What follows belongs to an exercise in optimizing a design on an open flow for small area, a short achievable clock period and few clock cycles per item; a production flow would make more cautious choices.
Where RTL was checked, it was by simulation tests only, not by an equivalence proof against the original.
Not every run is shown, and edits may drop behaviour that the tests do not exercise.
Function not checked in runs 2, 3, 6 and 7: the RTL went through the layout flow alone.
Power is estimated from default activity; no workload was simulated.

==> flow/design.v <==
module ProcessingElement(
  input         clock,
  input         reset,
  input  [7:0]  io_price,
  output [10:0] io_agentIdx,
  output        io_rewardIn_ready,
  input         io_rewardIn_valid,
  input  [7:0]  io_rewardIn_bits_reward,
  input  [10:0] io_rewardIn_bits_idx,
  input         io_rewardIn_bits_last,
  input         io_PEResultOut_ready,
  output        io_PEResultOut_valid,
  output [7:0]  io_PEResultOut_bits_benefit,
  output [7:0]  io_PEResultOut_bits_oldPrice,
  output [10:0] io_PEResultOut_bits_id,
  output        io_PEResultOut_bits_last
);
  reg [7:0] s1_last;  
  reg [7:0] s1_reward;  
  reg [7:0] s1_idx;  
  reg  s1_valid;  
  reg [7:0] s2_price;  
  reg [7:0] s2_idx;  
  reg  s2_last;  
  reg  s2_valid;  
  reg [7:0] s2_reward;  
  reg [7:0] s3_benefit;  
  reg [7:0] s3_oldPrice;  
  reg  s3_valid;  
  reg [7:0] s3_last;  
  reg [7:0] s3_idx;  
  wire  stall = ~io_PEResultOut_ready;  
  wire  fire = io_rewardIn_ready & io_rewardIn_valid;  
  wire [10:0] _GEN_2 = fire ? io_rewardIn_bits_idx : {{3'd0}, s1_idx};  
  wire [8:0] _diff_T = {1'b0,$signed(s2_reward)};  
  wire [8:0] _diff_T_1 = {1'b0,$signed(s2_price)};  
  wire [8:0] diff = $signed(_diff_T) - $signed(_diff_T_1);  
  wire [10:0] _GEN_9 = ~stall ? _GEN_2 : {{3'd0}, s1_idx};  
  wire [7:0] _GEN_14 = ~stall ? s1_last : {{7'd0}, s2_last};  
  assign io_agentIdx = stall ? {3'd0, s1_idx} : io_rewardIn_bits_idx;
  assign io_rewardIn_ready = ~stall;  
  assign io_PEResultOut_valid = s3_valid;  
  assign io_PEResultOut_bits_benefit = s3_benefit;  
  assign io_PEResultOut_bits_oldPrice = s3_oldPrice;  
  assign io_PEResultOut_bits_id = {{3'd0}, s3_idx};  
  assign io_PEResultOut_bits_last = s3_last[0];  
  always @(posedge clock) begin
    if (reset) begin  
      s1_last <= 8'h0;  
    end else if (~stall) begin  
      if (fire) begin  
        s1_last <= {{7'd0}, io_rewardIn_bits_last};  
      end
    end
    if (reset) begin  
      s1_reward <= 8'h0;  
    end else if (~stall) begin  
      if (fire) begin  
        s1_reward <= io_rewardIn_bits_reward;  
      end
    end
    if (reset) begin  
      s1_idx <= 8'h0;  
    end else begin
      s1_idx <= _GEN_9[7:0];
    end
    if (reset) begin  
      s1_valid <= 1'h0;  
    end else if (~stall) begin  
      s1_valid <= fire;  
    end
    if (reset) begin  
      s2_price <= 8'h0;  
    end else if (~stall) begin  
      s2_price <= io_price;  
    end
    if (reset) begin  
      s2_idx <= 8'h0;  
    end else if (~stall) begin  
      s2_idx <= s1_idx;  
    end
    if (reset) begin  
      s2_last <= 1'h0;  
    end else begin
      s2_last <= _GEN_14[0];
    end
    if (reset) begin  
      s2_valid <= 1'h0;  
    end else if (~stall) begin  
      s2_valid <= s1_valid;  
    end
    if (reset) begin  
      s2_reward <= 8'h0;  
    end else if (~stall) begin  
      s2_reward <= s1_reward;  
    end
    if (reset) begin  
      s3_benefit <= 8'h0;  
    end else if (~stall) begin  
      if (diff[8]) begin  
        s3_benefit <= 8'h0;
      end else begin
        s3_benefit <= diff[7:0];
      end
    end
    if (reset) begin  
      s3_oldPrice <= 8'h0;  
    end else if (~stall) begin  
      s3_oldPrice <= s2_price;  
    end
    if (reset) begin  
      s3_valid <= 1'h0;  
    end else if (~stall) begin  
      s3_valid <= s2_valid;  
    end
    if (reset) begin  
      s3_last <= 8'h0;  
    end else if (~stall) begin  
      s3_last <= {{7'd0}, s2_last};  
    end
    if (reset) begin  
      s3_idx <= 8'h0;  
    end else if (~stall) begin  
      s3_idx <= s2_idx;  
    end
  end
endmodule
module SearchTask(
  input         clock,
  input         reset,
  output        io_benefitIn_0_ready,
  input         io_benefitIn_0_valid,
  input  [7:0]  io_benefitIn_0_bits_benefit,
  input  [7:0]  io_benefitIn_0_bits_oldPrice,
  input  [10:0] io_benefitIn_0_bits_id,
  input         io_benefitIn_0_bits_last,
  output        io_benefitIn_1_ready,
  input         io_benefitIn_1_valid,
  input  [7:0]  io_benefitIn_1_bits_benefit,
  input  [7:0]  io_benefitIn_1_bits_oldPrice,
  input  [10:0] io_benefitIn_1_bits_id,
  output        io_benefitIn_2_ready,
  input         io_benefitIn_2_valid,
  input  [7:0]  io_benefitIn_2_bits_benefit,
  input  [7:0]  io_benefitIn_2_bits_oldPrice,
  input  [10:0] io_benefitIn_2_bits_id,
  output        io_benefitIn_3_ready,
  input         io_benefitIn_3_valid,
  input  [7:0]  io_benefitIn_3_bits_benefit,
  input  [7:0]  io_benefitIn_3_bits_oldPrice,
  input  [10:0] io_benefitIn_3_bits_id,
  output        io_benefitIn_4_ready,
  input         io_benefitIn_4_valid,
  input  [7:0]  io_benefitIn_4_bits_benefit,
  input  [7:0]  io_benefitIn_4_bits_oldPrice,
  input  [10:0] io_benefitIn_4_bits_id,
  output        io_benefitIn_5_ready,
  input         io_benefitIn_5_valid,
  input  [7:0]  io_benefitIn_5_bits_benefit,
  input  [7:0]  io_benefitIn_5_bits_oldPrice,
  input  [10:0] io_benefitIn_5_bits_id,
  output        io_benefitIn_6_ready,
  input         io_benefitIn_6_valid,
  input  [7:0]  io_benefitIn_6_bits_benefit,
  input  [7:0]  io_benefitIn_6_bits_oldPrice,
  input  [10:0] io_benefitIn_6_bits_id,
  output        io_benefitIn_7_ready,
  input         io_benefitIn_7_valid,
  input  [7:0]  io_benefitIn_7_bits_benefit,
  input  [7:0]  io_benefitIn_7_bits_oldPrice,
  input  [10:0] io_benefitIn_7_bits_id,
  input         io_resultOut_ready,
  output        io_resultOut_valid,
  output [10:0] io_resultOut_bits_winner,
  output [7:0]  io_resultOut_bits_bid
);
  reg  s_valid_0;  
  reg  s_valid_1;  
  reg  s_valid_2;  
  reg  s_valid_3;  
  reg  s_last_0;  
  reg  s_last_1;  
  reg  s_last_2;  
  reg  s_last_3;  
  reg [7:0] compRegs_0_0_benefit;  
  reg [10:0] compRegs_0_0_id;  
  reg [7:0] compRegs_0_0_runningBid;  
  reg [7:0] compRegs_0_0_oldPrice;  
  reg [7:0] compRegs_0_1_benefit;  
  reg [10:0] compRegs_0_1_id;  
  reg [7:0] compRegs_0_1_runningBid;  
  reg [7:0] compRegs_0_1_oldPrice;  
  reg [7:0] compRegs_0_2_benefit;  
  reg [10:0] compRegs_0_2_id;  
  reg [7:0] compRegs_0_2_runningBid;  
  reg [7:0] compRegs_0_2_oldPrice;  
  reg [7:0] compRegs_0_3_benefit;  
  reg [10:0] compRegs_0_3_id;  
  reg [7:0] compRegs_0_3_runningBid;  
  reg [7:0] compRegs_0_3_oldPrice;  
  reg [7:0] compRegs_0_4_benefit;  
  reg [10:0] compRegs_0_4_id;  
  reg [7:0] compRegs_0_4_runningBid;  
  reg [7:0] compRegs_0_4_oldPrice;  
  reg [7:0] compRegs_0_5_benefit;  
  reg [10:0] compRegs_0_5_id;  
  reg [7:0] compRegs_0_5_runningBid;  
  reg [7:0] compRegs_0_5_oldPrice;  
  reg [7:0] compRegs_0_6_benefit;  
  reg [10:0] compRegs_0_6_id;  
  reg [7:0] compRegs_0_6_runningBid;  
  reg [7:0] compRegs_0_6_oldPrice;  
  reg [7:0] compRegs_0_7_benefit;  
  reg [10:0] compRegs_0_7_id;  
  reg [7:0] compRegs_0_7_runningBid;  
  reg [7:0] compRegs_0_7_oldPrice;  
  reg [7:0] compRegs_1_0_benefit;  
  reg [10:0] compRegs_1_0_id;  
  reg [7:0] compRegs_1_0_runningBid;  
  reg [7:0] compRegs_1_0_oldPrice;  
  reg [7:0] compRegs_1_1_benefit;  
  reg [10:0] compRegs_1_1_id;  
  reg [7:0] compRegs_1_1_runningBid;  
  reg [7:0] compRegs_1_1_oldPrice;  
  reg [7:0] compRegs_1_2_benefit;  
  reg [10:0] compRegs_1_2_id;  
  reg [7:0] compRegs_1_2_runningBid;  
  reg [7:0] compRegs_1_2_oldPrice;  
  reg [7:0] compRegs_1_3_benefit;  
  reg [10:0] compRegs_1_3_id;  
  reg [7:0] compRegs_1_3_runningBid;  
  reg [7:0] compRegs_1_3_oldPrice;  
  reg [7:0] compRegs_2_0_benefit;  
  reg [10:0] compRegs_2_0_id;  
  reg [7:0] compRegs_2_0_runningBid;  
  reg [7:0] compRegs_2_0_oldPrice;  
  reg [7:0] compRegs_2_1_benefit;  
  reg [10:0] compRegs_2_1_id;  
  reg [7:0] compRegs_2_1_runningBid;  
  reg [7:0] compRegs_2_1_oldPrice;  
  reg [7:0] compRegs_3_0_benefit;  
  reg [10:0] compRegs_3_0_id;  
  reg [7:0] compRegs_3_0_runningBid;  
  reg [7:0] compRegs_3_0_oldPrice;  
  reg [7:0] slast_runningWinner_benefit;  
  reg [10:0] slast_runningWinner_id;  
  reg [7:0] slast_runningWinner_runningBid;  
  reg [7:0] slast_runningWinner_oldPrice;  
  reg  slast_valid;  
  reg  slast_last;  
  wire  stall = ~io_resultOut_ready & slast_valid;  
  wire  _fire_T = io_benefitIn_0_ready & io_benefitIn_0_valid;  
  wire  _fire_T_1 = io_benefitIn_1_ready & io_benefitIn_1_valid;  
  wire  _fire_T_2 = io_benefitIn_2_ready & io_benefitIn_2_valid;  
  wire  _fire_T_3 = io_benefitIn_3_ready & io_benefitIn_3_valid;  
  wire  _fire_T_4 = io_benefitIn_4_ready & io_benefitIn_4_valid;  
  wire  _fire_T_5 = io_benefitIn_5_ready & io_benefitIn_5_valid;  
  wire  _fire_T_6 = io_benefitIn_6_ready & io_benefitIn_6_valid;  
  wire  _fire_T_7 = io_benefitIn_7_ready & io_benefitIn_7_valid;  
  wire  fire = _fire_T | _fire_T_1 | _fire_T_2 | _fire_T_3 | _fire_T_4 | _fire_T_5 | _fire_T_6 | _fire_T_7;  
  wire [7:0] hypoBid = compRegs_0_0_benefit - compRegs_0_1_benefit;  
  wire [7:0] hypoBid_1 = compRegs_0_1_benefit - compRegs_0_0_benefit;  
  wire [7:0] hypoBid_2 = compRegs_0_2_benefit - compRegs_0_3_benefit;  
  wire [7:0] hypoBid_3 = compRegs_0_3_benefit - compRegs_0_2_benefit;  
  wire [7:0] hypoBid_4 = compRegs_0_4_benefit - compRegs_0_5_benefit;  
  wire [7:0] hypoBid_5 = compRegs_0_5_benefit - compRegs_0_4_benefit;  
  wire [7:0] hypoBid_6 = compRegs_0_6_benefit - compRegs_0_7_benefit;  
  wire [7:0] hypoBid_7 = compRegs_0_7_benefit - compRegs_0_6_benefit;  
  wire [7:0] hypoBid_8 = compRegs_1_0_benefit - compRegs_1_1_benefit;  
  wire [7:0] hypoBid_9 = compRegs_1_1_benefit - compRegs_1_0_benefit;  
  wire [7:0] hypoBid_10 = compRegs_1_2_benefit - compRegs_1_3_benefit;  
  wire [7:0] hypoBid_11 = compRegs_1_3_benefit - compRegs_1_2_benefit;  
  wire [7:0] hypoBid_12 = compRegs_2_0_benefit - compRegs_2_1_benefit;  
  wire [7:0] hypoBid_13 = compRegs_2_1_benefit - compRegs_2_0_benefit;  
  wire [7:0] hypoBid_14 = compRegs_3_0_benefit - slast_runningWinner_benefit;  
  wire [7:0] _slast_runningWinner_runningBid_T_1 = hypoBid_14 < compRegs_3_0_runningBid ? hypoBid_14 :
    compRegs_3_0_runningBid;  
  wire [7:0] hypoBid_15 = slast_runningWinner_benefit - compRegs_3_0_benefit;  
  wire [7:0] _slast_runningWinner_runningBid_T_3 = hypoBid_15 < slast_runningWinner_runningBid ? hypoBid_15 :
    slast_runningWinner_runningBid;  
  wire [7:0] _io_resultOut_bits_bid_T_1 = slast_runningWinner_oldPrice + 8'h1;  
  wire [7:0] _io_resultOut_bits_bid_T_3 = slast_runningWinner_runningBid + slast_runningWinner_oldPrice;  
  wire [7:0] _GEN_152 = slast_runningWinner_benefit == 8'h0 ? 8'h0 : _io_resultOut_bits_bid_T_3;  
  assign io_benefitIn_0_ready = ~stall;  
  assign io_benefitIn_1_ready = ~stall;  
  assign io_benefitIn_2_ready = ~stall;  
  assign io_benefitIn_3_ready = ~stall;  
  assign io_benefitIn_4_ready = ~stall;  
  assign io_benefitIn_5_ready = ~stall;  
  assign io_benefitIn_6_ready = ~stall;  
  assign io_benefitIn_7_ready = ~stall;  
  assign io_resultOut_valid = slast_valid & slast_last;  
  assign io_resultOut_bits_winner = slast_runningWinner_id;  
  assign io_resultOut_bits_bid = slast_runningWinner_runningBid == 8'h0 & slast_runningWinner_benefit > 8'h0 ?
    _io_resultOut_bits_bid_T_1 : _GEN_152;  
  always @(posedge clock) begin
    if (reset) begin  
      s_valid_0 <= 1'h0;  
    end else if (~stall) begin  
      s_valid_0 <= fire;  
    end
    if (reset) begin  
      s_valid_1 <= 1'h0;  
    end else if (~stall) begin  
      s_valid_1 <= s_valid_0;  
    end
    if (reset) begin  
      s_valid_2 <= 1'h0;  
    end else if (~stall) begin  
      s_valid_2 <= s_valid_1;  
    end
    if (reset) begin  
      s_valid_3 <= 1'h0;  
    end else if (~stall) begin  
      s_valid_3 <= s_valid_2;  
    end
    if (reset) begin  
      s_last_0 <= 1'h0;  
    end else if (~stall) begin  
      if (fire) begin  
        s_last_0 <= io_benefitIn_0_bits_last;  
      end
    end
    if (reset) begin  
      s_last_1 <= 1'h0;  
    end else if (~stall) begin  
      s_last_1 <= s_last_0;  
    end
    if (reset) begin  
      s_last_2 <= 1'h0;  
    end else if (~stall) begin  
      s_last_2 <= s_last_1;  
    end
    if (reset) begin  
      s_last_3 <= 1'h0;  
    end else if (~stall) begin  
      s_last_3 <= s_last_2;  
    end
    if (reset) begin  
      compRegs_0_0_benefit <= 8'h0;  
    end else if (~stall) begin  
      if (fire) begin  
        if (_fire_T) begin  
          compRegs_0_0_benefit <= io_benefitIn_0_bits_benefit;  
        end else begin
          compRegs_0_0_benefit <= 8'h0;  
        end
      end
    end
    if (reset) begin  
      compRegs_0_0_id <= 11'h0;  
    end else if (~stall) begin  
      if (fire) begin  
        compRegs_0_0_id <= io_benefitIn_0_bits_id;  
      end
    end
    if (reset) begin  
      compRegs_0_0_runningBid <= 8'h0;  
    end else if (~stall) begin  
      if (fire) begin  
        compRegs_0_0_runningBid <= 8'hff;  
      end
    end
    if (reset) begin  
      compRegs_0_0_oldPrice <= 8'h0;  
    end else if (~stall) begin  
      if (fire) begin  
        compRegs_0_0_oldPrice <= io_benefitIn_0_bits_oldPrice;  
      end
    end
    if (reset) begin  
      compRegs_0_1_benefit <= 8'h0;  
    end else if (~stall) begin  
      if (fire) begin  
        if (_fire_T_1) begin  
          compRegs_0_1_benefit <= io_benefitIn_1_bits_benefit;  
        end else begin
          compRegs_0_1_benefit <= 8'h0;  
        end
      end
    end
    if (reset) begin  
      compRegs_0_1_id <= 11'h0;  
    end else if (~stall) begin  
      if (fire) begin  
        compRegs_0_1_id <= io_benefitIn_1_bits_id;  
      end
    end
    if (reset) begin  
      compRegs_0_1_runningBid <= 8'h0;  
    end else if (~stall) begin  
      if (fire) begin  
        compRegs_0_1_runningBid <= 8'hff;  
      end
    end
    if (reset) begin  
      compRegs_0_1_oldPrice <= 8'h0;  
    end else if (~stall) begin  
      if (fire) begin  
        compRegs_0_1_oldPrice <= io_benefitIn_1_bits_oldPrice;  
      end
    end
    if (reset) begin  
      compRegs_0_2_benefit <= 8'h0;  
    end else if (~stall) begin  
      if (fire) begin  
        if (_fire_T_2) begin  
          compRegs_0_2_benefit <= io_benefitIn_2_bits_benefit;  
        end else begin
          compRegs_0_2_benefit <= 8'h0;  
        end
      end
    end
    if (reset) begin  
      compRegs_0_2_id <= 11'h0;  
    end else if (~stall) begin  
      if (fire) begin  
        compRegs_0_2_id <= io_benefitIn_2_bits_id;  
      end
    end
    if (reset) begin  
      compRegs_0_2_runningBid <= 8'h0;  
    end else if (~stall) begin  
      if (fire) begin  
        compRegs_0_2_runningBid <= 8'hff;  
      end
    end
    if (reset) begin  
      compRegs_0_2_oldPrice <= 8'h0;  
    end else if (~stall) begin  
      if (fire) begin  
        compRegs_0_2_oldPrice <= io_benefitIn_2_bits_oldPrice;  
      end
    end
    if (reset) begin  
      compRegs_0_3_benefit <= 8'h0;  
    end else if (~stall) begin  
      if (fire) begin  
        if (_fire_T_3) begin  
          compRegs_0_3_benefit <= io_benefitIn_3_bits_benefit;  
        end else begin
          compRegs_0_3_benefit <= 8'h0;  
        end
      end
    end
    if (reset) begin  
      compRegs_0_3_id <= 11'h0;  
    end else if (~stall) begin  
      if (fire) begin  
        compRegs_0_3_id <= io_benefitIn_3_bits_id;  
      end
    end
    if (reset) begin  
      compRegs_0_3_runningBid <= 8'h0;  
    end else if (~stall) begin  
      if (fire) begin  
        compRegs_0_3_runningBid <= 8'hff;  
      end
    end
    if (reset) begin  
      compRegs_0_3_oldPrice <= 8'h0;  
    end else if (~stall) begin  
      if (fire) begin  
        compRegs_0_3_oldPrice <= io_benefitIn_3_bits_oldPrice;  
      end
    end
    if (reset) begin  
      compRegs_0_4_benefit <= 8'h0;  
    end else if (~stall) begin  
      if (fire) begin  
        if (_fire_T_4) begin  
          compRegs_0_4_benefit <= io_benefitIn_4_bits_benefit;  
        end else begin
          compRegs_0_4_benefit <= 8'h0;  
        end
      end
    end
    if (reset) begin  
      compRegs_0_4_id <= 11'h0;  
    end else if (~stall) begin  
      if (fire) begin  
        compRegs_0_4_id <= io_benefitIn_4_bits_id;  
      end
    end
    if (reset) begin  
      compRegs_0_4_runningBid <= 8'h0;  
    end else if (~stall) begin  
      if (fire) begin  
        compRegs_0_4_runningBid <= 8'hff;  
      end
    end
    if (reset) begin  
      compRegs_0_4_oldPrice <= 8'h0;  
    end else if (~stall) begin  
      if (fire) begin  
        compRegs_0_4_oldPrice <= io_benefitIn_4_bits_oldPrice;  
      end
    end
    if (reset) begin  
      compRegs_0_5_benefit <= 8'h0;  
    end else if (~stall) begin  
      if (fire) begin  
        if (_fire_T_5) begin  
          compRegs_0_5_benefit <= io_benefitIn_5_bits_benefit;  
        end else begin
          compRegs_0_5_benefit <= 8'h0;  
        end
      end
    end
    if (reset) begin  
      compRegs_0_5_id <= 11'h0;  
    end else if (~stall) begin  
      if (fire) begin  
        compRegs_0_5_id <= io_benefitIn_5_bits_id;  
      end
    end
    if (reset) begin  
      compRegs_0_5_runningBid <= 8'h0;  
    end else if (~stall) begin  
      if (fire) begin  
        compRegs_0_5_runningBid <= 8'hff;  
      end
    end
    if (reset) begin  
      compRegs_0_5_oldPrice <= 8'h0;  
    end else if (~stall) begin  
      if (fire) begin  
        compRegs_0_5_oldPrice <= io_benefitIn_5_bits_oldPrice;  
      end
    end
    if (reset) begin  
      compRegs_0_6_benefit <= 8'h0;  
    end else if (~stall) begin  
      if (fire) begin  
        if (_fire_T_6) begin  
          compRegs_0_6_benefit <= io_benefitIn_6_bits_benefit;  
        end else begin
          compRegs_0_6_benefit <= 8'h0;  
        end
      end
    end
    if (reset) begin  
      compRegs_0_6_id <= 11'h0;  
    end else if (~stall) begin  
      if (fire) begin  
        compRegs_0_6_id <= io_benefitIn_6_bits_id;  
      end
    end
    if (reset) begin  
      compRegs_0_6_runningBid <= 8'h0;  
    end else if (~stall) begin  
      if (fire) begin  
        compRegs_0_6_runningBid <= 8'hff;  
      end
    end
    if (reset) begin  
      compRegs_0_6_oldPrice <= 8'h0;  
    end else if (~stall) begin  
      if (fire) begin  
        compRegs_0_6_oldPrice <= io_benefitIn_6_bits_oldPrice;  
      end
    end
    if (reset) begin  
      compRegs_0_7_benefit <= 8'h0;  
    end else if (~stall) begin  
      if (fire) begin  
        if (_fire_T_7) begin  
          compRegs_0_7_benefit <= io_benefitIn_7_bits_benefit;  
        end else begin
          compRegs_0_7_benefit <= 8'h0;  
        end
      end
    end
    if (reset) begin  
      compRegs_0_7_id <= 11'h0;  
    end else if (~stall) begin  
      if (fire) begin  
        compRegs_0_7_id <= io_benefitIn_7_bits_id;  
      end
    end
    if (reset) begin  
      compRegs_0_7_runningBid <= 8'h0;  
    end else if (~stall) begin  
      if (fire) begin  
        compRegs_0_7_runningBid <= 8'hff;  
      end
    end
    if (reset) begin  
      compRegs_0_7_oldPrice <= 8'h0;  
    end else if (~stall) begin  
      if (fire) begin  
        compRegs_0_7_oldPrice <= io_benefitIn_7_bits_oldPrice;  
      end
    end
    if (reset) begin  
      compRegs_1_0_benefit <= 8'h0;  
    end else if (~stall) begin  
      if (compRegs_0_0_benefit >= compRegs_0_1_benefit) begin  
        compRegs_1_0_benefit <= compRegs_0_0_benefit;  
      end else begin
        compRegs_1_0_benefit <= compRegs_0_1_benefit;  
      end
    end
    if (reset) begin  
      compRegs_1_0_id <= 11'h0;  
    end else if (~stall) begin  
      if (compRegs_0_0_benefit >= compRegs_0_1_benefit) begin  
        compRegs_1_0_id <= compRegs_0_0_id;  
      end else begin
        compRegs_1_0_id <= compRegs_0_1_id;  
      end
    end
    if (reset) begin  
      compRegs_1_0_runningBid <= 8'h0;  
    end else if (~stall) begin  
      if (compRegs_0_0_benefit >= compRegs_0_1_benefit) begin  
        if (hypoBid < compRegs_0_0_runningBid) begin  
          compRegs_1_0_runningBid <= hypoBid;
        end else begin
          compRegs_1_0_runningBid <= compRegs_0_0_runningBid;
        end
      end else if (hypoBid_1 < compRegs_0_1_runningBid) begin  
        compRegs_1_0_runningBid <= hypoBid_1;
      end else begin
        compRegs_1_0_runningBid <= compRegs_0_1_runningBid;
      end
    end
    if (reset) begin  
      compRegs_1_0_oldPrice <= 8'h0;  
    end else if (~stall) begin  
      if (compRegs_0_0_benefit >= compRegs_0_1_benefit) begin  
        compRegs_1_0_oldPrice <= compRegs_0_0_oldPrice;  
      end else begin
        compRegs_1_0_oldPrice <= compRegs_0_1_oldPrice;  
      end
    end
    if (reset) begin  
      compRegs_1_1_benefit <= 8'h0;  
    end else if (~stall) begin  
      if (compRegs_0_2_benefit >= compRegs_0_3_benefit) begin  
        compRegs_1_1_benefit <= compRegs_0_2_benefit;  
      end else begin
        compRegs_1_1_benefit <= compRegs_0_3_benefit;  
      end
    end
    if (reset) begin  
      compRegs_1_1_id <= 11'h0;  
    end else if (~stall) begin  
      if (compRegs_0_2_benefit >= compRegs_0_3_benefit) begin  
        compRegs_1_1_id <= compRegs_0_2_id;  
      end else begin
        compRegs_1_1_id <= compRegs_0_3_id;  
      end
    end
    if (reset) begin  
      compRegs_1_1_runningBid <= 8'h0;  
    end else if (~stall) begin  
      if (compRegs_0_2_benefit >= compRegs_0_3_benefit) begin  
        if (hypoBid_2 < compRegs_0_2_runningBid) begin  
          compRegs_1_1_runningBid <= hypoBid_2;
        end else begin
          compRegs_1_1_runningBid <= compRegs_0_2_runningBid;
        end
      end else if (hypoBid_3 < compRegs_0_3_runningBid) begin  
        compRegs_1_1_runningBid <= hypoBid_3;
      end else begin
        compRegs_1_1_runningBid <= compRegs_0_3_runningBid;
      end
    end
    if (reset) begin  
      compRegs_1_1_oldPrice <= 8'h0;  
    end else if (~stall) begin  
      if (compRegs_0_2_benefit >= compRegs_0_3_benefit) begin  
        compRegs_1_1_oldPrice <= compRegs_0_2_oldPrice;  
      end else begin
        compRegs_1_1_oldPrice <= compRegs_0_3_oldPrice;  
      end
    end
    if (reset) begin  
      compRegs_1_2_benefit <= 8'h0;  
    end else if (~stall) begin  
      if (compRegs_0_4_benefit >= compRegs_0_5_benefit) begin  
        compRegs_1_2_benefit <= compRegs_0_4_benefit;  
      end else begin
        compRegs_1_2_benefit <= compRegs_0_5_benefit;  
      end
    end
    if (reset) begin  
      compRegs_1_2_id <= 11'h0;  
    end else if (~stall) begin  
      if (compRegs_0_4_benefit >= compRegs_0_5_benefit) begin  
        compRegs_1_2_id <= compRegs_0_4_id;  
      end else begin
        compRegs_1_2_id <= compRegs_0_5_id;  
      end
    end
    if (reset) begin  
      compRegs_1_2_runningBid <= 8'h0;  
    end else if (~stall) begin  
      if (compRegs_0_4_benefit >= compRegs_0_5_benefit) begin  
        if (hypoBid_4 < compRegs_0_4_runningBid) begin  
          compRegs_1_2_runningBid <= hypoBid_4;
        end else begin
          compRegs_1_2_runningBid <= compRegs_0_4_runningBid;
        end
      end else if (hypoBid_5 < compRegs_0_5_runningBid) begin  
        compRegs_1_2_runningBid <= hypoBid_5;
      end else begin
        compRegs_1_2_runningBid <= compRegs_0_5_runningBid;
      end
    end
    if (reset) begin  
      compRegs_1_2_oldPrice <= 8'h0;  
    end else if (~stall) begin  
      if (compRegs_0_4_benefit >= compRegs_0_5_benefit) begin  
        compRegs_1_2_oldPrice <= compRegs_0_4_oldPrice;  
      end else begin
        compRegs_1_2_oldPrice <= compRegs_0_5_oldPrice;  
      end
    end
    if (reset) begin  
      compRegs_1_3_benefit <= 8'h0;  
    end else if (~stall) begin  
      if (compRegs_0_6_benefit >= compRegs_0_7_benefit) begin  
        compRegs_1_3_benefit <= compRegs_0_6_benefit;  
      end else begin
        compRegs_1_3_benefit <= compRegs_0_7_benefit;  
      end
    end
    if (reset) begin  
      compRegs_1_3_id <= 11'h0;  
    end else if (~stall) begin  
      if (compRegs_0_6_benefit >= compRegs_0_7_benefit) begin  
        compRegs_1_3_id <= compRegs_0_6_id;  
      end else begin
        compRegs_1_3_id <= compRegs_0_7_id;  
      end
    end
    if (reset) begin  
      compRegs_1_3_runningBid <= 8'h0;  
    end else if (~stall) begin  
      if (compRegs_0_6_benefit >= compRegs_0_7_benefit) begin  
        if (hypoBid_6 < compRegs_0_6_runningBid) begin  
          compRegs_1_3_runningBid <= hypoBid_6;
        end else begin
          compRegs_1_3_runningBid <= compRegs_0_6_runningBid;
        end
      end else if (hypoBid_7 < compRegs_0_7_runningBid) begin  
        compRegs_1_3_runningBid <= hypoBid_7;
      end else begin
        compRegs_1_3_runningBid <= compRegs_0_7_runningBid;
      end
    end
    if (reset) begin  
      compRegs_1_3_oldPrice <= 8'h0;  
    end else if (~stall) begin  
      if (compRegs_0_6_benefit >= compRegs_0_7_benefit) begin  
        compRegs_1_3_oldPrice <= compRegs_0_6_oldPrice;  
      end else begin
        compRegs_1_3_oldPrice <= compRegs_0_7_oldPrice;  
      end
    end
    if (reset) begin  
      compRegs_2_0_benefit <= 8'h0;  
    end else if (~stall) begin  
      if (compRegs_1_0_benefit >= compRegs_1_1_benefit) begin  
        compRegs_2_0_benefit <= compRegs_1_0_benefit;  
      end else begin
        compRegs_2_0_benefit <= compRegs_1_1_benefit;  
      end
    end
    if (reset) begin  
      compRegs_2_0_id <= 11'h0;  
    end else if (~stall) begin  
      if (compRegs_1_0_benefit >= compRegs_1_1_benefit) begin  
        compRegs_2_0_id <= compRegs_1_0_id;  
      end else begin
        compRegs_2_0_id <= compRegs_1_1_id;  
      end
    end
    if (reset) begin  
      compRegs_2_0_runningBid <= 8'h0;  
    end else if (~stall) begin  
      if (compRegs_1_0_benefit >= compRegs_1_1_benefit) begin  
        if (hypoBid_8 < compRegs_1_0_runningBid) begin  
          compRegs_2_0_runningBid <= hypoBid_8;
        end else begin
          compRegs_2_0_runningBid <= compRegs_1_0_runningBid;
        end
      end else if (hypoBid_9 < compRegs_1_1_runningBid) begin  
        compRegs_2_0_runningBid <= hypoBid_9;
      end else begin
        compRegs_2_0_runningBid <= compRegs_1_1_runningBid;
      end
    end
    if (reset) begin  
      compRegs_2_0_oldPrice <= 8'h0;  
    end else if (~stall) begin  
      if (compRegs_1_0_benefit >= compRegs_1_1_benefit) begin  
        compRegs_2_0_oldPrice <= compRegs_1_0_oldPrice;  
      end else begin
        compRegs_2_0_oldPrice <= compRegs_1_1_oldPrice;  
      end
    end
    if (reset) begin  
      compRegs_2_1_benefit <= 8'h0;  
    end else if (~stall) begin  
      if (compRegs_1_2_benefit >= compRegs_1_3_benefit) begin  
        compRegs_2_1_benefit <= compRegs_1_2_benefit;  
      end else begin
        compRegs_2_1_benefit <= compRegs_1_3_benefit;  
      end
    end
    if (reset) begin  
      compRegs_2_1_id <= 11'h0;  
    end else if (~stall) begin  
      if (compRegs_1_2_benefit >= compRegs_1_3_benefit) begin  
        compRegs_2_1_id <= compRegs_1_2_id;  
      end else begin
        compRegs_2_1_id <= compRegs_1_3_id;  
      end
    end
    if (reset) begin  
      compRegs_2_1_runningBid <= 8'h0;  
    end else if (~stall) begin  
      if (compRegs_1_2_benefit >= compRegs_1_3_benefit) begin  
        if (hypoBid_10 < compRegs_1_2_runningBid) begin  
          compRegs_2_1_runningBid <= hypoBid_10;
        end else begin
          compRegs_2_1_runningBid <= compRegs_1_2_runningBid;
        end
      end else if (hypoBid_11 < compRegs_1_3_runningBid) begin  
        compRegs_2_1_runningBid <= hypoBid_11;
      end else begin
        compRegs_2_1_runningBid <= compRegs_1_3_runningBid;
      end
    end
    if (reset) begin  
      compRegs_2_1_oldPrice <= 8'h0;  
    end else if (~stall) begin  
      if (compRegs_1_2_benefit >= compRegs_1_3_benefit) begin  
        compRegs_2_1_oldPrice <= compRegs_1_2_oldPrice;  
      end else begin
        compRegs_2_1_oldPrice <= compRegs_1_3_oldPrice;  
      end
    end
    if (reset) begin  
      compRegs_3_0_benefit <= 8'h0;  
    end else if (~stall) begin  
      if (compRegs_2_0_benefit >= compRegs_2_1_benefit) begin  
        compRegs_3_0_benefit <= compRegs_2_0_benefit;  
      end else begin
        compRegs_3_0_benefit <= compRegs_2_1_benefit;  
      end
    end
    if (reset) begin  
      compRegs_3_0_id <= 11'h0;  
    end else if (~stall) begin  
      if (compRegs_2_0_benefit >= compRegs_2_1_benefit) begin  
        compRegs_3_0_id <= compRegs_2_0_id;  
      end else begin
        compRegs_3_0_id <= compRegs_2_1_id;  
      end
    end
    if (reset) begin  
      compRegs_3_0_runningBid <= 8'h0;  
    end else if (~stall) begin  
      if (compRegs_2_0_benefit >= compRegs_2_1_benefit) begin  
        if (hypoBid_12 < compRegs_2_0_runningBid) begin  
          compRegs_3_0_runningBid <= hypoBid_12;
        end else begin
          compRegs_3_0_runningBid <= compRegs_2_0_runningBid;
        end
      end else if (hypoBid_13 < compRegs_2_1_runningBid) begin  
        compRegs_3_0_runningBid <= hypoBid_13;
      end else begin
        compRegs_3_0_runningBid <= compRegs_2_1_runningBid;
      end
    end
    if (reset) begin  
      compRegs_3_0_oldPrice <= 8'h0;  
    end else if (~stall) begin  
      if (compRegs_2_0_benefit >= compRegs_2_1_benefit) begin  
        compRegs_3_0_oldPrice <= compRegs_2_0_oldPrice;  
      end else begin
        compRegs_3_0_oldPrice <= compRegs_2_1_oldPrice;  
      end
    end
    if (reset) begin  
      slast_runningWinner_benefit <= 8'h0;  
    end else if (~stall) begin  
      if (slast_last | ~slast_valid) begin  
        slast_runningWinner_benefit <= compRegs_3_0_benefit;  
      end else if (compRegs_3_0_benefit > slast_runningWinner_benefit) begin  
        slast_runningWinner_benefit <= compRegs_3_0_benefit;  
      end
    end
    if (reset) begin  
      slast_runningWinner_id <= 11'h0;  
    end else if (~stall) begin  
      if (slast_last | ~slast_valid) begin  
        slast_runningWinner_id <= compRegs_3_0_id;  
      end else if (compRegs_3_0_benefit > slast_runningWinner_benefit) begin  
        slast_runningWinner_id <= compRegs_3_0_id;  
      end
    end
    if (reset) begin  
      slast_runningWinner_runningBid <= 8'h0;  
    end else if (~stall) begin  
      if (slast_last | ~slast_valid) begin  
        slast_runningWinner_runningBid <= compRegs_3_0_runningBid;  
      end else if (compRegs_3_0_benefit > slast_runningWinner_benefit) begin  
        slast_runningWinner_runningBid <= _slast_runningWinner_runningBid_T_1;  
      end else begin
        slast_runningWinner_runningBid <= _slast_runningWinner_runningBid_T_3;  
      end
    end
    if (reset) begin  
      slast_runningWinner_oldPrice <= 8'h0;  
    end else if (~stall) begin  
      if (slast_last | ~slast_valid) begin  
        slast_runningWinner_oldPrice <= compRegs_3_0_oldPrice;  
      end else if (compRegs_3_0_benefit > slast_runningWinner_benefit) begin  
        slast_runningWinner_oldPrice <= compRegs_3_0_oldPrice;  
      end
    end
    if (reset) begin  
      slast_valid <= 1'h0;  
    end else if (~stall) begin  
      slast_valid <= s_valid_3;  
    end
    if (reset) begin  
      slast_last <= 1'h0;  
    end else if (~stall) begin  
      slast_last <= s_last_3;  
    end
  end
endmodule
module AuctionSearch(
  input         clock,
  input         reset,
  output        io_rewardIn_0_ready,
  input         io_rewardIn_0_valid,
  input  [7:0]  io_rewardIn_0_reward,
  input  [10:0] io_rewardIn_0_idx,
  input         io_rewardIn_0_last,
  output [10:0] io_agentIdx_0,
  input  [7:0]  io_price_0,
  output        io_rewardIn_1_ready,
  input         io_rewardIn_1_valid,
  input  [7:0]  io_rewardIn_1_reward,
  input  [10:0] io_rewardIn_1_idx,
  output [10:0] io_agentIdx_1,
  input  [7:0]  io_price_1,
  output        io_rewardIn_2_ready,
  input         io_rewardIn_2_valid,
  input  [7:0]  io_rewardIn_2_reward,
  input  [10:0] io_rewardIn_2_idx,
  output [10:0] io_agentIdx_2,
  input  [7:0]  io_price_2,
  output        io_rewardIn_3_ready,
  input         io_rewardIn_3_valid,
  input  [7:0]  io_rewardIn_3_reward,
  input  [10:0] io_rewardIn_3_idx,
  output [10:0] io_agentIdx_3,
  input  [7:0]  io_price_3,
  output        io_rewardIn_4_ready,
  input         io_rewardIn_4_valid,
  input  [7:0]  io_rewardIn_4_reward,
  input  [10:0] io_rewardIn_4_idx,
  output [10:0] io_agentIdx_4,
  input  [7:0]  io_price_4,
  output        io_rewardIn_5_ready,
  input         io_rewardIn_5_valid,
  input  [7:0]  io_rewardIn_5_reward,
  input  [10:0] io_rewardIn_5_idx,
  output [10:0] io_agentIdx_5,
  input  [7:0]  io_price_5,
  output        io_rewardIn_6_ready,
  input         io_rewardIn_6_valid,
  input  [7:0]  io_rewardIn_6_reward,
  input  [10:0] io_rewardIn_6_idx,
  output [10:0] io_agentIdx_6,
  input  [7:0]  io_price_6,
  output        io_rewardIn_7_ready,
  input         io_rewardIn_7_valid,
  input  [7:0]  io_rewardIn_7_reward,
  input  [10:0] io_rewardIn_7_idx,
  output [10:0] io_agentIdx_7,
  input  [7:0]  io_price_7,
  input         io_resultOut_ready,
  output        io_resultOut_valid,
  output [10:0] io_resultOut_winner,
  output [7:0]  io_resultOut_bid
);
  wire        pe0_valid;
  wire [7:0]  pe0_benefit;
  wire [7:0]  pe0_oldPrice;
  wire [10:0] pe0_id;
  wire        pe0_last;
  wire        pe0_ready;
  wire        pe1_valid;
  wire [7:0]  pe1_benefit;
  wire [7:0]  pe1_oldPrice;
  wire [10:0] pe1_id;
  wire        pe1_last;
  wire        pe1_ready;
  wire        pe2_valid;
  wire [7:0]  pe2_benefit;
  wire [7:0]  pe2_oldPrice;
  wire [10:0] pe2_id;
  wire        pe2_last;
  wire        pe2_ready;
  wire        pe3_valid;
  wire [7:0]  pe3_benefit;
  wire [7:0]  pe3_oldPrice;
  wire [10:0] pe3_id;
  wire        pe3_last;
  wire        pe3_ready;
  wire        pe4_valid;
  wire [7:0]  pe4_benefit;
  wire [7:0]  pe4_oldPrice;
  wire [10:0] pe4_id;
  wire        pe4_last;
  wire        pe4_ready;
  wire        pe5_valid;
  wire [7:0]  pe5_benefit;
  wire [7:0]  pe5_oldPrice;
  wire [10:0] pe5_id;
  wire        pe5_last;
  wire        pe5_ready;
  wire        pe6_valid;
  wire [7:0]  pe6_benefit;
  wire [7:0]  pe6_oldPrice;
  wire [10:0] pe6_id;
  wire        pe6_last;
  wire        pe6_ready;
  wire        pe7_valid;
  wire [7:0]  pe7_benefit;
  wire [7:0]  pe7_oldPrice;
  wire [10:0] pe7_id;
  wire        pe7_last;
  wire        pe7_ready;
  ProcessingElement pes_0 (
    .clock(clock),
    .reset(reset),
    .io_price(io_price_0),
    .io_agentIdx(io_agentIdx_0),
    .io_rewardIn_ready(io_rewardIn_0_ready),
    .io_rewardIn_valid(io_rewardIn_0_valid),
    .io_rewardIn_bits_reward(io_rewardIn_0_reward),
    .io_rewardIn_bits_idx(io_rewardIn_0_idx),
    .io_rewardIn_bits_last(io_rewardIn_0_last),
    .io_PEResultOut_ready(pe0_ready),
    .io_PEResultOut_valid(pe0_valid),
    .io_PEResultOut_bits_benefit(pe0_benefit),
    .io_PEResultOut_bits_oldPrice(pe0_oldPrice),
    .io_PEResultOut_bits_id(pe0_id),
    .io_PEResultOut_bits_last(pe0_last)
  );
  ProcessingElement pes_1 (
    .clock(clock),
    .reset(reset),
    .io_price(io_price_1),
    .io_agentIdx(io_agentIdx_1),
    .io_rewardIn_ready(io_rewardIn_1_ready),
    .io_rewardIn_valid(io_rewardIn_1_valid),
    .io_rewardIn_bits_reward(io_rewardIn_1_reward),
    .io_rewardIn_bits_idx(io_rewardIn_1_idx),
    .io_rewardIn_bits_last(1'b0),
    .io_PEResultOut_ready(pe1_ready),
    .io_PEResultOut_valid(pe1_valid),
    .io_PEResultOut_bits_benefit(pe1_benefit),
    .io_PEResultOut_bits_oldPrice(pe1_oldPrice),
    .io_PEResultOut_bits_id(pe1_id),
    .io_PEResultOut_bits_last(pe1_last)
  );
  ProcessingElement pes_2 (
    .clock(clock),
    .reset(reset),
    .io_price(io_price_2),
    .io_agentIdx(io_agentIdx_2),
    .io_rewardIn_ready(io_rewardIn_2_ready),
    .io_rewardIn_valid(io_rewardIn_2_valid),
    .io_rewardIn_bits_reward(io_rewardIn_2_reward),
    .io_rewardIn_bits_idx(io_rewardIn_2_idx),
    .io_rewardIn_bits_last(1'b0),
    .io_PEResultOut_ready(pe2_ready),
    .io_PEResultOut_valid(pe2_valid),
    .io_PEResultOut_bits_benefit(pe2_benefit),
    .io_PEResultOut_bits_oldPrice(pe2_oldPrice),
    .io_PEResultOut_bits_id(pe2_id),
    .io_PEResultOut_bits_last(pe2_last)
  );
  ProcessingElement pes_3 (
    .clock(clock),
    .reset(reset),
    .io_price(io_price_3),
    .io_agentIdx(io_agentIdx_3),
    .io_rewardIn_ready(io_rewardIn_3_ready),
    .io_rewardIn_valid(io_rewardIn_3_valid),
    .io_rewardIn_bits_reward(io_rewardIn_3_reward),
    .io_rewardIn_bits_idx(io_rewardIn_3_idx),
    .io_rewardIn_bits_last(1'b0),
    .io_PEResultOut_ready(pe3_ready),
    .io_PEResultOut_valid(pe3_valid),
    .io_PEResultOut_bits_benefit(pe3_benefit),
    .io_PEResultOut_bits_oldPrice(pe3_oldPrice),
    .io_PEResultOut_bits_id(pe3_id),
    .io_PEResultOut_bits_last(pe3_last)
  );
  ProcessingElement pes_4 (
    .clock(clock),
    .reset(reset),
    .io_price(io_price_4),
    .io_agentIdx(io_agentIdx_4),
    .io_rewardIn_ready(io_rewardIn_4_ready),
    .io_rewardIn_valid(io_rewardIn_4_valid),
    .io_rewardIn_bits_reward(io_rewardIn_4_reward),
    .io_rewardIn_bits_idx(io_rewardIn_4_idx),
    .io_rewardIn_bits_last(1'b0),
    .io_PEResultOut_ready(pe4_ready),
    .io_PEResultOut_valid(pe4_valid),
    .io_PEResultOut_bits_benefit(pe4_benefit),
    .io_PEResultOut_bits_oldPrice(pe4_oldPrice),
    .io_PEResultOut_bits_id(pe4_id),
    .io_PEResultOut_bits_last(pe4_last)
  );
  ProcessingElement pes_5 (
    .clock(clock),
    .reset(reset),
    .io_price(io_price_5),
    .io_agentIdx(io_agentIdx_5),
    .io_rewardIn_ready(io_rewardIn_5_ready),
    .io_rewardIn_valid(io_rewardIn_5_valid),
    .io_rewardIn_bits_reward(io_rewardIn_5_reward),
    .io_rewardIn_bits_idx(io_rewardIn_5_idx),
    .io_rewardIn_bits_last(1'b0),
    .io_PEResultOut_ready(pe5_ready),
    .io_PEResultOut_valid(pe5_valid),
    .io_PEResultOut_bits_benefit(pe5_benefit),
    .io_PEResultOut_bits_oldPrice(pe5_oldPrice),
    .io_PEResultOut_bits_id(pe5_id),
    .io_PEResultOut_bits_last(pe5_last)
  );
  ProcessingElement pes_6 (
    .clock(clock),
    .reset(reset),
    .io_price(io_price_6),
    .io_agentIdx(io_agentIdx_6),
    .io_rewardIn_ready(io_rewardIn_6_ready),
    .io_rewardIn_valid(io_rewardIn_6_valid),
    .io_rewardIn_bits_reward(io_rewardIn_6_reward),
    .io_rewardIn_bits_idx(io_rewardIn_6_idx),
    .io_rewardIn_bits_last(1'b0),
    .io_PEResultOut_ready(pe6_ready),
    .io_PEResultOut_valid(pe6_valid),
    .io_PEResultOut_bits_benefit(pe6_benefit),
    .io_PEResultOut_bits_oldPrice(pe6_oldPrice),
    .io_PEResultOut_bits_id(pe6_id),
    .io_PEResultOut_bits_last(pe6_last)
  );
  ProcessingElement pes_7 (
    .clock(clock),
    .reset(reset),
    .io_price(io_price_7),
    .io_agentIdx(io_agentIdx_7),
    .io_rewardIn_ready(io_rewardIn_7_ready),
    .io_rewardIn_valid(io_rewardIn_7_valid),
    .io_rewardIn_bits_reward(io_rewardIn_7_reward),
    .io_rewardIn_bits_idx(io_rewardIn_7_idx),
    .io_rewardIn_bits_last(1'b0),
    .io_PEResultOut_ready(pe7_ready),
    .io_PEResultOut_valid(pe7_valid),
    .io_PEResultOut_bits_benefit(pe7_benefit),
    .io_PEResultOut_bits_oldPrice(pe7_oldPrice),
    .io_PEResultOut_bits_id(pe7_id),
    .io_PEResultOut_bits_last(pe7_last)
  );
  SearchTask search (
    .clock(clock),
    .reset(reset),
    .io_benefitIn_0_ready(pe0_ready),
    .io_benefitIn_0_valid(pe0_valid),
    .io_benefitIn_0_bits_benefit(pe0_benefit),
    .io_benefitIn_0_bits_oldPrice(pe0_oldPrice),
    .io_benefitIn_0_bits_id(pe0_id),
    .io_benefitIn_0_bits_last(pe0_last),
    .io_benefitIn_1_ready(pe1_ready),
    .io_benefitIn_1_valid(pe1_valid),
    .io_benefitIn_1_bits_benefit(pe1_benefit),
    .io_benefitIn_1_bits_oldPrice(pe1_oldPrice),
    .io_benefitIn_1_bits_id(pe1_id),
    .io_benefitIn_2_ready(pe2_ready),
    .io_benefitIn_2_valid(pe2_valid),
    .io_benefitIn_2_bits_benefit(pe2_benefit),
    .io_benefitIn_2_bits_oldPrice(pe2_oldPrice),
    .io_benefitIn_2_bits_id(pe2_id),
    .io_benefitIn_3_ready(pe3_ready),
    .io_benefitIn_3_valid(pe3_valid),
    .io_benefitIn_3_bits_benefit(pe3_benefit),
    .io_benefitIn_3_bits_oldPrice(pe3_oldPrice),
    .io_benefitIn_3_bits_id(pe3_id),
    .io_benefitIn_4_ready(pe4_ready),
    .io_benefitIn_4_valid(pe4_valid),
    .io_benefitIn_4_bits_benefit(pe4_benefit),
    .io_benefitIn_4_bits_oldPrice(pe4_oldPrice),
    .io_benefitIn_4_bits_id(pe4_id),
    .io_benefitIn_5_ready(pe5_ready),
    .io_benefitIn_5_valid(pe5_valid),
    .io_benefitIn_5_bits_benefit(pe5_benefit),
    .io_benefitIn_5_bits_oldPrice(pe5_oldPrice),
    .io_benefitIn_5_bits_id(pe5_id),
    .io_benefitIn_6_ready(pe6_ready),
    .io_benefitIn_6_valid(pe6_valid),
    .io_benefitIn_6_bits_benefit(pe6_benefit),
    .io_benefitIn_6_bits_oldPrice(pe6_oldPrice),
    .io_benefitIn_6_bits_id(pe6_id),
    .io_benefitIn_7_ready(pe7_ready),
    .io_benefitIn_7_valid(pe7_valid),
    .io_benefitIn_7_bits_benefit(pe7_benefit),
    .io_benefitIn_7_bits_oldPrice(pe7_oldPrice),
    .io_benefitIn_7_bits_id(pe7_id),
    .io_resultOut_ready(io_resultOut_ready),
    .io_resultOut_valid(io_resultOut_valid),
    .io_resultOut_bits_winner(io_resultOut_winner),
    .io_resultOut_bits_bid(io_resultOut_bid)
  );
endmodule
==> flow/run.sh <==
#!/bin/bash
# synth_recipe.tcl (not shown) runs the flow's synth.tcl, then flattens the netlist and writes it again
# the make line also repeats each setting of config.mk as NAME=value (left out here)
make -C /OpenROAD-flow-scripts/flow DESIGN_CONFIG=/design/flow/config.mk WORK_HOME=/design/flow/orfs CLKGATE_MAP_FILE= SYNTH_SCRIPT=/design/flow/synth_recipe.tcl finish
==> flow/config.mk <==
export PLATFORM = sky130hd
export DESIGN_NAME = AuctionSearch
export DESIGN_NICKNAME = AuctionSearch
export VERILOG_FILES = /design/flow/design.v
export SDC_FILE = /design/flow/constraint.sdc
export NUM_CORES = 4
export LEC_CHECK = 0
export CAP_MARGIN = 20
export CORE_MARGIN = 2
export CORE_UTILIZATION = 40
export PLACE_DENSITY = 0.6
export SLEW_MARGIN = 20
==> flow/constraint.sdc <==
create_clock -name core_clock -period 4.0 [get_ports {clock}]
set_input_delay 0.8000 -clock core_clock [delete_from_list [all_inputs] [get_ports {clock}]]
set_output_delay 0.8000 -clock core_clock [all_outputs]
set_load 0.01 [all_outputs]
Run 1, M3 wires:
Drawn at 1.5 px/um.
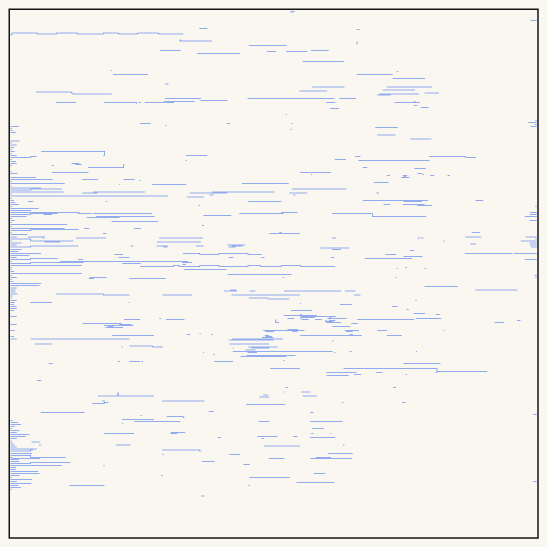
main direction: horizontal
nets with wire on the layer: 335
share of all routed wire: 4.2%
wire length on this layer: 5800 um
GR Util met3: 0.0304
Via Count: 41.3k
drt total wl: 138000 um

Run 1, I/O nets highlighted:
Drawn at 1.5 px/um.
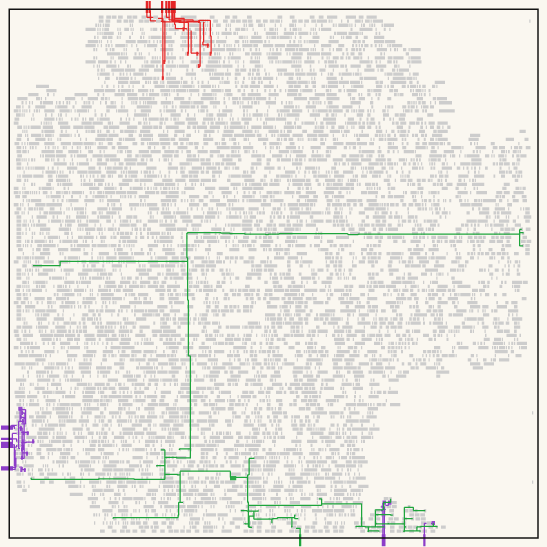
legend:
  red:
    port: io_price_4
    direction: input
    edge: north
    end_cells: 8
    buffers: 8
    wire: 349 um
  purple:
    port: io_rewardIn_1_idx
    direction: input
    edge: 8 west, 3 south
    end_cells: 19
    buffers: 11
    wire: 274 um
  green:
    port: io_rewardIn_0_ready
    direction: output
    edge: south
    end_cells: 1
    buffers: 2
    wire: 1170 um
IO Pins: 344
port bufs: 340

Run 1, signal wires by layer:
Drawn at 1.5 px/um.
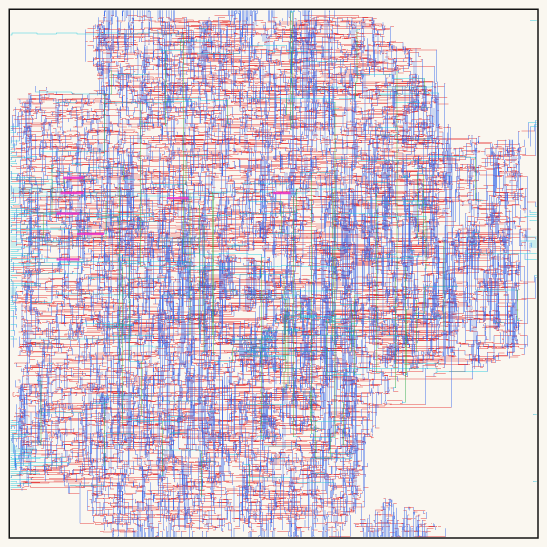
legend:
  green:
    layer: metal 4
    wire_length: 3620 um
  cyan:
    layer: metal 3
    wire_length: 5800 um
  red:
    layer: metal 1
    wire_length: 65.6 mm
  magenta:
    layer: metal 5
    wire_length: 92.9 um
  blue:
    layer: metal 2
    wire_length: 63.2 mm
Routed WL per cell: 17.3 um
total track usage: 0.220

Run 1, signal routing as the flow saved it:
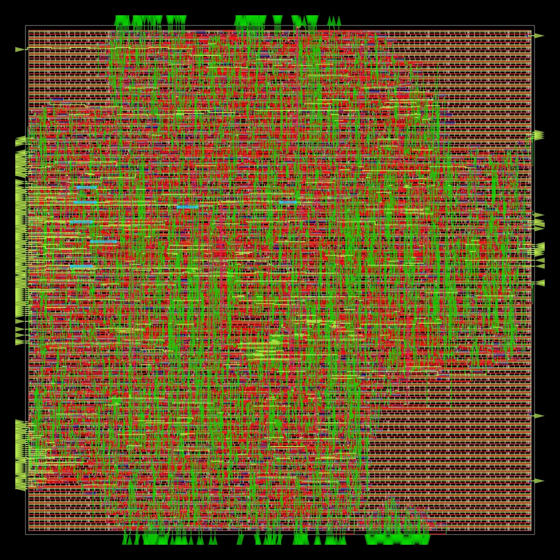
met3 WL: 5800 um
DR WL met2: 63200 um
top routing layer used: met5
met1 wire length: 65600 um

==> flow_summary_export.csv, run 1 <==
group,metric,value,unit
logic_synthesis,ys_seq_area_frac,0.414,
clock_network,numCtsBuffers,107,
place,hpwlAfterDp,100000,um
timing,tns,0,ps
critical_path,cp_slowest_cell,"fa_1",
critical_path,cp_top_family,"compound AO/OA/AOI/OAI gates",
routing,dr.pass1.iters,8,
floorplanning,die-height,352,um
critical_path,cp_num_buf_inv,1,
logic_synthesis,synth_area,48300,um^2
run_status,status,"timing/DRC/antenna clean",
grt,grt_pass1_wl,218000,um
timing,fmax,266,MHz
floorplanning,std_cell_rows,127,
layout,area_growth,18.3,%
logic_synthesis,synth.distinct_cells,79,
clock_network,cts.sinks,998,
routing,drtIter0Drc,2566,
timing,whs,425,ps
pwr,power.total,24.0,mW
grt,grt_max_degree,215,
timing,hold_viol,0,
layout,nets,6852,
timing,min_period,3750,ps
floorplanning,die_x,352,um
timing,fin_skew,46.8,ps
critical_path,crit_chain,"ha_1, fa_1, a21o_1, a21oi_2, o21bai_1, a21oi_1, xnor2_1, nor2_1, a211oi_1, dlygate4sd2_1",
routing,ant_nets,0,
logic_synthesis,ys_seq_elements,998,
clock_network,cts_max_path_buffers,3,
pwr,power.leakage,22.6,nW
pwr,irDropWorstVdd,0.000317,V
layout,fillCellCount,12054,
critical_path,cp-start-kind,"flip-flop",
grt,gr-total-overflow,0,
critical_path,r2r_start,"search.compRegs_0_1_benefit[0]",
floorplanning,dieArea,124000,um^2
flow_run,cap_violations,0,
critical_path,crit_start,"search.slast_runningWinner_oldPrice[0]",
layout,seqCellArea,20000,um^2
hold_path,worstHoldStart,"pes_7.s3_oldPrice[6]",
clock_network,clock_latency,700,ps
critical_path,cp.arrival,2950,ps
grt,antenna_found_initial,7,
critical_path,crit_path_end_kind,"primary output",
timing,slew_headroom,0.143,
logic_synthesis,synth_enable_flop_cells,0,
critical_path,cp_max_fo,7,
timing,rsz0062_at_grt,"no",
critical_path,slowest_delay,400,ps
logic_synthesis,ys_warn_count,2,
place,place_congestion,0.917,
layout,drive_above_1_share,0.0570,
clock_network,hold_buffers,0,
timing,tightest_slew,1290,ps
clock_network,root_buffer,"clkbuf_16",
floorplanning,initial_utilization,0.403,
critical_path,critPathKind,"reg -> out",
routing,routed_via_density,5.16,
timing,drv_slew,0,
logic_synthesis,post_synth.cell_area_avg,7.89,um^2
pwr,pwr_density_cell,419,nW/um^2
hold_path,min_path_type,"reg -> reg",
Testbench counts for the RTL of run 1, summed over its fixed seeds: cycles 66,811, rounds 5,813.
run 1: synthesized netlist by cell type (all sizes together), types with 34 or more instances:
library cell	count	share of area
o21ai	91	0.0094
mux2i	163	0.034
buf	67	0.0076
a21o	55	0.0085
ha	304	0.079
a21oi	870	0.091
inv	295	0.023
and2	46	0.0060
nor2	419	0.033
nand3	69	0.0071
nand2	1579	0.12
xor2	42	0.0076
clkbuf	340	0.026
xnor2	89	0.016
a211oi	209	0.033
a22oi	90	0.014
a221oi	34	0.0063
dfxtp	998	0.41
nor2b	54	0.0070
run 1: layout by cell type (no fill, tap or decap), drive strengths merged, types with 7 or more instances in the layout:
cell type / n
nand4: 16
dfxtp: 998
o21ai: 91
xor2: 42
nand3b: 14
nand2: 1579
o21a: 20
buf: 127
nor3: 27
ha: 304
nor2b: 54
inv: 303
and2: 46
mux2i: 163
bufinv: 12
a21oi: 870
clkbuf: 154
nand2b: 10
o21bai: 11
a211oi: 209
xnor2: 89
clkdlybuf4s50: 336
fa: 25
a2111oi: 15
o22ai: 19
a21boi: 10
and3: 7
or2: 13
nand3: 69
clkinv: 25
a22o: 8
nor2: 419
a31oi: 10
o311ai: 7
a22oi: 90
o211ai: 15
a21o: 55
or4: 10
a221oi: 34
a32o: 18
run 1: power by group:
group / leakage, nW / switching, mW / internal, mW
registers: 8.13 / 0.251 / 10.3
clock network: 1.87 / 4.24 / 6.27
logic: 12.6 / 1.65 / 1.26
run 1: metrics by stage:
| stage | utilization | setup slack [ps] | cell area, um^2 | cells |
|---|---|---|---|---|
| floorplan | - | 202 | 48300 | 6127 |
| global placement | 0.445 | 337 | 53300 | 7796 |
| detailed placement | 0.445 | 275 | 53300 | 7796 |
| CTS | 0.477 | 16.1 | 57100 | 7998 |
| global route | 0.477 | 21.0 | 57200 | 8000 |
| finish | 0.477 | 246 | 57200 | 8002 |
run 1: path summary, 6_finish.rpt:
kind | slack [ps] | cells after the start | end
worst min register to register | 420 | 2 | search.compRegs_0_7_oldPrice[6]
worst min-delay path | 420 | 2 | search.compRegs_0_7_oldPrice[6]
worst max register to register | 280 | 15 | search.compRegs_1_0_runningBid[5]
worst max-delay path | 250 | 10 | io_resultOut_bid[6]
run 1: area by class of cell:
cell class / count / area share
clock buffers: 154 / 0.0550
flip-flops and latches: 998 / 0.350
clock inverters: 48 / 0.0112
well taps: 1612 / 0.0353
multi-input cells: 4426 / 0.449
repair buffers: 466 / 0.0802
inverters: 296 / 0.0196
diodes: 2 / 0.0000876
run 1: logic make-up after synthesis:
kind of cell    Yosys count  share of synthesized area
mux                     165                     0.0342
flops                   998                      0.414
compound gates         1517                      0.192
xor+xnor                131                     0.0238
simple gates           2281                      0.191
fa+ha+maj               329                     0.0891
buf+inv                 703                     0.0570
other cells               1                  0.0000776
run 1: worst min-delay path, stage by stage (launching register included):
cell,delay (ps)
dfxtp_1,310
nand2_1,50
a21oi_1,50
run 1: timing repair:
| item | 4_1_cts | 5_1_grt |
|---|---|---|
| gates resized for setup | 4 | 9 |
| setup endpoints to repair | 2 | 20 |
| endpoints found under the hold margin | 0 | 0 |
| setup buffers | 0 | 2 |
| pin swaps | 0 | 1 |
| cloned | 0 | 0 |
run 1: layer usage:
| layer | vias to the layer above | share of wire | GRT usage | wire, um |
|---|---|---|---|---|
| li1 | 21072 | - | - | - |
| met1 | 19320 | 0.47 | 0.302 | 65600 |
| met2 | 706 | 0.46 | 0.357 | 63200 |
| met3 | 169 | 0.042 | 0.0304 | 5800 |
| met4 | 14 | 0.026 | 0.0658 | 3620 |
| met5 | - | 0.00066 | 0 | 92 |
## Run 2: files that changed since run 1, shown whole
==> flow/design.v <==
module ProcessingElement(
  input         clock,
  input         io_rewardIn_valid,
  input  [7:0]  io_rewardIn_bits_reward,
  input  [10:0] io_rewardIn_bits_idx,
  output [10:0] io_agentIdx,
  input  [7:0]  io_price,
  output [7:0]  io_diff,      
  output        io_neg,       
  output        io_zero,      
  output [7:0]  io_reward,
  output [7:0]  io_id
);
  reg [7:0] s1_reward;
  reg [7:0] s1_idx;
  reg       s1_valid;
  always @(posedge clock) begin
    s1_reward <= io_rewardIn_bits_reward;
    s1_idx    <= io_rewardIn_bits_idx[7:0];
    s1_valid  <= io_rewardIn_valid;
  end
  assign io_agentIdx = {3'd0, io_rewardIn_bits_idx[7:0]};
  wire [7:0] a = s1_reward;
  wire [7:0] nb = ~io_price;
  wire [7:0] g0 = {a[7:1] & nb[7:1], a[0] | nb[0]};
  wire [7:0] t0 = a | nb;
  wire [7:0] h  = a ^ nb;
  wire [7:0] g1, t1, g2, t2, g3, t3;
  genvar i;
  generate
    for (i = 0; i < 8; i = i + 1) begin : ks
      if (i >= 1) begin : l1
        assign g1[i] = g0[i] | (t0[i] & g0[i-1]);
        assign t1[i] = t0[i] & t0[i-1];
      end else begin : l1b
        assign g1[i] = g0[i];
        assign t1[i] = t0[i];
      end
      if (i >= 2) begin : l2
        assign g2[i] = g1[i] | (t1[i] & g1[i-2]);
        assign t2[i] = t1[i] & t1[i-2];
      end else begin : l2b
        assign g2[i] = g1[i];
        assign t2[i] = t1[i];
      end
      if (i >= 4) begin : l3
        assign g3[i] = g2[i] | (t2[i] & g2[i-4]);
      end else begin : l3b
        assign g3[i] = g2[i];
      end
    end
  endgenerate
  wire [7:0] c = {g3[6:0], 1'b1};
  assign io_diff = h ^ c;
  assign io_neg  = ~g3[7] | ~s1_valid;
  assign io_zero = io_neg | (s1_reward == io_price);
  assign io_reward = s1_reward;
  assign io_id     = s1_idx;
endmodule
module SearchTask(
  input         clock,
  input         reset,
  input         io_inValid,
  input         io_inLast,
  output        io_inReady,
  input  [63:0] io_diff,
  input  [7:0]  io_neg,
  input  [7:0]  io_zero,
  input  [63:0] io_reward,
  input  [63:0] io_id,
  input         io_resultOut_ready,
  output        io_resultOut_valid,
  output [10:0] io_resultOut_bits_winner,
  output [7:0]  io_resultOut_bits_bid
);
  function ge8(input [7:0] a, input [7:0] b);
    reg [7:0] g, t;
    reg [3:0] g1, t1;
    reg [1:0] g2, t2;
    integer k;
    begin
      g = a & ~b;
      t = a | ~b;
      for (k = 0; k < 4; k = k + 1) begin
        g1[k] = g[2*k+1] | (t[2*k+1] & g[2*k]);
        t1[k] = t[2*k+1] & t[2*k];
      end
      for (k = 0; k < 2; k = k + 1) begin
        g2[k] = g1[2*k+1] | (t1[2*k+1] & g1[2*k]);
        t2[k] = t1[2*k+1] & t1[2*k];
      end
      ge8 = g2[1] | (t2[1] & (g2[0] | t2[0]));
    end
  endfunction
  reg       s_valid;    
  reg       s_last;
  reg       t_valid;    
  reg       t_last;
  reg       act;        
  reg [7:0] tBest, tSecond, tId, tReward;
  reg [7:0] aBest, aSecond, aId, aReward;
  wire pending = t_valid & t_last;
  wire busy = (s_valid & s_last) | (pending & ~io_resultOut_ready);
  assign io_inReady = ~busy;
  wire [7:0] d [0:7];
  wire [7:0] r [0:7];
  wire [7:0] x [0:7];
  wire [7:0] b [0:7];
  genvar k;
  generate
    for (k = 0; k < 8; k = k + 1) begin : lane
      assign d[k] = io_diff[8*k +: 8];
      assign r[k] = io_reward[8*k +: 8];
      assign x[k] = io_id[8*k +: 8];
      assign b[k] = io_neg[k] ? 8'd0 : d[k];
    end
  endgenerate
  reg g [0:7][0:7];
  reg [6:0] beat_by [0:7];
  integer i, j;
  always @* begin
    for (i = 0; i < 8; i = i + 1)
      for (j = 0; j < 8; j = j + 1)
        g[i][j] = (i < j) ? (io_zero[j] | (~io_neg[i] & ge8(d[i], d[j]))) : 1'b0;
    for (i = 0; i < 8; i = i + 1)
      for (j = 0; j < 7; j = j + 1)
        beat_by[i][j] = (j < i) ? g[j][i] : ~g[i][j+1];
  end
  function one7(input [6:0] v);
    reg n01, o01, n23, o23, n45, o45, n03, o03;
    begin
      n01 = ~v[0] & ~v[1]; o01 = v[0] ^ v[1];
      n23 = ~v[2] & ~v[3]; o23 = v[2] ^ v[3];
      n45 = ~v[4] & ~v[5]; o45 = v[4] ^ v[5];
      n03 = n01 & n23; o03 = (o01 & n23) | (n01 & o23);
      one7 = (o03 & n45 & ~v[6]) | (n03 & o45 & ~v[6]) | (n03 & n45 & v[6]);
    end
  endfunction
  reg [7:0] w, s;
  reg [7:0] nBest, nSecond, nId, nReward;
  always @* begin
    for (i = 0; i < 8; i = i + 1) begin
      w[i] = ~|beat_by[i];
      s[i] = one7(beat_by[i]);
    end
    nBest = 8'd0; nSecond = 8'd0; nId = 8'd0; nReward = 8'd0;
    for (i = 0; i < 8; i = i + 1) begin
      nBest   = nBest   | ({8{w[i]}} & b[i]);
      nSecond = nSecond | ({8{s[i]}} & b[i]);
      nId     = nId     | ({8{w[i]}} & x[i]);
      nReward = nReward | ({8{w[i]}} & r[i]);
    end
  end
  wire accWins = act & ge8(aBest, tBest);
  wire [7:0] mBest   = accWins ? aBest   : tBest;
  wire [7:0] mId     = accWins ? aId     : tId;
  wire [7:0] mReward = accWins ? aReward : tReward;
  wire [7:0] mSecond = accWins ? (ge8(aSecond, tBest) ? aSecond : tBest) :
                       (act & ge8(aBest, tSecond)) ? aBest : tSecond;
  always @(posedge clock) begin
    if (reset) begin
      s_valid <= 1'b0;
      t_valid <= 1'b0;
      act     <= 1'b0;
    end else begin
      s_valid <= io_inValid & ~busy;
      t_valid <= s_valid | (pending & ~io_resultOut_ready);
      if (t_valid & ~t_last)
        act <= 1'b1;
      else if (pending & io_resultOut_ready)
        act <= 1'b0;
    end
    s_last <= io_inLast;
    if (s_valid) begin
      t_last  <= s_last;
      tBest   <= nBest;
      tSecond <= nSecond;
      tId     <= nId;
      tReward <= nReward;
    end
    if (t_valid & ~t_last) begin
      aBest   <= mBest;
      aSecond <= mSecond;
      aId     <= mId;
      aReward <= mReward;
    end
  end
  assign io_resultOut_valid       = pending;
  assign io_resultOut_bits_winner = {3'd0, mId};
  assign io_resultOut_bits_bid    = (mBest == 8'd0) ? 8'd0 :
                                    mReward - mSecond + {7'd0, mBest == mSecond};
endmodule
module AuctionSearch(
  input         clock,
  input         reset,
  output        io_rewardIn_0_ready,
  input         io_rewardIn_0_valid,
  input  [7:0]  io_rewardIn_0_reward,
  input  [10:0] io_rewardIn_0_idx,
  input         io_rewardIn_0_last,
  output [10:0] io_agentIdx_0,
  input  [7:0]  io_price_0,
  output        io_rewardIn_1_ready,
  input         io_rewardIn_1_valid,
  input  [7:0]  io_rewardIn_1_reward,
  input  [10:0] io_rewardIn_1_idx,
  output [10:0] io_agentIdx_1,
  input  [7:0]  io_price_1,
  output        io_rewardIn_2_ready,
  input         io_rewardIn_2_valid,
  input  [7:0]  io_rewardIn_2_reward,
  input  [10:0] io_rewardIn_2_idx,
  output [10:0] io_agentIdx_2,
  input  [7:0]  io_price_2,
  output        io_rewardIn_3_ready,
  input         io_rewardIn_3_valid,
  input  [7:0]  io_rewardIn_3_reward,
  input  [10:0] io_rewardIn_3_idx,
  output [10:0] io_agentIdx_3,
  input  [7:0]  io_price_3,
  output        io_rewardIn_4_ready,
  input         io_rewardIn_4_valid,
  input  [7:0]  io_rewardIn_4_reward,
  input  [10:0] io_rewardIn_4_idx,
  output [10:0] io_agentIdx_4,
  input  [7:0]  io_price_4,
  output        io_rewardIn_5_ready,
  input         io_rewardIn_5_valid,
  input  [7:0]  io_rewardIn_5_reward,
  input  [10:0] io_rewardIn_5_idx,
  output [10:0] io_agentIdx_5,
  input  [7:0]  io_price_5,
  output        io_rewardIn_6_ready,
  input         io_rewardIn_6_valid,
  input  [7:0]  io_rewardIn_6_reward,
  input  [10:0] io_rewardIn_6_idx,
  output [10:0] io_agentIdx_6,
  input  [7:0]  io_price_6,
  output        io_rewardIn_7_ready,
  input         io_rewardIn_7_valid,
  input  [7:0]  io_rewardIn_7_reward,
  input  [10:0] io_rewardIn_7_idx,
  output [10:0] io_agentIdx_7,
  input  [7:0]  io_price_7,
  input         io_resultOut_ready,
  output        io_resultOut_valid,
  output [10:0] io_resultOut_winner,
  output [7:0]  io_resultOut_bid
);
  wire        ready;
  wire [63:0] diff, reward, id;
  wire [7:0]  neg, zero;
  assign io_rewardIn_0_ready = ready;
  assign io_rewardIn_1_ready = ready;
  assign io_rewardIn_2_ready = ready;
  assign io_rewardIn_3_ready = ready;
  assign io_rewardIn_4_ready = ready;
  assign io_rewardIn_5_ready = ready;
  assign io_rewardIn_6_ready = ready;
  assign io_rewardIn_7_ready = ready;
  ProcessingElement pes_0 (
    .clock(clock),
    .io_rewardIn_valid(io_rewardIn_0_valid),
    .io_rewardIn_bits_reward(io_rewardIn_0_reward),
    .io_rewardIn_bits_idx(io_rewardIn_0_idx),
    .io_agentIdx(io_agentIdx_0),
    .io_price(io_price_0),
    .io_diff(diff[7:0]),
    .io_neg(neg[0]),
    .io_zero(zero[0]),
    .io_reward(reward[7:0]),
    .io_id(id[7:0])
  );
  ProcessingElement pes_1 (
    .clock(clock),
    .io_rewardIn_valid(io_rewardIn_1_valid),
    .io_rewardIn_bits_reward(io_rewardIn_1_reward),
    .io_rewardIn_bits_idx(io_rewardIn_1_idx),
    .io_agentIdx(io_agentIdx_1),
    .io_price(io_price_1),
    .io_diff(diff[15:8]),
    .io_neg(neg[1]),
    .io_zero(zero[1]),
    .io_reward(reward[15:8]),
    .io_id(id[15:8])
  );
  ProcessingElement pes_2 (
    .clock(clock),
    .io_rewardIn_valid(io_rewardIn_2_valid),
    .io_rewardIn_bits_reward(io_rewardIn_2_reward),
    .io_rewardIn_bits_idx(io_rewardIn_2_idx),
    .io_agentIdx(io_agentIdx_2),
    .io_price(io_price_2),
    .io_diff(diff[23:16]),
    .io_neg(neg[2]),
    .io_zero(zero[2]),
    .io_reward(reward[23:16]),
    .io_id(id[23:16])
  );
  ProcessingElement pes_3 (
    .clock(clock),
    .io_rewardIn_valid(io_rewardIn_3_valid),
    .io_rewardIn_bits_reward(io_rewardIn_3_reward),
    .io_rewardIn_bits_idx(io_rewardIn_3_idx),
    .io_agentIdx(io_agentIdx_3),
    .io_price(io_price_3),
    .io_diff(diff[31:24]),
    .io_neg(neg[3]),
    .io_zero(zero[3]),
    .io_reward(reward[31:24]),
    .io_id(id[31:24])
  );
  ProcessingElement pes_4 (
    .clock(clock),
    .io_rewardIn_valid(io_rewardIn_4_valid),
    .io_rewardIn_bits_reward(io_rewardIn_4_reward),
    .io_rewardIn_bits_idx(io_rewardIn_4_idx),
    .io_agentIdx(io_agentIdx_4),
    .io_price(io_price_4),
    .io_diff(diff[39:32]),
    .io_neg(neg[4]),
    .io_zero(zero[4]),
    .io_reward(reward[39:32]),
    .io_id(id[39:32])
  );
  ProcessingElement pes_5 (
    .clock(clock),
    .io_rewardIn_valid(io_rewardIn_5_valid),
    .io_rewardIn_bits_reward(io_rewardIn_5_reward),
    .io_rewardIn_bits_idx(io_rewardIn_5_idx),
    .io_agentIdx(io_agentIdx_5),
    .io_price(io_price_5),
    .io_diff(diff[47:40]),
    .io_neg(neg[5]),
    .io_zero(zero[5]),
    .io_reward(reward[47:40]),
    .io_id(id[47:40])
  );
  ProcessingElement pes_6 (
    .clock(clock),
    .io_rewardIn_valid(io_rewardIn_6_valid),
    .io_rewardIn_bits_reward(io_rewardIn_6_reward),
    .io_rewardIn_bits_idx(io_rewardIn_6_idx),
    .io_agentIdx(io_agentIdx_6),
    .io_price(io_price_6),
    .io_diff(diff[55:48]),
    .io_neg(neg[6]),
    .io_zero(zero[6]),
    .io_reward(reward[55:48]),
    .io_id(id[55:48])
  );
  ProcessingElement pes_7 (
    .clock(clock),
    .io_rewardIn_valid(io_rewardIn_7_valid),
    .io_rewardIn_bits_reward(io_rewardIn_7_reward),
    .io_rewardIn_bits_idx(io_rewardIn_7_idx),
    .io_agentIdx(io_agentIdx_7),
    .io_price(io_price_7),
    .io_diff(diff[63:56]),
    .io_neg(neg[7]),
    .io_zero(zero[7]),
    .io_reward(reward[63:56]),
    .io_id(id[63:56])
  );
  SearchTask search (
    .clock(clock),
    .reset(reset),
    .io_inValid(io_rewardIn_0_valid),
    .io_inLast(io_rewardIn_0_last),
    .io_inReady(ready),
    .io_diff(diff),
    .io_neg(neg),
    .io_zero(zero),
    .io_reward(reward),
    .io_id(id),
    .io_resultOut_ready(io_resultOut_ready),
    .io_resultOut_valid(io_resultOut_valid),
    .io_resultOut_bits_winner(io_resultOut_winner),
    .io_resultOut_bits_bid(io_resultOut_bid)
  );
endmodule
Run 2, selected gate families:
Drawn at 2 px/um.
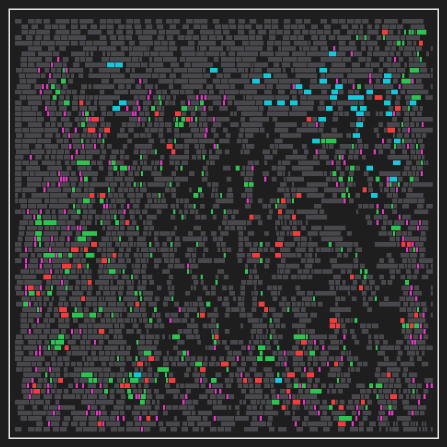
legend:
  green:
    family: NOR gates
    cells: 239
    where: all over the die
  red:
    family: AND and OR gates
    cells: 88
    where: all over the die
  cyan:
    family: multiplexers
    cells: 41
  magenta:
    family: inverters
    cells: 223
    where: all over the die
multi-input combinational area share: 0.436
final std cells w/o fill: 3629
commonest non-fill, non-tap cell in the layout: buf_4

Run 2, M3 wires:
Drawn at 2 px/um.
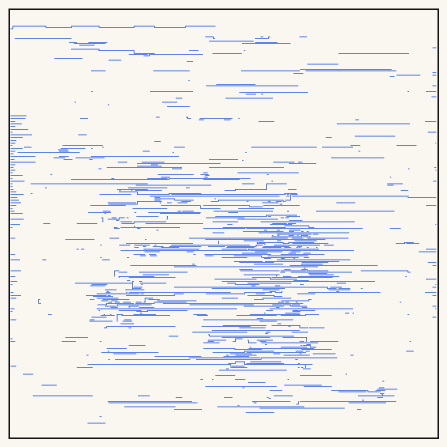
longest straight run: 76.6 um
main direction: horizontal
share of all routed wire: 8.8%
nets with wire on the layer: 440
Via Count: 20.7k
drt total wl: 87000 um
GR Util met3: 0.0669

Run 2, signal wires by layer:
Drawn at 2 px/um.
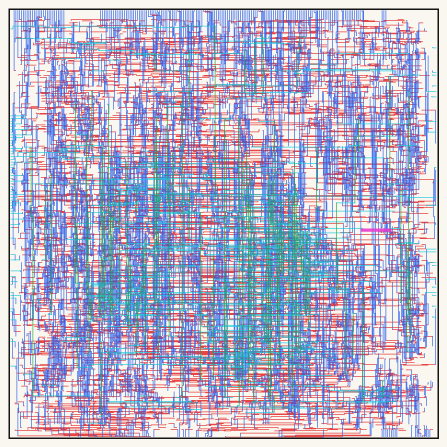
legend:
  cyan:
    layer: metal 3
    wire_length: 7680 um
  blue:
    layer: metal 2
    wire_length: 39.3 mm
  magenta:
    layer: metal 5
    wire_length: 13.8 um
  green:
    layer: metal 4
    wire_length: 4670 um
  red:
    layer: metal 1
    wire_length: 35.4 mm
total track usage: 0.366
Routed WL per cell: 24.0 um

Run 2, I/O nets highlighted:
Drawn at 2 px/um.
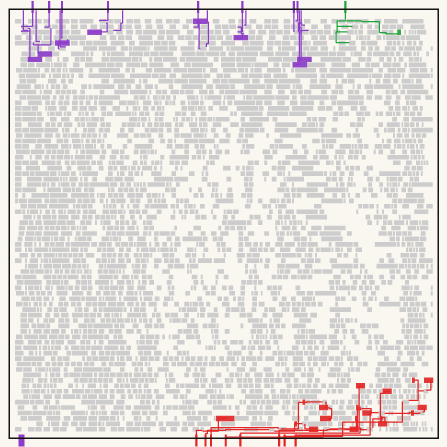
legend:
  green:
    port: io_rewardIn_0_ready
    direction: output
    edge: north
    end_cells: 1
    buffers: 1
    wire: 72.3 um
  purple:
    port: io_rewardIn_1_idx
    direction: input
    edge: 8 north, 3 south
    end_cells: 8
    buffers: 16
    wire: 346 um
  red:
    port: io_price_4
    direction: input
    edge: south
    end_cells: 18
    buffers: 15
    wire: 609 um
port bufs: 292

==> run 2 against run 1 <==
Area after synthesis fell by 64%. Register-to-register slack got worse by 1700 ps. Critical path depth is 14 higher. Synthesized cell count decreased by 66%. Wire length fell by 37%. Sequential share of layout area decreased by 19 points. Largest power group is now combinational cells. Clock-buffer cell count is 123 lower. Critical path type unchanged. Via count shrank 50%. The layout now fails its checks (setup timing). Cell count fell by 55%. Total power down 56%.
==> flow_summary_export.csv, run 2 <==
group,metric,value,unit
logic_synthesis,synth_ff_type,"dfxtp_1",
routing,ant_nets,0,
pwr,irDropWorstVdd,0.000442,V
logic_synthesis,synth_common_cells,"223 x inv_1, 168 x ha_1, 140 x dfxtp_1",
routing,drtIter0Drc,2317,
pwr,pwr_density_cell,360,nW/um^2
timing,tightest_slew,914,ps
layout,nets,3431,
critical_path,crit_chain,"nand2b_4, maj3_2, o221ai_2, o311ai_2, maj3_2, maj3_2, o21bai_4, and3_4, mux2i_4, xnor2_1, or4_4, a2111oi_4, ha_2, a21o_1, a21o_1, a21o_1, a21oi_2, o21bai_1, a21oi_1, xor2_1, xnor2_1, xnor2_1, nor2b_4, buf_2",
grt,antenna_found_initial,2,
timing,timing.final.crit_share,1.59,
layout,area_growth,65.9,%
critical_path,cp-start-kind,"flip-flop",
logic_synthesis,post_synth.cell_area_avg,8.55,um^2
clock_network,cts_tree,"yes",
critical_path,critPathKind,"reg -> out",
floorplanning,die-height,214,um
routing,dr.pass1.iters,7,
logic_synthesis,yosys-top-cells-area,"dfxtp_1 16%, ha_1 12%, edfxtp_1 11%",
routing,drc,0,
floorplanning,initial_utilization,0.407,
timing,worst_slack,-2350,ps
clock_network,root_buffer,"clkbuf_16",
clock_network,numCtsBuffers,24,
clock_network,clock_latency,560,ps
critical_path,cp.arrival,5550,ps
clock_network,cts.clk_slew.worst_paths,60,ps
critical_path,cp_top_family,"compound AO/OA/AOI/OAI gates",
timing,min_period,6350,ps
pwr,power.total,10.5,mW
timing,final-setup-viol-count,48,
critical_path,crit_path_end_kind,"primary output",
clock_network,cts.sinks,205,
grt,grt_pass1_vias,20396,
critical_path,cp_slowest_cell,"or4_4",
routing,routed_via_density,5.69,
logic_synthesis,synth_enable_flop_cells,65,
timing,fin_skew,16.6,ps
logic_synthesis,yosys.area.top_type,"dfxtp_1",
floorplanning,die_x,214,um
logic_synthesis,synthArstFlopShare,0,
critical_path,cp_max_fo,7,
layout,multiInputGateArea,12700,um^2
layout,drive_above_1_share,0.398,
grt,gr-total-overflow,0,
floorplanning,pin_count,344,
layout,final_cell_mix,"748 x buf_4, 252 x clkdlybuf4s50_1, 201 x inv_1",
timing,slew_headroom,0.391,
timing,fmax,158,MHz
floorplanning,core_area,43300,um^2
logic_synthesis,ys_warn_count,4,
timing,hold_viol,0,
grt,grt_pass1_wl,124000,um
floorplanning,dieArea,45700,um^2
logic_synthesis,ys_seq_elements,205,
logic_synthesis,post-synth-top-count-cell,"inv_1",
place,place_congestion,1.07,
timing,drv_slew,0,
critical_path,slowest_delay,520,ps
pwr,power.leakage,13.2,nW
logic_synthesis,synth.distinct_cells,93,
clock_network,h-tree-depth,1,
critical_path,crit_required,3200,ps
logic_synthesis,synth_area,17600,um^2
place,hpwlAfterDp,70800,um
critical_path,cp_num_buf_inv,1,
run_status,status,"complete, but fails checks",
hold_path,min_path_type,"reg -> reg",
clock_network,cts_max_path_buffers,3,
grt,grt_max_degree,35,
layout,diodes,0,
logic_synthesis,ys_seq_area_frac,0.270,
floorplanning,std_cell_rows,76,
logic_synthesis,synth_top_area_share,0.159,
flow_run,cap_violations,0,
layout,fillCellCount,3549,
layout,seqCellArea,4760,um^2
run_status,so_faults,"setup timing",
place,dp.cells,3515,
logic_synthesis,synthCells,2057,
timing,rsz0062_at_grt,"yes",
layout,utilization,0.675,
## run 2: cell types whose count changed in the layout (fill, tap and decap cells not counted), moves of 65 or more
cell	change
a211oi_1	-187
a21oi_1	-792
buf_4	+640
clkbuf_16	-83
clkdlybuf4s50_1	-84
dfxtp_1	-858
edfxtp_1	+65
ha_1	-163
inv_1	-93
mux2i_1	-148
nand2_1	-1473
nor2_1	-289
## run 2: path summary, 6_finish.rpt
path / start / to / slack (ps) / cells past startpoint
min reg2reg: search.s_last / search.t_last / 440 / 0
max reg2reg: pes_0.s1_reward[0] / search.tSecond[6] / -1400 / 24
max: search.aBest[0] / io_resultOut_bid[7] / -2350 / 24
min: search.s_last / search.t_last / 440 / 0
## run 2: area by class of cell
cell class	count	area share
multi-input cells	1479	0.436
repair buffers	1093	0.319
flip-flops and latches	205	0.163
inverters	223	0.0287
well taps	585	0.0251
clock buffers	31	0.0229
clock inverters	13	0.00476
## run 2: report_power, final
part | switching [mW] | total, mW | internal (mW)
clock | 0.956 | 2.27 | 1.32
combinational | 3.03 | 5.86 | 2.84
sequential | 0.0799 | 2.38 | 2.30
## run 2: kinds of logic after synthesis
logic type	share of synthesized area
buf+inv	0.108
xor+xnor	0.0356
other cells	0.000213
compound gates	0.241
simple gates	0.159
fa+ha+maj	0.161
flops	0.270
mux	0.0251
## run 2: metal layers
layer / GRT usage / wire length, um
met1: 0.481 / 35400
met2: 0.590 / 39300
met3: 0.0669 / 7680
met4: 0.158 / 4670
met5: 0 / 13
## run 2: timing repair
| item | 4_1_cts | 5_1_grt |
|---|---|---|
| gates resized for setup | 287 | 196 |
| gates cloned | 2 | 0 |
| hold buffers | 0 | 0 |
| buffers inserted | 39 | 37 |
| setup endpoints to repair | 48 | 48 |
| pin swaps | 116 | 131 |
## run 2: per-stage QoR
| stage | setup slack [ps] | hold slack, ps | cell area (um^2) | setup TNS, ps |
|---|---|---|---|---|
| 6_report | -2350 | 437 | 29200 | -48200 |
| 5_1_grt | -2580 | 447 | 29200 | -54960 |
| 4_1_cts | -2390 | 436 | 28100 | -56000 |
| 3_5_place_dp | -2420 | 422 | 26100 | -84260 |
| 3_3_place_gp | -2380 | 415 | 26100 | -82850 |
| 2_1_floorplan | -1610 | 409 | 17900 | -44710 |
Run 2, signal routing as the flow saved it:
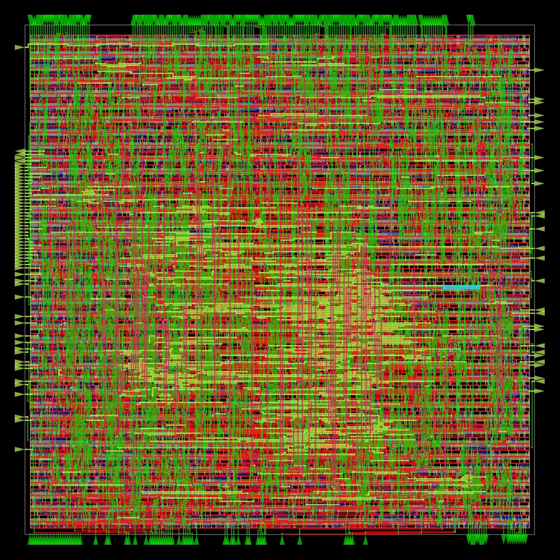

==> inputs of run 3 (changes only) <==
--- a/flow/design.v
+++ b/flow/design.v
@@ -57,21 +57,16 @@
   assign io_reward = s1_reward;
   assign io_id     = s1_idx;
 endmodule
-module SearchTask(
-  input         clock,
-  input         reset,
-  input         io_inValid,
-  input         io_inLast,
-  output        io_inReady,
+module BeatReduce(
   input  [63:0] io_diff,
   input  [7:0]  io_neg,
   input  [7:0]  io_zero,
   input  [63:0] io_reward,
   input  [63:0] io_id,
-  input         io_resultOut_ready,
-  output        io_resultOut_valid,
-  output [10:0] io_resultOut_bits_winner,
-  output [7:0]  io_resultOut_bits_bid
+  output reg [7:0] io_best,
+  output reg [7:0] io_second,
+  output reg [7:0] io_bestId,
+  output reg [7:0] io_bestReward
 );
   function ge8(input [7:0] a, input [7:0] b);
     reg [7:0] g, t;
@@ -92,16 +87,6 @@
       ge8 = g2[1] | (t2[1] & (g2[0] | t2[0]));
     end
   endfunction
-  reg       s_valid;    
-  reg       s_last;
-  reg       t_valid;    
-  reg       t_last;
-  reg       act;        
-  reg [7:0] tBest, tSecond, tId, tReward;
-  reg [7:0] aBest, aSecond, aId, aReward;
-  wire pending = t_valid & t_last;
-  wire busy = (s_valid & s_last) | (pending & ~io_resultOut_ready);
-  assign io_inReady = ~busy;
   wire [7:0] d [0:7];
   wire [7:0] r [0:7];
   wire [7:0] x [0:7];
@@ -137,20 +122,72 @@
     end
   endfunction
   reg [7:0] w, s;
-  reg [7:0] nBest, nSecond, nId, nReward;
   always @* begin
     for (i = 0; i < 8; i = i + 1) begin
       w[i] = ~|beat_by[i];
       s[i] = one7(beat_by[i]);
     end
-    nBest = 8'd0; nSecond = 8'd0; nId = 8'd0; nReward = 8'd0;
+    io_best = 8'd0; io_second = 8'd0; io_bestId = 8'd0; io_bestReward = 8'd0;
     for (i = 0; i < 8; i = i + 1) begin
-      nBest   = nBest   | ({8{w[i]}} & b[i]);
-      nSecond = nSecond | ({8{s[i]}} & b[i]);
-      nId     = nId     | ({8{w[i]}} & x[i]);
-      nReward = nReward | ({8{w[i]}} & r[i]);
+      io_best   = io_best   | ({8{w[i]}} & b[i]);
+      io_second = io_second | ({8{s[i]}} & b[i]);
+      io_bestId     = io_bestId     | ({8{w[i]}} & x[i]);
+      io_bestReward = io_bestReward | ({8{w[i]}} & r[i]);
     end
   end
+endmodule
+module SearchTask(
+  input         clock,
+  input         reset,
+  input         io_inValid,
+  input         io_inLast,
+  output        io_inReady,
+  input  [63:0] io_diff,
+  input  [7:0]  io_neg,
+  input  [7:0]  io_zero,
+  input  [63:0] io_reward,
+  input  [63:0] io_id,
+  input         io_resultOut_ready,
+  output        io_resultOut_valid,
+  output [10:0] io_resultOut_bits_winner,
+  output [7:0]  io_resultOut_bits_bid
+);
+  function ge8(input [7:0] a, input [7:0] b);
+    reg [7:0] g, t;
+    reg [3:0] g1, t1;
+    reg [1:0] g2, t2;
+    integer k;
+    begin
+      g = a & ~b;
+      t = a | ~b;
+      for (k = 0; k < 4; k = k + 1) begin
+        g1[k] = g[2*k+1] | (t[2*k+1] & g[2*k]);
+        t1[k] = t[2*k+1] & t[2*k];
+      end
+      for (k = 0; k < 2; k = k + 1) begin
+        g2[k] = g1[2*k+1] | (t1[2*k+1] & g1[2*k]);
+        t2[k] = t1[2*k+1] & t1[2*k];
+      end
+      ge8 = g2[1] | (t2[1] & (g2[0] | t2[0]));
+    end
+  endfunction
+  reg       s_valid;    
+  reg       s_last;
+  reg       t_valid;    
+  reg       t_last;
+  reg       act;        
+  reg [7:0] tBest, tSecond, tId, tReward;
+  reg [7:0] aBest, aSecond, aId, aReward;
+  wire pending = t_valid & t_last;
+  wire busy = (s_valid & s_last) | (pending & ~io_resultOut_ready);
+  assign io_inReady = ~busy;
+  wire [7:0] nBest, nSecond, nId, nReward;
+  BeatReduce reduce (
+    .io_diff(io_diff), .io_neg(io_neg), .io_zero(io_zero),
+    .io_reward(io_reward), .io_id(io_id),
+    .io_best(nBest), .io_second(nSecond), .io_bestId(nId), .io_bestReward(nReward)
+  );
+  integer i;
   wire accWins = act & ge8(aBest, tBest);
   wire [7:0] mBest   = accWins ? aBest   : tBest;
   wire [7:0] mId     = accWins ? aId     : tId;
--- a/flow/config.mk
+++ b/flow/config.mk
@@ -10,3 +10,4 @@
 export CORE_UTILIZATION = 40
 export PLACE_DENSITY = 0.6
 export SLEW_MARGIN = 20
+export SYNTH_HIERARCHICAL = 1
Run 3, signal routing as the flow saved it:
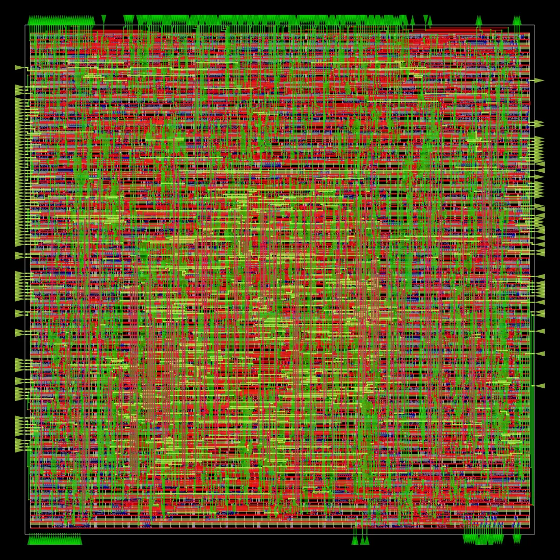
total track usage: 0.346
Via Count: 20.1k
met1 wire length: 33300 um
DR WL met2: 37900 um

Run 3, M3 wires:
Drawn at 2 px/um.
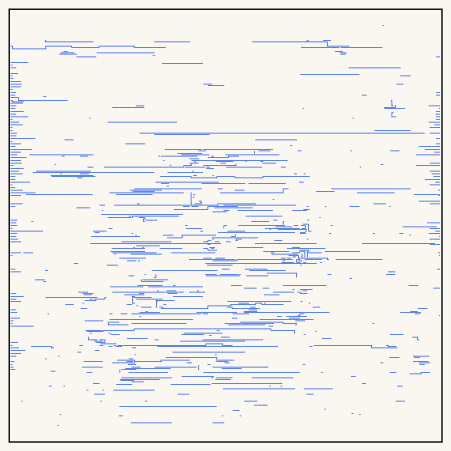
wire length on this layer: 5620 um
longest straight run: 142 um
GR Util met3: 0.0531
drt total wl: 83500 um

Run 3, I/O nets highlighted:
Drawn at 2 px/um.
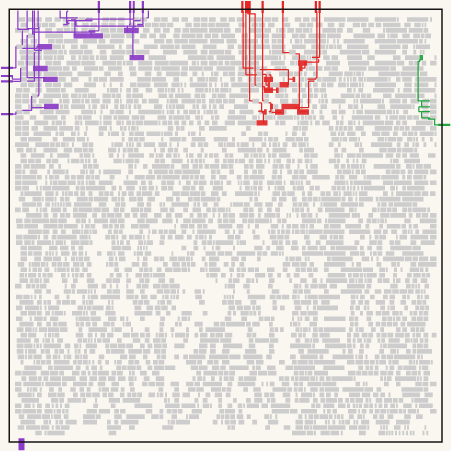
legend:
  red:
    port: io_price_4
    direction: input
    edge: north
    end_cells: 15
    buffers: 11
    wire: 440 um
  purple:
    port: io_rewardIn_1_idx
    direction: input
    edge: 4 north, 4 west, 3 south
    end_cells: 8
    buffers: 16
    wire: 441 um
  green:
    port: io_rewardIn_0_ready
    direction: output
    edge: east
    end_cells: 1
    buffers: 1
    wire: 60.0 um

Run 3, selected gate families:
Drawn at 1.5 px/um.
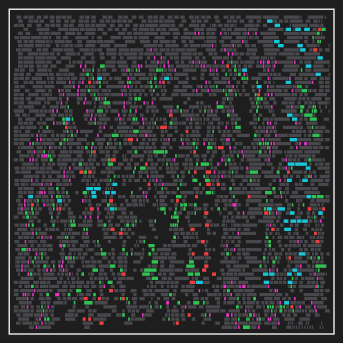
legend:
  red:
    family: AND and OR gates
    cells: 61
  green:
    family: NOR gates
    cells: 312
    where: all over the die
  cyan:
    family: multiplexers
    cells: 56
    where: all over the die
  magenta:
    family: inverters
    cells: 261
    where: all over the die
final std cells w/o fill: 3624
multi-input combinational area share: 0.453

==> run 3 against run 2 <==
Largest cell class unchanged. Non-clock buffer count is 72 lower. Cell count fell by 0.14%. Utilization grew 0.063 points. The layout still fails its checks (setup timing). Global-route usage down 2.0 points. Critical endpoint unchanged. Die area rose by 1.7%.
==> flow_summary_export.csv, run 3 <==
group,metric,value,unit
run_status,status,"complete, but fails checks",
run_status,so_faults,"setup timing",
layout,final_common_cell,"buf_4",
timing,hold_viol,0,
timing,whs,465,ps
clock_network,h-tree-depth,1,
critical_path,reg2reg_depth,20,
layout,multiInputGateArea,13500,um^2
floorplanning,die-height,216,um
logic_synthesis,synthCells,2135,
clock_network,cts_max_path_buffers,3,
grt,grt_use_met1,0.423,
floorplanning,pin_count,344,
timing,fmax,176,MHz
critical_path,crit_start,"search.tBest[5]",
routing,wire_per_inst,23.0,um
hold_path,min_path_type,"reg -> reg",
logic_synthesis,ys_warn_count,11,
clock_network,root_buffer,"clkbuf_16",
pwr,pwr_density_cell,354,nW/um^2
critical_path,timing.critical_path.mode_cell,"nand4_1",
timing,drv_slew,0,
layout,utilization,0.675,
layout,drive_above_1_share,0.431,
critical_path,critical_path.endpoint,"io_resultOut_bid[7]",
grt,antenna_found_initial,1,
timing,fin_skew,11.6,ps
routing,ant_nets,0,
grt,grt_pass1_wl,122000,um
critical_path,critPathKind,"reg -> out",
critical_path,cp_top_family,"compound AO/OA/AOI/OAI gates",
timing,tightest_slew,893,ps
timing,slew_headroom,0.403,
routing,dr.pass1.iters,7,
critical_path,cp_num_buf_inv,5,
floorplanning,dieArea,46500,um^2
critical_path,r2r_start,"pes_1.s1_reward[0]",
routing,drtIter0Drc,1622,
flow_run,cap_violations,0,
grt,gr-total-overflow,0,
logic_synthesis,synth_area,17900,um^2
pwr,power.total,10.6,mW
critical_path,cp-start-kind,"flip-flop",
critical_path,r2r_slack,-1420,ps
place,placed_cell_area,25900,um^2
grt,use_met2,0.572,
timing,tns,-48250,ps
grt,busiest_layer,"met2",
hold_path,holdPathStages,0,
floorplanning,core_area,44200,um^2
routing,routed_via_density,5.54,
critical_path,cp_slowest_cell,"edfxtp_1",
timing,min_period,5670,ps
critical_path,cp.arrival,4870,ps
critical_path,slowest_delay,490,ps
place,numPortBuffers,292,
timing,timing.final.crit_share,1.42,
layout,fillCellCount,3634,
floorplanning,std_cell_rows,77,
clock_network,cts.clk_slew.worst_paths,60,ps
clock_network,cts_tree,"yes",
logic_synthesis,post_synth.cell_area_avg,8.39,um^2
place,place_congestion,1.05,
clock_network,numCtsBuffers,25,
grt,grt_pass1_vias,20310,
critical_path,timing.rr.end,"search.tSecond[6]",
place,dp.cells,3471,
critical_path,cp_max_fo,5,
pwr,power.leakage,13.2,nW
layout,seqCellArea,4770,um^2
clock_network,clock_latency,570,ps
routing,drc,0,
place,pre_cts_slack,-2940,ps
floorplanning,initial_utilization,0.405,
critical_path,cp_num_cells,23,
layout,stdcell_area,29900,um^2
timing,final-setup-viol-count,48,
layout,nets,3407,
critical_path,crit_chain,"buf_6, nand2b_4, nand4_1, buf_4, nand4_1, o21ai_0, a211oi_1, buf_4, xnor2_1, o21ai_0, nand4_1, ha_4, inv_2, ha_4, a21o_1, a21oi_2, nor2b_2, o21a_1, o41ai_2, xnor2_1, xor3_1, nor2_2, buf_2",
grt,grt_max_degree,35,
timing,rsz0062_at_grt,"yes",
layout,area_growth,66.8,%
critical_path,crit_required,3200,ps
critical_path,crit_path_end_kind,"primary output",
place,hpwlAfterDp,66300,um
pwr,irDropWorstVdd,0.000377,V
clock_network,cts.sinks,205,
floorplanning,die_x,216,um
layout,final_cell_mix,"639 x buf_4, 254 x clkdlybuf4s50_1, 204 x inv_1",
timing,worst_slack,-1670,ps
run 3: layout make-up:
class	count	area share
sequential	205	0.160
timing repair buffer	1021	0.301
clock buffer	33	0.0244
antenna	1	0.0000838
inverter	261	0.0340
multi-input combinational	1500	0.453
tap	592	0.0248
clock inverter	11	0.00302
run 3: worst min path at each step:
stage                    end           from
2_1_floorplan  search.t_last  search.s_last
3_3_place_gp   search.t_last  search.s_last
3_5_place_dp   search.t_last  search.s_last
4_1_cts        search.t_last  search.s_last
5_1_grt        search.t_last  search.s_last
6_report       search.t_last  search.s_last
run 3: where the power goes:
group          internal [mW]  switching [mW]
logic                   2.92            3.06
registers               2.27          0.0666
clock network           1.30           0.967
total                   6.49            4.09
run 3: what timing repair did:
item                       in CTS  in global routing
cloned                          2                  1
buffers inserted               82                 37
pin swaps                     214                153
hold buffers                    0                  0
resized for setup             459                167
setup endpoints to repair      48                 48
run 3: per-layer routing:
layer  vias up  share of wire
li1       9294              -
met1      9611           0.40
met2       881           0.45
met3       288          0.067
met4         0          0.081
met5         -              0
Run 3, signal wires by layer:
Drawn at 2 px/um.
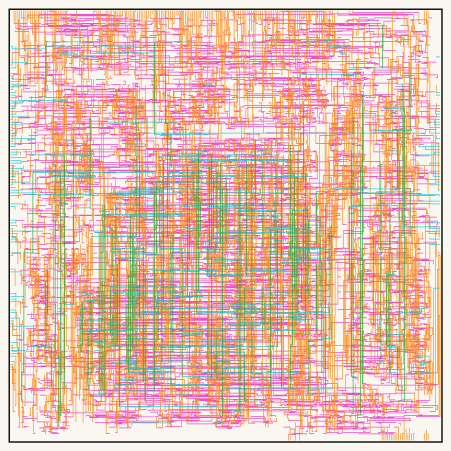

==> run 4: a larger rewrite; changed files in full <==
==> flow/design.v <==
module ProcessingElement(
  input         clock,
  input         io_rewardIn_valid,
  input  [7:0]  io_rewardIn_bits_reward,
  input  [10:0] io_rewardIn_bits_idx,
  output [10:0] io_agentIdx,
  input  [7:0]  io_price,
  output [7:0]  io_benefit,
  output [7:0]  io_oldPrice,
  output [7:0]  io_id
);
  reg [7:0] s1_reward;
  reg [7:0] s1_idx;
  reg       s1_valid;
  always @(posedge clock) begin
    s1_reward <= io_rewardIn_bits_reward;
    s1_idx    <= io_rewardIn_bits_idx[7:0];
    s1_valid  <= io_rewardIn_valid;
  end
  assign io_agentIdx = {3'd0, io_rewardIn_bits_idx[7:0]};
  wire [8:0] diff = {1'b0, s1_reward} - {1'b0, io_price};
  assign io_benefit  = (s1_valid & ~diff[8]) ? diff[7:0] : 8'd0;
  assign io_oldPrice = io_price;
  assign io_id       = s1_idx;
endmodule
module SearchTask(
  input         clock,
  input         reset,
  input         io_inValid,
  input         io_inLast,
  output        io_inReady,
  input  [63:0] io_benefit,
  input  [63:0] io_oldPrice,
  input  [63:0] io_id,
  input         io_resultOut_ready,
  output        io_resultOut_valid,
  output [10:0] io_resultOut_bits_winner,
  output [7:0]  io_resultOut_bits_bid
);
  reg       s_valid;    
  reg       s_last;     
  reg       act;        
  reg       done;       
  reg [7:0] accBest;
  reg [7:0] accSecond;
  reg [7:0] accId;
  reg [7:0] accPrice;
  wire busy = (done & ~io_resultOut_ready) | (s_valid & s_last);
  assign io_inReady = ~busy;
  wire [7:0] b [0:7];
  wire [7:0] p [0:7];
  wire [7:0] x [0:7];
  genvar k;
  generate
    for (k = 0; k < 8; k = k + 1) begin : lane
      assign b[k] = io_benefit[8*k +: 8];
      assign p[k] = io_oldPrice[8*k +: 8];
      assign x[k] = io_id[8*k +: 8];
    end
  endgenerate
  reg        g [0:7][0:7];
  reg  [7:0] ga;   
  reg  [7:0] gs;   
  integer i, j;
  always @* begin
    for (i = 0; i < 8; i = i + 1) begin
      for (j = 0; j < 8; j = j + 1)
        g[i][j] = (i < j) ? (b[i] >= b[j]) : 1'b0;
      ga[i] = accBest >= b[i];
      gs[i] = accSecond >= b[i];
    end
  end
  reg [8:0] beat_by [0:7];
  always @* begin
    for (i = 0; i < 8; i = i + 1) begin
      beat_by[i][8] = act & ga[i];
      beat_by[i][7] = act & gs[i];
      for (j = 0; j < 7; j = j + 1)
        beat_by[i][j] = (j < i) ? g[j][i] : ~g[i][j+1];
    end
  end
  function none9(input [8:0] v);
    none9 = ~|v;
  endfunction
  function one9(input [8:0] v);
    reg n01, o01, n23, o23, n45, o45, n67, o67, n03, o03, n47, o47, n07, o07;
    begin
      n01 = ~v[0] & ~v[1]; o01 = v[0] ^ v[1];
      n23 = ~v[2] & ~v[3]; o23 = v[2] ^ v[3];
      n45 = ~v[4] & ~v[5]; o45 = v[4] ^ v[5];
      n67 = ~v[6] & ~v[7]; o67 = v[6] ^ v[7];
      n03 = n01 & n23; o03 = (o01 & n23) | (n01 & o23);
      n47 = n45 & n67; o47 = (o45 & n67) | (n45 & o67);
      n07 = n03 & n47; o07 = (o03 & n47) | (n03 & o47);
      one9 = (o07 & ~v[8]) | (n07 & v[8]);
    end
  endfunction
  function one8(input [7:0] v);
    one8 = one9({1'b0, v});
  endfunction
  reg [7:0] wL, r1L;
  reg       wA, r1A, r1S;
  always @* begin
    for (i = 0; i < 8; i = i + 1) begin
      wL[i]  = none9(beat_by[i]);
      r1L[i] = one9(beat_by[i]);
    end
    wA  = act & (&ga);
    r1A = act & one8(~ga);
    r1S = act & (&gs);
  end
  reg [7:0] nBest, nSecond, nId, nPrice;
  always @* begin
    nBest   = {8{wA}}  & accBest;
    nSecond = ({8{r1A}} & accBest) | ({8{r1S}} & accSecond);
    nId     = {8{wA}}  & accId;
    nPrice  = {8{wA}}  & accPrice;
    for (i = 0; i < 8; i = i + 1) begin
      nBest   = nBest   | ({8{wL[i]}}  & b[i]);
      nSecond = nSecond | ({8{r1L[i]}} & b[i]);
      nId     = nId     | ({8{wL[i]}}  & x[i]);
      nPrice  = nPrice  | ({8{wL[i]}}  & p[i]);
    end
  end
  always @(posedge clock) begin
    if (reset) begin
      s_valid <= 1'b0;
      act     <= 1'b0;
      done    <= 1'b0;
    end else begin
      s_valid <= io_inValid & ~busy;
      if (s_valid) begin
        act  <= ~s_last;
        done <= s_last;
      end else if (io_resultOut_ready) begin
        done <= 1'b0;
      end
    end
    s_last <= io_inLast;
    if (s_valid) begin
      accBest   <= nBest;
      accSecond <= nSecond;
      accId     <= nId;
      accPrice  <= nPrice;
    end
  end
  wire [7:0] gap = accBest - accSecond;
  wire [7:0] inc = (accBest == accSecond) ? 8'd1 : gap;
  assign io_resultOut_valid       = done;
  assign io_resultOut_bits_winner = {3'd0, accId};
  assign io_resultOut_bits_bid    = (accBest == 8'd0) ? 8'd0 : accPrice + inc;
endmodule
module AuctionSearch(
  input         clock,
  input         reset,
  output        io_rewardIn_0_ready,
  input         io_rewardIn_0_valid,
  input  [7:0]  io_rewardIn_0_reward,
  input  [10:0] io_rewardIn_0_idx,
  input         io_rewardIn_0_last,
  output [10:0] io_agentIdx_0,
  input  [7:0]  io_price_0,
  output        io_rewardIn_1_ready,
  input         io_rewardIn_1_valid,
  input  [7:0]  io_rewardIn_1_reward,
  input  [10:0] io_rewardIn_1_idx,
  output [10:0] io_agentIdx_1,
  input  [7:0]  io_price_1,
  output        io_rewardIn_2_ready,
  input         io_rewardIn_2_valid,
  input  [7:0]  io_rewardIn_2_reward,
  input  [10:0] io_rewardIn_2_idx,
  output [10:0] io_agentIdx_2,
  input  [7:0]  io_price_2,
  output        io_rewardIn_3_ready,
  input         io_rewardIn_3_valid,
  input  [7:0]  io_rewardIn_3_reward,
  input  [10:0] io_rewardIn_3_idx,
  output [10:0] io_agentIdx_3,
  input  [7:0]  io_price_3,
  output        io_rewardIn_4_ready,
  input         io_rewardIn_4_valid,
  input  [7:0]  io_rewardIn_4_reward,
  input  [10:0] io_rewardIn_4_idx,
  output [10:0] io_agentIdx_4,
  input  [7:0]  io_price_4,
  output        io_rewardIn_5_ready,
  input         io_rewardIn_5_valid,
  input  [7:0]  io_rewardIn_5_reward,
  input  [10:0] io_rewardIn_5_idx,
  output [10:0] io_agentIdx_5,
  input  [7:0]  io_price_5,
  output        io_rewardIn_6_ready,
  input         io_rewardIn_6_valid,
  input  [7:0]  io_rewardIn_6_reward,
  input  [10:0] io_rewardIn_6_idx,
  output [10:0] io_agentIdx_6,
  input  [7:0]  io_price_6,
  output        io_rewardIn_7_ready,
  input         io_rewardIn_7_valid,
  input  [7:0]  io_rewardIn_7_reward,
  input  [10:0] io_rewardIn_7_idx,
  output [10:0] io_agentIdx_7,
  input  [7:0]  io_price_7,
  input         io_resultOut_ready,
  output        io_resultOut_valid,
  output [10:0] io_resultOut_winner,
  output [7:0]  io_resultOut_bid
);
  wire        ready;
  wire [63:0] benefit, oldPrice, id;
  assign io_rewardIn_0_ready = ready;
  assign io_rewardIn_1_ready = ready;
  assign io_rewardIn_2_ready = ready;
  assign io_rewardIn_3_ready = ready;
  assign io_rewardIn_4_ready = ready;
  assign io_rewardIn_5_ready = ready;
  assign io_rewardIn_6_ready = ready;
  assign io_rewardIn_7_ready = ready;
  ProcessingElement pes_0 (
    .clock(clock),
    .io_rewardIn_valid(io_rewardIn_0_valid),
    .io_rewardIn_bits_reward(io_rewardIn_0_reward),
    .io_rewardIn_bits_idx(io_rewardIn_0_idx),
    .io_agentIdx(io_agentIdx_0),
    .io_price(io_price_0),
    .io_benefit(benefit[7:0]),
    .io_oldPrice(oldPrice[7:0]),
    .io_id(id[7:0])
  );
  ProcessingElement pes_1 (
    .clock(clock),
    .io_rewardIn_valid(io_rewardIn_1_valid),
    .io_rewardIn_bits_reward(io_rewardIn_1_reward),
    .io_rewardIn_bits_idx(io_rewardIn_1_idx),
    .io_agentIdx(io_agentIdx_1),
    .io_price(io_price_1),
    .io_benefit(benefit[15:8]),
    .io_oldPrice(oldPrice[15:8]),
    .io_id(id[15:8])
  );
  ProcessingElement pes_2 (
    .clock(clock),
    .io_rewardIn_valid(io_rewardIn_2_valid),
    .io_rewardIn_bits_reward(io_rewardIn_2_reward),
    .io_rewardIn_bits_idx(io_rewardIn_2_idx),
    .io_agentIdx(io_agentIdx_2),
    .io_price(io_price_2),
    .io_benefit(benefit[23:16]),
    .io_oldPrice(oldPrice[23:16]),
    .io_id(id[23:16])
  );
  ProcessingElement pes_3 (
    .clock(clock),
    .io_rewardIn_valid(io_rewardIn_3_valid),
    .io_rewardIn_bits_reward(io_rewardIn_3_reward),
    .io_rewardIn_bits_idx(io_rewardIn_3_idx),
    .io_agentIdx(io_agentIdx_3),
    .io_price(io_price_3),
    .io_benefit(benefit[31:24]),
    .io_oldPrice(oldPrice[31:24]),
    .io_id(id[31:24])
  );
  ProcessingElement pes_4 (
    .clock(clock),
    .io_rewardIn_valid(io_rewardIn_4_valid),
    .io_rewardIn_bits_reward(io_rewardIn_4_reward),
    .io_rewardIn_bits_idx(io_rewardIn_4_idx),
    .io_agentIdx(io_agentIdx_4),
    .io_price(io_price_4),
    .io_benefit(benefit[39:32]),
    .io_oldPrice(oldPrice[39:32]),
    .io_id(id[39:32])
  );
  ProcessingElement pes_5 (
    .clock(clock),
    .io_rewardIn_valid(io_rewardIn_5_valid),
    .io_rewardIn_bits_reward(io_rewardIn_5_reward),
    .io_rewardIn_bits_idx(io_rewardIn_5_idx),
    .io_agentIdx(io_agentIdx_5),
    .io_price(io_price_5),
    .io_benefit(benefit[47:40]),
    .io_oldPrice(oldPrice[47:40]),
    .io_id(id[47:40])
  );
  ProcessingElement pes_6 (
    .clock(clock),
    .io_rewardIn_valid(io_rewardIn_6_valid),
    .io_rewardIn_bits_reward(io_rewardIn_6_reward),
    .io_rewardIn_bits_idx(io_rewardIn_6_idx),
    .io_agentIdx(io_agentIdx_6),
    .io_price(io_price_6),
    .io_benefit(benefit[55:48]),
    .io_oldPrice(oldPrice[55:48]),
    .io_id(id[55:48])
  );
  ProcessingElement pes_7 (
    .clock(clock),
    .io_rewardIn_valid(io_rewardIn_7_valid),
    .io_rewardIn_bits_reward(io_rewardIn_7_reward),
    .io_rewardIn_bits_idx(io_rewardIn_7_idx),
    .io_agentIdx(io_agentIdx_7),
    .io_price(io_price_7),
    .io_benefit(benefit[63:56]),
    .io_oldPrice(oldPrice[63:56]),
    .io_id(id[63:56])
  );
  SearchTask search (
    .clock(clock),
    .reset(reset),
    .io_inValid(io_rewardIn_0_valid),
    .io_inLast(io_rewardIn_0_last),
    .io_inReady(ready),
    .io_benefit(benefit),
    .io_oldPrice(oldPrice),
    .io_id(id),
    .io_resultOut_ready(io_resultOut_ready),
    .io_resultOut_valid(io_resultOut_valid),
    .io_resultOut_bits_winner(io_resultOut_winner),
    .io_resultOut_bits_bid(io_resultOut_bid)
  );
endmodule
==> flow/config.mk <==
export PLATFORM = sky130hd
export DESIGN_NAME = AuctionSearch
export DESIGN_NICKNAME = AuctionSearch
export VERILOG_FILES = /design/flow/design.v
export SDC_FILE = /design/flow/constraint.sdc
export NUM_CORES = 4
export LEC_CHECK = 0
export CAP_MARGIN = 20
export CORE_MARGIN = 2
export CORE_UTILIZATION = 40
export PLACE_DENSITY = 0.6
export SLEW_MARGIN = 20
Run 4, signal wires by layer:
Drawn at 2 px/um.
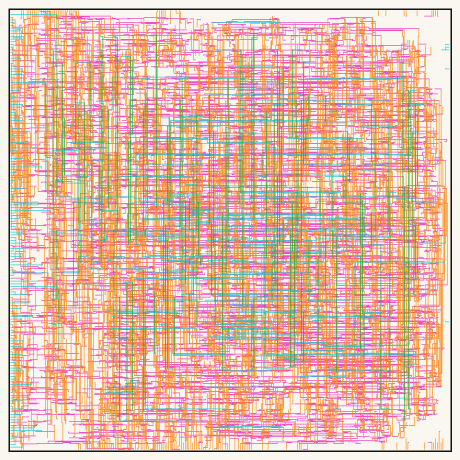
legend:
  green:
    layer: metal 4
    wire_length: 6580 um
  magenta:
    layer: metal 1
    wire_length: 37.7 mm
  cyan:
    layer: metal 3
    wire_length: 7060 um
  orange:
    layer: metal 2
    wire_length: 44.2 mm
Via Count: 21.1k
drt total wl: 95500 um
Routed WL per cell: 25.6 um
total track usage: 0.385

Run 4, signal routing as the flow saved it:
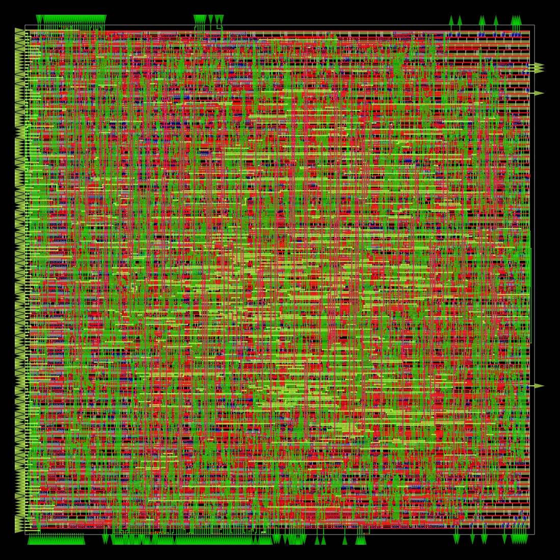
top routing layer used: met4
met1 wire length: 37700 um
met3 WL: 7060 um
DR WL met2: 44200 um

Run 4, selected gate families:
Drawn at 1.5 px/um.
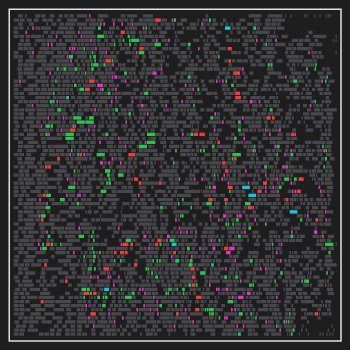
legend:
  magenta:
    family: inverters
    cells: 218
    where: all over the die
  cyan:
    family: multiplexers
    cells: 6
  red:
    family: AND and OR gates
    cells: 66
    where: all over the die
  green:
    family: NOR gates
    cells: 230
    where: all over the die
multi-input combinational area share: 0.512
final std cells w/o fill: 3738

Run 4, M3 wires:
Drawn at 2 px/um.
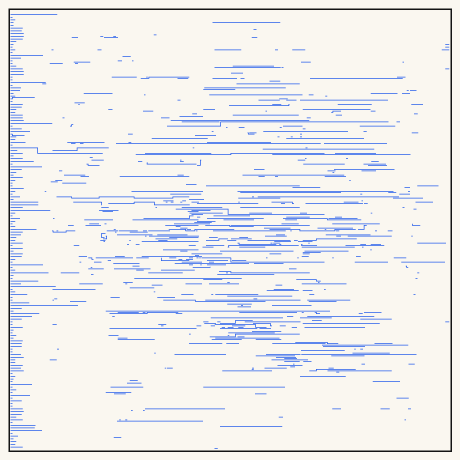
wire length on this layer: 7060 um
main direction: horizontal
GR Util met3: 0.0610

==> run 4 against run 3 <==
The layout still fails its checks (setup timing). Highest routed layer unchanged. Design area up 4.7%. Cell count increased by 3.1%. Sequential cell count fell by 33. Wire length is 14% higher. Worst setup slack better by 210 ps. Critical path depth is 4 higher.
==> flow_summary_export.csv, run 4 <==
group,metric,value,unit
pwr,comb_power_share,0.627,
critical_path,cp_slowest_cell,"or4b_1",
timing,fin_skew,18.6,ps
clock_network,numCtsBuffers,17,
layout,final_common_cell,"buf_4",
pwr,seqPwrFrac,0.190,
timing,worst_slack,-1460,ps
routing,routed_via_density,5.65,
grt,gr-total-overflow,0,
routing,dr.pass1.iters,7,
pwr,pwr_density_cell,326,nW/um^2
timing,slew_headroom,0.560,
layout,nets,3822,
clock_network,hold_buffers,0,
routing,ant_nets,0,
floorplanning,std_cell_rows,79,
critical_path,cp_top_family,"compound AO/OA/AOI/OAI gates",
timing,hold_viol,0,
clock_network,root_buffer,"clkbuf_16",
logic_synthesis,synth_common_cells,"466 x ha_1, 206 x inv_1, 140 x dfxtp_1",
pwr,p_sw,4.26,mW
logic_synthesis,yosys-mux-area-fraction,0.00348,
logic_synthesis,synth_compound_area_frac,0.224,
flow_run,cap_violations,0,
layout,utilization,0.674,
clock_network,cts_tree,"yes",
floorplanning,core_area,46400,um^2
clock_network,cts_max_path_buffers,2,
critical_path,slowest_delay,460,ps
layout,drive_above_1_share,0.405,
logic_synthesis,synth_ff_type,"dfxtp_1",
logic_synthesis,synthSimpleGateAreaFrac,0.143,
critical_path,critPathKind,"in -> reg",
grt,grt_max_degree,36,
critical_path,crit_required,4210,ps
routing,drtIter0Drc,1532,
logic_synthesis,synth_enable_flop_cells,32,
floorplanning,dieArea,48500,um^2
logic_synthesis,ys_warn_count,4,
logic_synthesis,synthArstFlopShare,0,
place,numPortBuffers,292,
floorplanning,initial_utilization,0.403,
floorplanning,die-height,220,um
floorplanning,die_x,220,um
logic_synthesis,synth_xor_area_frac,0.0169,
run_status,status,"complete, but fails checks",
hold_path,min_path_type,"reg -> reg",
grt,grt_pass1_vias,21325,
timing,timing.final.crit_share,1.36,
grt,antenna_found_initial,0,
critical_path,cp-start-kind,"input pin",
timing,tightest_slew,657,ps
logic_synthesis,synth_area,18700,um^2
logic_synthesis,synth.distinct_cells,91,
logic_synthesis,synthCells,2142,
timing,rsz0062_at_grt,"yes",
clock_network,cts.sinks,172,
logic_synthesis,synth-adder-area-share,0.323,
logic_synthesis,yosys.area.top_type,"ha_1",
routing,drc,0,
critical_path,cp_num_buf_inv,6,
timing,final-setup-viol-count,36,
layout,final_cell_mix,"673 x buf_4, 379 x ha_1, 226 x clkdlybuf4s50_1",
pwr,power.leakage,14.6,nW
clock_network,clock_latency,470,ps
logic_synthesis,post-synth-top-count-cell,"ha_1",
pwr,power_frac_clock,0.183,
clock_network,h-tree-depth,4,
logic_synthesis,ys_seq_area_frac,0.201,
logic_synthesis,synth_top_family_by_area,"adder cells",
place,place_congestion,1.03,
timing,drv_slew,0,
clock_network,cts.clk_slew.worst_paths,90,ps
layout,diodes,0,
place,hpwlAfterDp,75900,um
critical_path,cp_max_fo,6,
layout,area_growth,67.2,%
pwr,irDropWorstVdd,0.000347,V
timing,min_period,5460,ps
grt,grt_pass1_wl,135000,um
timing,fmax,183,MHz
logic_synthesis,post_synth.cell_area_avg,8.73,um^2
timing,whs,522,ps
run_status,so_faults,"setup timing",
critical_path,cp.arrival,5660,ps
pwr,switching_share,0.417,
logic_synthesis,yosys-top-cells-area,"ha_1 31%, dfxtp_1 15%, edfxtp_1 5.1%",
critical_path,timing.critical_path.mode_cell,"a21oi_2",
critical_path,crit_path_end_kind,"flip-flop",
pwr,intPower,5.95,mW
logic_synthesis,ys_seq_elements,172,
floorplanning,pin_count,344,
logic_synthesis,synth_top_area_share,0.312,
Testbench counts for the RTL of run 4, summed over its fixed seeds: cycles 31,933, rounds 5,813.
==> run 4: cell families (layout without fill, tap and decap cells) <==
kind of cell	count (synthesis)	after routing
other	1	27
muxes	6	6
DFF	172	172
xor gates and xnor gates	36	36
AOI/OAI and AO/OA	575	575
adders and majority gates	476	476
buffers and inverters	340	1301
and+or+nand+nor	536	538
==> run 4: power by group through the flow <==
| stage | clock network, mW | logic, mW | registers, mW |
|---|---|---|---|
| finish | 1.87 | 6.39 | 1.94 |
| global route | 1.94 | 6.84 | 1.95 |
| CTS | 1.88 | 5.83 | 1.94 |
| detailed placement | 0 | 5.16 | 1.97 |
| global placement | 0 | 5.06 | 1.97 |
| floorplan | 0 | 2.57 | 1.97 |
==> run 4: metal layers <==
| layer | vias up | global-route usage |
|---|---|---|
| met3 | 294 | 0.0610 |
| met2 | 965 | 0.644 |
| li1 | 9786 | - |
| met5 | - | 0 |
| met4 | 0 | 0.236 |
| met1 | 10089 | 0.462 |
==> run 4: final timing paths <==
kind                 startpoint             endpoint  slack, ps  cells past startpoint
max reg2reg  pes_5.s1_reward[0]  search.accSecond[5]      -1410                     27
max               io_price_5[0]  search.accSecond[5]      -1460                     27
min reg2reg       search.s_last           search.act        520                      1
min               search.s_last           search.act        520                      1
==> run 4: what timing repair did <==
action                                 4_1_cts  5_1_grt
buffers inserted                            92       55
cloned                                       3        2
pin swaps                                  159      142
setup endpoints to repair                   39       37
gates resized for setup                    516      185
endpoints found under the hold margin        0        0
==> run 4: layout make-up <==
| type | instances | area (um^2) |
|---|---|---|
| flip-flops and latches | 172 | 3760 |
| well taps | 607 | 759 |
| clock buffers | 17 | 425 |
| multi-input cells | 1658 | 16000 |
| clock inverters | 15 | 220 |
| repair buffers | 1051 | 9180 |
| fillers | 3788 | 15100 |
| inverters | 218 | 890 |
==> run 4: stage by stage <==
stage / instance area, um^2 / cells / power, mW / TNS, ps / worst slack, ps
floorplan: 19300 / 2168 / 4.54 / -35160 / -1410
global placement: 27000 / 3567 / 7.03 / -78430 / -2630
detailed placement: 27000 / 3567 / 7.13 / -79460 / -2660
CTS: 30000 / 3690 / 9.64 / -38670 / -1340
global route: 31300 / 3738 / 10.7 / -46630 / -1620
finish: 31300 / 3738 / 10.2 / -40990 / -1460
Run 4, I/O nets highlighted:
Drawn at 2 px/um.
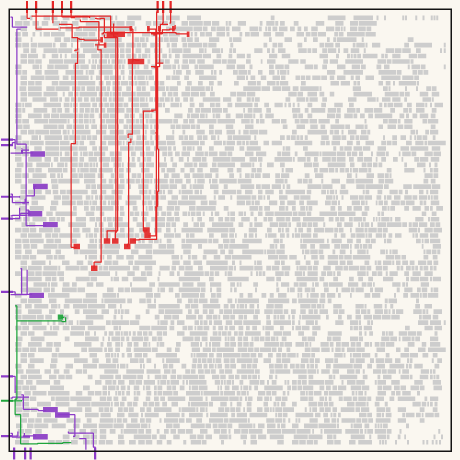

## Run 5: files that changed since run 4, shown whole
==> flow/design.v <==
module ProcessingElement(
  input         clock,
  input         io_rewardIn_valid,
  input  [7:0]  io_rewardIn_bits_reward,
  input  [10:0] io_rewardIn_bits_idx,
  output [10:0] io_agentIdx,
  input  [7:0]  io_price,
  output [7:0]  io_diff,      
  output        io_neg,       
  output        io_zero,      
  output [7:0]  io_reward,
  output [7:0]  io_id
);
  reg [7:0] s1_reward;
  reg [7:0] s1_idx;
  reg       s1_valid;
  always @(posedge clock) begin
    s1_reward <= io_rewardIn_bits_reward;
    s1_idx    <= io_rewardIn_bits_idx[7:0];
    s1_valid  <= io_rewardIn_valid;
  end
  assign io_agentIdx = {3'd0, io_rewardIn_bits_idx[7:0]};
  wire [7:0] diff;
  wire borrow;
  Sub8 sub (.a(s1_reward), .b(io_price), .d(diff), .borrow(borrow));
  reg [7:0] s2_diff;
  reg       s2_neg;
  reg       s2_zero;
  reg [7:0] s2_reward;
  reg [7:0] s2_idx;
  always @(posedge clock) begin
    s2_diff   <= diff;
    s2_neg    <= borrow | ~s1_valid;
    s2_zero   <= borrow | ~s1_valid | (s1_reward == io_price);
    s2_reward <= s1_reward;
    s2_idx    <= s1_idx;
  end
  assign io_diff   = s2_diff;
  assign io_neg    = s2_neg;
  assign io_zero   = s2_zero;
  assign io_reward = s2_reward;
  assign io_id     = s2_idx;
endmodule
module Sub8(
  input  [7:0] a,
  input  [7:0] b,
  output [7:0] d,
  output       borrow
);
  wire [8:0] x = {1'b0, a} - {1'b0, b};
  assign d = x[7:0];
  assign borrow = x[8];
endmodule
module Ge8(
  input  [7:0] a,
  input  [7:0] b,
  output       y
);
  assign y = a >= b;
endmodule
module LaneCmp(
  input  [7:0] di,
  input        negi,
  input  [7:0] dj,
  input        zeroj,
  output       y
);
  wire ge;
  Ge8 c (.a(di), .b(dj), .y(ge));
  assign y = zeroj | (~negi & ge);
endmodule
module AccCmp(
  input  [7:0] a,
  input  [7:0] dj,
  input        zeroj,
  output       y
);
  wire ge;
  Ge8 c (.a(a), .b(dj), .y(ge));
  assign y = zeroj | ge;
endmodule
module Rank(
  input        act,       
  input  [27:0] g,        
  input  [7:0] ga,        
  input  [7:0] gs,        
  output reg [7:0] wL,
  output reg [7:0] sL,
  output reg   wA,
  output reg   sA,
  output reg   sS
);
  function one9(input [8:0] v);
    reg n01, o01, n23, o23, n45, o45, n67, o67, n03, o03, n47, o47, n07, o07;
    begin
      n01 = ~(v[0] | v[1]); o01 = v[0] ^ v[1];
      n23 = ~(v[2] | v[3]); o23 = v[2] ^ v[3];
      n45 = ~(v[4] | v[5]); o45 = v[4] ^ v[5];
      n67 = ~(v[6] | v[7]); o67 = v[6] ^ v[7];
      n03 = n01 & n23; o03 = (o01 & n23) | (n01 & o23);
      n47 = n45 & n67; o47 = (o45 & n67) | (n45 & o67);
      n07 = n03 & n47; o07 = (o03 & n47) | (n03 & o47);
      one9 = (o07 & ~v[8]) | (n07 & v[8]);
    end
  endfunction
  reg gm [0:7][0:7];
  reg [8:0] by [0:7];
  integer i, j, n;
  always @* begin
    n = 0;
    for (i = 0; i < 8; i = i + 1)
      for (j = 0; j < 8; j = j + 1)
        gm[i][j] = 1'b0;
    for (i = 0; i < 8; i = i + 1)
      for (j = i + 1; j < 8; j = j + 1) begin
        gm[i][j] = g[n];
        n = n + 1;
      end
    for (i = 0; i < 8; i = i + 1) begin
      by[i][8] = act & ga[i];
      by[i][7] = act & gs[i];
      for (j = 0; j < 7; j = j + 1)
        by[i][j] = (j < i) ? gm[j][i] : ~gm[i][j+1];
      wL[i] = ~|by[i];
      sL[i] = one9(by[i]);
    end
    wA = act & (&ga);
    sA = act & one9({1'b0, ~ga});
    sS = act & (&gs);
  end
endmodule
module Sel10(
  input  [79:0] v,
  input  [9:0]  s,
  output reg [7:0] y
);
  integer i;
  always @* begin
    y = 8'd0;
    for (i = 0; i < 10; i = i + 1)
      y = y | ({8{s[i]}} & v[8*i +: 8]);
  end
endmodule
module SearchTask(
  input         clock,
  input         reset,
  input         io_inValid,
  input         io_inLast,
  output        io_inReady,
  input  [63:0] io_diff,
  input  [7:0]  io_neg,
  input  [7:0]  io_zero,
  input  [63:0] io_reward,
  input  [63:0] io_id,
  input         io_resultOut_ready,
  output        io_resultOut_valid,
  output [10:0] io_resultOut_bits_winner,
  output [7:0]  io_resultOut_bits_bid
);
  reg       s_valid;    
  reg       s_last;     
  reg       s2_valid;   
  reg       s2_last;
  reg       act;        
  reg       done;       
  reg [7:0] accBest;
  reg [7:0] accSecond;
  reg [7:0] accId;
  reg [7:0] accReward;
  wire busy = (done & ~io_resultOut_ready) | (s_valid & s_last) | (s2_valid & s2_last);
  assign io_inReady = ~busy;
  wire [27:0] g;
  wire [7:0]  ga, gs;
  genvar i, j;
  generate
    for (i = 0; i < 8; i = i + 1) begin : row
      for (j = i + 1; j < 8; j = j + 1) begin : col
        LaneCmp c (.di(io_diff[8*i +: 8]), .negi(io_neg[i]), .dj(io_diff[8*j +: 8]),
                   .zeroj(io_zero[j]), .y(g[i*7 - (i*(i-1))/2 + (j-i-1)]));
      end
      AccCmp ca (.a(accBest),   .dj(io_diff[8*i +: 8]), .zeroj(io_zero[i]), .y(ga[i]));
      AccCmp cs (.a(accSecond), .dj(io_diff[8*i +: 8]), .zeroj(io_zero[i]), .y(gs[i]));
    end
  endgenerate
  wire [7:0] wL, sL;
  wire       wA, sA, sS;
  Rank rank (.act(act), .g(g), .ga(ga), .gs(gs), .wL(wL), .sL(sL), .wA(wA), .sA(sA), .sS(sS));
  wire [63:0] ben;
  generate
    for (i = 0; i < 8; i = i + 1) begin : bn
      assign ben[8*i +: 8] = io_neg[i] ? 8'd0 : io_diff[8*i +: 8];
    end
  endgenerate
  wire [7:0] nBest, nSecond, nId, nReward;
  Sel10 mb (.v({ben, 8'd0, accBest}),       .s({wL, 1'b0, wA}),  .y(nBest));
  Sel10 ms (.v({ben, accSecond, accBest}),  .s({sL, sS, sA}),    .y(nSecond));
  Sel10 mi (.v({io_id, 8'd0, accId}),       .s({wL, 1'b0, wA}),  .y(nId));
  Sel10 mr (.v({io_reward, 8'd0, accReward}), .s({wL, 1'b0, wA}), .y(nReward));
  always @(posedge clock) begin
    if (reset) begin
      s_valid  <= 1'b0;
      s2_valid <= 1'b0;
      act      <= 1'b0;
      done    <= 1'b0;
    end else begin
      s_valid  <= io_inValid & ~busy;
      s2_valid <= s_valid;
      if (s2_valid) begin
        act  <= ~s2_last;
        done <= s2_last;
      end else if (io_resultOut_ready) begin
        done <= 1'b0;
      end
    end
    s_last  <= io_inLast;
    s2_last <= s_last;
    if (s2_valid) begin
      accBest   <= nBest;
      accSecond <= nSecond;
      accId     <= nId;
      accReward <= nReward;
    end
  end
  assign io_resultOut_valid       = done;
  assign io_resultOut_bits_winner = {3'd0, accId};
  assign io_resultOut_bits_bid    = (accBest == 8'd0) ? 8'd0 :
                                    accReward - accSecond + {7'd0, accBest == accSecond};
endmodule
module AuctionSearch(
  input         clock,
  input         reset,
  output        io_rewardIn_0_ready,
  input         io_rewardIn_0_valid,
  input  [7:0]  io_rewardIn_0_reward,
  input  [10:0] io_rewardIn_0_idx,
  input         io_rewardIn_0_last,
  output [10:0] io_agentIdx_0,
  input  [7:0]  io_price_0,
  output        io_rewardIn_1_ready,
  input         io_rewardIn_1_valid,
  input  [7:0]  io_rewardIn_1_reward,
  input  [10:0] io_rewardIn_1_idx,
  output [10:0] io_agentIdx_1,
  input  [7:0]  io_price_1,
  output        io_rewardIn_2_ready,
  input         io_rewardIn_2_valid,
  input  [7:0]  io_rewardIn_2_reward,
  input  [10:0] io_rewardIn_2_idx,
  output [10:0] io_agentIdx_2,
  input  [7:0]  io_price_2,
  output        io_rewardIn_3_ready,
  input         io_rewardIn_3_valid,
  input  [7:0]  io_rewardIn_3_reward,
  input  [10:0] io_rewardIn_3_idx,
  output [10:0] io_agentIdx_3,
  input  [7:0]  io_price_3,
  output        io_rewardIn_4_ready,
  input         io_rewardIn_4_valid,
  input  [7:0]  io_rewardIn_4_reward,
  input  [10:0] io_rewardIn_4_idx,
  output [10:0] io_agentIdx_4,
  input  [7:0]  io_price_4,
  output        io_rewardIn_5_ready,
  input         io_rewardIn_5_valid,
  input  [7:0]  io_rewardIn_5_reward,
  input  [10:0] io_rewardIn_5_idx,
  output [10:0] io_agentIdx_5,
  input  [7:0]  io_price_5,
  output        io_rewardIn_6_ready,
  input         io_rewardIn_6_valid,
  input  [7:0]  io_rewardIn_6_reward,
  input  [10:0] io_rewardIn_6_idx,
  output [10:0] io_agentIdx_6,
  input  [7:0]  io_price_6,
  output        io_rewardIn_7_ready,
  input         io_rewardIn_7_valid,
  input  [7:0]  io_rewardIn_7_reward,
  input  [10:0] io_rewardIn_7_idx,
  output [10:0] io_agentIdx_7,
  input  [7:0]  io_price_7,
  input         io_resultOut_ready,
  output        io_resultOut_valid,
  output [10:0] io_resultOut_winner,
  output [7:0]  io_resultOut_bid
);
  wire        ready;
  wire [63:0] diff, reward, id;
  wire [7:0]  neg, zero;
  assign io_rewardIn_0_ready = ready;
  assign io_rewardIn_1_ready = ready;
  assign io_rewardIn_2_ready = ready;
  assign io_rewardIn_3_ready = ready;
  assign io_rewardIn_4_ready = ready;
  assign io_rewardIn_5_ready = ready;
  assign io_rewardIn_6_ready = ready;
  assign io_rewardIn_7_ready = ready;
  ProcessingElement pes_0 (
    .clock(clock),
    .io_rewardIn_valid(io_rewardIn_0_valid),
    .io_rewardIn_bits_reward(io_rewardIn_0_reward),
    .io_rewardIn_bits_idx(io_rewardIn_0_idx),
    .io_agentIdx(io_agentIdx_0),
    .io_price(io_price_0),
    .io_diff(diff[7:0]),
    .io_neg(neg[0]),
    .io_zero(zero[0]),
    .io_reward(reward[7:0]),
    .io_id(id[7:0])
  );
  ProcessingElement pes_1 (
    .clock(clock),
    .io_rewardIn_valid(io_rewardIn_1_valid),
    .io_rewardIn_bits_reward(io_rewardIn_1_reward),
    .io_rewardIn_bits_idx(io_rewardIn_1_idx),
    .io_agentIdx(io_agentIdx_1),
    .io_price(io_price_1),
    .io_diff(diff[15:8]),
    .io_neg(neg[1]),
    .io_zero(zero[1]),
    .io_reward(reward[15:8]),
    .io_id(id[15:8])
  );
  ProcessingElement pes_2 (
    .clock(clock),
    .io_rewardIn_valid(io_rewardIn_2_valid),
    .io_rewardIn_bits_reward(io_rewardIn_2_reward),
    .io_rewardIn_bits_idx(io_rewardIn_2_idx),
    .io_agentIdx(io_agentIdx_2),
    .io_price(io_price_2),
    .io_diff(diff[23:16]),
    .io_neg(neg[2]),
    .io_zero(zero[2]),
    .io_reward(reward[23:16]),
    .io_id(id[23:16])
  );
  ProcessingElement pes_3 (
    .clock(clock),
    .io_rewardIn_valid(io_rewardIn_3_valid),
    .io_rewardIn_bits_reward(io_rewardIn_3_reward),
    .io_rewardIn_bits_idx(io_rewardIn_3_idx),
    .io_agentIdx(io_agentIdx_3),
    .io_price(io_price_3),
    .io_diff(diff[31:24]),
    .io_neg(neg[3]),
    .io_zero(zero[3]),
    .io_reward(reward[31:24]),
    .io_id(id[31:24])
  );
  ProcessingElement pes_4 (
    .clock(clock),
    .io_rewardIn_valid(io_rewardIn_4_valid),
    .io_rewardIn_bits_reward(io_rewardIn_4_reward),
    .io_rewardIn_bits_idx(io_rewardIn_4_idx),
    .io_agentIdx(io_agentIdx_4),
    .io_price(io_price_4),
    .io_diff(diff[39:32]),
    .io_neg(neg[4]),
    .io_zero(zero[4]),
    .io_reward(reward[39:32]),
    .io_id(id[39:32])
  );
  ProcessingElement pes_5 (
    .clock(clock),
    .io_rewardIn_valid(io_rewardIn_5_valid),
    .io_rewardIn_bits_reward(io_rewardIn_5_reward),
    .io_rewardIn_bits_idx(io_rewardIn_5_idx),
    .io_agentIdx(io_agentIdx_5),
    .io_price(io_price_5),
    .io_diff(diff[47:40]),
    .io_neg(neg[5]),
    .io_zero(zero[5]),
    .io_reward(reward[47:40]),
    .io_id(id[47:40])
  );
  ProcessingElement pes_6 (
    .clock(clock),
    .io_rewardIn_valid(io_rewardIn_6_valid),
    .io_rewardIn_bits_reward(io_rewardIn_6_reward),
    .io_rewardIn_bits_idx(io_rewardIn_6_idx),
    .io_agentIdx(io_agentIdx_6),
    .io_price(io_price_6),
    .io_diff(diff[55:48]),
    .io_neg(neg[6]),
    .io_zero(zero[6]),
    .io_reward(reward[55:48]),
    .io_id(id[55:48])
  );
  ProcessingElement pes_7 (
    .clock(clock),
    .io_rewardIn_valid(io_rewardIn_7_valid),
    .io_rewardIn_bits_reward(io_rewardIn_7_reward),
    .io_rewardIn_bits_idx(io_rewardIn_7_idx),
    .io_agentIdx(io_agentIdx_7),
    .io_price(io_price_7),
    .io_diff(diff[63:56]),
    .io_neg(neg[7]),
    .io_zero(zero[7]),
    .io_reward(reward[63:56]),
    .io_id(id[63:56])
  );
  SearchTask search (
    .clock(clock),
    .reset(reset),
    .io_inValid(io_rewardIn_0_valid),
    .io_inLast(io_rewardIn_0_last),
    .io_inReady(ready),
    .io_diff(diff),
    .io_neg(neg),
    .io_zero(zero),
    .io_reward(reward),
    .io_id(id),
    .io_resultOut_ready(io_resultOut_ready),
    .io_resultOut_valid(io_resultOut_valid),
    .io_resultOut_bits_winner(io_resultOut_winner),
    .io_resultOut_bits_bid(io_resultOut_bid)
  );
endmodule
==> flow/config.mk <==
export PLATFORM = sky130hd
export DESIGN_NAME = AuctionSearch
export DESIGN_NICKNAME = AuctionSearch
export VERILOG_FILES = /design/flow/design.v
export SDC_FILE = /design/flow/constraint.sdc
export NUM_CORES = 4
export LEC_CHECK = 0
export CAP_MARGIN = 20
export CORE_MARGIN = 2
export CORE_UTILIZATION = 40
export PLACE_DENSITY = 0.6
export SLEW_MARGIN = 20
export SYNTH_HIERARCHICAL = 1
Run 5, I/O nets highlighted:
Drawn at 2 px/um.
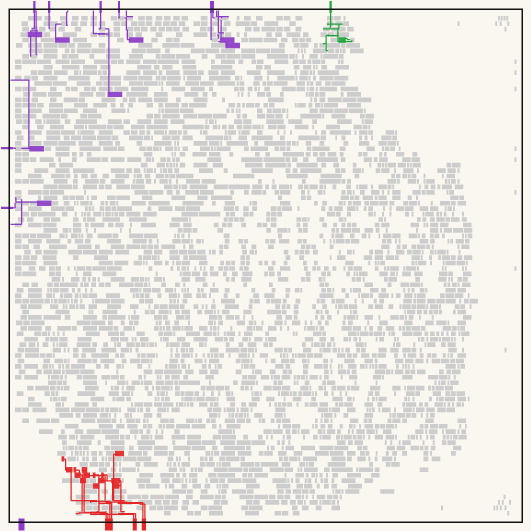
legend:
  purple:
    port: io_rewardIn_1_idx
    direction: input
    edge: 6 north, 3 south, 2 west
    end_cells: 8
    buffers: 16
    wire: 321 um
  green:
    port: io_rewardIn_0_ready
    direction: output
    edge: north
    end_cells: 1
    buffers: 2
    wire: 61.6 um
  red:
    port: io_price_4
    direction: input
    edge: south
    end_cells: 16
    buffers: 8
    wire: 371 um

Run 5, signal wires by layer:
Drawn at 2 px/um.
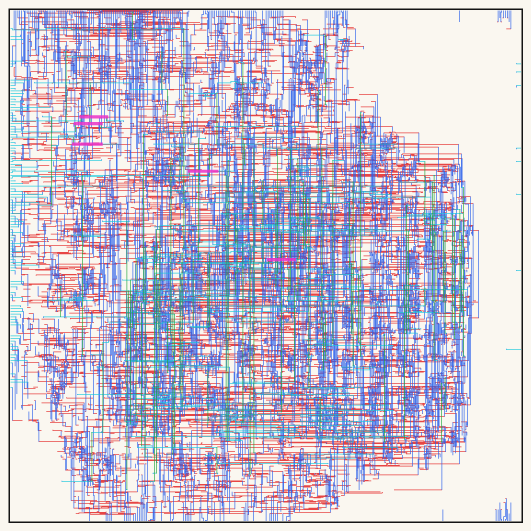
legend:
  cyan:
    layer: metal 3
    wire_length: 6020 um
  magenta:
    layer: metal 5
    wire_length: 66.2 um
  green:
    layer: metal 4
    wire_length: 4830 um
  blue:
    layer: metal 2
    wire_length: 39.3 mm
  red:
    layer: metal 1
    wire_length: 36.1 mm
total track usage: 0.259
Via Count: 20.7k
Routed WL per cell: 22.2 um

Run 5, selected gate families:
Drawn at 1.5 px/um.
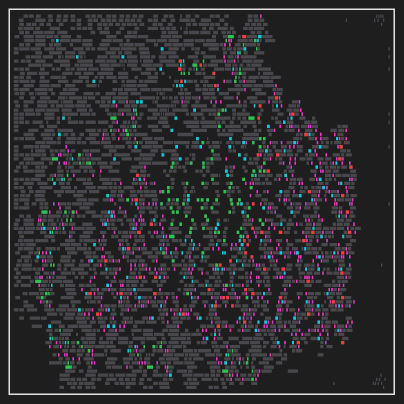
legend:
  magenta:
    family: inverters
    cells: 513
  cyan:
    family: NAND gates
    cells: 183
  red:
    family: AND and OR gates
    cells: 68
  green:
    family: NOR gates
    cells: 150
commonest non-fill, non-tap cell in the layout: inv_1
multi-input combinational area share: 0.470
final std cells w/o fill: 3898

Run 5, M3 wires:
Drawn at 2 px/um.
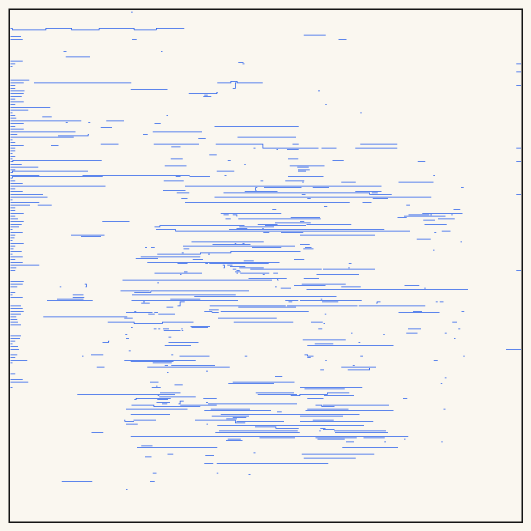
longest straight run: 139 um
wire length on this layer: 6020 um
share of all routed wire: 7.0%
GR Util met3: 0.0406
drt total wl: 86400 um

==> run 5 against run 4 <==
Still fails the layout checks on setup timing. Maximum frequency is 36% higher. Sequential cell count is 210 higher. Combinational power is 18% lower. Clock power is 100% higher. Sequential share of layout area is 14 points higher. Clock-buffer cell count is 32 higher. Sequential power is 140% higher. Non-clock buffer count is 632 lower. Largest cell class unchanged.
==> flow_summary_export.csv, run 5 <==
group,metric,value,unit
layout,final_cell_mix,"504 x inv_1, 464 x ha_1, 337 x dfxtp_1",
critical_path,cp_top_family,"adder cells",
floorplanning,initial_utilization,0.403,
clock_network,hold_buffers,0,
routing,routed_via_density,5.31,
floorplanning,dieArea,65400,um^2
critical_path,crit_chain,"xor2_1, nor4_2, nand2_1, ha_4, inv_2, ha_4, fa_2, buf_4, a21o_2, a211oi_2, nor3_2, buf_2",
timing,timing.final.crit_share,1.01,
clock_network,numCtsBuffers,38,
timing,tns,-24.2,ps
layout,area_growth,23.1,%
logic_synthesis,synth_common_cells,"505 x inv_1, 466 x ha_1, 350 x dfxtp_1",
pwr,irDropWorstVdd,0.000326,V
run_status,status,"complete, but fails checks",
routing,drc,0,
critical_path,cp.arrival,3220,ps
hold_path,min_path_type,"reg -> reg",
logic_synthesis,yosys.area.top_type,"dfxtp_1",
logic_synthesis,synth.distinct_cells,53,
place,place_congestion,0.949,
grt,grt_pass1_vias,21326,
timing,worst_slack,-24.2,ps
timing,drv_slew,0,
critical_path,cp_slowest_cell,"edfxtp_1",
grt,grt_pass1_wl,129000,um
layout,fillCellCount,5814,
routing,ant_nets,0,
grt,antenna_found_initial,8,
clock_network,clock_latency,550,ps
timing,fmax,248,MHz
clock_network,cts_tree,"yes",
logic_synthesis,synth_area,25300,um^2
logic_synthesis,synth_compound_area_frac,0.197,
floorplanning,core_area,62900,um^2
layout,stdcell_area,31200,um^2
logic_synthesis,synth_xor_area_frac,0.0425,
logic_synthesis,post-synth-top-count-cell,"inv_1",
timing,whs,325,ps
logic_synthesis,synth_top_area_share,0.276,
floorplanning,std_cell_rows,92,
timing,rsz0062_at_grt,"yes",
routing,dr.pass1.iters,6,
logic_synthesis,ys_seq_elements,382,
logic_synthesis,synth_top_family_by_area,"adder cells",
critical_path,cp-start-kind,"flip-flop",
grt,grt_max_degree,36,
timing,slew_headroom,0.370,
place,pre_cts_slack,-28.1,ps
timing,min_period,4020,ps
logic_synthesis,synth_ff_type,"dfxtp_1",
clock_network,root_buffer,"clkbuf_16",
layout,multiInputGateArea,14700,um^2
critical_path,crit_path_end_kind,"primary output",
run_status,so_faults,"setup timing",
logic_synthesis,synthSimpleGateAreaFrac,0.0906,
flow_run,cap_violations,0,
critical_path,cp_num_buf_inv,3,
pwr,power.leakage,16.0,nW
place,hpwlAfterDp,67000,um
clock_network,cts.clk_slew.worst_paths,60,ps
routing,drtIter0Drc,1443,
critical_path,slowest_delay,400,ps
logic_synthesis,yosys-mux-area-fraction,0,
place,numPortBuffers,292,
grt,gr-total-overflow,0,
logic_synthesis,synth_enable_flop_cells,32,
logic_synthesis,yosys-top-cells-area,"dfxtp_1 28%, ha_1 23%, inv_1 7.5%",
timing,final-setup-viol-count,1,
clock_network,cts_max_path_buffers,3,
timing,hold_viol,0,
timing,fin_skew,12.9,ps
critical_path,critPathKind,"reg -> out",
logic_synthesis,synthArstFlopShare,0,
clock_network,h-tree-depth,2,
place,placed_cell_area,29800,um^2
logic_synthesis,post_synth.cell_area_avg,9.54,um^2
floorplanning,die_x,256,um
layout,nets,3721,
place,dp.cells,3823,
pwr,pwr_density_cell,440,nW/um^2
logic_synthesis,ys_seq_area_frac,0.314,
critical_path,crit_required,3200,ps
clock_network,cts.sinks,382,
layout,seqCellArea,7990,um^2
logic_synthesis,synthCells,2656,
critical_path,timing.critical_path.mode_cell,"ha_4",
timing,tightest_slew,945,ps
logic_synthesis,ys_warn_count,12,
critical_path,cp_max_fo,2,
floorplanning,die-height,256,um
logic_synthesis,synth-adder-area-share,0.237,
floorplanning,pin_count,344,
layout,drive_above_1_share,0.122,
Testbench counts for the RTL of run 5, summed over its fixed seeds: cycles 37,746, rounds 5,813.
run 5: cell types whose count changed after synthesis, sizes merged, moves of 82 or more:
cell   delta
inv     +288
dfxtp   +210
a21o    +147
a22oi    +92
a21oi    -88
nand2    -82
run 5: stage by stage:
step / util / power [mW]
after floorplan: - / 7.74
after global placement: 0.474 / 9.61
after detailed placement: 0.474 / 9.92
after CTS: 0.496 / 13.7
after global routing: 0.496 / 14.5
final: 0.497 / 13.7
run 5: cell families (layout without fill, tap and decap cells):
logic type / count (synthesis) / after routing
buffers and inverters: 655 / 1001
flip-flops: 382 / 382
adder cells (fa/ha/maj): 475 / 475
other: 9 / 59
XOR/XNOR: 123 / 123
AND/OR/NAND/NOR: 401 / 401
AO/OA/AOI/OAI: 611 / 611
run 5: worst register-to-register path, stage by stage, from the launching register on:
cell and delay [ps]:
dfxtp_1 620, inv_1 100, ha_1 320, and3_2 200
a221oi_2 200, o21ai_1 160, a21o_1 260, ha_1 320
a222oi_1 360, a31o_2 160, o22ai_1 80, buf_4 190
a22o_1 230, a221oi_2 170, nand4_1 190
run 5: per-layer routing:
metal,track usage,share of wire,up-vias,routed length [um]
met5,0,0.00076,-,66
met4,0.129,0.056,10,4830
met3,0.0406,0.070,222,6020
met2,0.432,0.46,735,39300
met1,0.324,0.42,9890,36100
li1,-,-,9823,-
run 5: final timing paths:
kind / endpoint / slack [ps] / start / depth (start not counted)
worst max-delay path: io_resultOut_bid[4] / -20 / search.accSecond[3] / 12
worst min register to register: pes_3.s2_idx[4] / 330 / pes_3.s1_idx[4] / 0
worst min-delay path: pes_3.s2_idx[4] / 330 / pes_3.s1_idx[4] / 0
worst max register to register: search.accSecond[7] / 150 / pes_5.s2_diff[7] / 14
run 5: timing repair:
item                       4_1_cts  5_1_grt
setup endpoints to repair        8       21
setup buffers                    1        0
gates resized for setup         25       24
pin swaps                        8        8
run 5: where the power goes:
group	leakage [nW]	switching [mW]	internal, mW
registers	3.25	0.487	4.19
clock network	0.658	1.52	2.28
logic	12.1	2.81	2.46
total	16.0	4.81	8.92
run 5: modules after synthesis, one instance, submodules excluded:
| module | times used | cell area, um^2 | cells | flops+latches |
|---|---|---|---|---|
| Sub8 | 8 | 327 | 46 | 0 |
| LaneCmp | 28 | 11.3 | 2 | 0 |
| ProcessingElement | 8 | 1050 | 67 | 43 |
| AuctionSearch | 1 | 52.6 | 7 | 0 |
| AccCmp | 16 | 6.26 | 1 | 0 |
| Ge8 | 44 | 198 | 25 | 0 |
| Rank | 1 | 1090 | 151 | 0 |
| Sel10 | 4 | 485 | 58 | 0 |
| SearchTask | 1 | 2130 | 190 | 38 |
run 5: cell type report:
class | instances | share of cell area
Antenna cell | 5 | 0.000401
Tap cell | 846 | 0.0339
Inverter | 513 | 0.0617
Clock buffer | 49 | 0.0338
Multi-Input combinational cell | 1664 | 0.470
Sequential cell | 382 | 0.256
Timing Repair Buffer | 419 | 0.134
Clock inverter | 20 | 0.00990
Run 5, signal routing as the flow saved it:
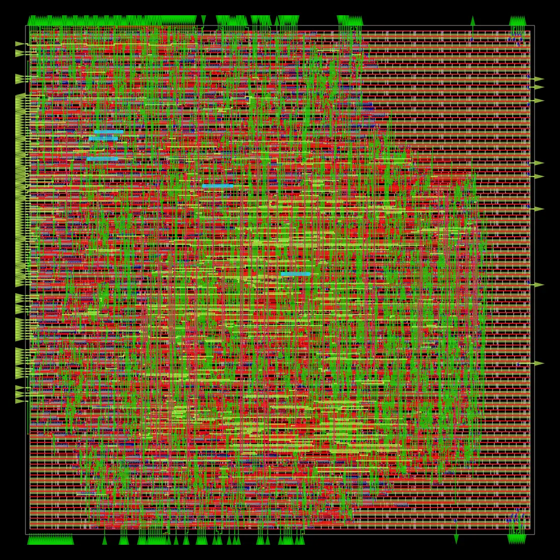

--- run 6 (changed files replaced; the others as in run 5) ---
==> flow/design.v <==
module ProcessingElement(
  input         clock,
  input         io_valid,     
  input  [7:0]  io_rewardIn_bits_reward,
  input  [10:0] io_rewardIn_bits_idx,
  output [10:0] io_agentIdx,
  input  [7:0]  io_price,
  output [7:0]  io_ben,       
  output [7:0]  io_diff,      
  output [7:0]  io_ndiff,     
  output        io_pos,       
  output        io_zero,      
  output [7:0]  io_reward,
  output [7:0]  io_id
);
  reg [7:0] s1_reward;
  reg [7:0] s1_idx;
  reg       s1_valid;
  always @(posedge clock) begin
    s1_reward <= io_rewardIn_bits_reward;
    s1_idx    <= io_rewardIn_bits_idx[7:0];
    s1_valid  <= io_valid;
  end
  assign io_agentIdx = {3'd0, io_rewardIn_bits_idx[7:0]};
  wire neg, eq;
  Sub8G sub (.r(s1_reward), .p(io_price), .d(io_diff), .nd(io_ndiff), .neg(neg), .eq(eq));
  assign io_pos  = s1_valid & ~neg;
  assign io_zero = ~io_pos | eq;
  assign io_ben  = io_diff & {8{io_pos}};
  assign io_reward = s1_reward;
  assign io_id     = s1_idx;
endmodule
module Sub8G(
  input  [7:0] r,
  input  [7:0] p,
  output [7:0] d,
  output [7:0] nd,
  output       neg,
  output       eq
);
  wire [7:0] nr, g0, t0, h;
  wire [7:0] ng1, nt1, g2, t2, ng3;
  genvar k;
  generate
    for (k = 0; k < 8; k = k + 1) begin : b
      GInv  inr (.a(r[k]), .y(nr[k]));
      GNor2  ug (.a(nr[k]), .b(p[k]), .y(g0[k]));
      GNand2 ut (.a(nr[k]), .b(p[k]), .y(t0[k]));
      GXnor2 uh (.a(r[k]), .b(p[k]), .y(h[k]));
    end
    GInv l1z (.a(t0[0]), .y(ng1[0]));
    assign nt1[0] = 1'b1;   
    for (k = 1; k < 8; k = k + 1) begin : l1
      if (k == 1) begin : c
        GAoi21 ug (.a1(t0[1]), .a2(t0[0]), .b1(g0[1]), .y(ng1[1]));
      end else begin : n
        GAoi21 ug (.a1(t0[k]), .a2(g0[k-1]), .b1(g0[k]), .y(ng1[k]));
      end
      GNand2 ut (.a(t0[k]), .b(t0[k-1]), .y(nt1[k]));
    end
    for (k = 0; k < 8; k = k + 1) begin : l2
      if (k < 2) begin : c
        GInv ug (.a(ng1[k]), .y(g2[k]));
        assign t2[k] = 1'b0;   
      end else begin : n
        GOai21 ug (.a1(nt1[k]), .a2(ng1[k-2]), .b1(ng1[k]), .y(g2[k]));
        if (k >= 4) begin : t
          GNor2 ut (.a(nt1[k]), .b(nt1[k-2]), .y(t2[k]));
        end else begin : nt
          assign t2[k] = 1'b0;   
        end
      end
    end
    for (k = 0; k < 8; k = k + 1) begin : l3
      if (k < 4) begin : c
        GInv ug (.a(g2[k]), .y(ng3[k]));
      end else begin : n
        GAoi21 ug (.a1(t2[k]), .a2(g2[k-4]), .b1(g2[k]), .y(ng3[k]));
      end
    end
  endgenerate
  GInv  d0 (.a(h[0]), .y(d[0]));
  generate
    for (k = 1; k < 8; k = k + 1) begin : s
      GXnor2 ux (.a(h[k]), .b(ng3[k-1]), .y(d[k]));
    end
    for (k = 0; k < 8; k = k + 1) begin : n
      GInv un (.a(d[k]), .y(nd[k]));
    end
  endgenerate
  assign neg = ng3[7];
  wire e0, e1, ne;
  GNand3 q0 (.a(h[0]), .b(h[1]), .c(h[2]), .y(e0));
  GNand3 q1 (.a(h[3]), .b(h[4]), .c(h[5]), .y(e1));
  wire e2;
  GNand2 q2 (.a(h[6]), .b(h[7]), .y(e2));
  GNor3  q3 (.a(e0), .b(e1), .c(e2), .y(eq));
endmodule
module Ge8G(
  input  [7:0] a,
  input  [7:0] nb,
  output       y
);
  wire [7:0] ng, nt;
  wire [3:0] g1, t1;
  wire nglo, nghi, nthi;
  genvar k;
  generate
    for (k = 0; k < 8; k = k + 1) begin : b
      if (k > 0) begin : g
        GNand2 ug (.a(a[k]), .b(nb[k]), .y(ng[k]));    
      end else begin : g0
        assign ng[k] = 1'b1;  
      end
      GNor2  ut (.a(a[k]), .b(nb[k]), .y(nt[k]));       
    end
    for (k = 0; k < 4; k = k + 1) begin : l1
      if (k == 0) begin : c
        GOai21 ug (.a1(nt[1]), .a2(nt[0]), .b1(ng[1]), .y(g1[0]));
        assign t1[0] = 1'b0;  
      end else begin : n
        GOai21 ug (.a1(nt[2*k+1]), .a2(ng[2*k]), .b1(ng[2*k+1]), .y(g1[k]));
        GNor2  ut (.a(nt[2*k+1]), .b(nt[2*k]), .y(t1[k]));
      end
    end
  endgenerate
  GAoi21 l2a (.a1(t1[1]), .a2(g1[0]), .b1(g1[1]), .y(nglo));
  GAoi21 l2b (.a1(t1[3]), .a2(g1[2]), .b1(g1[3]), .y(nghi));
  GNand2 l2c (.a(t1[3]), .b(t1[2]), .y(nthi));
  GOai21 l3  (.a1(nthi), .a2(nglo), .b1(nghi), .y(y));
endmodule
module GInv(input a, output y); assign y = ~a; endmodule
module GNand2(input a, input b, output y); assign y = ~(a & b); endmodule
module GNor2(input a, input b, output y); assign y = ~(a | b); endmodule
module GNand3(input a, input b, input c, output y); assign y = ~(a & b & c); endmodule
module GNor3(input a, input b, input c, output y); assign y = ~(a | b | c); endmodule
module GXor2(input a, input b, output y); assign y = a ^ b; endmodule
module GXnor2(input a, input b, output y); assign y = ~(a ^ b); endmodule
module GAoi21(input a1, input a2, input b1, output y); assign y = ~((a1 & a2) | b1); endmodule
module GOai21(input a1, input a2, input b1, output y); assign y = ~((a1 | a2) & b1); endmodule
module LaneCmp(
  input  [7:0] di,
  input        posi,
  input  [7:0] ndj,
  input        zeroj,
  output       ny
);
  wire ge;
  Ge8G c (.a(di), .nb(ndj), .y(ge));
  GAoi21 o (.a1(posi), .a2(ge), .b1(zeroj), .y(ny));
endmodule
module AccCmp(
  input  [7:0] a,
  input  [7:0] ndj,
  input        zeroj,
  input        part,
  output       ny
);
  wire ge;
  Ge8G c (.a(a), .nb(ndj), .y(ge));
  GOai21 o (.a1(zeroj), .a2(ge), .b1(part), .y(ny));
endmodule
module All9(input [8:0] nb, output y);
  assign y = &nb;
endmodule
module One9(input [8:0] nb, output y);
  wire [8:0] v = ~nb;
  wire n01 = ~(v[0] | v[1]), o01 = v[0] ^ v[1];
  wire n23 = ~(v[2] | v[3]), o23 = v[2] ^ v[3];
  wire n45 = ~(v[4] | v[5]), o45 = v[4] ^ v[5];
  wire n67 = ~(v[6] | v[7]), o67 = v[6] ^ v[7];
  wire n03 = n01 & n23, o03 = (o01 & n23) | (n01 & o23);
  wire n47 = n45 & n67, o47 = (o45 & n67) | (n45 & o67);
  wire n07 = n03 & n47, o07 = (o03 & n47) | (n03 & o47);
  assign y = (o07 & ~v[8]) | (n07 & v[8]);
endmodule
module Sel10(
  input  [79:0] v,
  input  [9:0]  s,
  output reg [7:0] y
);
  integer i;
  always @* begin
    y = 8'd0;
    for (i = 0; i < 10; i = i + 1)
      y = y | ({8{s[i]}} & v[8*i +: 8]);
  end
endmodule
module BidCalc(
  input  [7:0] best,
  input  [7:0] second,
  input  [7:0] reward,
  output [7:0] bid
);
  wire [7:0] y0 = reward - second;
  wire [7:0] y1 = (reward + 8'd1) - second;
  wire [7:0] y = (best == second) ? y1 : y0;
  assign bid = (best == 8'd0) ? 8'd0 : y;
endmodule
module SearchTask(
  input         clock,
  input         reset,
  input         io_inValid,
  input         io_inLast,
  output        io_inReady,
  output        io_fire,
  input  [63:0] io_ben,
  input  [63:0] io_diff,
  input  [63:0] io_ndiff,
  input  [7:0]  io_pos,
  input  [7:0]  io_zero,
  input  [63:0] io_reward,
  input  [63:0] io_id,
  input         io_resultOut_ready,
  output        io_resultOut_valid,
  output [10:0] io_resultOut_bits_winner,
  output [7:0]  io_resultOut_bits_bid
);
  reg       s_valid;    
  reg       s_last;     
  reg       act;        
  reg       done;       
  reg [7:0] accBest;
  reg [7:0] accSecond;
  reg [7:0] accId;
  reg [7:0] accReward;
  wire busy = (done & ~io_resultOut_ready) | (s_valid & s_last);
  assign io_inReady = ~busy;
  assign io_fire = io_inValid & ~busy;
  wire part = act | ~s_valid;
  wire [8:0] nb [0:7];
  wire [7:0] nga, ngs;
  genvar i, j;
  generate
    for (i = 0; i < 8; i = i + 1) begin : row
      for (j = i + 1; j < 8; j = j + 1) begin : col
        wire ny, y;
        LaneCmp c (.di(io_diff[8*i +: 8]), .posi(io_pos[i]), .ndj(io_ndiff[8*j +: 8]),
                   .zeroj(io_zero[j]), .ny(ny));
        GInv inv (.a(ny), .y(y));
        assign nb[j][i] = ny;       
        assign nb[i][j-1] = y;      
      end
      AccCmp ca (.a(accBest),   .ndj(io_ndiff[8*i +: 8]), .zeroj(io_zero[i]), .part(part), .ny(nga[i]));
      AccCmp cs (.a(accSecond), .ndj(io_ndiff[8*i +: 8]), .zeroj(io_zero[i]), .part(part), .ny(ngs[i]));
      assign nb[i][7] = ngs[i];
      assign nb[i][8] = nga[i];
    end
  endgenerate
  wire [7:0] wL, sL;
  wire       wA, sA, sS;
  generate
    for (i = 0; i < 8; i = i + 1) begin : rk
      All9 w (.nb(nb[i]), .y(wL[i]));
      One9 s (.nb(nb[i]), .y(sL[i]));
    end
  endgenerate
  All9 wa (.nb({1'b1, ~nga}), .y(wA));
  One9 sa (.nb({1'b1, ~nga}), .y(sA));
  All9 ss (.nb({1'b1, ~ngs}), .y(sS));
  wire [7:0] nBest, nSecond, nId, nReward;
  Sel10 mb (.v({io_ben, 8'd0, accBest}),        .s({wL, 1'b0, wA}), .y(nBest));
  Sel10 ms (.v({io_ben, accSecond, accBest}),   .s({sL, sS, sA}),   .y(nSecond));
  Sel10 mi (.v({io_id, 8'd0, accId}),           .s({wL, 1'b0, wA}), .y(nId));
  Sel10 mr (.v({io_reward, 8'd0, accReward}),   .s({wL, 1'b0, wA}), .y(nReward));
  always @(posedge clock) begin
    if (reset) begin
      s_valid <= 1'b0;
      act     <= 1'b0;
      done    <= 1'b0;
    end else begin
      s_valid <= io_fire;
      if (s_valid) begin
        act  <= ~s_last;
        done <= s_last;
      end else if (io_resultOut_ready) begin
        done <= 1'b0;
      end
    end
    s_last    <= io_inLast;
    accBest   <= nBest;
    accSecond <= nSecond;
    accId     <= nId;
    accReward <= nReward;
  end
  assign io_resultOut_valid       = done;
  assign io_resultOut_bits_winner = {3'd0, accId};
  BidCalc bc (.best(accBest), .second(accSecond), .reward(accReward), .bid(io_resultOut_bits_bid));
endmodule
module AuctionSearch(
  input         clock,
  input         reset,
  output        io_rewardIn_0_ready,
  input         io_rewardIn_0_valid,
  input  [7:0]  io_rewardIn_0_reward,
  input  [10:0] io_rewardIn_0_idx,
  input         io_rewardIn_0_last,
  output [10:0] io_agentIdx_0,
  input  [7:0]  io_price_0,
  output        io_rewardIn_1_ready,
  input         io_rewardIn_1_valid,
  input  [7:0]  io_rewardIn_1_reward,
  input  [10:0] io_rewardIn_1_idx,
  output [10:0] io_agentIdx_1,
  input  [7:0]  io_price_1,
  output        io_rewardIn_2_ready,
  input         io_rewardIn_2_valid,
  input  [7:0]  io_rewardIn_2_reward,
  input  [10:0] io_rewardIn_2_idx,
  output [10:0] io_agentIdx_2,
  input  [7:0]  io_price_2,
  output        io_rewardIn_3_ready,
  input         io_rewardIn_3_valid,
  input  [7:0]  io_rewardIn_3_reward,
  input  [10:0] io_rewardIn_3_idx,
  output [10:0] io_agentIdx_3,
  input  [7:0]  io_price_3,
  output        io_rewardIn_4_ready,
  input         io_rewardIn_4_valid,
  input  [7:0]  io_rewardIn_4_reward,
  input  [10:0] io_rewardIn_4_idx,
  output [10:0] io_agentIdx_4,
  input  [7:0]  io_price_4,
  output        io_rewardIn_5_ready,
  input         io_rewardIn_5_valid,
  input  [7:0]  io_rewardIn_5_reward,
  input  [10:0] io_rewardIn_5_idx,
  output [10:0] io_agentIdx_5,
  input  [7:0]  io_price_5,
  output        io_rewardIn_6_ready,
  input         io_rewardIn_6_valid,
  input  [7:0]  io_rewardIn_6_reward,
  input  [10:0] io_rewardIn_6_idx,
  output [10:0] io_agentIdx_6,
  input  [7:0]  io_price_6,
  output        io_rewardIn_7_ready,
  input         io_rewardIn_7_valid,
  input  [7:0]  io_rewardIn_7_reward,
  input  [10:0] io_rewardIn_7_idx,
  output [10:0] io_agentIdx_7,
  input  [7:0]  io_price_7,
  input         io_resultOut_ready,
  output        io_resultOut_valid,
  output [10:0] io_resultOut_winner,
  output [7:0]  io_resultOut_bid
);
  wire        ready;
  wire        fire;
  wire [63:0] ben, diff, ndiff, reward, id;
  wire [7:0]  pos, zero;
  assign io_rewardIn_0_ready = ready;
  assign io_rewardIn_1_ready = ready;
  assign io_rewardIn_2_ready = ready;
  assign io_rewardIn_3_ready = ready;
  assign io_rewardIn_4_ready = ready;
  assign io_rewardIn_5_ready = ready;
  assign io_rewardIn_6_ready = ready;
  assign io_rewardIn_7_ready = ready;
  ProcessingElement pes_0 (
    .clock(clock),
    .io_valid(io_rewardIn_0_valid & fire),
    .io_rewardIn_bits_reward(io_rewardIn_0_reward),
    .io_rewardIn_bits_idx(io_rewardIn_0_idx),
    .io_agentIdx(io_agentIdx_0),
    .io_price(io_price_0),
    .io_ben(ben[7:0]),
    .io_diff(diff[7:0]),
    .io_ndiff(ndiff[7:0]),
    .io_pos(pos[0]),
    .io_zero(zero[0]),
    .io_reward(reward[7:0]),
    .io_id(id[7:0])
  );
  ProcessingElement pes_1 (
    .clock(clock),
    .io_valid(io_rewardIn_1_valid & fire),
    .io_rewardIn_bits_reward(io_rewardIn_1_reward),
    .io_rewardIn_bits_idx(io_rewardIn_1_idx),
    .io_agentIdx(io_agentIdx_1),
    .io_price(io_price_1),
    .io_ben(ben[15:8]),
    .io_diff(diff[15:8]),
    .io_ndiff(ndiff[15:8]),
    .io_pos(pos[1]),
    .io_zero(zero[1]),
    .io_reward(reward[15:8]),
    .io_id(id[15:8])
  );
  ProcessingElement pes_2 (
    .clock(clock),
    .io_valid(io_rewardIn_2_valid & fire),
    .io_rewardIn_bits_reward(io_rewardIn_2_reward),
    .io_rewardIn_bits_idx(io_rewardIn_2_idx),
    .io_agentIdx(io_agentIdx_2),
    .io_price(io_price_2),
    .io_ben(ben[23:16]),
    .io_diff(diff[23:16]),
    .io_ndiff(ndiff[23:16]),
    .io_pos(pos[2]),
    .io_zero(zero[2]),
    .io_reward(reward[23:16]),
    .io_id(id[23:16])
  );
  ProcessingElement pes_3 (
    .clock(clock),
    .io_valid(io_rewardIn_3_valid & fire),
    .io_rewardIn_bits_reward(io_rewardIn_3_reward),
    .io_rewardIn_bits_idx(io_rewardIn_3_idx),
    .io_agentIdx(io_agentIdx_3),
    .io_price(io_price_3),
    .io_ben(ben[31:24]),
    .io_diff(diff[31:24]),
    .io_ndiff(ndiff[31:24]),
    .io_pos(pos[3]),
    .io_zero(zero[3]),
    .io_reward(reward[31:24]),
    .io_id(id[31:24])
  );
  ProcessingElement pes_4 (
    .clock(clock),
    .io_valid(io_rewardIn_4_valid & fire),
    .io_rewardIn_bits_reward(io_rewardIn_4_reward),
    .io_rewardIn_bits_idx(io_rewardIn_4_idx),
    .io_agentIdx(io_agentIdx_4),
    .io_price(io_price_4),
    .io_ben(ben[39:32]),
    .io_diff(diff[39:32]),
    .io_ndiff(ndiff[39:32]),
    .io_pos(pos[4]),
    .io_zero(zero[4]),
    .io_reward(reward[39:32]),
    .io_id(id[39:32])
  );
  ProcessingElement pes_5 (
    .clock(clock),
    .io_valid(io_rewardIn_5_valid & fire),
    .io_rewardIn_bits_reward(io_rewardIn_5_reward),
    .io_rewardIn_bits_idx(io_rewardIn_5_idx),
    .io_agentIdx(io_agentIdx_5),
    .io_price(io_price_5),
    .io_ben(ben[47:40]),
    .io_diff(diff[47:40]),
    .io_ndiff(ndiff[47:40]),
    .io_pos(pos[5]),
    .io_zero(zero[5]),
    .io_reward(reward[47:40]),
    .io_id(id[47:40])
  );
  ProcessingElement pes_6 (
    .clock(clock),
    .io_valid(io_rewardIn_6_valid & fire),
    .io_rewardIn_bits_reward(io_rewardIn_6_reward),
    .io_rewardIn_bits_idx(io_rewardIn_6_idx),
    .io_agentIdx(io_agentIdx_6),
    .io_price(io_price_6),
    .io_ben(ben[55:48]),
    .io_diff(diff[55:48]),
    .io_ndiff(ndiff[55:48]),
    .io_pos(pos[6]),
    .io_zero(zero[6]),
    .io_reward(reward[55:48]),
    .io_id(id[55:48])
  );
  ProcessingElement pes_7 (
    .clock(clock),
    .io_valid(io_rewardIn_7_valid & fire),
    .io_rewardIn_bits_reward(io_rewardIn_7_reward),
    .io_rewardIn_bits_idx(io_rewardIn_7_idx),
    .io_agentIdx(io_agentIdx_7),
    .io_price(io_price_7),
    .io_ben(ben[63:56]),
    .io_diff(diff[63:56]),
    .io_ndiff(ndiff[63:56]),
    .io_pos(pos[7]),
    .io_zero(zero[7]),
    .io_reward(reward[63:56]),
    .io_id(id[63:56])
  );
  SearchTask search (
    .clock(clock),
    .reset(reset),
    .io_inValid(io_rewardIn_0_valid),
    .io_inLast(io_rewardIn_0_last),
    .io_inReady(ready),
    .io_fire(fire),
    .io_ben(ben),
    .io_diff(diff),
    .io_ndiff(ndiff),
    .io_pos(pos),
    .io_zero(zero),
    .io_reward(reward),
    .io_id(id),
    .io_resultOut_ready(io_resultOut_ready),
    .io_resultOut_valid(io_resultOut_valid),
    .io_resultOut_bits_winner(io_resultOut_winner),
    .io_resultOut_bits_bid(io_resultOut_bid)
  );
endmodule
Run 6, signal routing as the flow saved it:
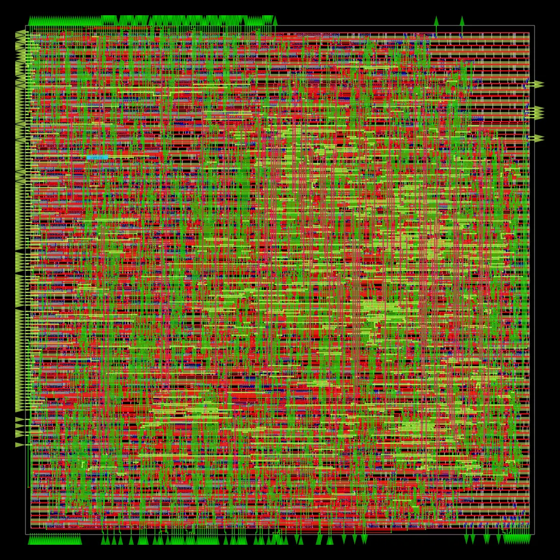
total track usage: 0.347
Via Count: 22.6k
drt total wl: 85900 um
Routed WL per cell: 20.7 um

Run 6, signal wires by layer:
Drawn at 2 px/um.
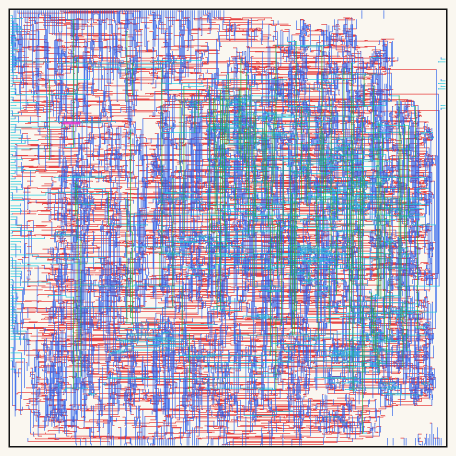
legend:
  green:
    layer: metal 4
    wire_length: 5000 um
  magenta:
    layer: metal 5
    wire_length: 7.40 um
  cyan:
    layer: metal 3
    wire_length: 6660 um
  red:
    layer: metal 1
    wire_length: 36.0 mm
  blue:
    layer: metal 2
    wire_length: 38.3 mm

==> run 6 against run 5 <==
Still fails the layout checks on setup timing. Combinational power increased by about 20%. Cell count increased by 6.3%. Global-route usage increased by 8.9 points. Design area decreased by 9.7%. Register-to-register slack got worse by 220 ps. Clock power decreased by 53%. Wire length decreased by 0.50%. Total power decreased by 27%. Area after synthesis decreased by 28%. Sequential power decreased by 59%. Clock skew about the same. Sequential cell count decreased by 210. Critical endpoint is now search.accReward[1].
==> flow_summary_export.csv, run 6 <==
group,metric,value,unit
timing,final-setup-viol-count,13,
hold_path,holdPathEnd,"search.accId[5]",
grt,gr-total-overflow,0,
floorplanning,core_area,45300,um^2
critical_path,slowest_delay,280,ps
pwr,power.total,10.0,mW
clock_network,h-tree-depth,4,
floorplanning,initial_utilization,0.405,
flow_run,cap_violations,0,
routing,drc,0,
critical_path,crit_path_end_kind,"flip-flop",
logic_synthesis,post_synth.cell_area_avg,6.59,um^2
layout,diodes,0,
critical_path,critPathKind,"in -> reg",
critical_path,crit_required,4320,ps
clock_network,cts.sinks,172,
logic_synthesis,ys_warn_count,9,
place,pre_cts_slack,-1010,ps
timing,rsz0062_at_grt,"yes",
routing,dr.pass1.iters,6,
critical_path,cp-start-kind,"input pin",
critical_path,reg2reg_depth,26,
timing,worst_slack,-96.5,ps
critical_path,timing.critical_path.mode_cell,"buf_4",
timing,min_period,4100,ps
floorplanning,std_cell_rows,78,
floorplanning,die-height,218,um
critical_path,cp_top_family,"buffers and inverters",
hold_path,worstHoldStart,"pes_0.s1_idx[5]",
place,numPortBuffers,292,
clock_network,numCtsBuffers,17,
routing,ant_nets,0,
timing,fin_skew,13.3,ps
clock_network,cts.clk_slew.worst_paths,80,ps
hold_path,holdPathStages,2,
grt,grt_pass1_vias,21372,
critical_path,cp.arrival,4420,ps
critical_path,cp_max_fo,9,
layout,drive_above_1_share,0.361,
layout,seqCellArea,3450,um^2
run_status,so_faults,"setup timing",
clock_network,root_buffer,"clkbuf_16",
clock_network,cts_tree,"yes",
logic_synthesis,synthCells,2779,
floorplanning,die_x,218,um
grt,grt_max_degree,23,
place,hpwlAfterDp,68000,um
pwr,irDropWorstVdd,0.000336,V
pwr,power.leakage,12.6,nW
timing,fmax,244,MHz
layout,multiInputGateArea,14900,um^2
grt,grt_pass1_wl,125000,um
timing,slew_headroom,0.410,
layout,area_growth,53.8,%
floorplanning,pin_count,344,
routing,drtIter0Drc,2321,
routing,routed_via_density,5.46,
logic_synthesis,synth_area,18300,um^2
layout,nets,3815,
floorplanning,dieArea,47500,um^2
timing,tightest_slew,881,ps
layout,fillCellCount,4092,
critical_path,r2r_slack,-70,ps
critical_path,r2r_start,"pes_5.s1_reward[1]",
critical_path,cp_num_buf_inv,12,
hold_path,min_path_type,"reg -> reg",
clock_network,clock_latency,480,ps
grt,antenna_found_initial,1,
critical_path,cp_slowest_cell,"a22o_1",
timing,hold_viol,0,
timing,drv_slew,0,
layout,final_cell_mix,"476 x nor2_1, 452 x buf_4, 444 x nand2_1",
place,place_congestion,1.01,
timing,timing.final.crit_share,1.02,
critical_path,timing.rr.end,"search.accReward[1]",
pwr,pwr_density_cell,357,nW/um^2
run_status,status,"complete, but fails checks",
clock_network,cts_max_path_buffers,2,
Run 6, I/O nets highlighted:
Drawn at 2 px/um.
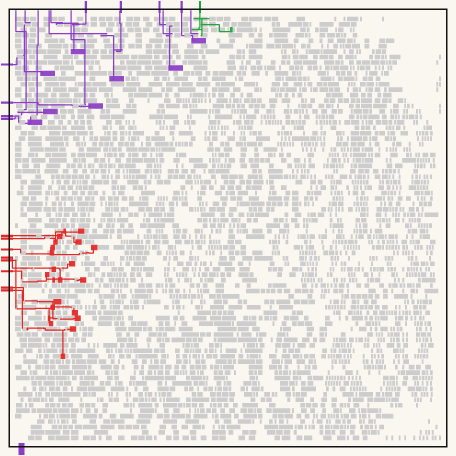
legend:
  purple:
    port: io_rewardIn_1_idx
    direction: input
    edge: 4 north, 4 west, 3 south
    end_cells: 8
    buffers: 16
    wire: 518 um
  green:
    port: io_rewardIn_0_ready
    direction: output
    edge: north
    end_cells: 1
    buffers: 1
    wire: 49.7 um
  red:
    port: io_price_4
    direction: input
    edge: west
    end_cells: 23
    buffers: 15
    wire: 381 um

Run 6, selected gate families:
Drawn at 1.5 px/um.
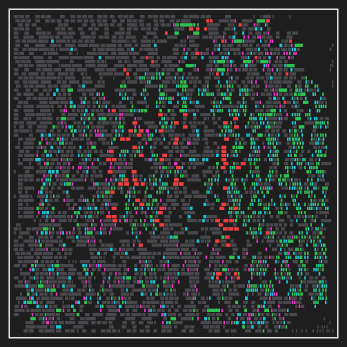
legend:
  red:
    family: AND and OR gates
    cells: 95
  cyan:
    family: NAND gates
    cells: 565
    where: all over the die
  magenta:
    family: inverters
    cells: 265
    where: all over the die
  green:
    family: NOR gates
    cells: 616
commonest non-fill, non-tap cell in the layout: nor2_1
final std cells w/o fill: 4144
multi-input combinational area share: 0.528

run 6: cell count changes in the layout (fill, tap and decap cells not counted), sizes merged, moves of 73 or more:
| cell | change |
|---|---|
| a21o | -178 |
| a21oi | +194 |
| buf | +402 |
| dfxtp | -178 |
| ha | -415 |
| inv | -235 |
| nand2 | +445 |
| nor2 | +530 |
| nor2b | -73 |
| o21ai | +232 |
| xnor2 | +77 |
run 6: worst max-delay path by stage:
stage / startpoint / cells past startpoint / end
2_1_floorplan: io_price_0[1] / 19 / search.accSecond[7]
3_3_place_gp: io_price_5[2] / 24 / search.accSecond[2]
3_5_place_dp: io_price_5[2] / 24 / search.accSecond[2]
4_1_cts: search.accReward[1] / 13 / io_resultOut_bid[7]
5_1_grt: pes_5.s1_reward[1] / 27 / search.accBest[2]
6_report: io_price_5[0] / 26 / search.accReward[1]
run 6: worst register-to-register path, cell delays in order, from the launching register on:
cell and delay, ps:
dfxtp_2 330, inv_2 80, nor2_4 50, a21oi_4 170
o21ai_4 90, buf_6 130, a21oi_4 140, xnor2_1 130
buf_4 180, clkinvlp_4 180, buf_12 200, nor2_4 150
o21ai_2 90, a21oi_2 110, o21ai_2 80, a21oi_2 190
inv_1 90, buf_4 130, buf_4 120, buf_4 120
buf_4 120, nand4_1 110, nor3_4 70, buf_12 150
a22o_1 290, a221oi_4 270, nand4_1 170
run 6: cell type report:
| class | count | share of cell area |
|---|---|---|
| Tap cell | 600 | 0.0266 |
| Inverter | 265 | 0.0358 |
| Clock inverter | 15 | 0.00791 |
| Timing Repair Buffer | 824 | 0.264 |
| Sequential cell | 172 | 0.123 |
| Clock buffer | 17 | 0.0151 |
| Multi-Input combinational cell | 2251 | 0.528 |
run 6: layer usage:
layer / routed length [um] / track usage / vias to the layer above
met5: 7 / 0 / -
met4: 5000 / 0.175 / 2
met3: 6660 / 0.0456 / 245
met2: 38300 / 0.555 / 1158
met1: 36000 / 0.458 / 10503
li1: - / - / 10708
run 6: metrics by stage:
step,instance area [um^2],TNS [ps],std cells,hold WS (ps),util
after floorplan,18700,0,2828,424,-
after global placement,25400,-27280,4052,433,0.560
after detailed placement,25400,-28470,4052,443,0.560
after CTS,26900,-111,4115,461,0.594
after global routing,28200,-2280,4144,477,0.622
final,28200,-463,4144,453,0.622
run 6: power breakdown:
group	total (mW)	switching [mW]	internal (mW)
logic	6.34	3.69	2.64
registers	1.92	0.102	1.82
clock network	1.79	0.915	0.877
total	10.0	4.71	5.34
run 6: timing repair:
| action | CTS | global route |
|---|---|---|
| gates cloned | 1 | 2 |
| hold buffers | 0 | 0 |
| buffers inserted | 31 | 31 |
| gates resized for setup | 235 | 355 |
| endpoints found under the setup margin | 35 | 37 |
| pin swaps | 86 | 140 |
Run 6, M3 wires:
Drawn at 2 px/um.
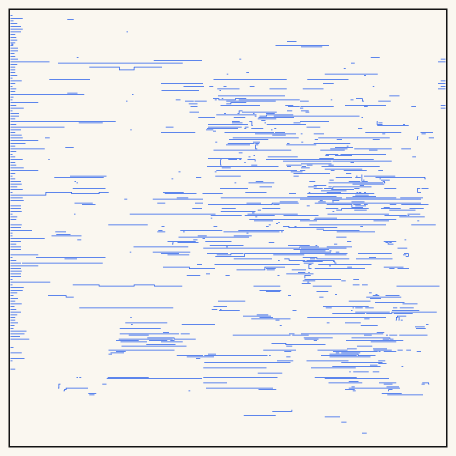

==> run 7: a larger rewrite; changed files in full <==
==> flow/design.v <==
module ProcessingElement(
  input         clock,
  input         io_valid,     
  input  [7:0]  io_rewardIn_bits_reward,
  input  [10:0] io_rewardIn_bits_idx,
  output [10:0] io_agentIdx,
  input  [7:0]  io_price,
  output [7:0]  io_ben,
  output [7:0]  io_nben,
  output [7:0]  io_reward,
  output [7:0]  io_id
);
  reg [7:0] s1_reward;
  reg [7:0] s1_idx;
  reg       s1_valid;
  always @(posedge clock) begin
    s1_reward <= io_rewardIn_bits_reward;
    s1_idx    <= io_rewardIn_bits_idx[7:0];
    s1_valid  <= io_valid;
  end
  assign io_agentIdx = {3'd0, io_rewardIn_bits_idx[7:0]};
  Benefit8 sub (.r(s1_reward), .v(s1_valid), .p(io_price), .b(io_ben), .nb(io_nben));
  assign io_reward = s1_reward;
  assign io_id     = s1_idx;
endmodule
module Benefit8(
  input  [7:0] r,
  input        v,
  input  [7:0] p,
  output [7:0] b,
  output [7:0] nb
);
  wire [7:0] nr, g0, t0, h;
  wire [7:0] ng1, nt1, g2, t2, ng3;
  genvar k;
  generate
    for (k = 0; k < 8; k = k + 1) begin : bt
      GInv  inr (.a(r[k]), .y(nr[k]));
      GNor2  ug (.a(nr[k]), .b(p[k]), .y(g0[k]));
      GNand2 ut (.a(nr[k]), .b(p[k]), .y(t0[k]));
      GXnor2 uh (.a(r[k]), .b(p[k]), .y(h[k]));
    end
    GInv l1z (.a(t0[0]), .y(ng1[0]));
    assign nt1[0] = 1'b1;   
    for (k = 1; k < 8; k = k + 1) begin : l1
      if (k == 1) begin : c
        GAoi21 ug (.a1(t0[1]), .a2(t0[0]), .b1(g0[1]), .y(ng1[1]));
      end else begin : n
        GAoi21 ug (.a1(t0[k]), .a2(g0[k-1]), .b1(g0[k]), .y(ng1[k]));
      end
      GNand2 ut (.a(t0[k]), .b(t0[k-1]), .y(nt1[k]));
    end
    for (k = 0; k < 8; k = k + 1) begin : l2
      if (k < 2) begin : c
        GInv ug (.a(ng1[k]), .y(g2[k]));
        assign t2[k] = 1'b0;   
      end else begin : n
        GOai21 ug (.a1(nt1[k]), .a2(ng1[k-2]), .b1(ng1[k]), .y(g2[k]));
        if (k >= 4) begin : t
          GNor2 ut (.a(nt1[k]), .b(nt1[k-2]), .y(t2[k]));
        end else begin : nt
          assign t2[k] = 1'b0;   
        end
      end
    end
    for (k = 0; k < 8; k = k + 1) begin : l3
      if (k < 4) begin : c
        GInv ug (.a(g2[k]), .y(ng3[k]));
      end else begin : n
        GAoi21 ug (.a1(t2[k]), .a2(g2[k-4]), .b1(g2[k]), .y(ng3[k]));
      end
    end
  endgenerate
  wire nv, pos, npos;
  GInv  iv (.a(v), .y(nv));
  GNor2 up (.a(ng3[7]), .b(nv), .y(pos));
  GInv  un (.a(pos), .y(npos));
  wire [7:0] d, nd;
  GInv  d0 (.a(h[0]), .y(d[0]));
  assign nd[0] = h[0];
  generate
    for (k = 1; k < 8; k = k + 1) begin : s
      GXnor2 ux (.a(h[k]), .b(ng3[k-1]), .y(d[k]));
      GXor2  uy (.a(h[k]), .b(ng3[k-1]), .y(nd[k]));
    end
    for (k = 0; k < 8; k = k + 1) begin : m
      GNor2  ub (.a(nd[k]), .b(npos), .y(b[k]));
      GNand2 un (.a(d[k]), .b(pos), .y(nb[k]));
    end
  endgenerate
endmodule
module Ge8G(
  input  [7:0] a,
  input  [7:0] nb,
  output       y
);
  wire [7:0] ng, nt;
  wire [3:0] g1, t1;
  wire nglo, nghi, nthi;
  genvar k;
  generate
    for (k = 0; k < 8; k = k + 1) begin : bt
      if (k > 0) begin : g
        GNand2 ug (.a(a[k]), .b(nb[k]), .y(ng[k]));    
      end else begin : g0
        assign ng[k] = 1'b1;   
      end
      GNor2  ut (.a(a[k]), .b(nb[k]), .y(nt[k]));       
    end
    for (k = 0; k < 4; k = k + 1) begin : l1
      if (k == 0) begin : c
        GOai21 ug (.a1(nt[1]), .a2(nt[0]), .b1(ng[1]), .y(g1[0]));
        assign t1[0] = 1'b0;   
      end else begin : n
        GOai21 ug (.a1(nt[2*k+1]), .a2(ng[2*k]), .b1(ng[2*k+1]), .y(g1[k]));
        GNor2  ut (.a(nt[2*k+1]), .b(nt[2*k]), .y(t1[k]));
      end
    end
  endgenerate
  GAoi21 l2a (.a1(t1[1]), .a2(g1[0]), .b1(g1[1]), .y(nglo));
  GAoi21 l2b (.a1(t1[3]), .a2(g1[2]), .b1(g1[3]), .y(nghi));
  GNand2 l2c (.a(t1[3]), .b(t1[2]), .y(nthi));
  GOai21 l3  (.a1(nthi), .a2(nglo), .b1(nghi), .y(y));
endmodule
module GInv(input a, output y); assign y = ~a; endmodule
module GAnd2(input a, input b, output y); assign y = a & b; endmodule
module GNand2(input a, input b, output y); assign y = ~(a & b); endmodule
module GNor2(input a, input b, output y); assign y = ~(a | b); endmodule
module GNand3(input a, input b, input c, output y); assign y = ~(a & b & c); endmodule
module GNor3(input a, input b, input c, output y); assign y = ~(a | b | c); endmodule
module GNor4(input a, input b, input c, input d, output y); assign y = ~(a | b | c | d); endmodule
module GXor2(input a, input b, output y); assign y = a ^ b; endmodule
module GXnor2(input a, input b, output y); assign y = ~(a ^ b); endmodule
module GAoi21(input a1, input a2, input b1, output y); assign y = ~((a1 & a2) | b1); endmodule
module GOai21(input a1, input a2, input b1, output y); assign y = ~((a1 | a2) & b1); endmodule
module GAoi22(input a1, input a2, input b1, input b2, output y); assign y = ~((a1 & a2) | (b1 & b2)); endmodule
module GOai22(input a1, input a2, input b1, input b2, output y); assign y = ~((a1 | a2) & (b1 | b2)); endmodule
module Win9(input [8:0] nb, output y0, output y1, output y2);
  wire a, b, c;
  GNand3 ua (.a(nb[0]), .b(nb[1]), .c(nb[2]), .y(a));
  GNand3 ub (.a(nb[3]), .b(nb[4]), .c(nb[5]), .y(b));
  GNand3 uc (.a(nb[6]), .b(nb[7]), .c(nb[8]), .y(c));
  GNor3  o0 (.a(a), .b(b), .c(c), .y(y0));
  GNor3  o1 (.a(a), .b(b), .c(c), .y(y1));
  GNor3  o2 (.a(a), .b(b), .c(c), .y(y2));
endmodule
module One9(input [8:0] nb, output y);
  wire [3:0] nn2, o2, no2;
  wire [1:0] one4, none4;
  wire none8n, one8n, nb8n;
  genvar k;
  generate
    for (k = 0; k < 4; k = k + 1) begin : l1
      GNand2 un (.a(nb[2*k]), .b(nb[2*k+1]), .y(nn2[k]));    
      GXnor2 uo (.a(nb[2*k]), .b(nb[2*k+1]), .y(no2[k]));    
    end
    for (k = 0; k < 2; k = k + 1) begin : l2
      GOai22 uo (.a1(no2[2*k]), .a2(nn2[2*k+1]), .b1(nn2[2*k]), .b2(no2[2*k+1]), .y(one4[k]));
      GNor2  un (.a(nn2[2*k]), .b(nn2[2*k+1]), .y(none4[k]));
    end
  endgenerate
  GAoi22 l3o (.a1(one4[0]), .a2(none4[1]), .b1(none4[0]), .b2(one4[1]), .y(one8n));
  GNand2 l3n (.a(none4[0]), .b(none4[1]), .y(none8n));
  GInv   i8  (.a(nb[8]), .y(nb8n));
  GOai22 l4  (.a1(one8n), .a2(nb8n), .b1(none8n), .b2(nb[8]), .y(y));
endmodule
module One8p(input [7:0] v, output y);
  wire [3:0] n2, o2;
  wire [1:0] one4n, none4n;
  genvar k;
  generate
    for (k = 0; k < 4; k = k + 1) begin : l1
      GNor2 un (.a(v[2*k]), .b(v[2*k+1]), .y(n2[k]));
      GXor2 uo (.a(v[2*k]), .b(v[2*k+1]), .y(o2[k]));
    end
    for (k = 0; k < 2; k = k + 1) begin : l2
      GAoi22 uo (.a1(o2[2*k]), .a2(n2[2*k+1]), .b1(n2[2*k]), .b2(o2[2*k+1]), .y(one4n[k]));
      GNand2 un (.a(n2[2*k]), .b(n2[2*k+1]), .y(none4n[k]));
    end
  endgenerate
  GOai22 l3 (.a1(one4n[0]), .a2(none4n[1]), .b1(none4n[0]), .b2(one4n[1]), .y(y));
endmodule
module None8p(input [7:0] v, output y0, output y1, output y2);
  wire a, b;
  GNor4 ua (.a(v[0]), .b(v[1]), .c(v[2]), .d(v[3]), .y(a));
  GNor4 ub (.a(v[4]), .b(v[5]), .c(v[6]), .d(v[7]), .y(b));
  GAnd2 o0 (.a(a), .b(b), .y(y0));
  GAnd2 o1 (.a(a), .b(b), .y(y1));
  GAnd2 o2 (.a(a), .b(b), .y(y2));
endmodule
module Sel10(
  input  [79:0] v,
  input  [9:0]  s,
  output reg [7:0] y
);
  integer i;
  always @* begin
    y = 8'd0;
    for (i = 0; i < 10; i = i + 1)
      y = y | ({8{s[i]}} & v[8*i +: 8]);
  end
endmodule
module BidCalc(
  input  [7:0] best,
  input  [7:0] second,
  input  [7:0] reward,
  output [7:0] bid
);
  wire [7:0] y0 = reward - second;
  wire [7:0] y1 = (reward + 8'd1) - second;
  wire [7:0] y = (best == second) ? y1 : y0;
  assign bid = (best == 8'd0) ? 8'd0 : y;
endmodule
module SearchTask(
  input         clock,
  input         reset,
  input         io_inValid,
  input         io_inLast,
  output        io_inReady,
  output        io_fire,
  input  [63:0] io_ben,
  input  [63:0] io_nben,
  input  [63:0] io_reward,
  input  [63:0] io_id,
  input         io_resultOut_ready,
  output        io_resultOut_valid,
  output [10:0] io_resultOut_bits_winner,
  output [7:0]  io_resultOut_bits_bid
);
  reg       s_valid;    
  reg       s_last;     
  reg       act;        
  reg       done;       
  reg [7:0] accBest;
  reg [7:0] accSecond;
  reg [7:0] accId;
  reg [7:0] accReward;
  wire busy = (done & ~io_resultOut_ready) | (s_valid & s_last);
  assign io_inReady = ~busy;
  assign io_fire = io_inValid & ~busy;
  wire part = act | ~s_valid;
  wire [8:0] nb [0:7];
  wire [7:0] bA, bS;    
  genvar i, j;
  generate
    for (i = 0; i < 8; i = i + 1) begin : row
      for (j = i + 1; j < 8; j = j + 1) begin : col
        wire y, ny;    
        Ge8G c (.a(io_ben[8*i +: 8]), .nb(io_nben[8*j +: 8]), .y(y));
        GInv inv (.a(y), .y(ny));
        assign nb[j][i]   = ny;
        assign nb[i][j-1] = y;
      end
      wire ya, ys;
      Ge8G ca (.a(accBest),   .nb(io_nben[8*i +: 8]), .y(ya));
      Ge8G cs (.a(accSecond), .nb(io_nben[8*i +: 8]), .y(ys));
      GNand2 na (.a(ya), .b(part), .y(nb[i][8]));
      GNand2 ns (.a(ys), .b(part), .y(nb[i][7]));
      assign bA[i] = nb[i][8];
      assign bS[i] = nb[i][7];
    end
  endgenerate
  wire [7:0] wB, wI, wR, sL;
  wire       wAB, wAI, wAR, sA, sS, sS1, sS2;
  generate
    for (i = 0; i < 8; i = i + 1) begin : rk
      Win9 w (.nb(nb[i]), .y0(wB[i]), .y1(wI[i]), .y2(wR[i]));
      One9 s (.nb(nb[i]), .y(sL[i]));
    end
  endgenerate
  None8p wa (.v(bA), .y0(wAB), .y1(wAI), .y2(wAR));
  One8p  sa (.v(bA), .y(sA));
  None8p ss (.v(bS), .y0(sS), .y1(sS1), .y2(sS2));
  wire [7:0] nBest, nSecond, nId, nReward;
  Sel10 mb (.v({io_ben, 8'd0, accBest}),        .s({wB, 1'b0, wAB}), .y(nBest));
  Sel10 ms (.v({io_ben, accSecond, accBest}),   .s({sL, sS, sA}),    .y(nSecond));
  Sel10 mi (.v({io_id, 8'd0, accId}),           .s({wI, 1'b0, wAI}), .y(nId));
  Sel10 mr (.v({io_reward, 8'd0, accReward}),   .s({wR, 1'b0, wAR}), .y(nReward));
  always @(posedge clock) begin
    if (reset) begin
      s_valid <= 1'b0;
      act     <= 1'b0;
      done    <= 1'b0;
    end else begin
      s_valid <= io_fire;
      if (s_valid) begin
        act  <= ~s_last;
        done <= s_last;
      end else if (io_resultOut_ready) begin
        done <= 1'b0;
      end
    end
    s_last    <= io_inLast;
    accBest   <= nBest;
    accSecond <= nSecond;
    accId     <= nId;
    accReward <= nReward;
  end
  assign io_resultOut_valid       = done;
  assign io_resultOut_bits_winner = {3'd0, accId};
  BidCalc bc (.best(accBest), .second(accSecond), .reward(accReward), .bid(io_resultOut_bits_bid));
endmodule
module AuctionSearch(
  input         clock,
  input         reset,
  output        io_rewardIn_0_ready,
  input         io_rewardIn_0_valid,
  input  [7:0]  io_rewardIn_0_reward,
  input  [10:0] io_rewardIn_0_idx,
  input         io_rewardIn_0_last,
  output [10:0] io_agentIdx_0,
  input  [7:0]  io_price_0,
  output        io_rewardIn_1_ready,
  input         io_rewardIn_1_valid,
  input  [7:0]  io_rewardIn_1_reward,
  input  [10:0] io_rewardIn_1_idx,
  output [10:0] io_agentIdx_1,
  input  [7:0]  io_price_1,
  output        io_rewardIn_2_ready,
  input         io_rewardIn_2_valid,
  input  [7:0]  io_rewardIn_2_reward,
  input  [10:0] io_rewardIn_2_idx,
  output [10:0] io_agentIdx_2,
  input  [7:0]  io_price_2,
  output        io_rewardIn_3_ready,
  input         io_rewardIn_3_valid,
  input  [7:0]  io_rewardIn_3_reward,
  input  [10:0] io_rewardIn_3_idx,
  output [10:0] io_agentIdx_3,
  input  [7:0]  io_price_3,
  output        io_rewardIn_4_ready,
  input         io_rewardIn_4_valid,
  input  [7:0]  io_rewardIn_4_reward,
  input  [10:0] io_rewardIn_4_idx,
  output [10:0] io_agentIdx_4,
  input  [7:0]  io_price_4,
  output        io_rewardIn_5_ready,
  input         io_rewardIn_5_valid,
  input  [7:0]  io_rewardIn_5_reward,
  input  [10:0] io_rewardIn_5_idx,
  output [10:0] io_agentIdx_5,
  input  [7:0]  io_price_5,
  output        io_rewardIn_6_ready,
  input         io_rewardIn_6_valid,
  input  [7:0]  io_rewardIn_6_reward,
  input  [10:0] io_rewardIn_6_idx,
  output [10:0] io_agentIdx_6,
  input  [7:0]  io_price_6,
  output        io_rewardIn_7_ready,
  input         io_rewardIn_7_valid,
  input  [7:0]  io_rewardIn_7_reward,
  input  [10:0] io_rewardIn_7_idx,
  output [10:0] io_agentIdx_7,
  input  [7:0]  io_price_7,
  input         io_resultOut_ready,
  output        io_resultOut_valid,
  output [10:0] io_resultOut_winner,
  output [7:0]  io_resultOut_bid
);
  wire        ready;
  wire        fire;
  wire [63:0] ben, nben, reward, id;
  assign io_rewardIn_0_ready = ready;
  assign io_rewardIn_1_ready = ready;
  assign io_rewardIn_2_ready = ready;
  assign io_rewardIn_3_ready = ready;
  assign io_rewardIn_4_ready = ready;
  assign io_rewardIn_5_ready = ready;
  assign io_rewardIn_6_ready = ready;
  assign io_rewardIn_7_ready = ready;
  ProcessingElement pes_0 (
    .clock(clock),
    .io_valid(io_rewardIn_0_valid & fire),
    .io_rewardIn_bits_reward(io_rewardIn_0_reward),
    .io_rewardIn_bits_idx(io_rewardIn_0_idx),
    .io_agentIdx(io_agentIdx_0),
    .io_price(io_price_0),
    .io_ben(ben[7:0]),
    .io_nben(nben[7:0]),
    .io_reward(reward[7:0]),
    .io_id(id[7:0])
  );
  ProcessingElement pes_1 (
    .clock(clock),
    .io_valid(io_rewardIn_1_valid & fire),
    .io_rewardIn_bits_reward(io_rewardIn_1_reward),
    .io_rewardIn_bits_idx(io_rewardIn_1_idx),
    .io_agentIdx(io_agentIdx_1),
    .io_price(io_price_1),
    .io_ben(ben[15:8]),
    .io_nben(nben[15:8]),
    .io_reward(reward[15:8]),
    .io_id(id[15:8])
  );
  ProcessingElement pes_2 (
    .clock(clock),
    .io_valid(io_rewardIn_2_valid & fire),
    .io_rewardIn_bits_reward(io_rewardIn_2_reward),
    .io_rewardIn_bits_idx(io_rewardIn_2_idx),
    .io_agentIdx(io_agentIdx_2),
    .io_price(io_price_2),
    .io_ben(ben[23:16]),
    .io_nben(nben[23:16]),
    .io_reward(reward[23:16]),
    .io_id(id[23:16])
  );
  ProcessingElement pes_3 (
    .clock(clock),
    .io_valid(io_rewardIn_3_valid & fire),
    .io_rewardIn_bits_reward(io_rewardIn_3_reward),
    .io_rewardIn_bits_idx(io_rewardIn_3_idx),
    .io_agentIdx(io_agentIdx_3),
    .io_price(io_price_3),
    .io_ben(ben[31:24]),
    .io_nben(nben[31:24]),
    .io_reward(reward[31:24]),
    .io_id(id[31:24])
  );
  ProcessingElement pes_4 (
    .clock(clock),
    .io_valid(io_rewardIn_4_valid & fire),
    .io_rewardIn_bits_reward(io_rewardIn_4_reward),
    .io_rewardIn_bits_idx(io_rewardIn_4_idx),
    .io_agentIdx(io_agentIdx_4),
    .io_price(io_price_4),
    .io_ben(ben[39:32]),
    .io_nben(nben[39:32]),
    .io_reward(reward[39:32]),
    .io_id(id[39:32])
  );
  ProcessingElement pes_5 (
    .clock(clock),
    .io_valid(io_rewardIn_5_valid & fire),
    .io_rewardIn_bits_reward(io_rewardIn_5_reward),
    .io_rewardIn_bits_idx(io_rewardIn_5_idx),
    .io_agentIdx(io_agentIdx_5),
    .io_price(io_price_5),
    .io_ben(ben[47:40]),
    .io_nben(nben[47:40]),
    .io_reward(reward[47:40]),
    .io_id(id[47:40])
  );
  ProcessingElement pes_6 (
    .clock(clock),
    .io_valid(io_rewardIn_6_valid & fire),
    .io_rewardIn_bits_reward(io_rewardIn_6_reward),
    .io_rewardIn_bits_idx(io_rewardIn_6_idx),
    .io_agentIdx(io_agentIdx_6),
    .io_price(io_price_6),
    .io_ben(ben[55:48]),
    .io_nben(nben[55:48]),
    .io_reward(reward[55:48]),
    .io_id(id[55:48])
  );
  ProcessingElement pes_7 (
    .clock(clock),
    .io_valid(io_rewardIn_7_valid & fire),
    .io_rewardIn_bits_reward(io_rewardIn_7_reward),
    .io_rewardIn_bits_idx(io_rewardIn_7_idx),
    .io_agentIdx(io_agentIdx_7),
    .io_price(io_price_7),
    .io_ben(ben[63:56]),
    .io_nben(nben[63:56]),
    .io_reward(reward[63:56]),
    .io_id(id[63:56])
  );
  SearchTask search (
    .clock(clock),
    .reset(reset),
    .io_inValid(io_rewardIn_0_valid),
    .io_inLast(io_rewardIn_0_last),
    .io_inReady(ready),
    .io_fire(fire),
    .io_ben(ben),
    .io_nben(nben),
    .io_reward(reward),
    .io_id(id),
    .io_resultOut_ready(io_resultOut_ready),
    .io_resultOut_valid(io_resultOut_valid),
    .io_resultOut_bits_winner(io_resultOut_winner),
    .io_resultOut_bits_bid(io_resultOut_bid)
  );
endmodule
Run 7, M3 wires:
Drawn at 2 px/um.
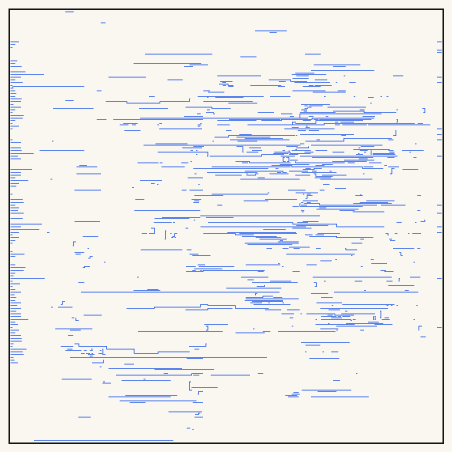
main direction: horizontal
share of all routed wire: 7.1%
nets with wire on the layer: 461
drt total wl: 85200 um
GR Util met3: 0.0469
Via Count: 23.3k

Run 7, signal wires by layer:
Drawn at 2 px/um.
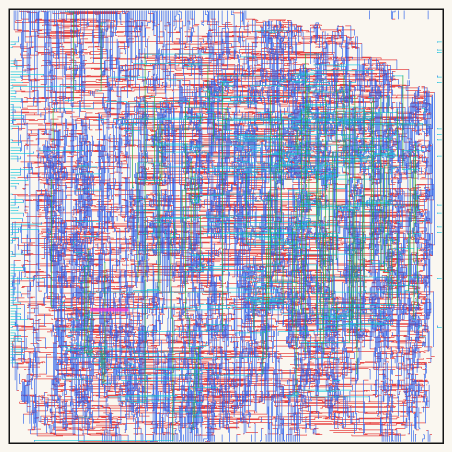
legend:
  magenta:
    layer: metal 5
    wire_length: 17.5 um
  blue:
    layer: metal 2
    wire_length: 39.8 mm
  red:
    layer: metal 1
    wire_length: 34.9 mm
  cyan:
    layer: metal 3
    wire_length: 6080 um
  green:
    layer: metal 4
    wire_length: 4350 um
Routed WL per cell: 19.4 um
total track usage: 0.342

==> run 7 against run 6 <==
The layout still fails its checks (setup timing). Clock-buffer cell count is the same. Register-to-register slack gained 210 ps. Worst hold slack gained 5.9 ps. Clock skew is essentially flat. Largest power group unchanged. Critical endpoint is now io_resultOut_bid[7]. Wire length shrank 0.85%. Synthesized cell count grew 1.3%. Non-clock buffer count grew 209. Design area grew 4.9%. Clock power shrank 8%. Cell count grew 5.7%. Combinational power shrank 3.3%. First-iteration DRC count shrank 5.4%.
==> flow_summary_export.csv, run 7 <==
group,metric,value,unit
critical_path,timing.critical_path.mode_cell,"ha_4",
timing,tightest_slew,1220,ps
routing,drtIter0Drc,2196,
clock_network,root_buffer,"clkbuf_16",
pwr,power.leakage,13.6,nW
critical_path,cp-start-kind,"flip-flop",
floorplanning,dieArea,46700,um^2
place,hpwlAfterDp,67600,um
logic_synthesis,ys_warn_count,9,
layout,fillCellCount,3880,
layout,area_growth,64.1,%
floorplanning,core_area,44300,um^2
layout,final_cell_mix,"647 x buf_4, 540 x nor2_1, 504 x nand2_1",
place,place_congestion,1.03,
timing,slew_headroom,0.185,
grt,antenna_found_initial,1,
floorplanning,die_x,216,um
timing,hold_viol,0,
floorplanning,initial_utilization,0.406,
layout,multiInputGateArea,14500,um^2
grt,grt_max_degree,20,
critical_path,cp.arrival,3230,ps
clock_network,clock_latency,460,ps
timing,drv_slew,0,
layout,nets,4023,
pwr,irDropWorstVdd,0.000266,V
flow_run,cap_violations,0,
hold_path,holdPathStages,2,
critical_path,crit_required,3200,ps
clock_network,cts.sinks,172,
timing,worst_slack,-33.1,ps
layout,drive_above_1_share,0.366,
pwr,pwr_density_cell,329,nW/um^2
clock_network,cts_max_path_buffers,2,
critical_path,crit_path_end_kind,"primary output",
layout,seqCellArea,3460,um^2
critical_path,crit_chain,"ha_4, inv_4, ha_4, inv_2, fa_2, nor4bb_4, a311oi_4, o31ai_4, xor2_1, a211oi_2, nor3_2, buf_4",
timing,rsz0062_at_grt,"yes",
routing,routed_via_density,5.33,
clock_network,cts_tree,"yes",
timing,whs,459,ps
timing,final-setup-viol-count,1,
run_status,status,"complete, but fails checks",
clock_network,cts.clk_slew.worst_paths,80,ps
grt,grt_pass1_wl,123000,um
clock_network,numCtsBuffers,17,
logic_synthesis,synthCells,2816,
floorplanning,pin_count,344,
logic_synthesis,post_synth.cell_area_avg,6.40,um^2
timing,fmax,248,MHz
routing,drc,0,
critical_path,slowest_delay,420,ps
logic_synthesis,synth_area,18000,um^2
critical_path,cp_max_fo,3,
place,numPortBuffers,292,
timing,min_period,4030,ps
critical_path,critPathKind,"reg -> out",
timing,tns,-33.1,ps
floorplanning,std_cell_rows,77,
clock_network,h-tree-depth,4,
layout,utilization,0.667,
critical_path,cp_slowest_cell,"fa_2",
timing,timing.final.crit_share,1.01,
run_status,so_faults,"setup timing",
critical_path,reg2reg_depth,24,
routing,dr.pass1.iters,6,
floorplanning,die-height,216,um
critical_path,r2r_slack,140,ps
routing,ant_nets,0,
timing,fin_skew,12.8,ps
grt,gr-total-overflow,0,
hold_path,min_path_type,"reg -> reg",
grt,grt_pass1_vias,22226,
Run 7, selected gate families:
Drawn at 1.5 px/um.
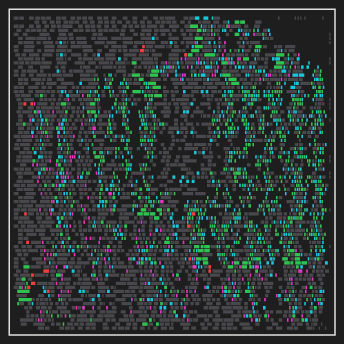
legend:
  red:
    family: AND and OR gates
    cells: 18
  magenta:
    family: inverters
    cells: 200
    where: all over the die
  cyan:
    family: NAND gates
    cells: 648
    where: all over the die
  green:
    family: NOR gates
    cells: 713
multi-input combinational area share: 0.490
final std cells w/o fill: 4381
commonest non-fill, non-tap cell in the layout: buf_4

Run 7, signal routing as the flow saved it:
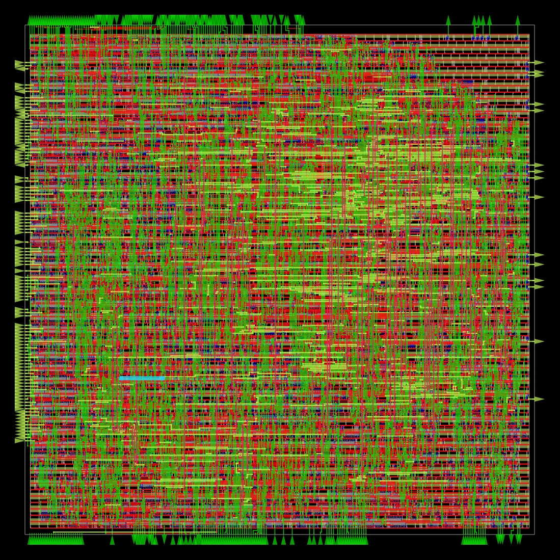
met3 WL: 6080 um
top routing layer used: met5
met1 wire length: 34900 um
DR WL met2: 39800 um

==> run 7: repair_timing <==
item,CTS,global route
cloned,0,5
endpoints found under the setup margin,37,36
buffers inserted,27,54
gates resized for setup,123,358
hold buffers,0,0
pin swaps,26,153
==> run 7: power breakdown <==
part,internal (mW),total (mW),leakage [nW],switching (mW)
combinational,2.83,6.13,11.9,3.30
clock,0.829,1.64,0.279,0.813
sequential,1.84,1.96,1.45,0.125
total,5.50,9.74,13.6,4.24
==> run 7: through the flow <==
stage / power (mW) / std cells / cell area (um^2) / setup WS, ps
2_1_floorplan: 4.93 / 2861 / 18400 / 64.5
3_3_place_gp: 7.25 / 4262 / 26500 / -885
3_5_place_dp: 7.37 / 4262 / 26500 / -899
4_1_cts: 9.15 / 4321 / 27700 / -86.7
5_1_grt: 10.2 / 4380 / 29600 / -98.6
6_report: 9.74 / 4381 / 29600 / -33.1
==> run 7: critical path: cells and delay by family, from the launching register on <==
kind / cells / cell delay (ps)
compound gates: 3 / 500
flops: 1 / 390
buf+inv: 3 / 260
simple gates: 2 / 580
fa+ha+maj: 3 / 810
xor+xnor: 1 / 230
==> run 7: area by class of cell <==
class	count	share of cell area
repair buffers	1033	0.322
clock buffers	17	0.0144
inverters	200	0.0264
clock inverters	15	0.00504
flip-flops and latches	172	0.117
multi-input cells	2351	0.490
well taps	592	0.0251
diodes	1	0.0000847
==> run 7: worst paths after layout <==
path                            start             endpoint
setup / recovery  search.accSecond[1]  io_resultOut_bid[7]
hold / removal        pes_0.s1_idx[0]      search.accId[0]
setup reg to reg   pes_2.s1_reward[1]  search.accSecond[0]
hold reg to reg       pes_0.s1_idx[0]      search.accId[0]
==> run 7: per-layer routing <==
| layer | track usage | vias up | part of all wire |
|---|---|---|---|
| met2 | 0.577 | 1043 | 0.47 |
| li1 | - | 11112 | - |
| met5 | 0 | - | 0.00020 |
| met4 | 0.165 | 2 | 0.051 |
| met1 | 0.430 | 10960 | 0.41 |
| met3 | 0.0469 | 214 | 0.071 |
Run 7, I/O nets highlighted:
Drawn at 2 px/um.
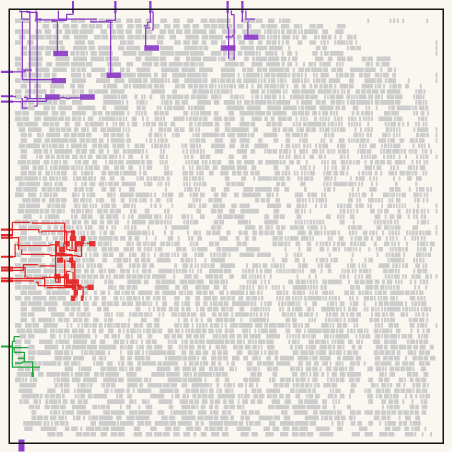

==> inputs of run 8 (changes only) <==
--- a/flow/design.v
+++ b/flow/design.v
@@ -129,6 +129,8 @@
 module GNand3(input a, input b, input c, output y); assign y = ~(a & b & c); endmodule
 module GNor3(input a, input b, input c, output y); assign y = ~(a | b | c); endmodule
 module GNor4(input a, input b, input c, input d, output y); assign y = ~(a | b | c | d); endmodule
+module GNand4(input a, input b, input c, input d, output y); assign y = ~(a & b & c & d); endmodule
+module GMux2(input a, input b, input s, output y); assign y = s ? b : a; endmodule
 module GXor2(input a, input b, output y); assign y = a ^ b; endmodule
 module GXnor2(input a, input b, output y); assign y = ~(a ^ b); endmodule
 module GAoi21(input a1, input a2, input b1, output y); assign y = ~((a1 & a2) | b1); endmodule
@@ -206,10 +208,30 @@
   input  [7:0] reward,
   output [7:0] bid
 );
-  wire [7:0] y0 = reward - second;
-  wire [7:0] y1 = (reward + 8'd1) - second;
-  wire [7:0] y = (best == second) ? y1 : y0;
-  assign bid = (best == 8'd0) ? 8'd0 : y;
+  wire [7:0] x;
+  wire e0, e1, e;
+  genvar k;
+  generate
+    for (k = 0; k < 8; k = k + 1) begin : q
+      GXnor2 u (.a(best[k]), .b(second[k]), .y(x[k]));
+    end
+  endgenerate
+  GNand4 q0 (.a(x[0]), .b(x[1]), .c(x[2]), .d(x[3]), .y(e0));
+  GNand4 q1 (.a(x[4]), .b(x[5]), .c(x[6]), .d(x[7]), .y(e1));
+  GNor2  q2 (.a(e0), .b(e1), .y(e));
+  wire z0, z1, nz;
+  GNor4  n0 (.a(best[0]), .b(best[1]), .c(best[2]), .d(best[3]), .y(z0));
+  GNor4  n1 (.a(best[4]), .b(best[5]), .c(best[6]), .d(best[7]), .y(z1));
+  GNand2 n2 (.a(z0), .b(z1), .y(nz));
+  wire [7:0] dec = second - 8'd1;
+  wire [7:0] sub;
+  generate
+    for (k = 0; k < 8; k = k + 1) begin : m
+      GMux2 u (.a(second[k]), .b(dec[k]), .s(e), .y(sub[k]));
+    end
+  endgenerate
+  wire [7:0] nbid;
+  Benefit8 d (.r(reward), .v(nz), .p(sub), .b(bid), .nb(nbid));
 endmodule
 module SearchTask(
   input         clock,
--- a/flow/config.mk
+++ b/flow/config.mk
@@ -8,6 +8,7 @@
 export CAP_MARGIN = 20
 export CORE_MARGIN = 2
 export CORE_UTILIZATION = 40
+export GPL_TIMING_DRIVEN = 0
 export PLACE_DENSITY = 0.6
 export SLEW_MARGIN = 20
 export SYNTH_HIERARCHICAL = 1
Run 8, I/O nets highlighted:
Drawn at 2 px/um.
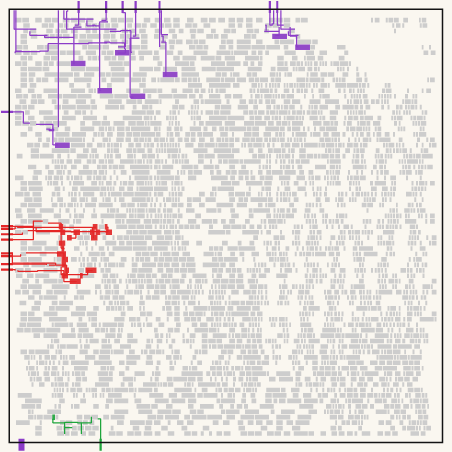
legend:
  red:
    port: io_price_4
    direction: input
    edge: west
    end_cells: 23
    buffers: 8
    wire: 333 um
  green:
    port: io_rewardIn_0_ready
    direction: output
    edge: south
    end_cells: 1
    buffers: 1
    wire: 52.1 um
  purple:
    port: io_rewardIn_1_idx
    direction: input
    edge: 7 north, 3 south, 1 west
    end_cells: 8
    buffers: 24
    wire: 617 um

Run 8, signal wires by layer:
Drawn at 2 px/um.
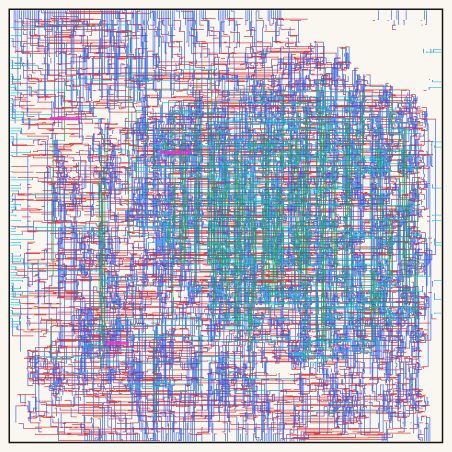
legend:
  green:
    layer: metal 4
    wire_length: 5980 um
  cyan:
    layer: metal 3
    wire_length: 9070 um
  blue:
    layer: metal 2
    wire_length: 37.2 mm
  red:
    layer: metal 1
    wire_length: 34.7 mm
  magenta:
    layer: metal 5
    wire_length: 37.7 um
Via Count: 22.9k
drt total wl: 87000 um
total track usage: 0.343
Routed WL per cell: 21.6 um

==> run 8 against run 7 <==
Via count decreased by 2.1%. Largest power group unchanged. Largest cell class unchanged. Non-clock buffer count shrank 377. Combinational power decreased by 5.5%. Total power is 2.0% lower. Still fails the layout checks on setup timing.
==> flow_summary_export.csv, run 8 <==
group,metric,value,unit
run_status,status,"complete, but fails checks",
run_status,so_faults,"setup timing",
timing,tightest_slew,1230,ps
routing,routed_via_density,5.67,
grt,grt_max_degree,19,
pwr,intPower,5.12,mW
place,place_congestion,0.942,
timing,final-setup-viol-count,1,
floorplanning,initial_utilization,0.406,
clock_network,cts.clk_slew.worst_paths,70,ps
timing,rsz0062_at_grt,"yes",
critical_path,crit_chain,"dlygate4sd2_1, nand2_2, a21oi_2, o21ai_1, a21oi_2, nor2_4, buf_4, buf_4, nand2_2, nor2_1, o21ai_1, a21oi_2, o21ai_1, nand2_1, nand3_1, nor3_2, buf_6, a22oi_1, nand4_1",
timing,slew_headroom,0.181,
pwr,seqPwrFrac,0.208,
clock_network,clock_latency,470,ps
pwr,irDropWorstVdd,0.000328,V
place,hpwlAfterDp,59600,um
critical_path,crit_path_end_kind,"flip-flop",
clock_network,h-tree-depth,4,
timing,min_period,4040,ps
clock_network,numCtsBuffers,17,
pwr,p_sw,4.42,mW
critical_path,crit_start,"io_price_3[5]",
flow_run,cap_violations,0,
grt,grt_pass1_wl,121000,um
pwr,comb_power_share,0.606,
timing,fmax,248,MHz
critical_path,cp_max_fo,10,
grt,gr-total-overflow,0,
critical_path,cp_slowest_cell,"a22oi_1",
routing,ant_nets,0,
floorplanning,core_area,44200,um^2
timing,worst_slack,-38.6,ps
critical_path,cp.arrival,4350,ps
pwr,power_frac_clock,0.186,
timing,timing.final.crit_share,1.01,
pwr,power.total,9.54,mW
critical_path,critical_path.endpoint,"search.accReward[6]",
place,numPortBuffers,292,
layout,final_cell_mix,"546 x nor2_1, 502 x nand2_1, 269 x buf_4",
critical_path,cp_top_family,"compound AO/OA/AOI/OAI gates",
layout,drive_above_1_share,0.309,
clock_network,root_buffer,"clkbuf_16",
place,placed_cell_area,22000,um^2
pwr,power.leakage,11.6,nW
logic_synthesis,post_synth.cell_area_avg,6.34,um^2
clock_network,cts.sinks,172,
critical_path,r2r_slack,50,ps
critical_path,r2r_start,"pes_3.s1_reward[5]",
layout,fillCellCount,4002,
grt,antenna_found_initial,3,
floorplanning,dieArea,46600,um^2
pwr,switching_share,0.464,
floorplanning,std_cell_rows,77,
timing,fin_skew,22.3,ps
routing,dr.pass1.iters,9,
critical_path,crit_required,4310,ps
hold_path,min_path_type,"reg -> reg",
clock_network,cts_max_path_buffers,2,
critical_path,cp-start-kind,"input pin",
layout,area_growth,49.9,%
timing,hold_viol,0,
critical_path,timing.rr.end,"search.accSecond[7]",
pwr,pwr_density_cell,355,nW/um^2
logic_synthesis,synthCells,2830,
floorplanning,die_x,216,um
grt,grt_pass1_vias,20656,
logic_synthesis,synth_area,17900,um^2
critical_path,slowest_delay,430,ps
critical_path,critPathKind,"in -> reg",
routing,drc,0,
layout,final_common_cell,"nor2_1",
floorplanning,die-height,216,um
timing,tns,-38.6,ps
timing,drv_slew,0,
layout,nets,3650,
critical_path,cp_num_buf_inv,4,
layout,utilization,0.609,
clock_network,cts_tree,"yes",
layout,stdcell_area,26900,um^2
logic_synthesis,ys_warn_count,9,
floorplanning,pin_count,344,
critical_path,reg2reg_depth,23,
routing,drtIter0Drc,2710,
critical_path,cp_num_cells,19,
clock_network,hold_buffers,0,
Testbench counts for the RTL of run 8, summed over its fixed seeds: cycles 31,933, rounds 5,813.
Run 8, selected gate families:
Drawn at 1.5 px/um.
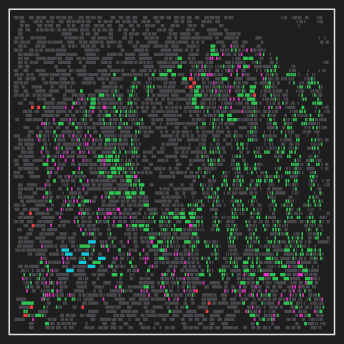
legend:
  green:
    family: NOR gates
    cells: 730
  red:
    family: AND and OR gates
    cells: 14
  magenta:
    family: inverters
    cells: 202
    where: all over the die
  cyan:
    family: multiplexers
    cells: 8
    where: south-west
final std cells w/o fill: 4027
multi-input combinational area share: 0.559

Run 8, signal routing as the flow saved it:
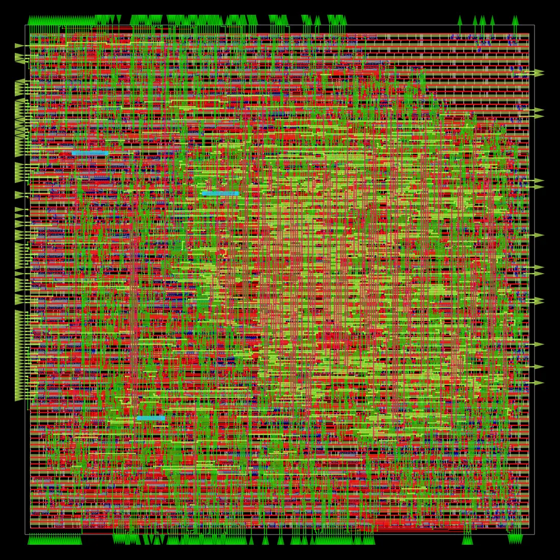
met3 WL: 9070 um
met1 wire length: 34700 um
DR WL met2: 37200 um

run 8: through the flow:
stage	hold slack, ps	cells	setup WS (ps)
floorplan	424	2875	64.5
global placement	433	3759	-1670
detailed placement	440	3759	-1670
CTS	455	3964	1.83
global route	484	4026	-51.4
finish	450	4027	-38.6
run 8: worst min-delay path: stages (launching register included):
cell and delay (ps):
dfxtp_1 310, a22oi_1 50, nand4_1 60
run 8: cell type report:
type	count	area, um^2	share of cell area
diodes	1	2.50	0.0000930
plain buffers	135	1010	0.0375
clock buffers	17	425	0.0158
clock inverters	15	200	0.00744
inverters	201	787	0.0292
multi-input cells	2372	15000	0.559
flip-flops and latches	172	3510	0.130
well taps	592	741	0.0275
repair buffers	521	5200	0.193
repair inverters	1	6.26	0.000232
run 8: what timing repair did:
item                                    in CTS  in global routing
endpoints found under the hold margin        0                  0
pin swaps                                  118                110
setup buffers                              173                 55
gates cloned                                 3                  7
resized for setup                          384                242
endpoints found under the setup margin      40                 37
run 8: layer usage:
metal	share of wire	global-route usage	up-vias	routed length, um
met5	0.00043	0	-	37
met4	0.069	0.208	6	5980
met3	0.10	0.0610	372	9070
met2	0.43	0.533	1479	37200
met1	0.40	0.441	10575	34700
li1	-	-	10418	-
run 8: worst min path at each step:
stage / startpoint / cells past startpoint / slack, ps / end
6_report: pes_0.s1_idx[4] / 2 / 450 / search.accId[4]
3_3_place_gp: pes_0.s1_idx[4] / 2 / 430 / search.accId[4]
3_5_place_dp: pes_0.s1_idx[4] / 2 / 440 / search.accId[4]
4_1_cts: pes_0.s1_idx[4] / 2 / 460 / search.accId[4]
5_1_grt: pes_0.s1_idx[2] / 2 / 480 / search.accId[2]
2_1_floorplan: pes_0.s1_idx[0] / 2 / 420 / search.accId[0]
run 8: power by group through the flow:
stage	registers, mW	clock network, mW	logic [mW]
floorplan	2.04	0	2.98
global route	1.99	1.86	6.07
detailed placement	2.21	0	4.26
finish	1.98	1.77	5.79
global placement	2.19	0	4.17
CTS	1.97	1.80	5.16
Run 8, M3 wires:
Drawn at 2 px/um.
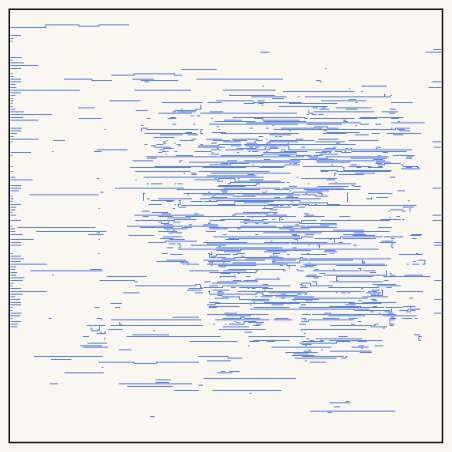

==> inputs of run 9 (changes only) <==
--- a/flow/config.mk
+++ b/flow/config.mk
@@ -8,7 +8,6 @@
 export CAP_MARGIN = 20
 export CORE_MARGIN = 2
 export CORE_UTILIZATION = 40
-export GPL_TIMING_DRIVEN = 0
 export PLACE_DENSITY = 0.6
 export SLEW_MARGIN = 20
 export SYNTH_HIERARCHICAL = 1
Run 9, M3 wires:
Drawn at 2 px/um.
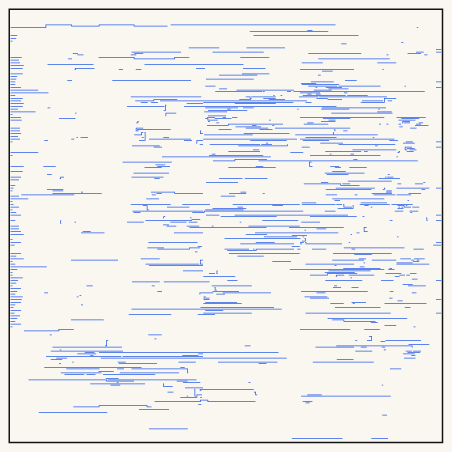
nets with wire on the layer: 444
wire length on this layer: 7010 um
main direction: horizontal
share of all routed wire: 8.1%
Via Count: 23.2k
drt total wl: 86800 um

Run 9, signal wires by layer:
Drawn at 2 px/um.
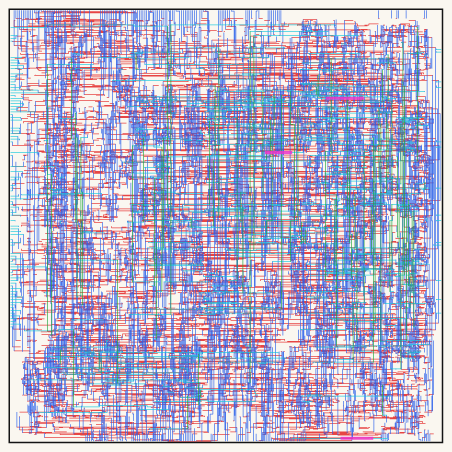
legend:
  magenta:
    layer: metal 5
    wire_length: 44.2 um
  blue:
    layer: metal 2
    wire_length: 39.8 mm
  green:
    layer: metal 4
    wire_length: 4100 um
  cyan:
    layer: metal 3
    wire_length: 7010 um
  red:
    layer: metal 1
    wire_length: 35.9 mm
total track usage: 0.354
Routed WL per cell: 20.1 um

==> run 9 against run 8 <==
The run now finishes clean. Non-clock buffer count grew 306. Worst hold slack gained 9.3 ps. Clock-buffer cell count grew 1. Sequential cell count is the same. Via count grew 1.4%. Total power grew 3.0%. Global-route usage grew 1.1 points. Utilization grew 5.4 points. Sequential power shrank 2%. Area after synthesis is the same. Critical path depth grew 5. Critical path type unchanged. Largest cell class unchanged. Highest routed layer unchanged.
==> flow_summary_export.csv, run 9 <==
group,metric,value,unit
layout,nets,3949,
critical_path,r2r_start,"pes_6.s1_reward[5]",
clock_network,numCtsBuffers,17,
logic_synthesis,synth_area,17900,um^2
grt,gr-total-overflow,0,
floorplanning,die_x,216,um
timing,whs,459,ps
timing,hold_viol,0,
critical_path,cp_max_fo,8,
critical_path,r2r_slack,100,ps
critical_path,timing.rr.end,"search.accSecond[2]",
clock_network,cts.sinks,172,
layout,final_common_cell,"buf_4",
floorplanning,die-height,216,um
hold_path,holdPathStages,2,
critical_path,reg2reg_depth,24,
floorplanning,pin_count,344,
floorplanning,std_cell_rows,77,
routing,ant_nets,0,
routing,dr.pass1.iters,7,
timing,final-setup-viol-count,0,
pwr,power.leakage,13.3,nW
critical_path,crit_required,4410,ps
flow_run,cap_violations,0,
critical_path,timing.critical_path.mode_cell,"buf_4",
hold_path,min_path_type,"reg -> reg",
critical_path,crit_path_end_kind,"flip-flop",
hold_path,worstHoldStart,"pes_0.s1_idx[5]",
floorplanning,core_area,44200,um^2
clock_network,cts_max_path_buffers,2,
logic_synthesis,ys_warn_count,9,
timing,rsz0062_at_grt,"yes",
floorplanning,initial_utilization,0.406,
critical_path,critPathKind,"in -> reg",
place,pre_cts_slack,-897,ps
critical_path,cp.arrival,4310,ps
clock_network,root_buffer,"clkbuf_16",
logic_synthesis,post_synth.cell_area_avg,6.34,um^2
timing,tns,0,ps
routing,routed_via_density,5.36,
critical_path,cp_top_family,"buffers and inverters",
layout,area_growth,63.2,%
pwr,irDropWorstVdd,0.000328,V
run_status,status,"timing/DRC/antenna clean",
pwr,pwr_density_cell,336,nW/um^2
timing,fmax,256,MHz
grt,grt_max_degree,23,
layout,final_cell_mix,"558 x buf_4, 534 x nor2_1, 510 x nand2_1",
grt,grt_use_met1,0.455,
place,hpwlAfterDp,68500,um
grt,grt_pass1_vias,22013,
routing,drtIter0Drc,1965,
routing,drc,0,
timing,timing.final.crit_share,0.975,
place,place_congestion,1.04,
hold_path,holdPathEnd,"search.accId[5]",
timing,slew_headroom,0.338,
timing,fin_skew,18.2,ps
grt,antenna_found_initial,3,
logic_synthesis,synthCells,2830,
clock_network,clock_latency,470,ps
grt,use_met2,0.586,
Run 9, signal routing as the flow saved it:
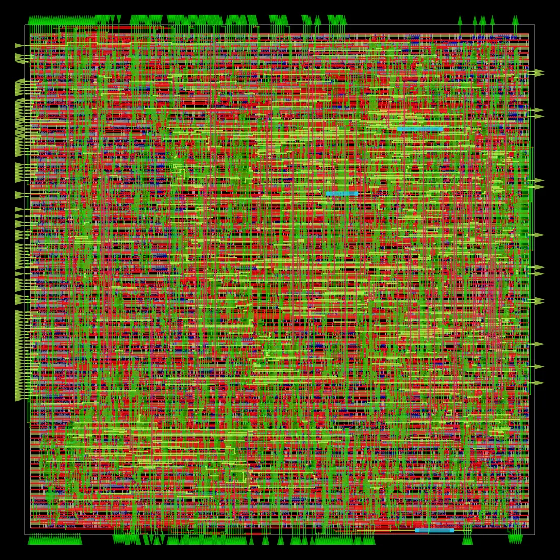
met3 WL: 7010 um
DR WL met2: 39800 um
met1 wire length: 35900 um

Run 9, selected gate families:
Drawn at 1.5 px/um.
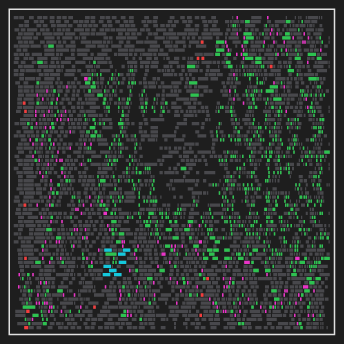
legend:
  magenta:
    family: inverters
    cells: 202
    where: all over the die
  cyan:
    family: multiplexers
    cells: 8
  green:
    family: NOR gates
    cells: 728
  red:
    family: AND and OR gates
    cells: 14
final std cells w/o fill: 4325
multi-input combinational area share: 0.501

-- run 9: where the power goes --
part / internal [mW] / total, mW / switching [mW]
combinational: 2.78 / 6.24 / 3.46
clock: 0.881 / 1.65 / 0.766
sequential: 1.84 / 1.94 / 0.103
total: 5.50 / 9.83 / 4.33
-- run 9: timing repair --
action,4_1_cts,5_1_grt
setup buffers,29,50
cloned,1,5
endpoints found under the hold margin,0,0
gates resized for setup,198,388
pin swaps,71,174
setup endpoints to repair,40,40
-- run 9: how the worst max path moves through the flow --
stage | cells past startpoint | endpoint | slack [ps] | startpoint
6_report | 24 | search.accReward[0] | 100 | io_price_4[1]
2_1_floorplan | 20 | search.accSecond[6] | 60 | io_price_5[1]
4_1_cts | 23 | search.accSecond[4] | -40 | io_price_1[4]
3_3_place_gp | 20 | search.accBest[0] | -800 | io_price_5[1]
5_1_grt | 22 | search.accSecond[6] | -60 | io_price_0[4]
3_5_place_dp | 21 | search.accId[7] | -900 | io_price_3[1]
-- run 9: cell type report --
type	instances	area (um^2)
fillers	3865	14900
multi-input cells	2365	14700
repair buffers	962	9040
flip-flops and latches	172	3450
inverters	201	786
well taps	592	741
clock buffers	18	429
clock inverters	14	153
repair inverters	1	8.76
-- run 9: metal layers --
metal  vias up  routed length, um
li1      10990                  -
met3       200               7010
met2      1087              39800
met1     10880              35900
met5         -                 44
met4         6               4100
-- run 9: worst register-to-register path: stages (launching register included) --
cell and delay, ps:
dfxtp_1 490, inv_1 140, nor2_2 200, a21oi_2 60, o21ai_1 160, a21oi_2 50
nor2_2 190, buf_6 170, nand2_2 70, buf_12 140, buf_12 140, nor2_2 130
nor2_1 70, buf_4 140, a21oi_4 160, o21ai_4 100, inv_2 90, xnor2_1 120
o22ai_1 100, a22oi_2 200, o22ai_2 120, buf_12 170, a22o_1 230, a221oi_4 220
nand4_1 120
-- run 9: metrics by stage --
stage	total power, mW	instance area (um^2)
6_report	9.83	29300
5_1_grt	10.3	29300
4_1_cts	9.31	27600
3_5_place_dp	7.50	26100
3_3_place_gp	7.39	26100
2_1_floorplan	5.02	18300
==> inputs of run 10 (changes only) <==
--- a/flow/config.mk
+++ b/flow/config.mk
@@ -7,7 +7,7 @@
 export LEC_CHECK = 0
 export CAP_MARGIN = 20
 export CORE_MARGIN = 2
-export CORE_UTILIZATION = 40
-export PLACE_DENSITY = 0.6
+export CORE_UTILIZATION = 60
+export PLACE_DENSITY = 0.75
 export SLEW_MARGIN = 20
 export SYNTH_HIERARCHICAL = 1
==> run 10 against run 9 <==
The flow now stops in global routing. Area after synthesis stayed put. Synthesized cell count is the same.
==> flow_summary_export.csv, run 10 <==
group,metric,value,unit
floorplanning,pin_count,344,
run_status,lastStage,"global routing",
logic_synthesis,synth_area,17900,um^2
clock_network,cts_max_path_buffers,2,
grt,grt_max_degree,23,
floorplanning,die-height,177,um
logic_synthesis,ys_warn_count,9,
floorplanning,initial_utilization,0.607,
grt,gr-total-overflow,74,
floorplanning,std_cell_rows,63,
clock_network,hold_buffers,0,
clock_network,root_buffer,"clkbuf_16",
logic_synthesis,synthCells,2830,
logic_synthesis,post_synth.cell_area_avg,6.34,um^2
place,pre_cts_slack,-873,ps
place,numPortBuffers,292,
floorplanning,die_x,177,um
run_status,status,"stopped before the end",
place,hpwlAfterDp,66500,um
clock_network,cts.sinks,172,
grt,grt_pass1_vias,29988,
grt,grt_util_all_layers,0.777,
place,place_congestion,1.08,
clock_network,h-tree-depth,4,
run_status,error,"[ERROR GRT-0116] Global routing finished with congestion. Check the congestion regions in the DRC Viewer.",
grt,grt_pass1_wl,184000,um
clock_network,numCtsBuffers,17,
==> run 10: how the worst min path moves through the flow <==
stage	startpoint	to	cells after the start
floorplan	pes_0.s1_idx[0]	search.accId[0]	2
global placement	pes_0.s1_idx[0]	search.accId[0]	2
detailed placement	pes_7.s1_idx[3]	search.accId[3]	2
CTS	pes_7.s1_idx[3]	search.accId[3]	2
==> run 10: power by group through the flow <==
stage	Sequential, mW	Combinational [mW]	Clock (mW)
after detailed placement	1.99	5.35	0
after global placement	1.98	5.07	0
after CTS	1.95	5.65	1.78
after floorplan	2.04	2.98	0
==> run 10: metal layers <==
| metal | GRT overflow | track usage |
|---|---|---|
| met3 | 1 | 0.657 |
| met2 | 29 | 0.944 |
| met5 | 0 | 0.354 |
| met4 | 44 | 0.770 |
| met1 | 0 | 0.751 |
==> run 10: through the flow <==
step	utilization	instances	cell area [um^2]	power, mW
floorplan	-	2875	18300	5.02
global placement	0.852	3955	25200	7.05
detailed placement	0.852	3955	25200	7.34
CTS	0.902	4013	26700	9.38
==> run 10: repair_timing <==
action,in CTS
pin swaps,47
endpoints found under the setup margin,40
buffers inserted,25
resized for setup,193
gates cloned,1
==> inputs of run 11 (changes only) <==
==> flow/flow/run.sh (new file) <==
#!/bin/bash
# The standard layout (standard.sh), with plain buf_2 buffers on the ports
# instead of the flow's default choice (a delay cell). Every port still gets
# its own buffer. The full output of the flow goes to standard.log; ORFS's own
# per-step logs are under orfs/logs/.
set -euo pipefail
export BUFFER_PORTS_ARGS="-buffer_cell sky130_fd_sc_hd__buf_2"
bash standard.sh > standard.log 2>&1
==> flow/standard.sh (new file) <==
#!/bin/bash
# synth_recipe.tcl (not shown) runs the flow's synth.tcl, then flattens the netlist and writes it again
# the make line also repeats each setting of config.mk as NAME=value (left out here)
make -C /OpenROAD-flow-scripts/flow DESIGN_CONFIG=/design/flow/config.mk WORK_HOME=/design/flow/orfs CLKGATE_MAP_FILE= SYNTH_SCRIPT=/design/flow/synth_recipe.tcl "${@:-finish}"
--- a/flow/config.mk
+++ b/flow/config.mk
@@ -7,7 +7,7 @@
 export LEC_CHECK = 0
 export CAP_MARGIN = 20
 export CORE_MARGIN = 2
-export CORE_UTILIZATION = 60
-export PLACE_DENSITY = 0.75
+export CORE_UTILIZATION = 40
+export PLACE_DENSITY = 0.6
 export SLEW_MARGIN = 20
 export SYNTH_HIERARCHICAL = 1
removed: flow/run.sh
Run 11, signal wires by layer:
Drawn at 2 px/um.
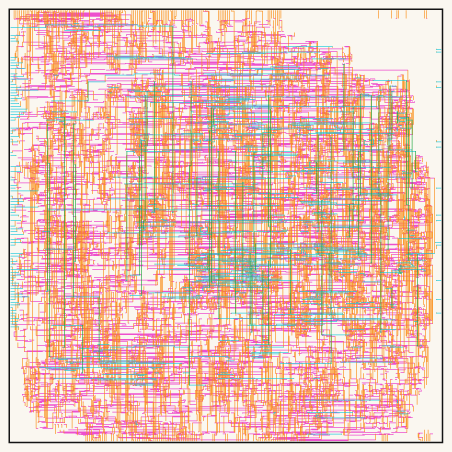
legend:
  orange:
    layer: metal 2
    wire_length: 36.0 mm
  magenta:
    layer: metal 1
    wire_length: 34.5 mm
  green:
    layer: metal 4
    wire_length: 2970 um
  cyan:
    layer: metal 3
    wire_length: 6140 um
drt total wl: 79600 um
Via Count: 22.2k
total track usage: 0.330
Routed WL per cell: 19.0 um

Run 11, M3 wires:
Drawn at 2 px/um.
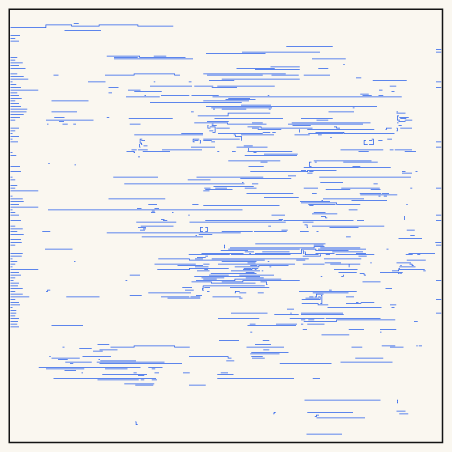
share of all routed wire: 7.7%
wire length on this layer: 6140 um
longest straight run: 97.1 um
GR Util met3: 0.0357

Run 11, selected gate families:
Drawn at 1.5 px/um.
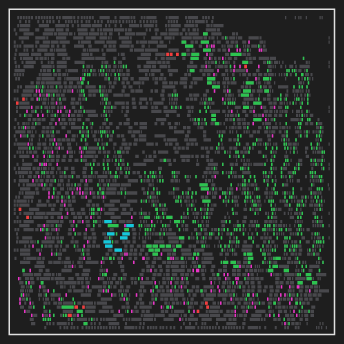
legend:
  cyan:
    family: multiplexers
    cells: 8
  red:
    family: AND and OR gates
    cells: 14
  green:
    family: NOR gates
    cells: 727
  magenta:
    family: inverters
    cells: 201
    where: all over the die
final std cells w/o fill: 4197
multi-input combinational area share: 0.530

Run 11, I/O nets highlighted:
Drawn at 2 px/um.
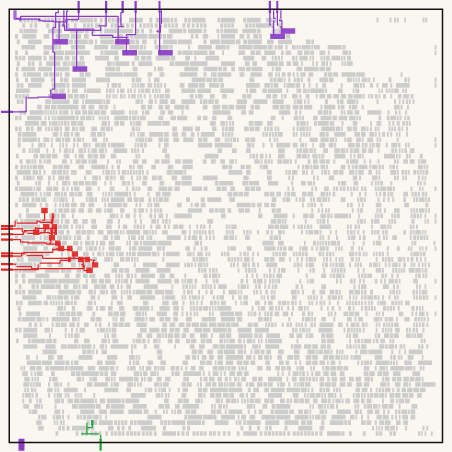
legend:
  purple:
    port: io_rewardIn_1_idx
    direction: input
    edge: 7 north, 3 south, 1 west
    end_cells: 8
    buffers: 16
    wire: 424 um
  red:
    port: io_price_4
    direction: input
    edge: west
    end_cells: 23
    buffers: 16
    wire: 295 um
  green:
    port: io_rewardIn_0_ready
    direction: output
    edge: south
    end_cells: 1
    buffers: 1
    wire: 21.5 um

==> run 11 against run 10 <==
Now clean on timing, DRC and antenna. Synthesized cell count did not move. Area after synthesis did not move.
==> flow_summary_export.csv, run 11 <==
group,metric,value,unit
clock_network,cts.clk_slew.worst_paths,70,ps
pwr,power.total,9.05,mW
layout,stdcell_area,25300,um^2
grt,grt_max_degree,23,
clock_network,clock_latency,450,ps
pwr,irDropWorstVdd,0.000253,V
layout,final_common_cell,"nor2_1",
critical_path,cp_top_family,"simple AND/OR/NAND/NOR gates",
timing,tightest_slew,976,ps
critical_path,critPathKind,"in -> reg",
run_status,status,"timing/DRC/antenna clean",
hold_path,worstHoldStart,"io_rewardIn_3_reward[4]",
floorplanning,initial_utilization,0.406,
logic_synthesis,synthCells,2830,
clock_network,root_buffer,"clkbuf_16",
timing,hold_viol,0,
critical_path,crit_path_end_kind,"flip-flop",
place,placed_cell_area,24200,um^2
critical_path,cp.arrival,4270,ps
logic_synthesis,post_synth.cell_area_avg,6.34,um^2
clock_network,hold_buffers,0,
grt,grt_pass1_wl,118000,um
routing,ant_nets,0,
layout,area_growth,40.7,%
clock_network,numCtsBuffers,17,
place,dp.cells,4154,
timing,drv_slew,0,
floorplanning,dieArea,46600,um^2
grt,grt_pass1_vias,20881,
layout,diodes,0,
layout,nets,3821,
layout,final_cell_mix,"641 x nor2_1, 599 x nand2_1, 483 x buf_4",
layout,utilization,0.571,
timing,slew_headroom,0.347,
hold_path,holdPathStages,1,
hold_path,min_path_type,"in -> reg",
clock_network,cts_max_path_buffers,2,
flow_run,cap_violations,0,
hold_path,holdPathEnd,"pes_3.s1_reward[4]",
floorplanning,std_cell_rows,77,
routing,wl_met2,36000,um
timing,fin_skew,9.17,ps
routing,routed_via_density,5.28,
timing,timing.final.crit_share,0.971,
routing,top_layer,"met4",
timing,min_period,3880,ps
critical_path,r2r_start,"pes_3.s1_reward[5]",
timing,final-setup-viol-count,0,
floorplanning,pin_count,344,
grt,gr-total-overflow,0,
critical_path,cp_num_buf_inv,6,
place,numPortBuffers,292,
critical_path,r2r_slack,170,ps
layout,drive_above_1_share,0.342,
clock_network,cts_tree,"yes",
place,place_congestion,0.939,
logic_synthesis,ys_warn_count,9,
routing,drc,0,
timing,fmax,257,MHz
floorplanning,core_area,44200,um^2
place,pre_cts_slack,-595,ps
logic_synthesis,synth_area,17900,um^2
critical_path,cp_slowest_cell,"nor3_4",
routing,wl_met3,6140,um
timing,worst_slack,116,ps
critical_path,slowest_delay,630,ps
critical_path,timing.rr.end,"search.accReward[6]",
pwr,pwr_density_cell,358,nW/um^2
critical_path,reg2reg_depth,20,
place,hpwlAfterDp,64900,um
critical_path,cp_num_cells,20,
critical_path,cp_max_fo,9,
critical_path,cp-start-kind,"input pin",
critical_path,crit_required,4380,ps
clock_network,cts.sinks,172,
pwr,power.leakage,12.0,nW
floorplanning,die_x,216,um
floorplanning,die-height,216,um
clock_network,h-tree-depth,4,
routing,drtIter0Drc,2035,
routing,wl_met1,34500,um
critical_path,crit_chain,"buf_2, nor2_2, a21oi_2, o21ai_2, a21oi_2, nor2_2, clkinvlp_4, buf_12, nor2_2, buf_12, nor2_1, o21ai_1, a21oi_2, o21ai_2, buf_4, nand3_1, nor3_4, a22oi_1, buf_4, nand4_1",
grt,antenna_found_initial,0,
routing,dr.pass1.iters,6,
[run 11: per-layer routing]
layer | GRT usage | vias to the layer above
met5 | 0 | -
met4 | 0.134 | 0
met3 | 0.0357 | 131
met2 | 0.542 | 985
met1 | 0.442 | 10331
li1 | - | 10728
[run 11: what timing repair did]
item	CTS	global route
gates resized for setup	4	75
setup buffers	0	11
endpoints found under the setup margin	24	40
pin swaps	0	9
[run 11: how the worst max path moves through the flow]
stage,start,to
after global routing,pes_5.s1_reward[2],search.accSecond[0]
after CTS,pes_6.s1_reward[5],search.accId[5]
after global placement,io_price_0[2],search.accSecond[2]
final,io_price_3[1],search.accReward[6]
after floorplan,io_price_5[1],search.accSecond[6]
after detailed placement,io_price_0[1],search.accReward[4]
[run 11: through the flow]
| stage | TNS [ps] | hold WS, ps |
|---|---|---|
| 5_1_grt | -134 | 428 |
| 4_1_cts | 0 | 425 |
| 3_5_place_dp | -14340 | 440 |
| 3_3_place_gp | -14160 | 433 |
| 2_1_floorplan | 0 | 424 |
| 6_report | 0 | 446 |
[run 11: area by class of cell]
type | count | area [um^2]
clock buffer | 18 | 429
clock inverter | 14 | 175
fill | 4353 | 19000
inverter | 201 | 763
multi-input combinational | 2364 | 13400
sequential | 172 | 3450
tap | 592 | 741
timing repair buffer | 836 | 6300
[run 11: where the power goes]
part           internal, mW  leakage (nW)  switching, mW
Combinational          2.26          10.2           3.10
Clock                 0.949         0.295          0.797
Sequential             1.84          1.45         0.0994
Total                  5.05          12.0           4.00

## afterwards: timing with drivers on the ports
Ports are ideal in the flow. The routed layouts listed here were re-timed in OpenROAD. Step 1, drivers: a clkbuf_16 drives clock and a buf_2 each remaining input, both assumed. Step 2 times the ports against the registers' clock, not the clock port: input delays grow and output delays shrink by t, the midpoint of the rising clock arrivals with the driver on. a / b / c = no drivers / after step 1 / after step 2; a / b = the first two.
run	t, ns	setup WS [ns]	worst hold slack (ns)	slew at the worst register clock pin (ns)
run 1	0.754	0.246 / 0.170 / 0.276	0.425 / 0.425 / 0.425	0.06 / 0.06
run 2	0.603	-2.346 / -2.402 / -2.023	0.437 / 0.437 / 0.437	0.07 / 0.07
run 3	0.621	-1.667 / -1.727 / -2.016	0.465 / 0.465 / 0.465	0.06 / 0.06
run 4	0.515	-1.459 / -1.449 / -1.964	0.522 / 0.522 / 0.522	0.10 / 0.10
run 5	0.605	-0.024 / -0.086 / 0.150	0.325 / 0.325 / 0.325	0.07 / 0.07
run 6	0.508	-0.097 / -0.089 / -0.596	0.453 / 0.453 / 0.453	0.09 / 0.09
run 7	0.506	-0.033 / -0.085 / -0.433	0.459 / 0.459 / 0.459	0.08 / 0.08
run 8	0.516	-0.039 / -0.002 / -0.518	0.450 / 0.450 / 0.450	0.09 / 0.09
run 9	0.516	0.100 / 0.055 / -0.395	0.459 / 0.459 / 0.459	0.07 / 0.07
run 11	0.503	0.116 / 0.101 / -0.354	0.446 / 0.412 / 0.454	0.08 / 0.08
Met with ideal ports but missed after step 2: setup timing in run 9 and run 11. For run 4, which loses most, drivers alone change the setup slack by +0.010 ns; drivers and shift together by -0.505 ns.
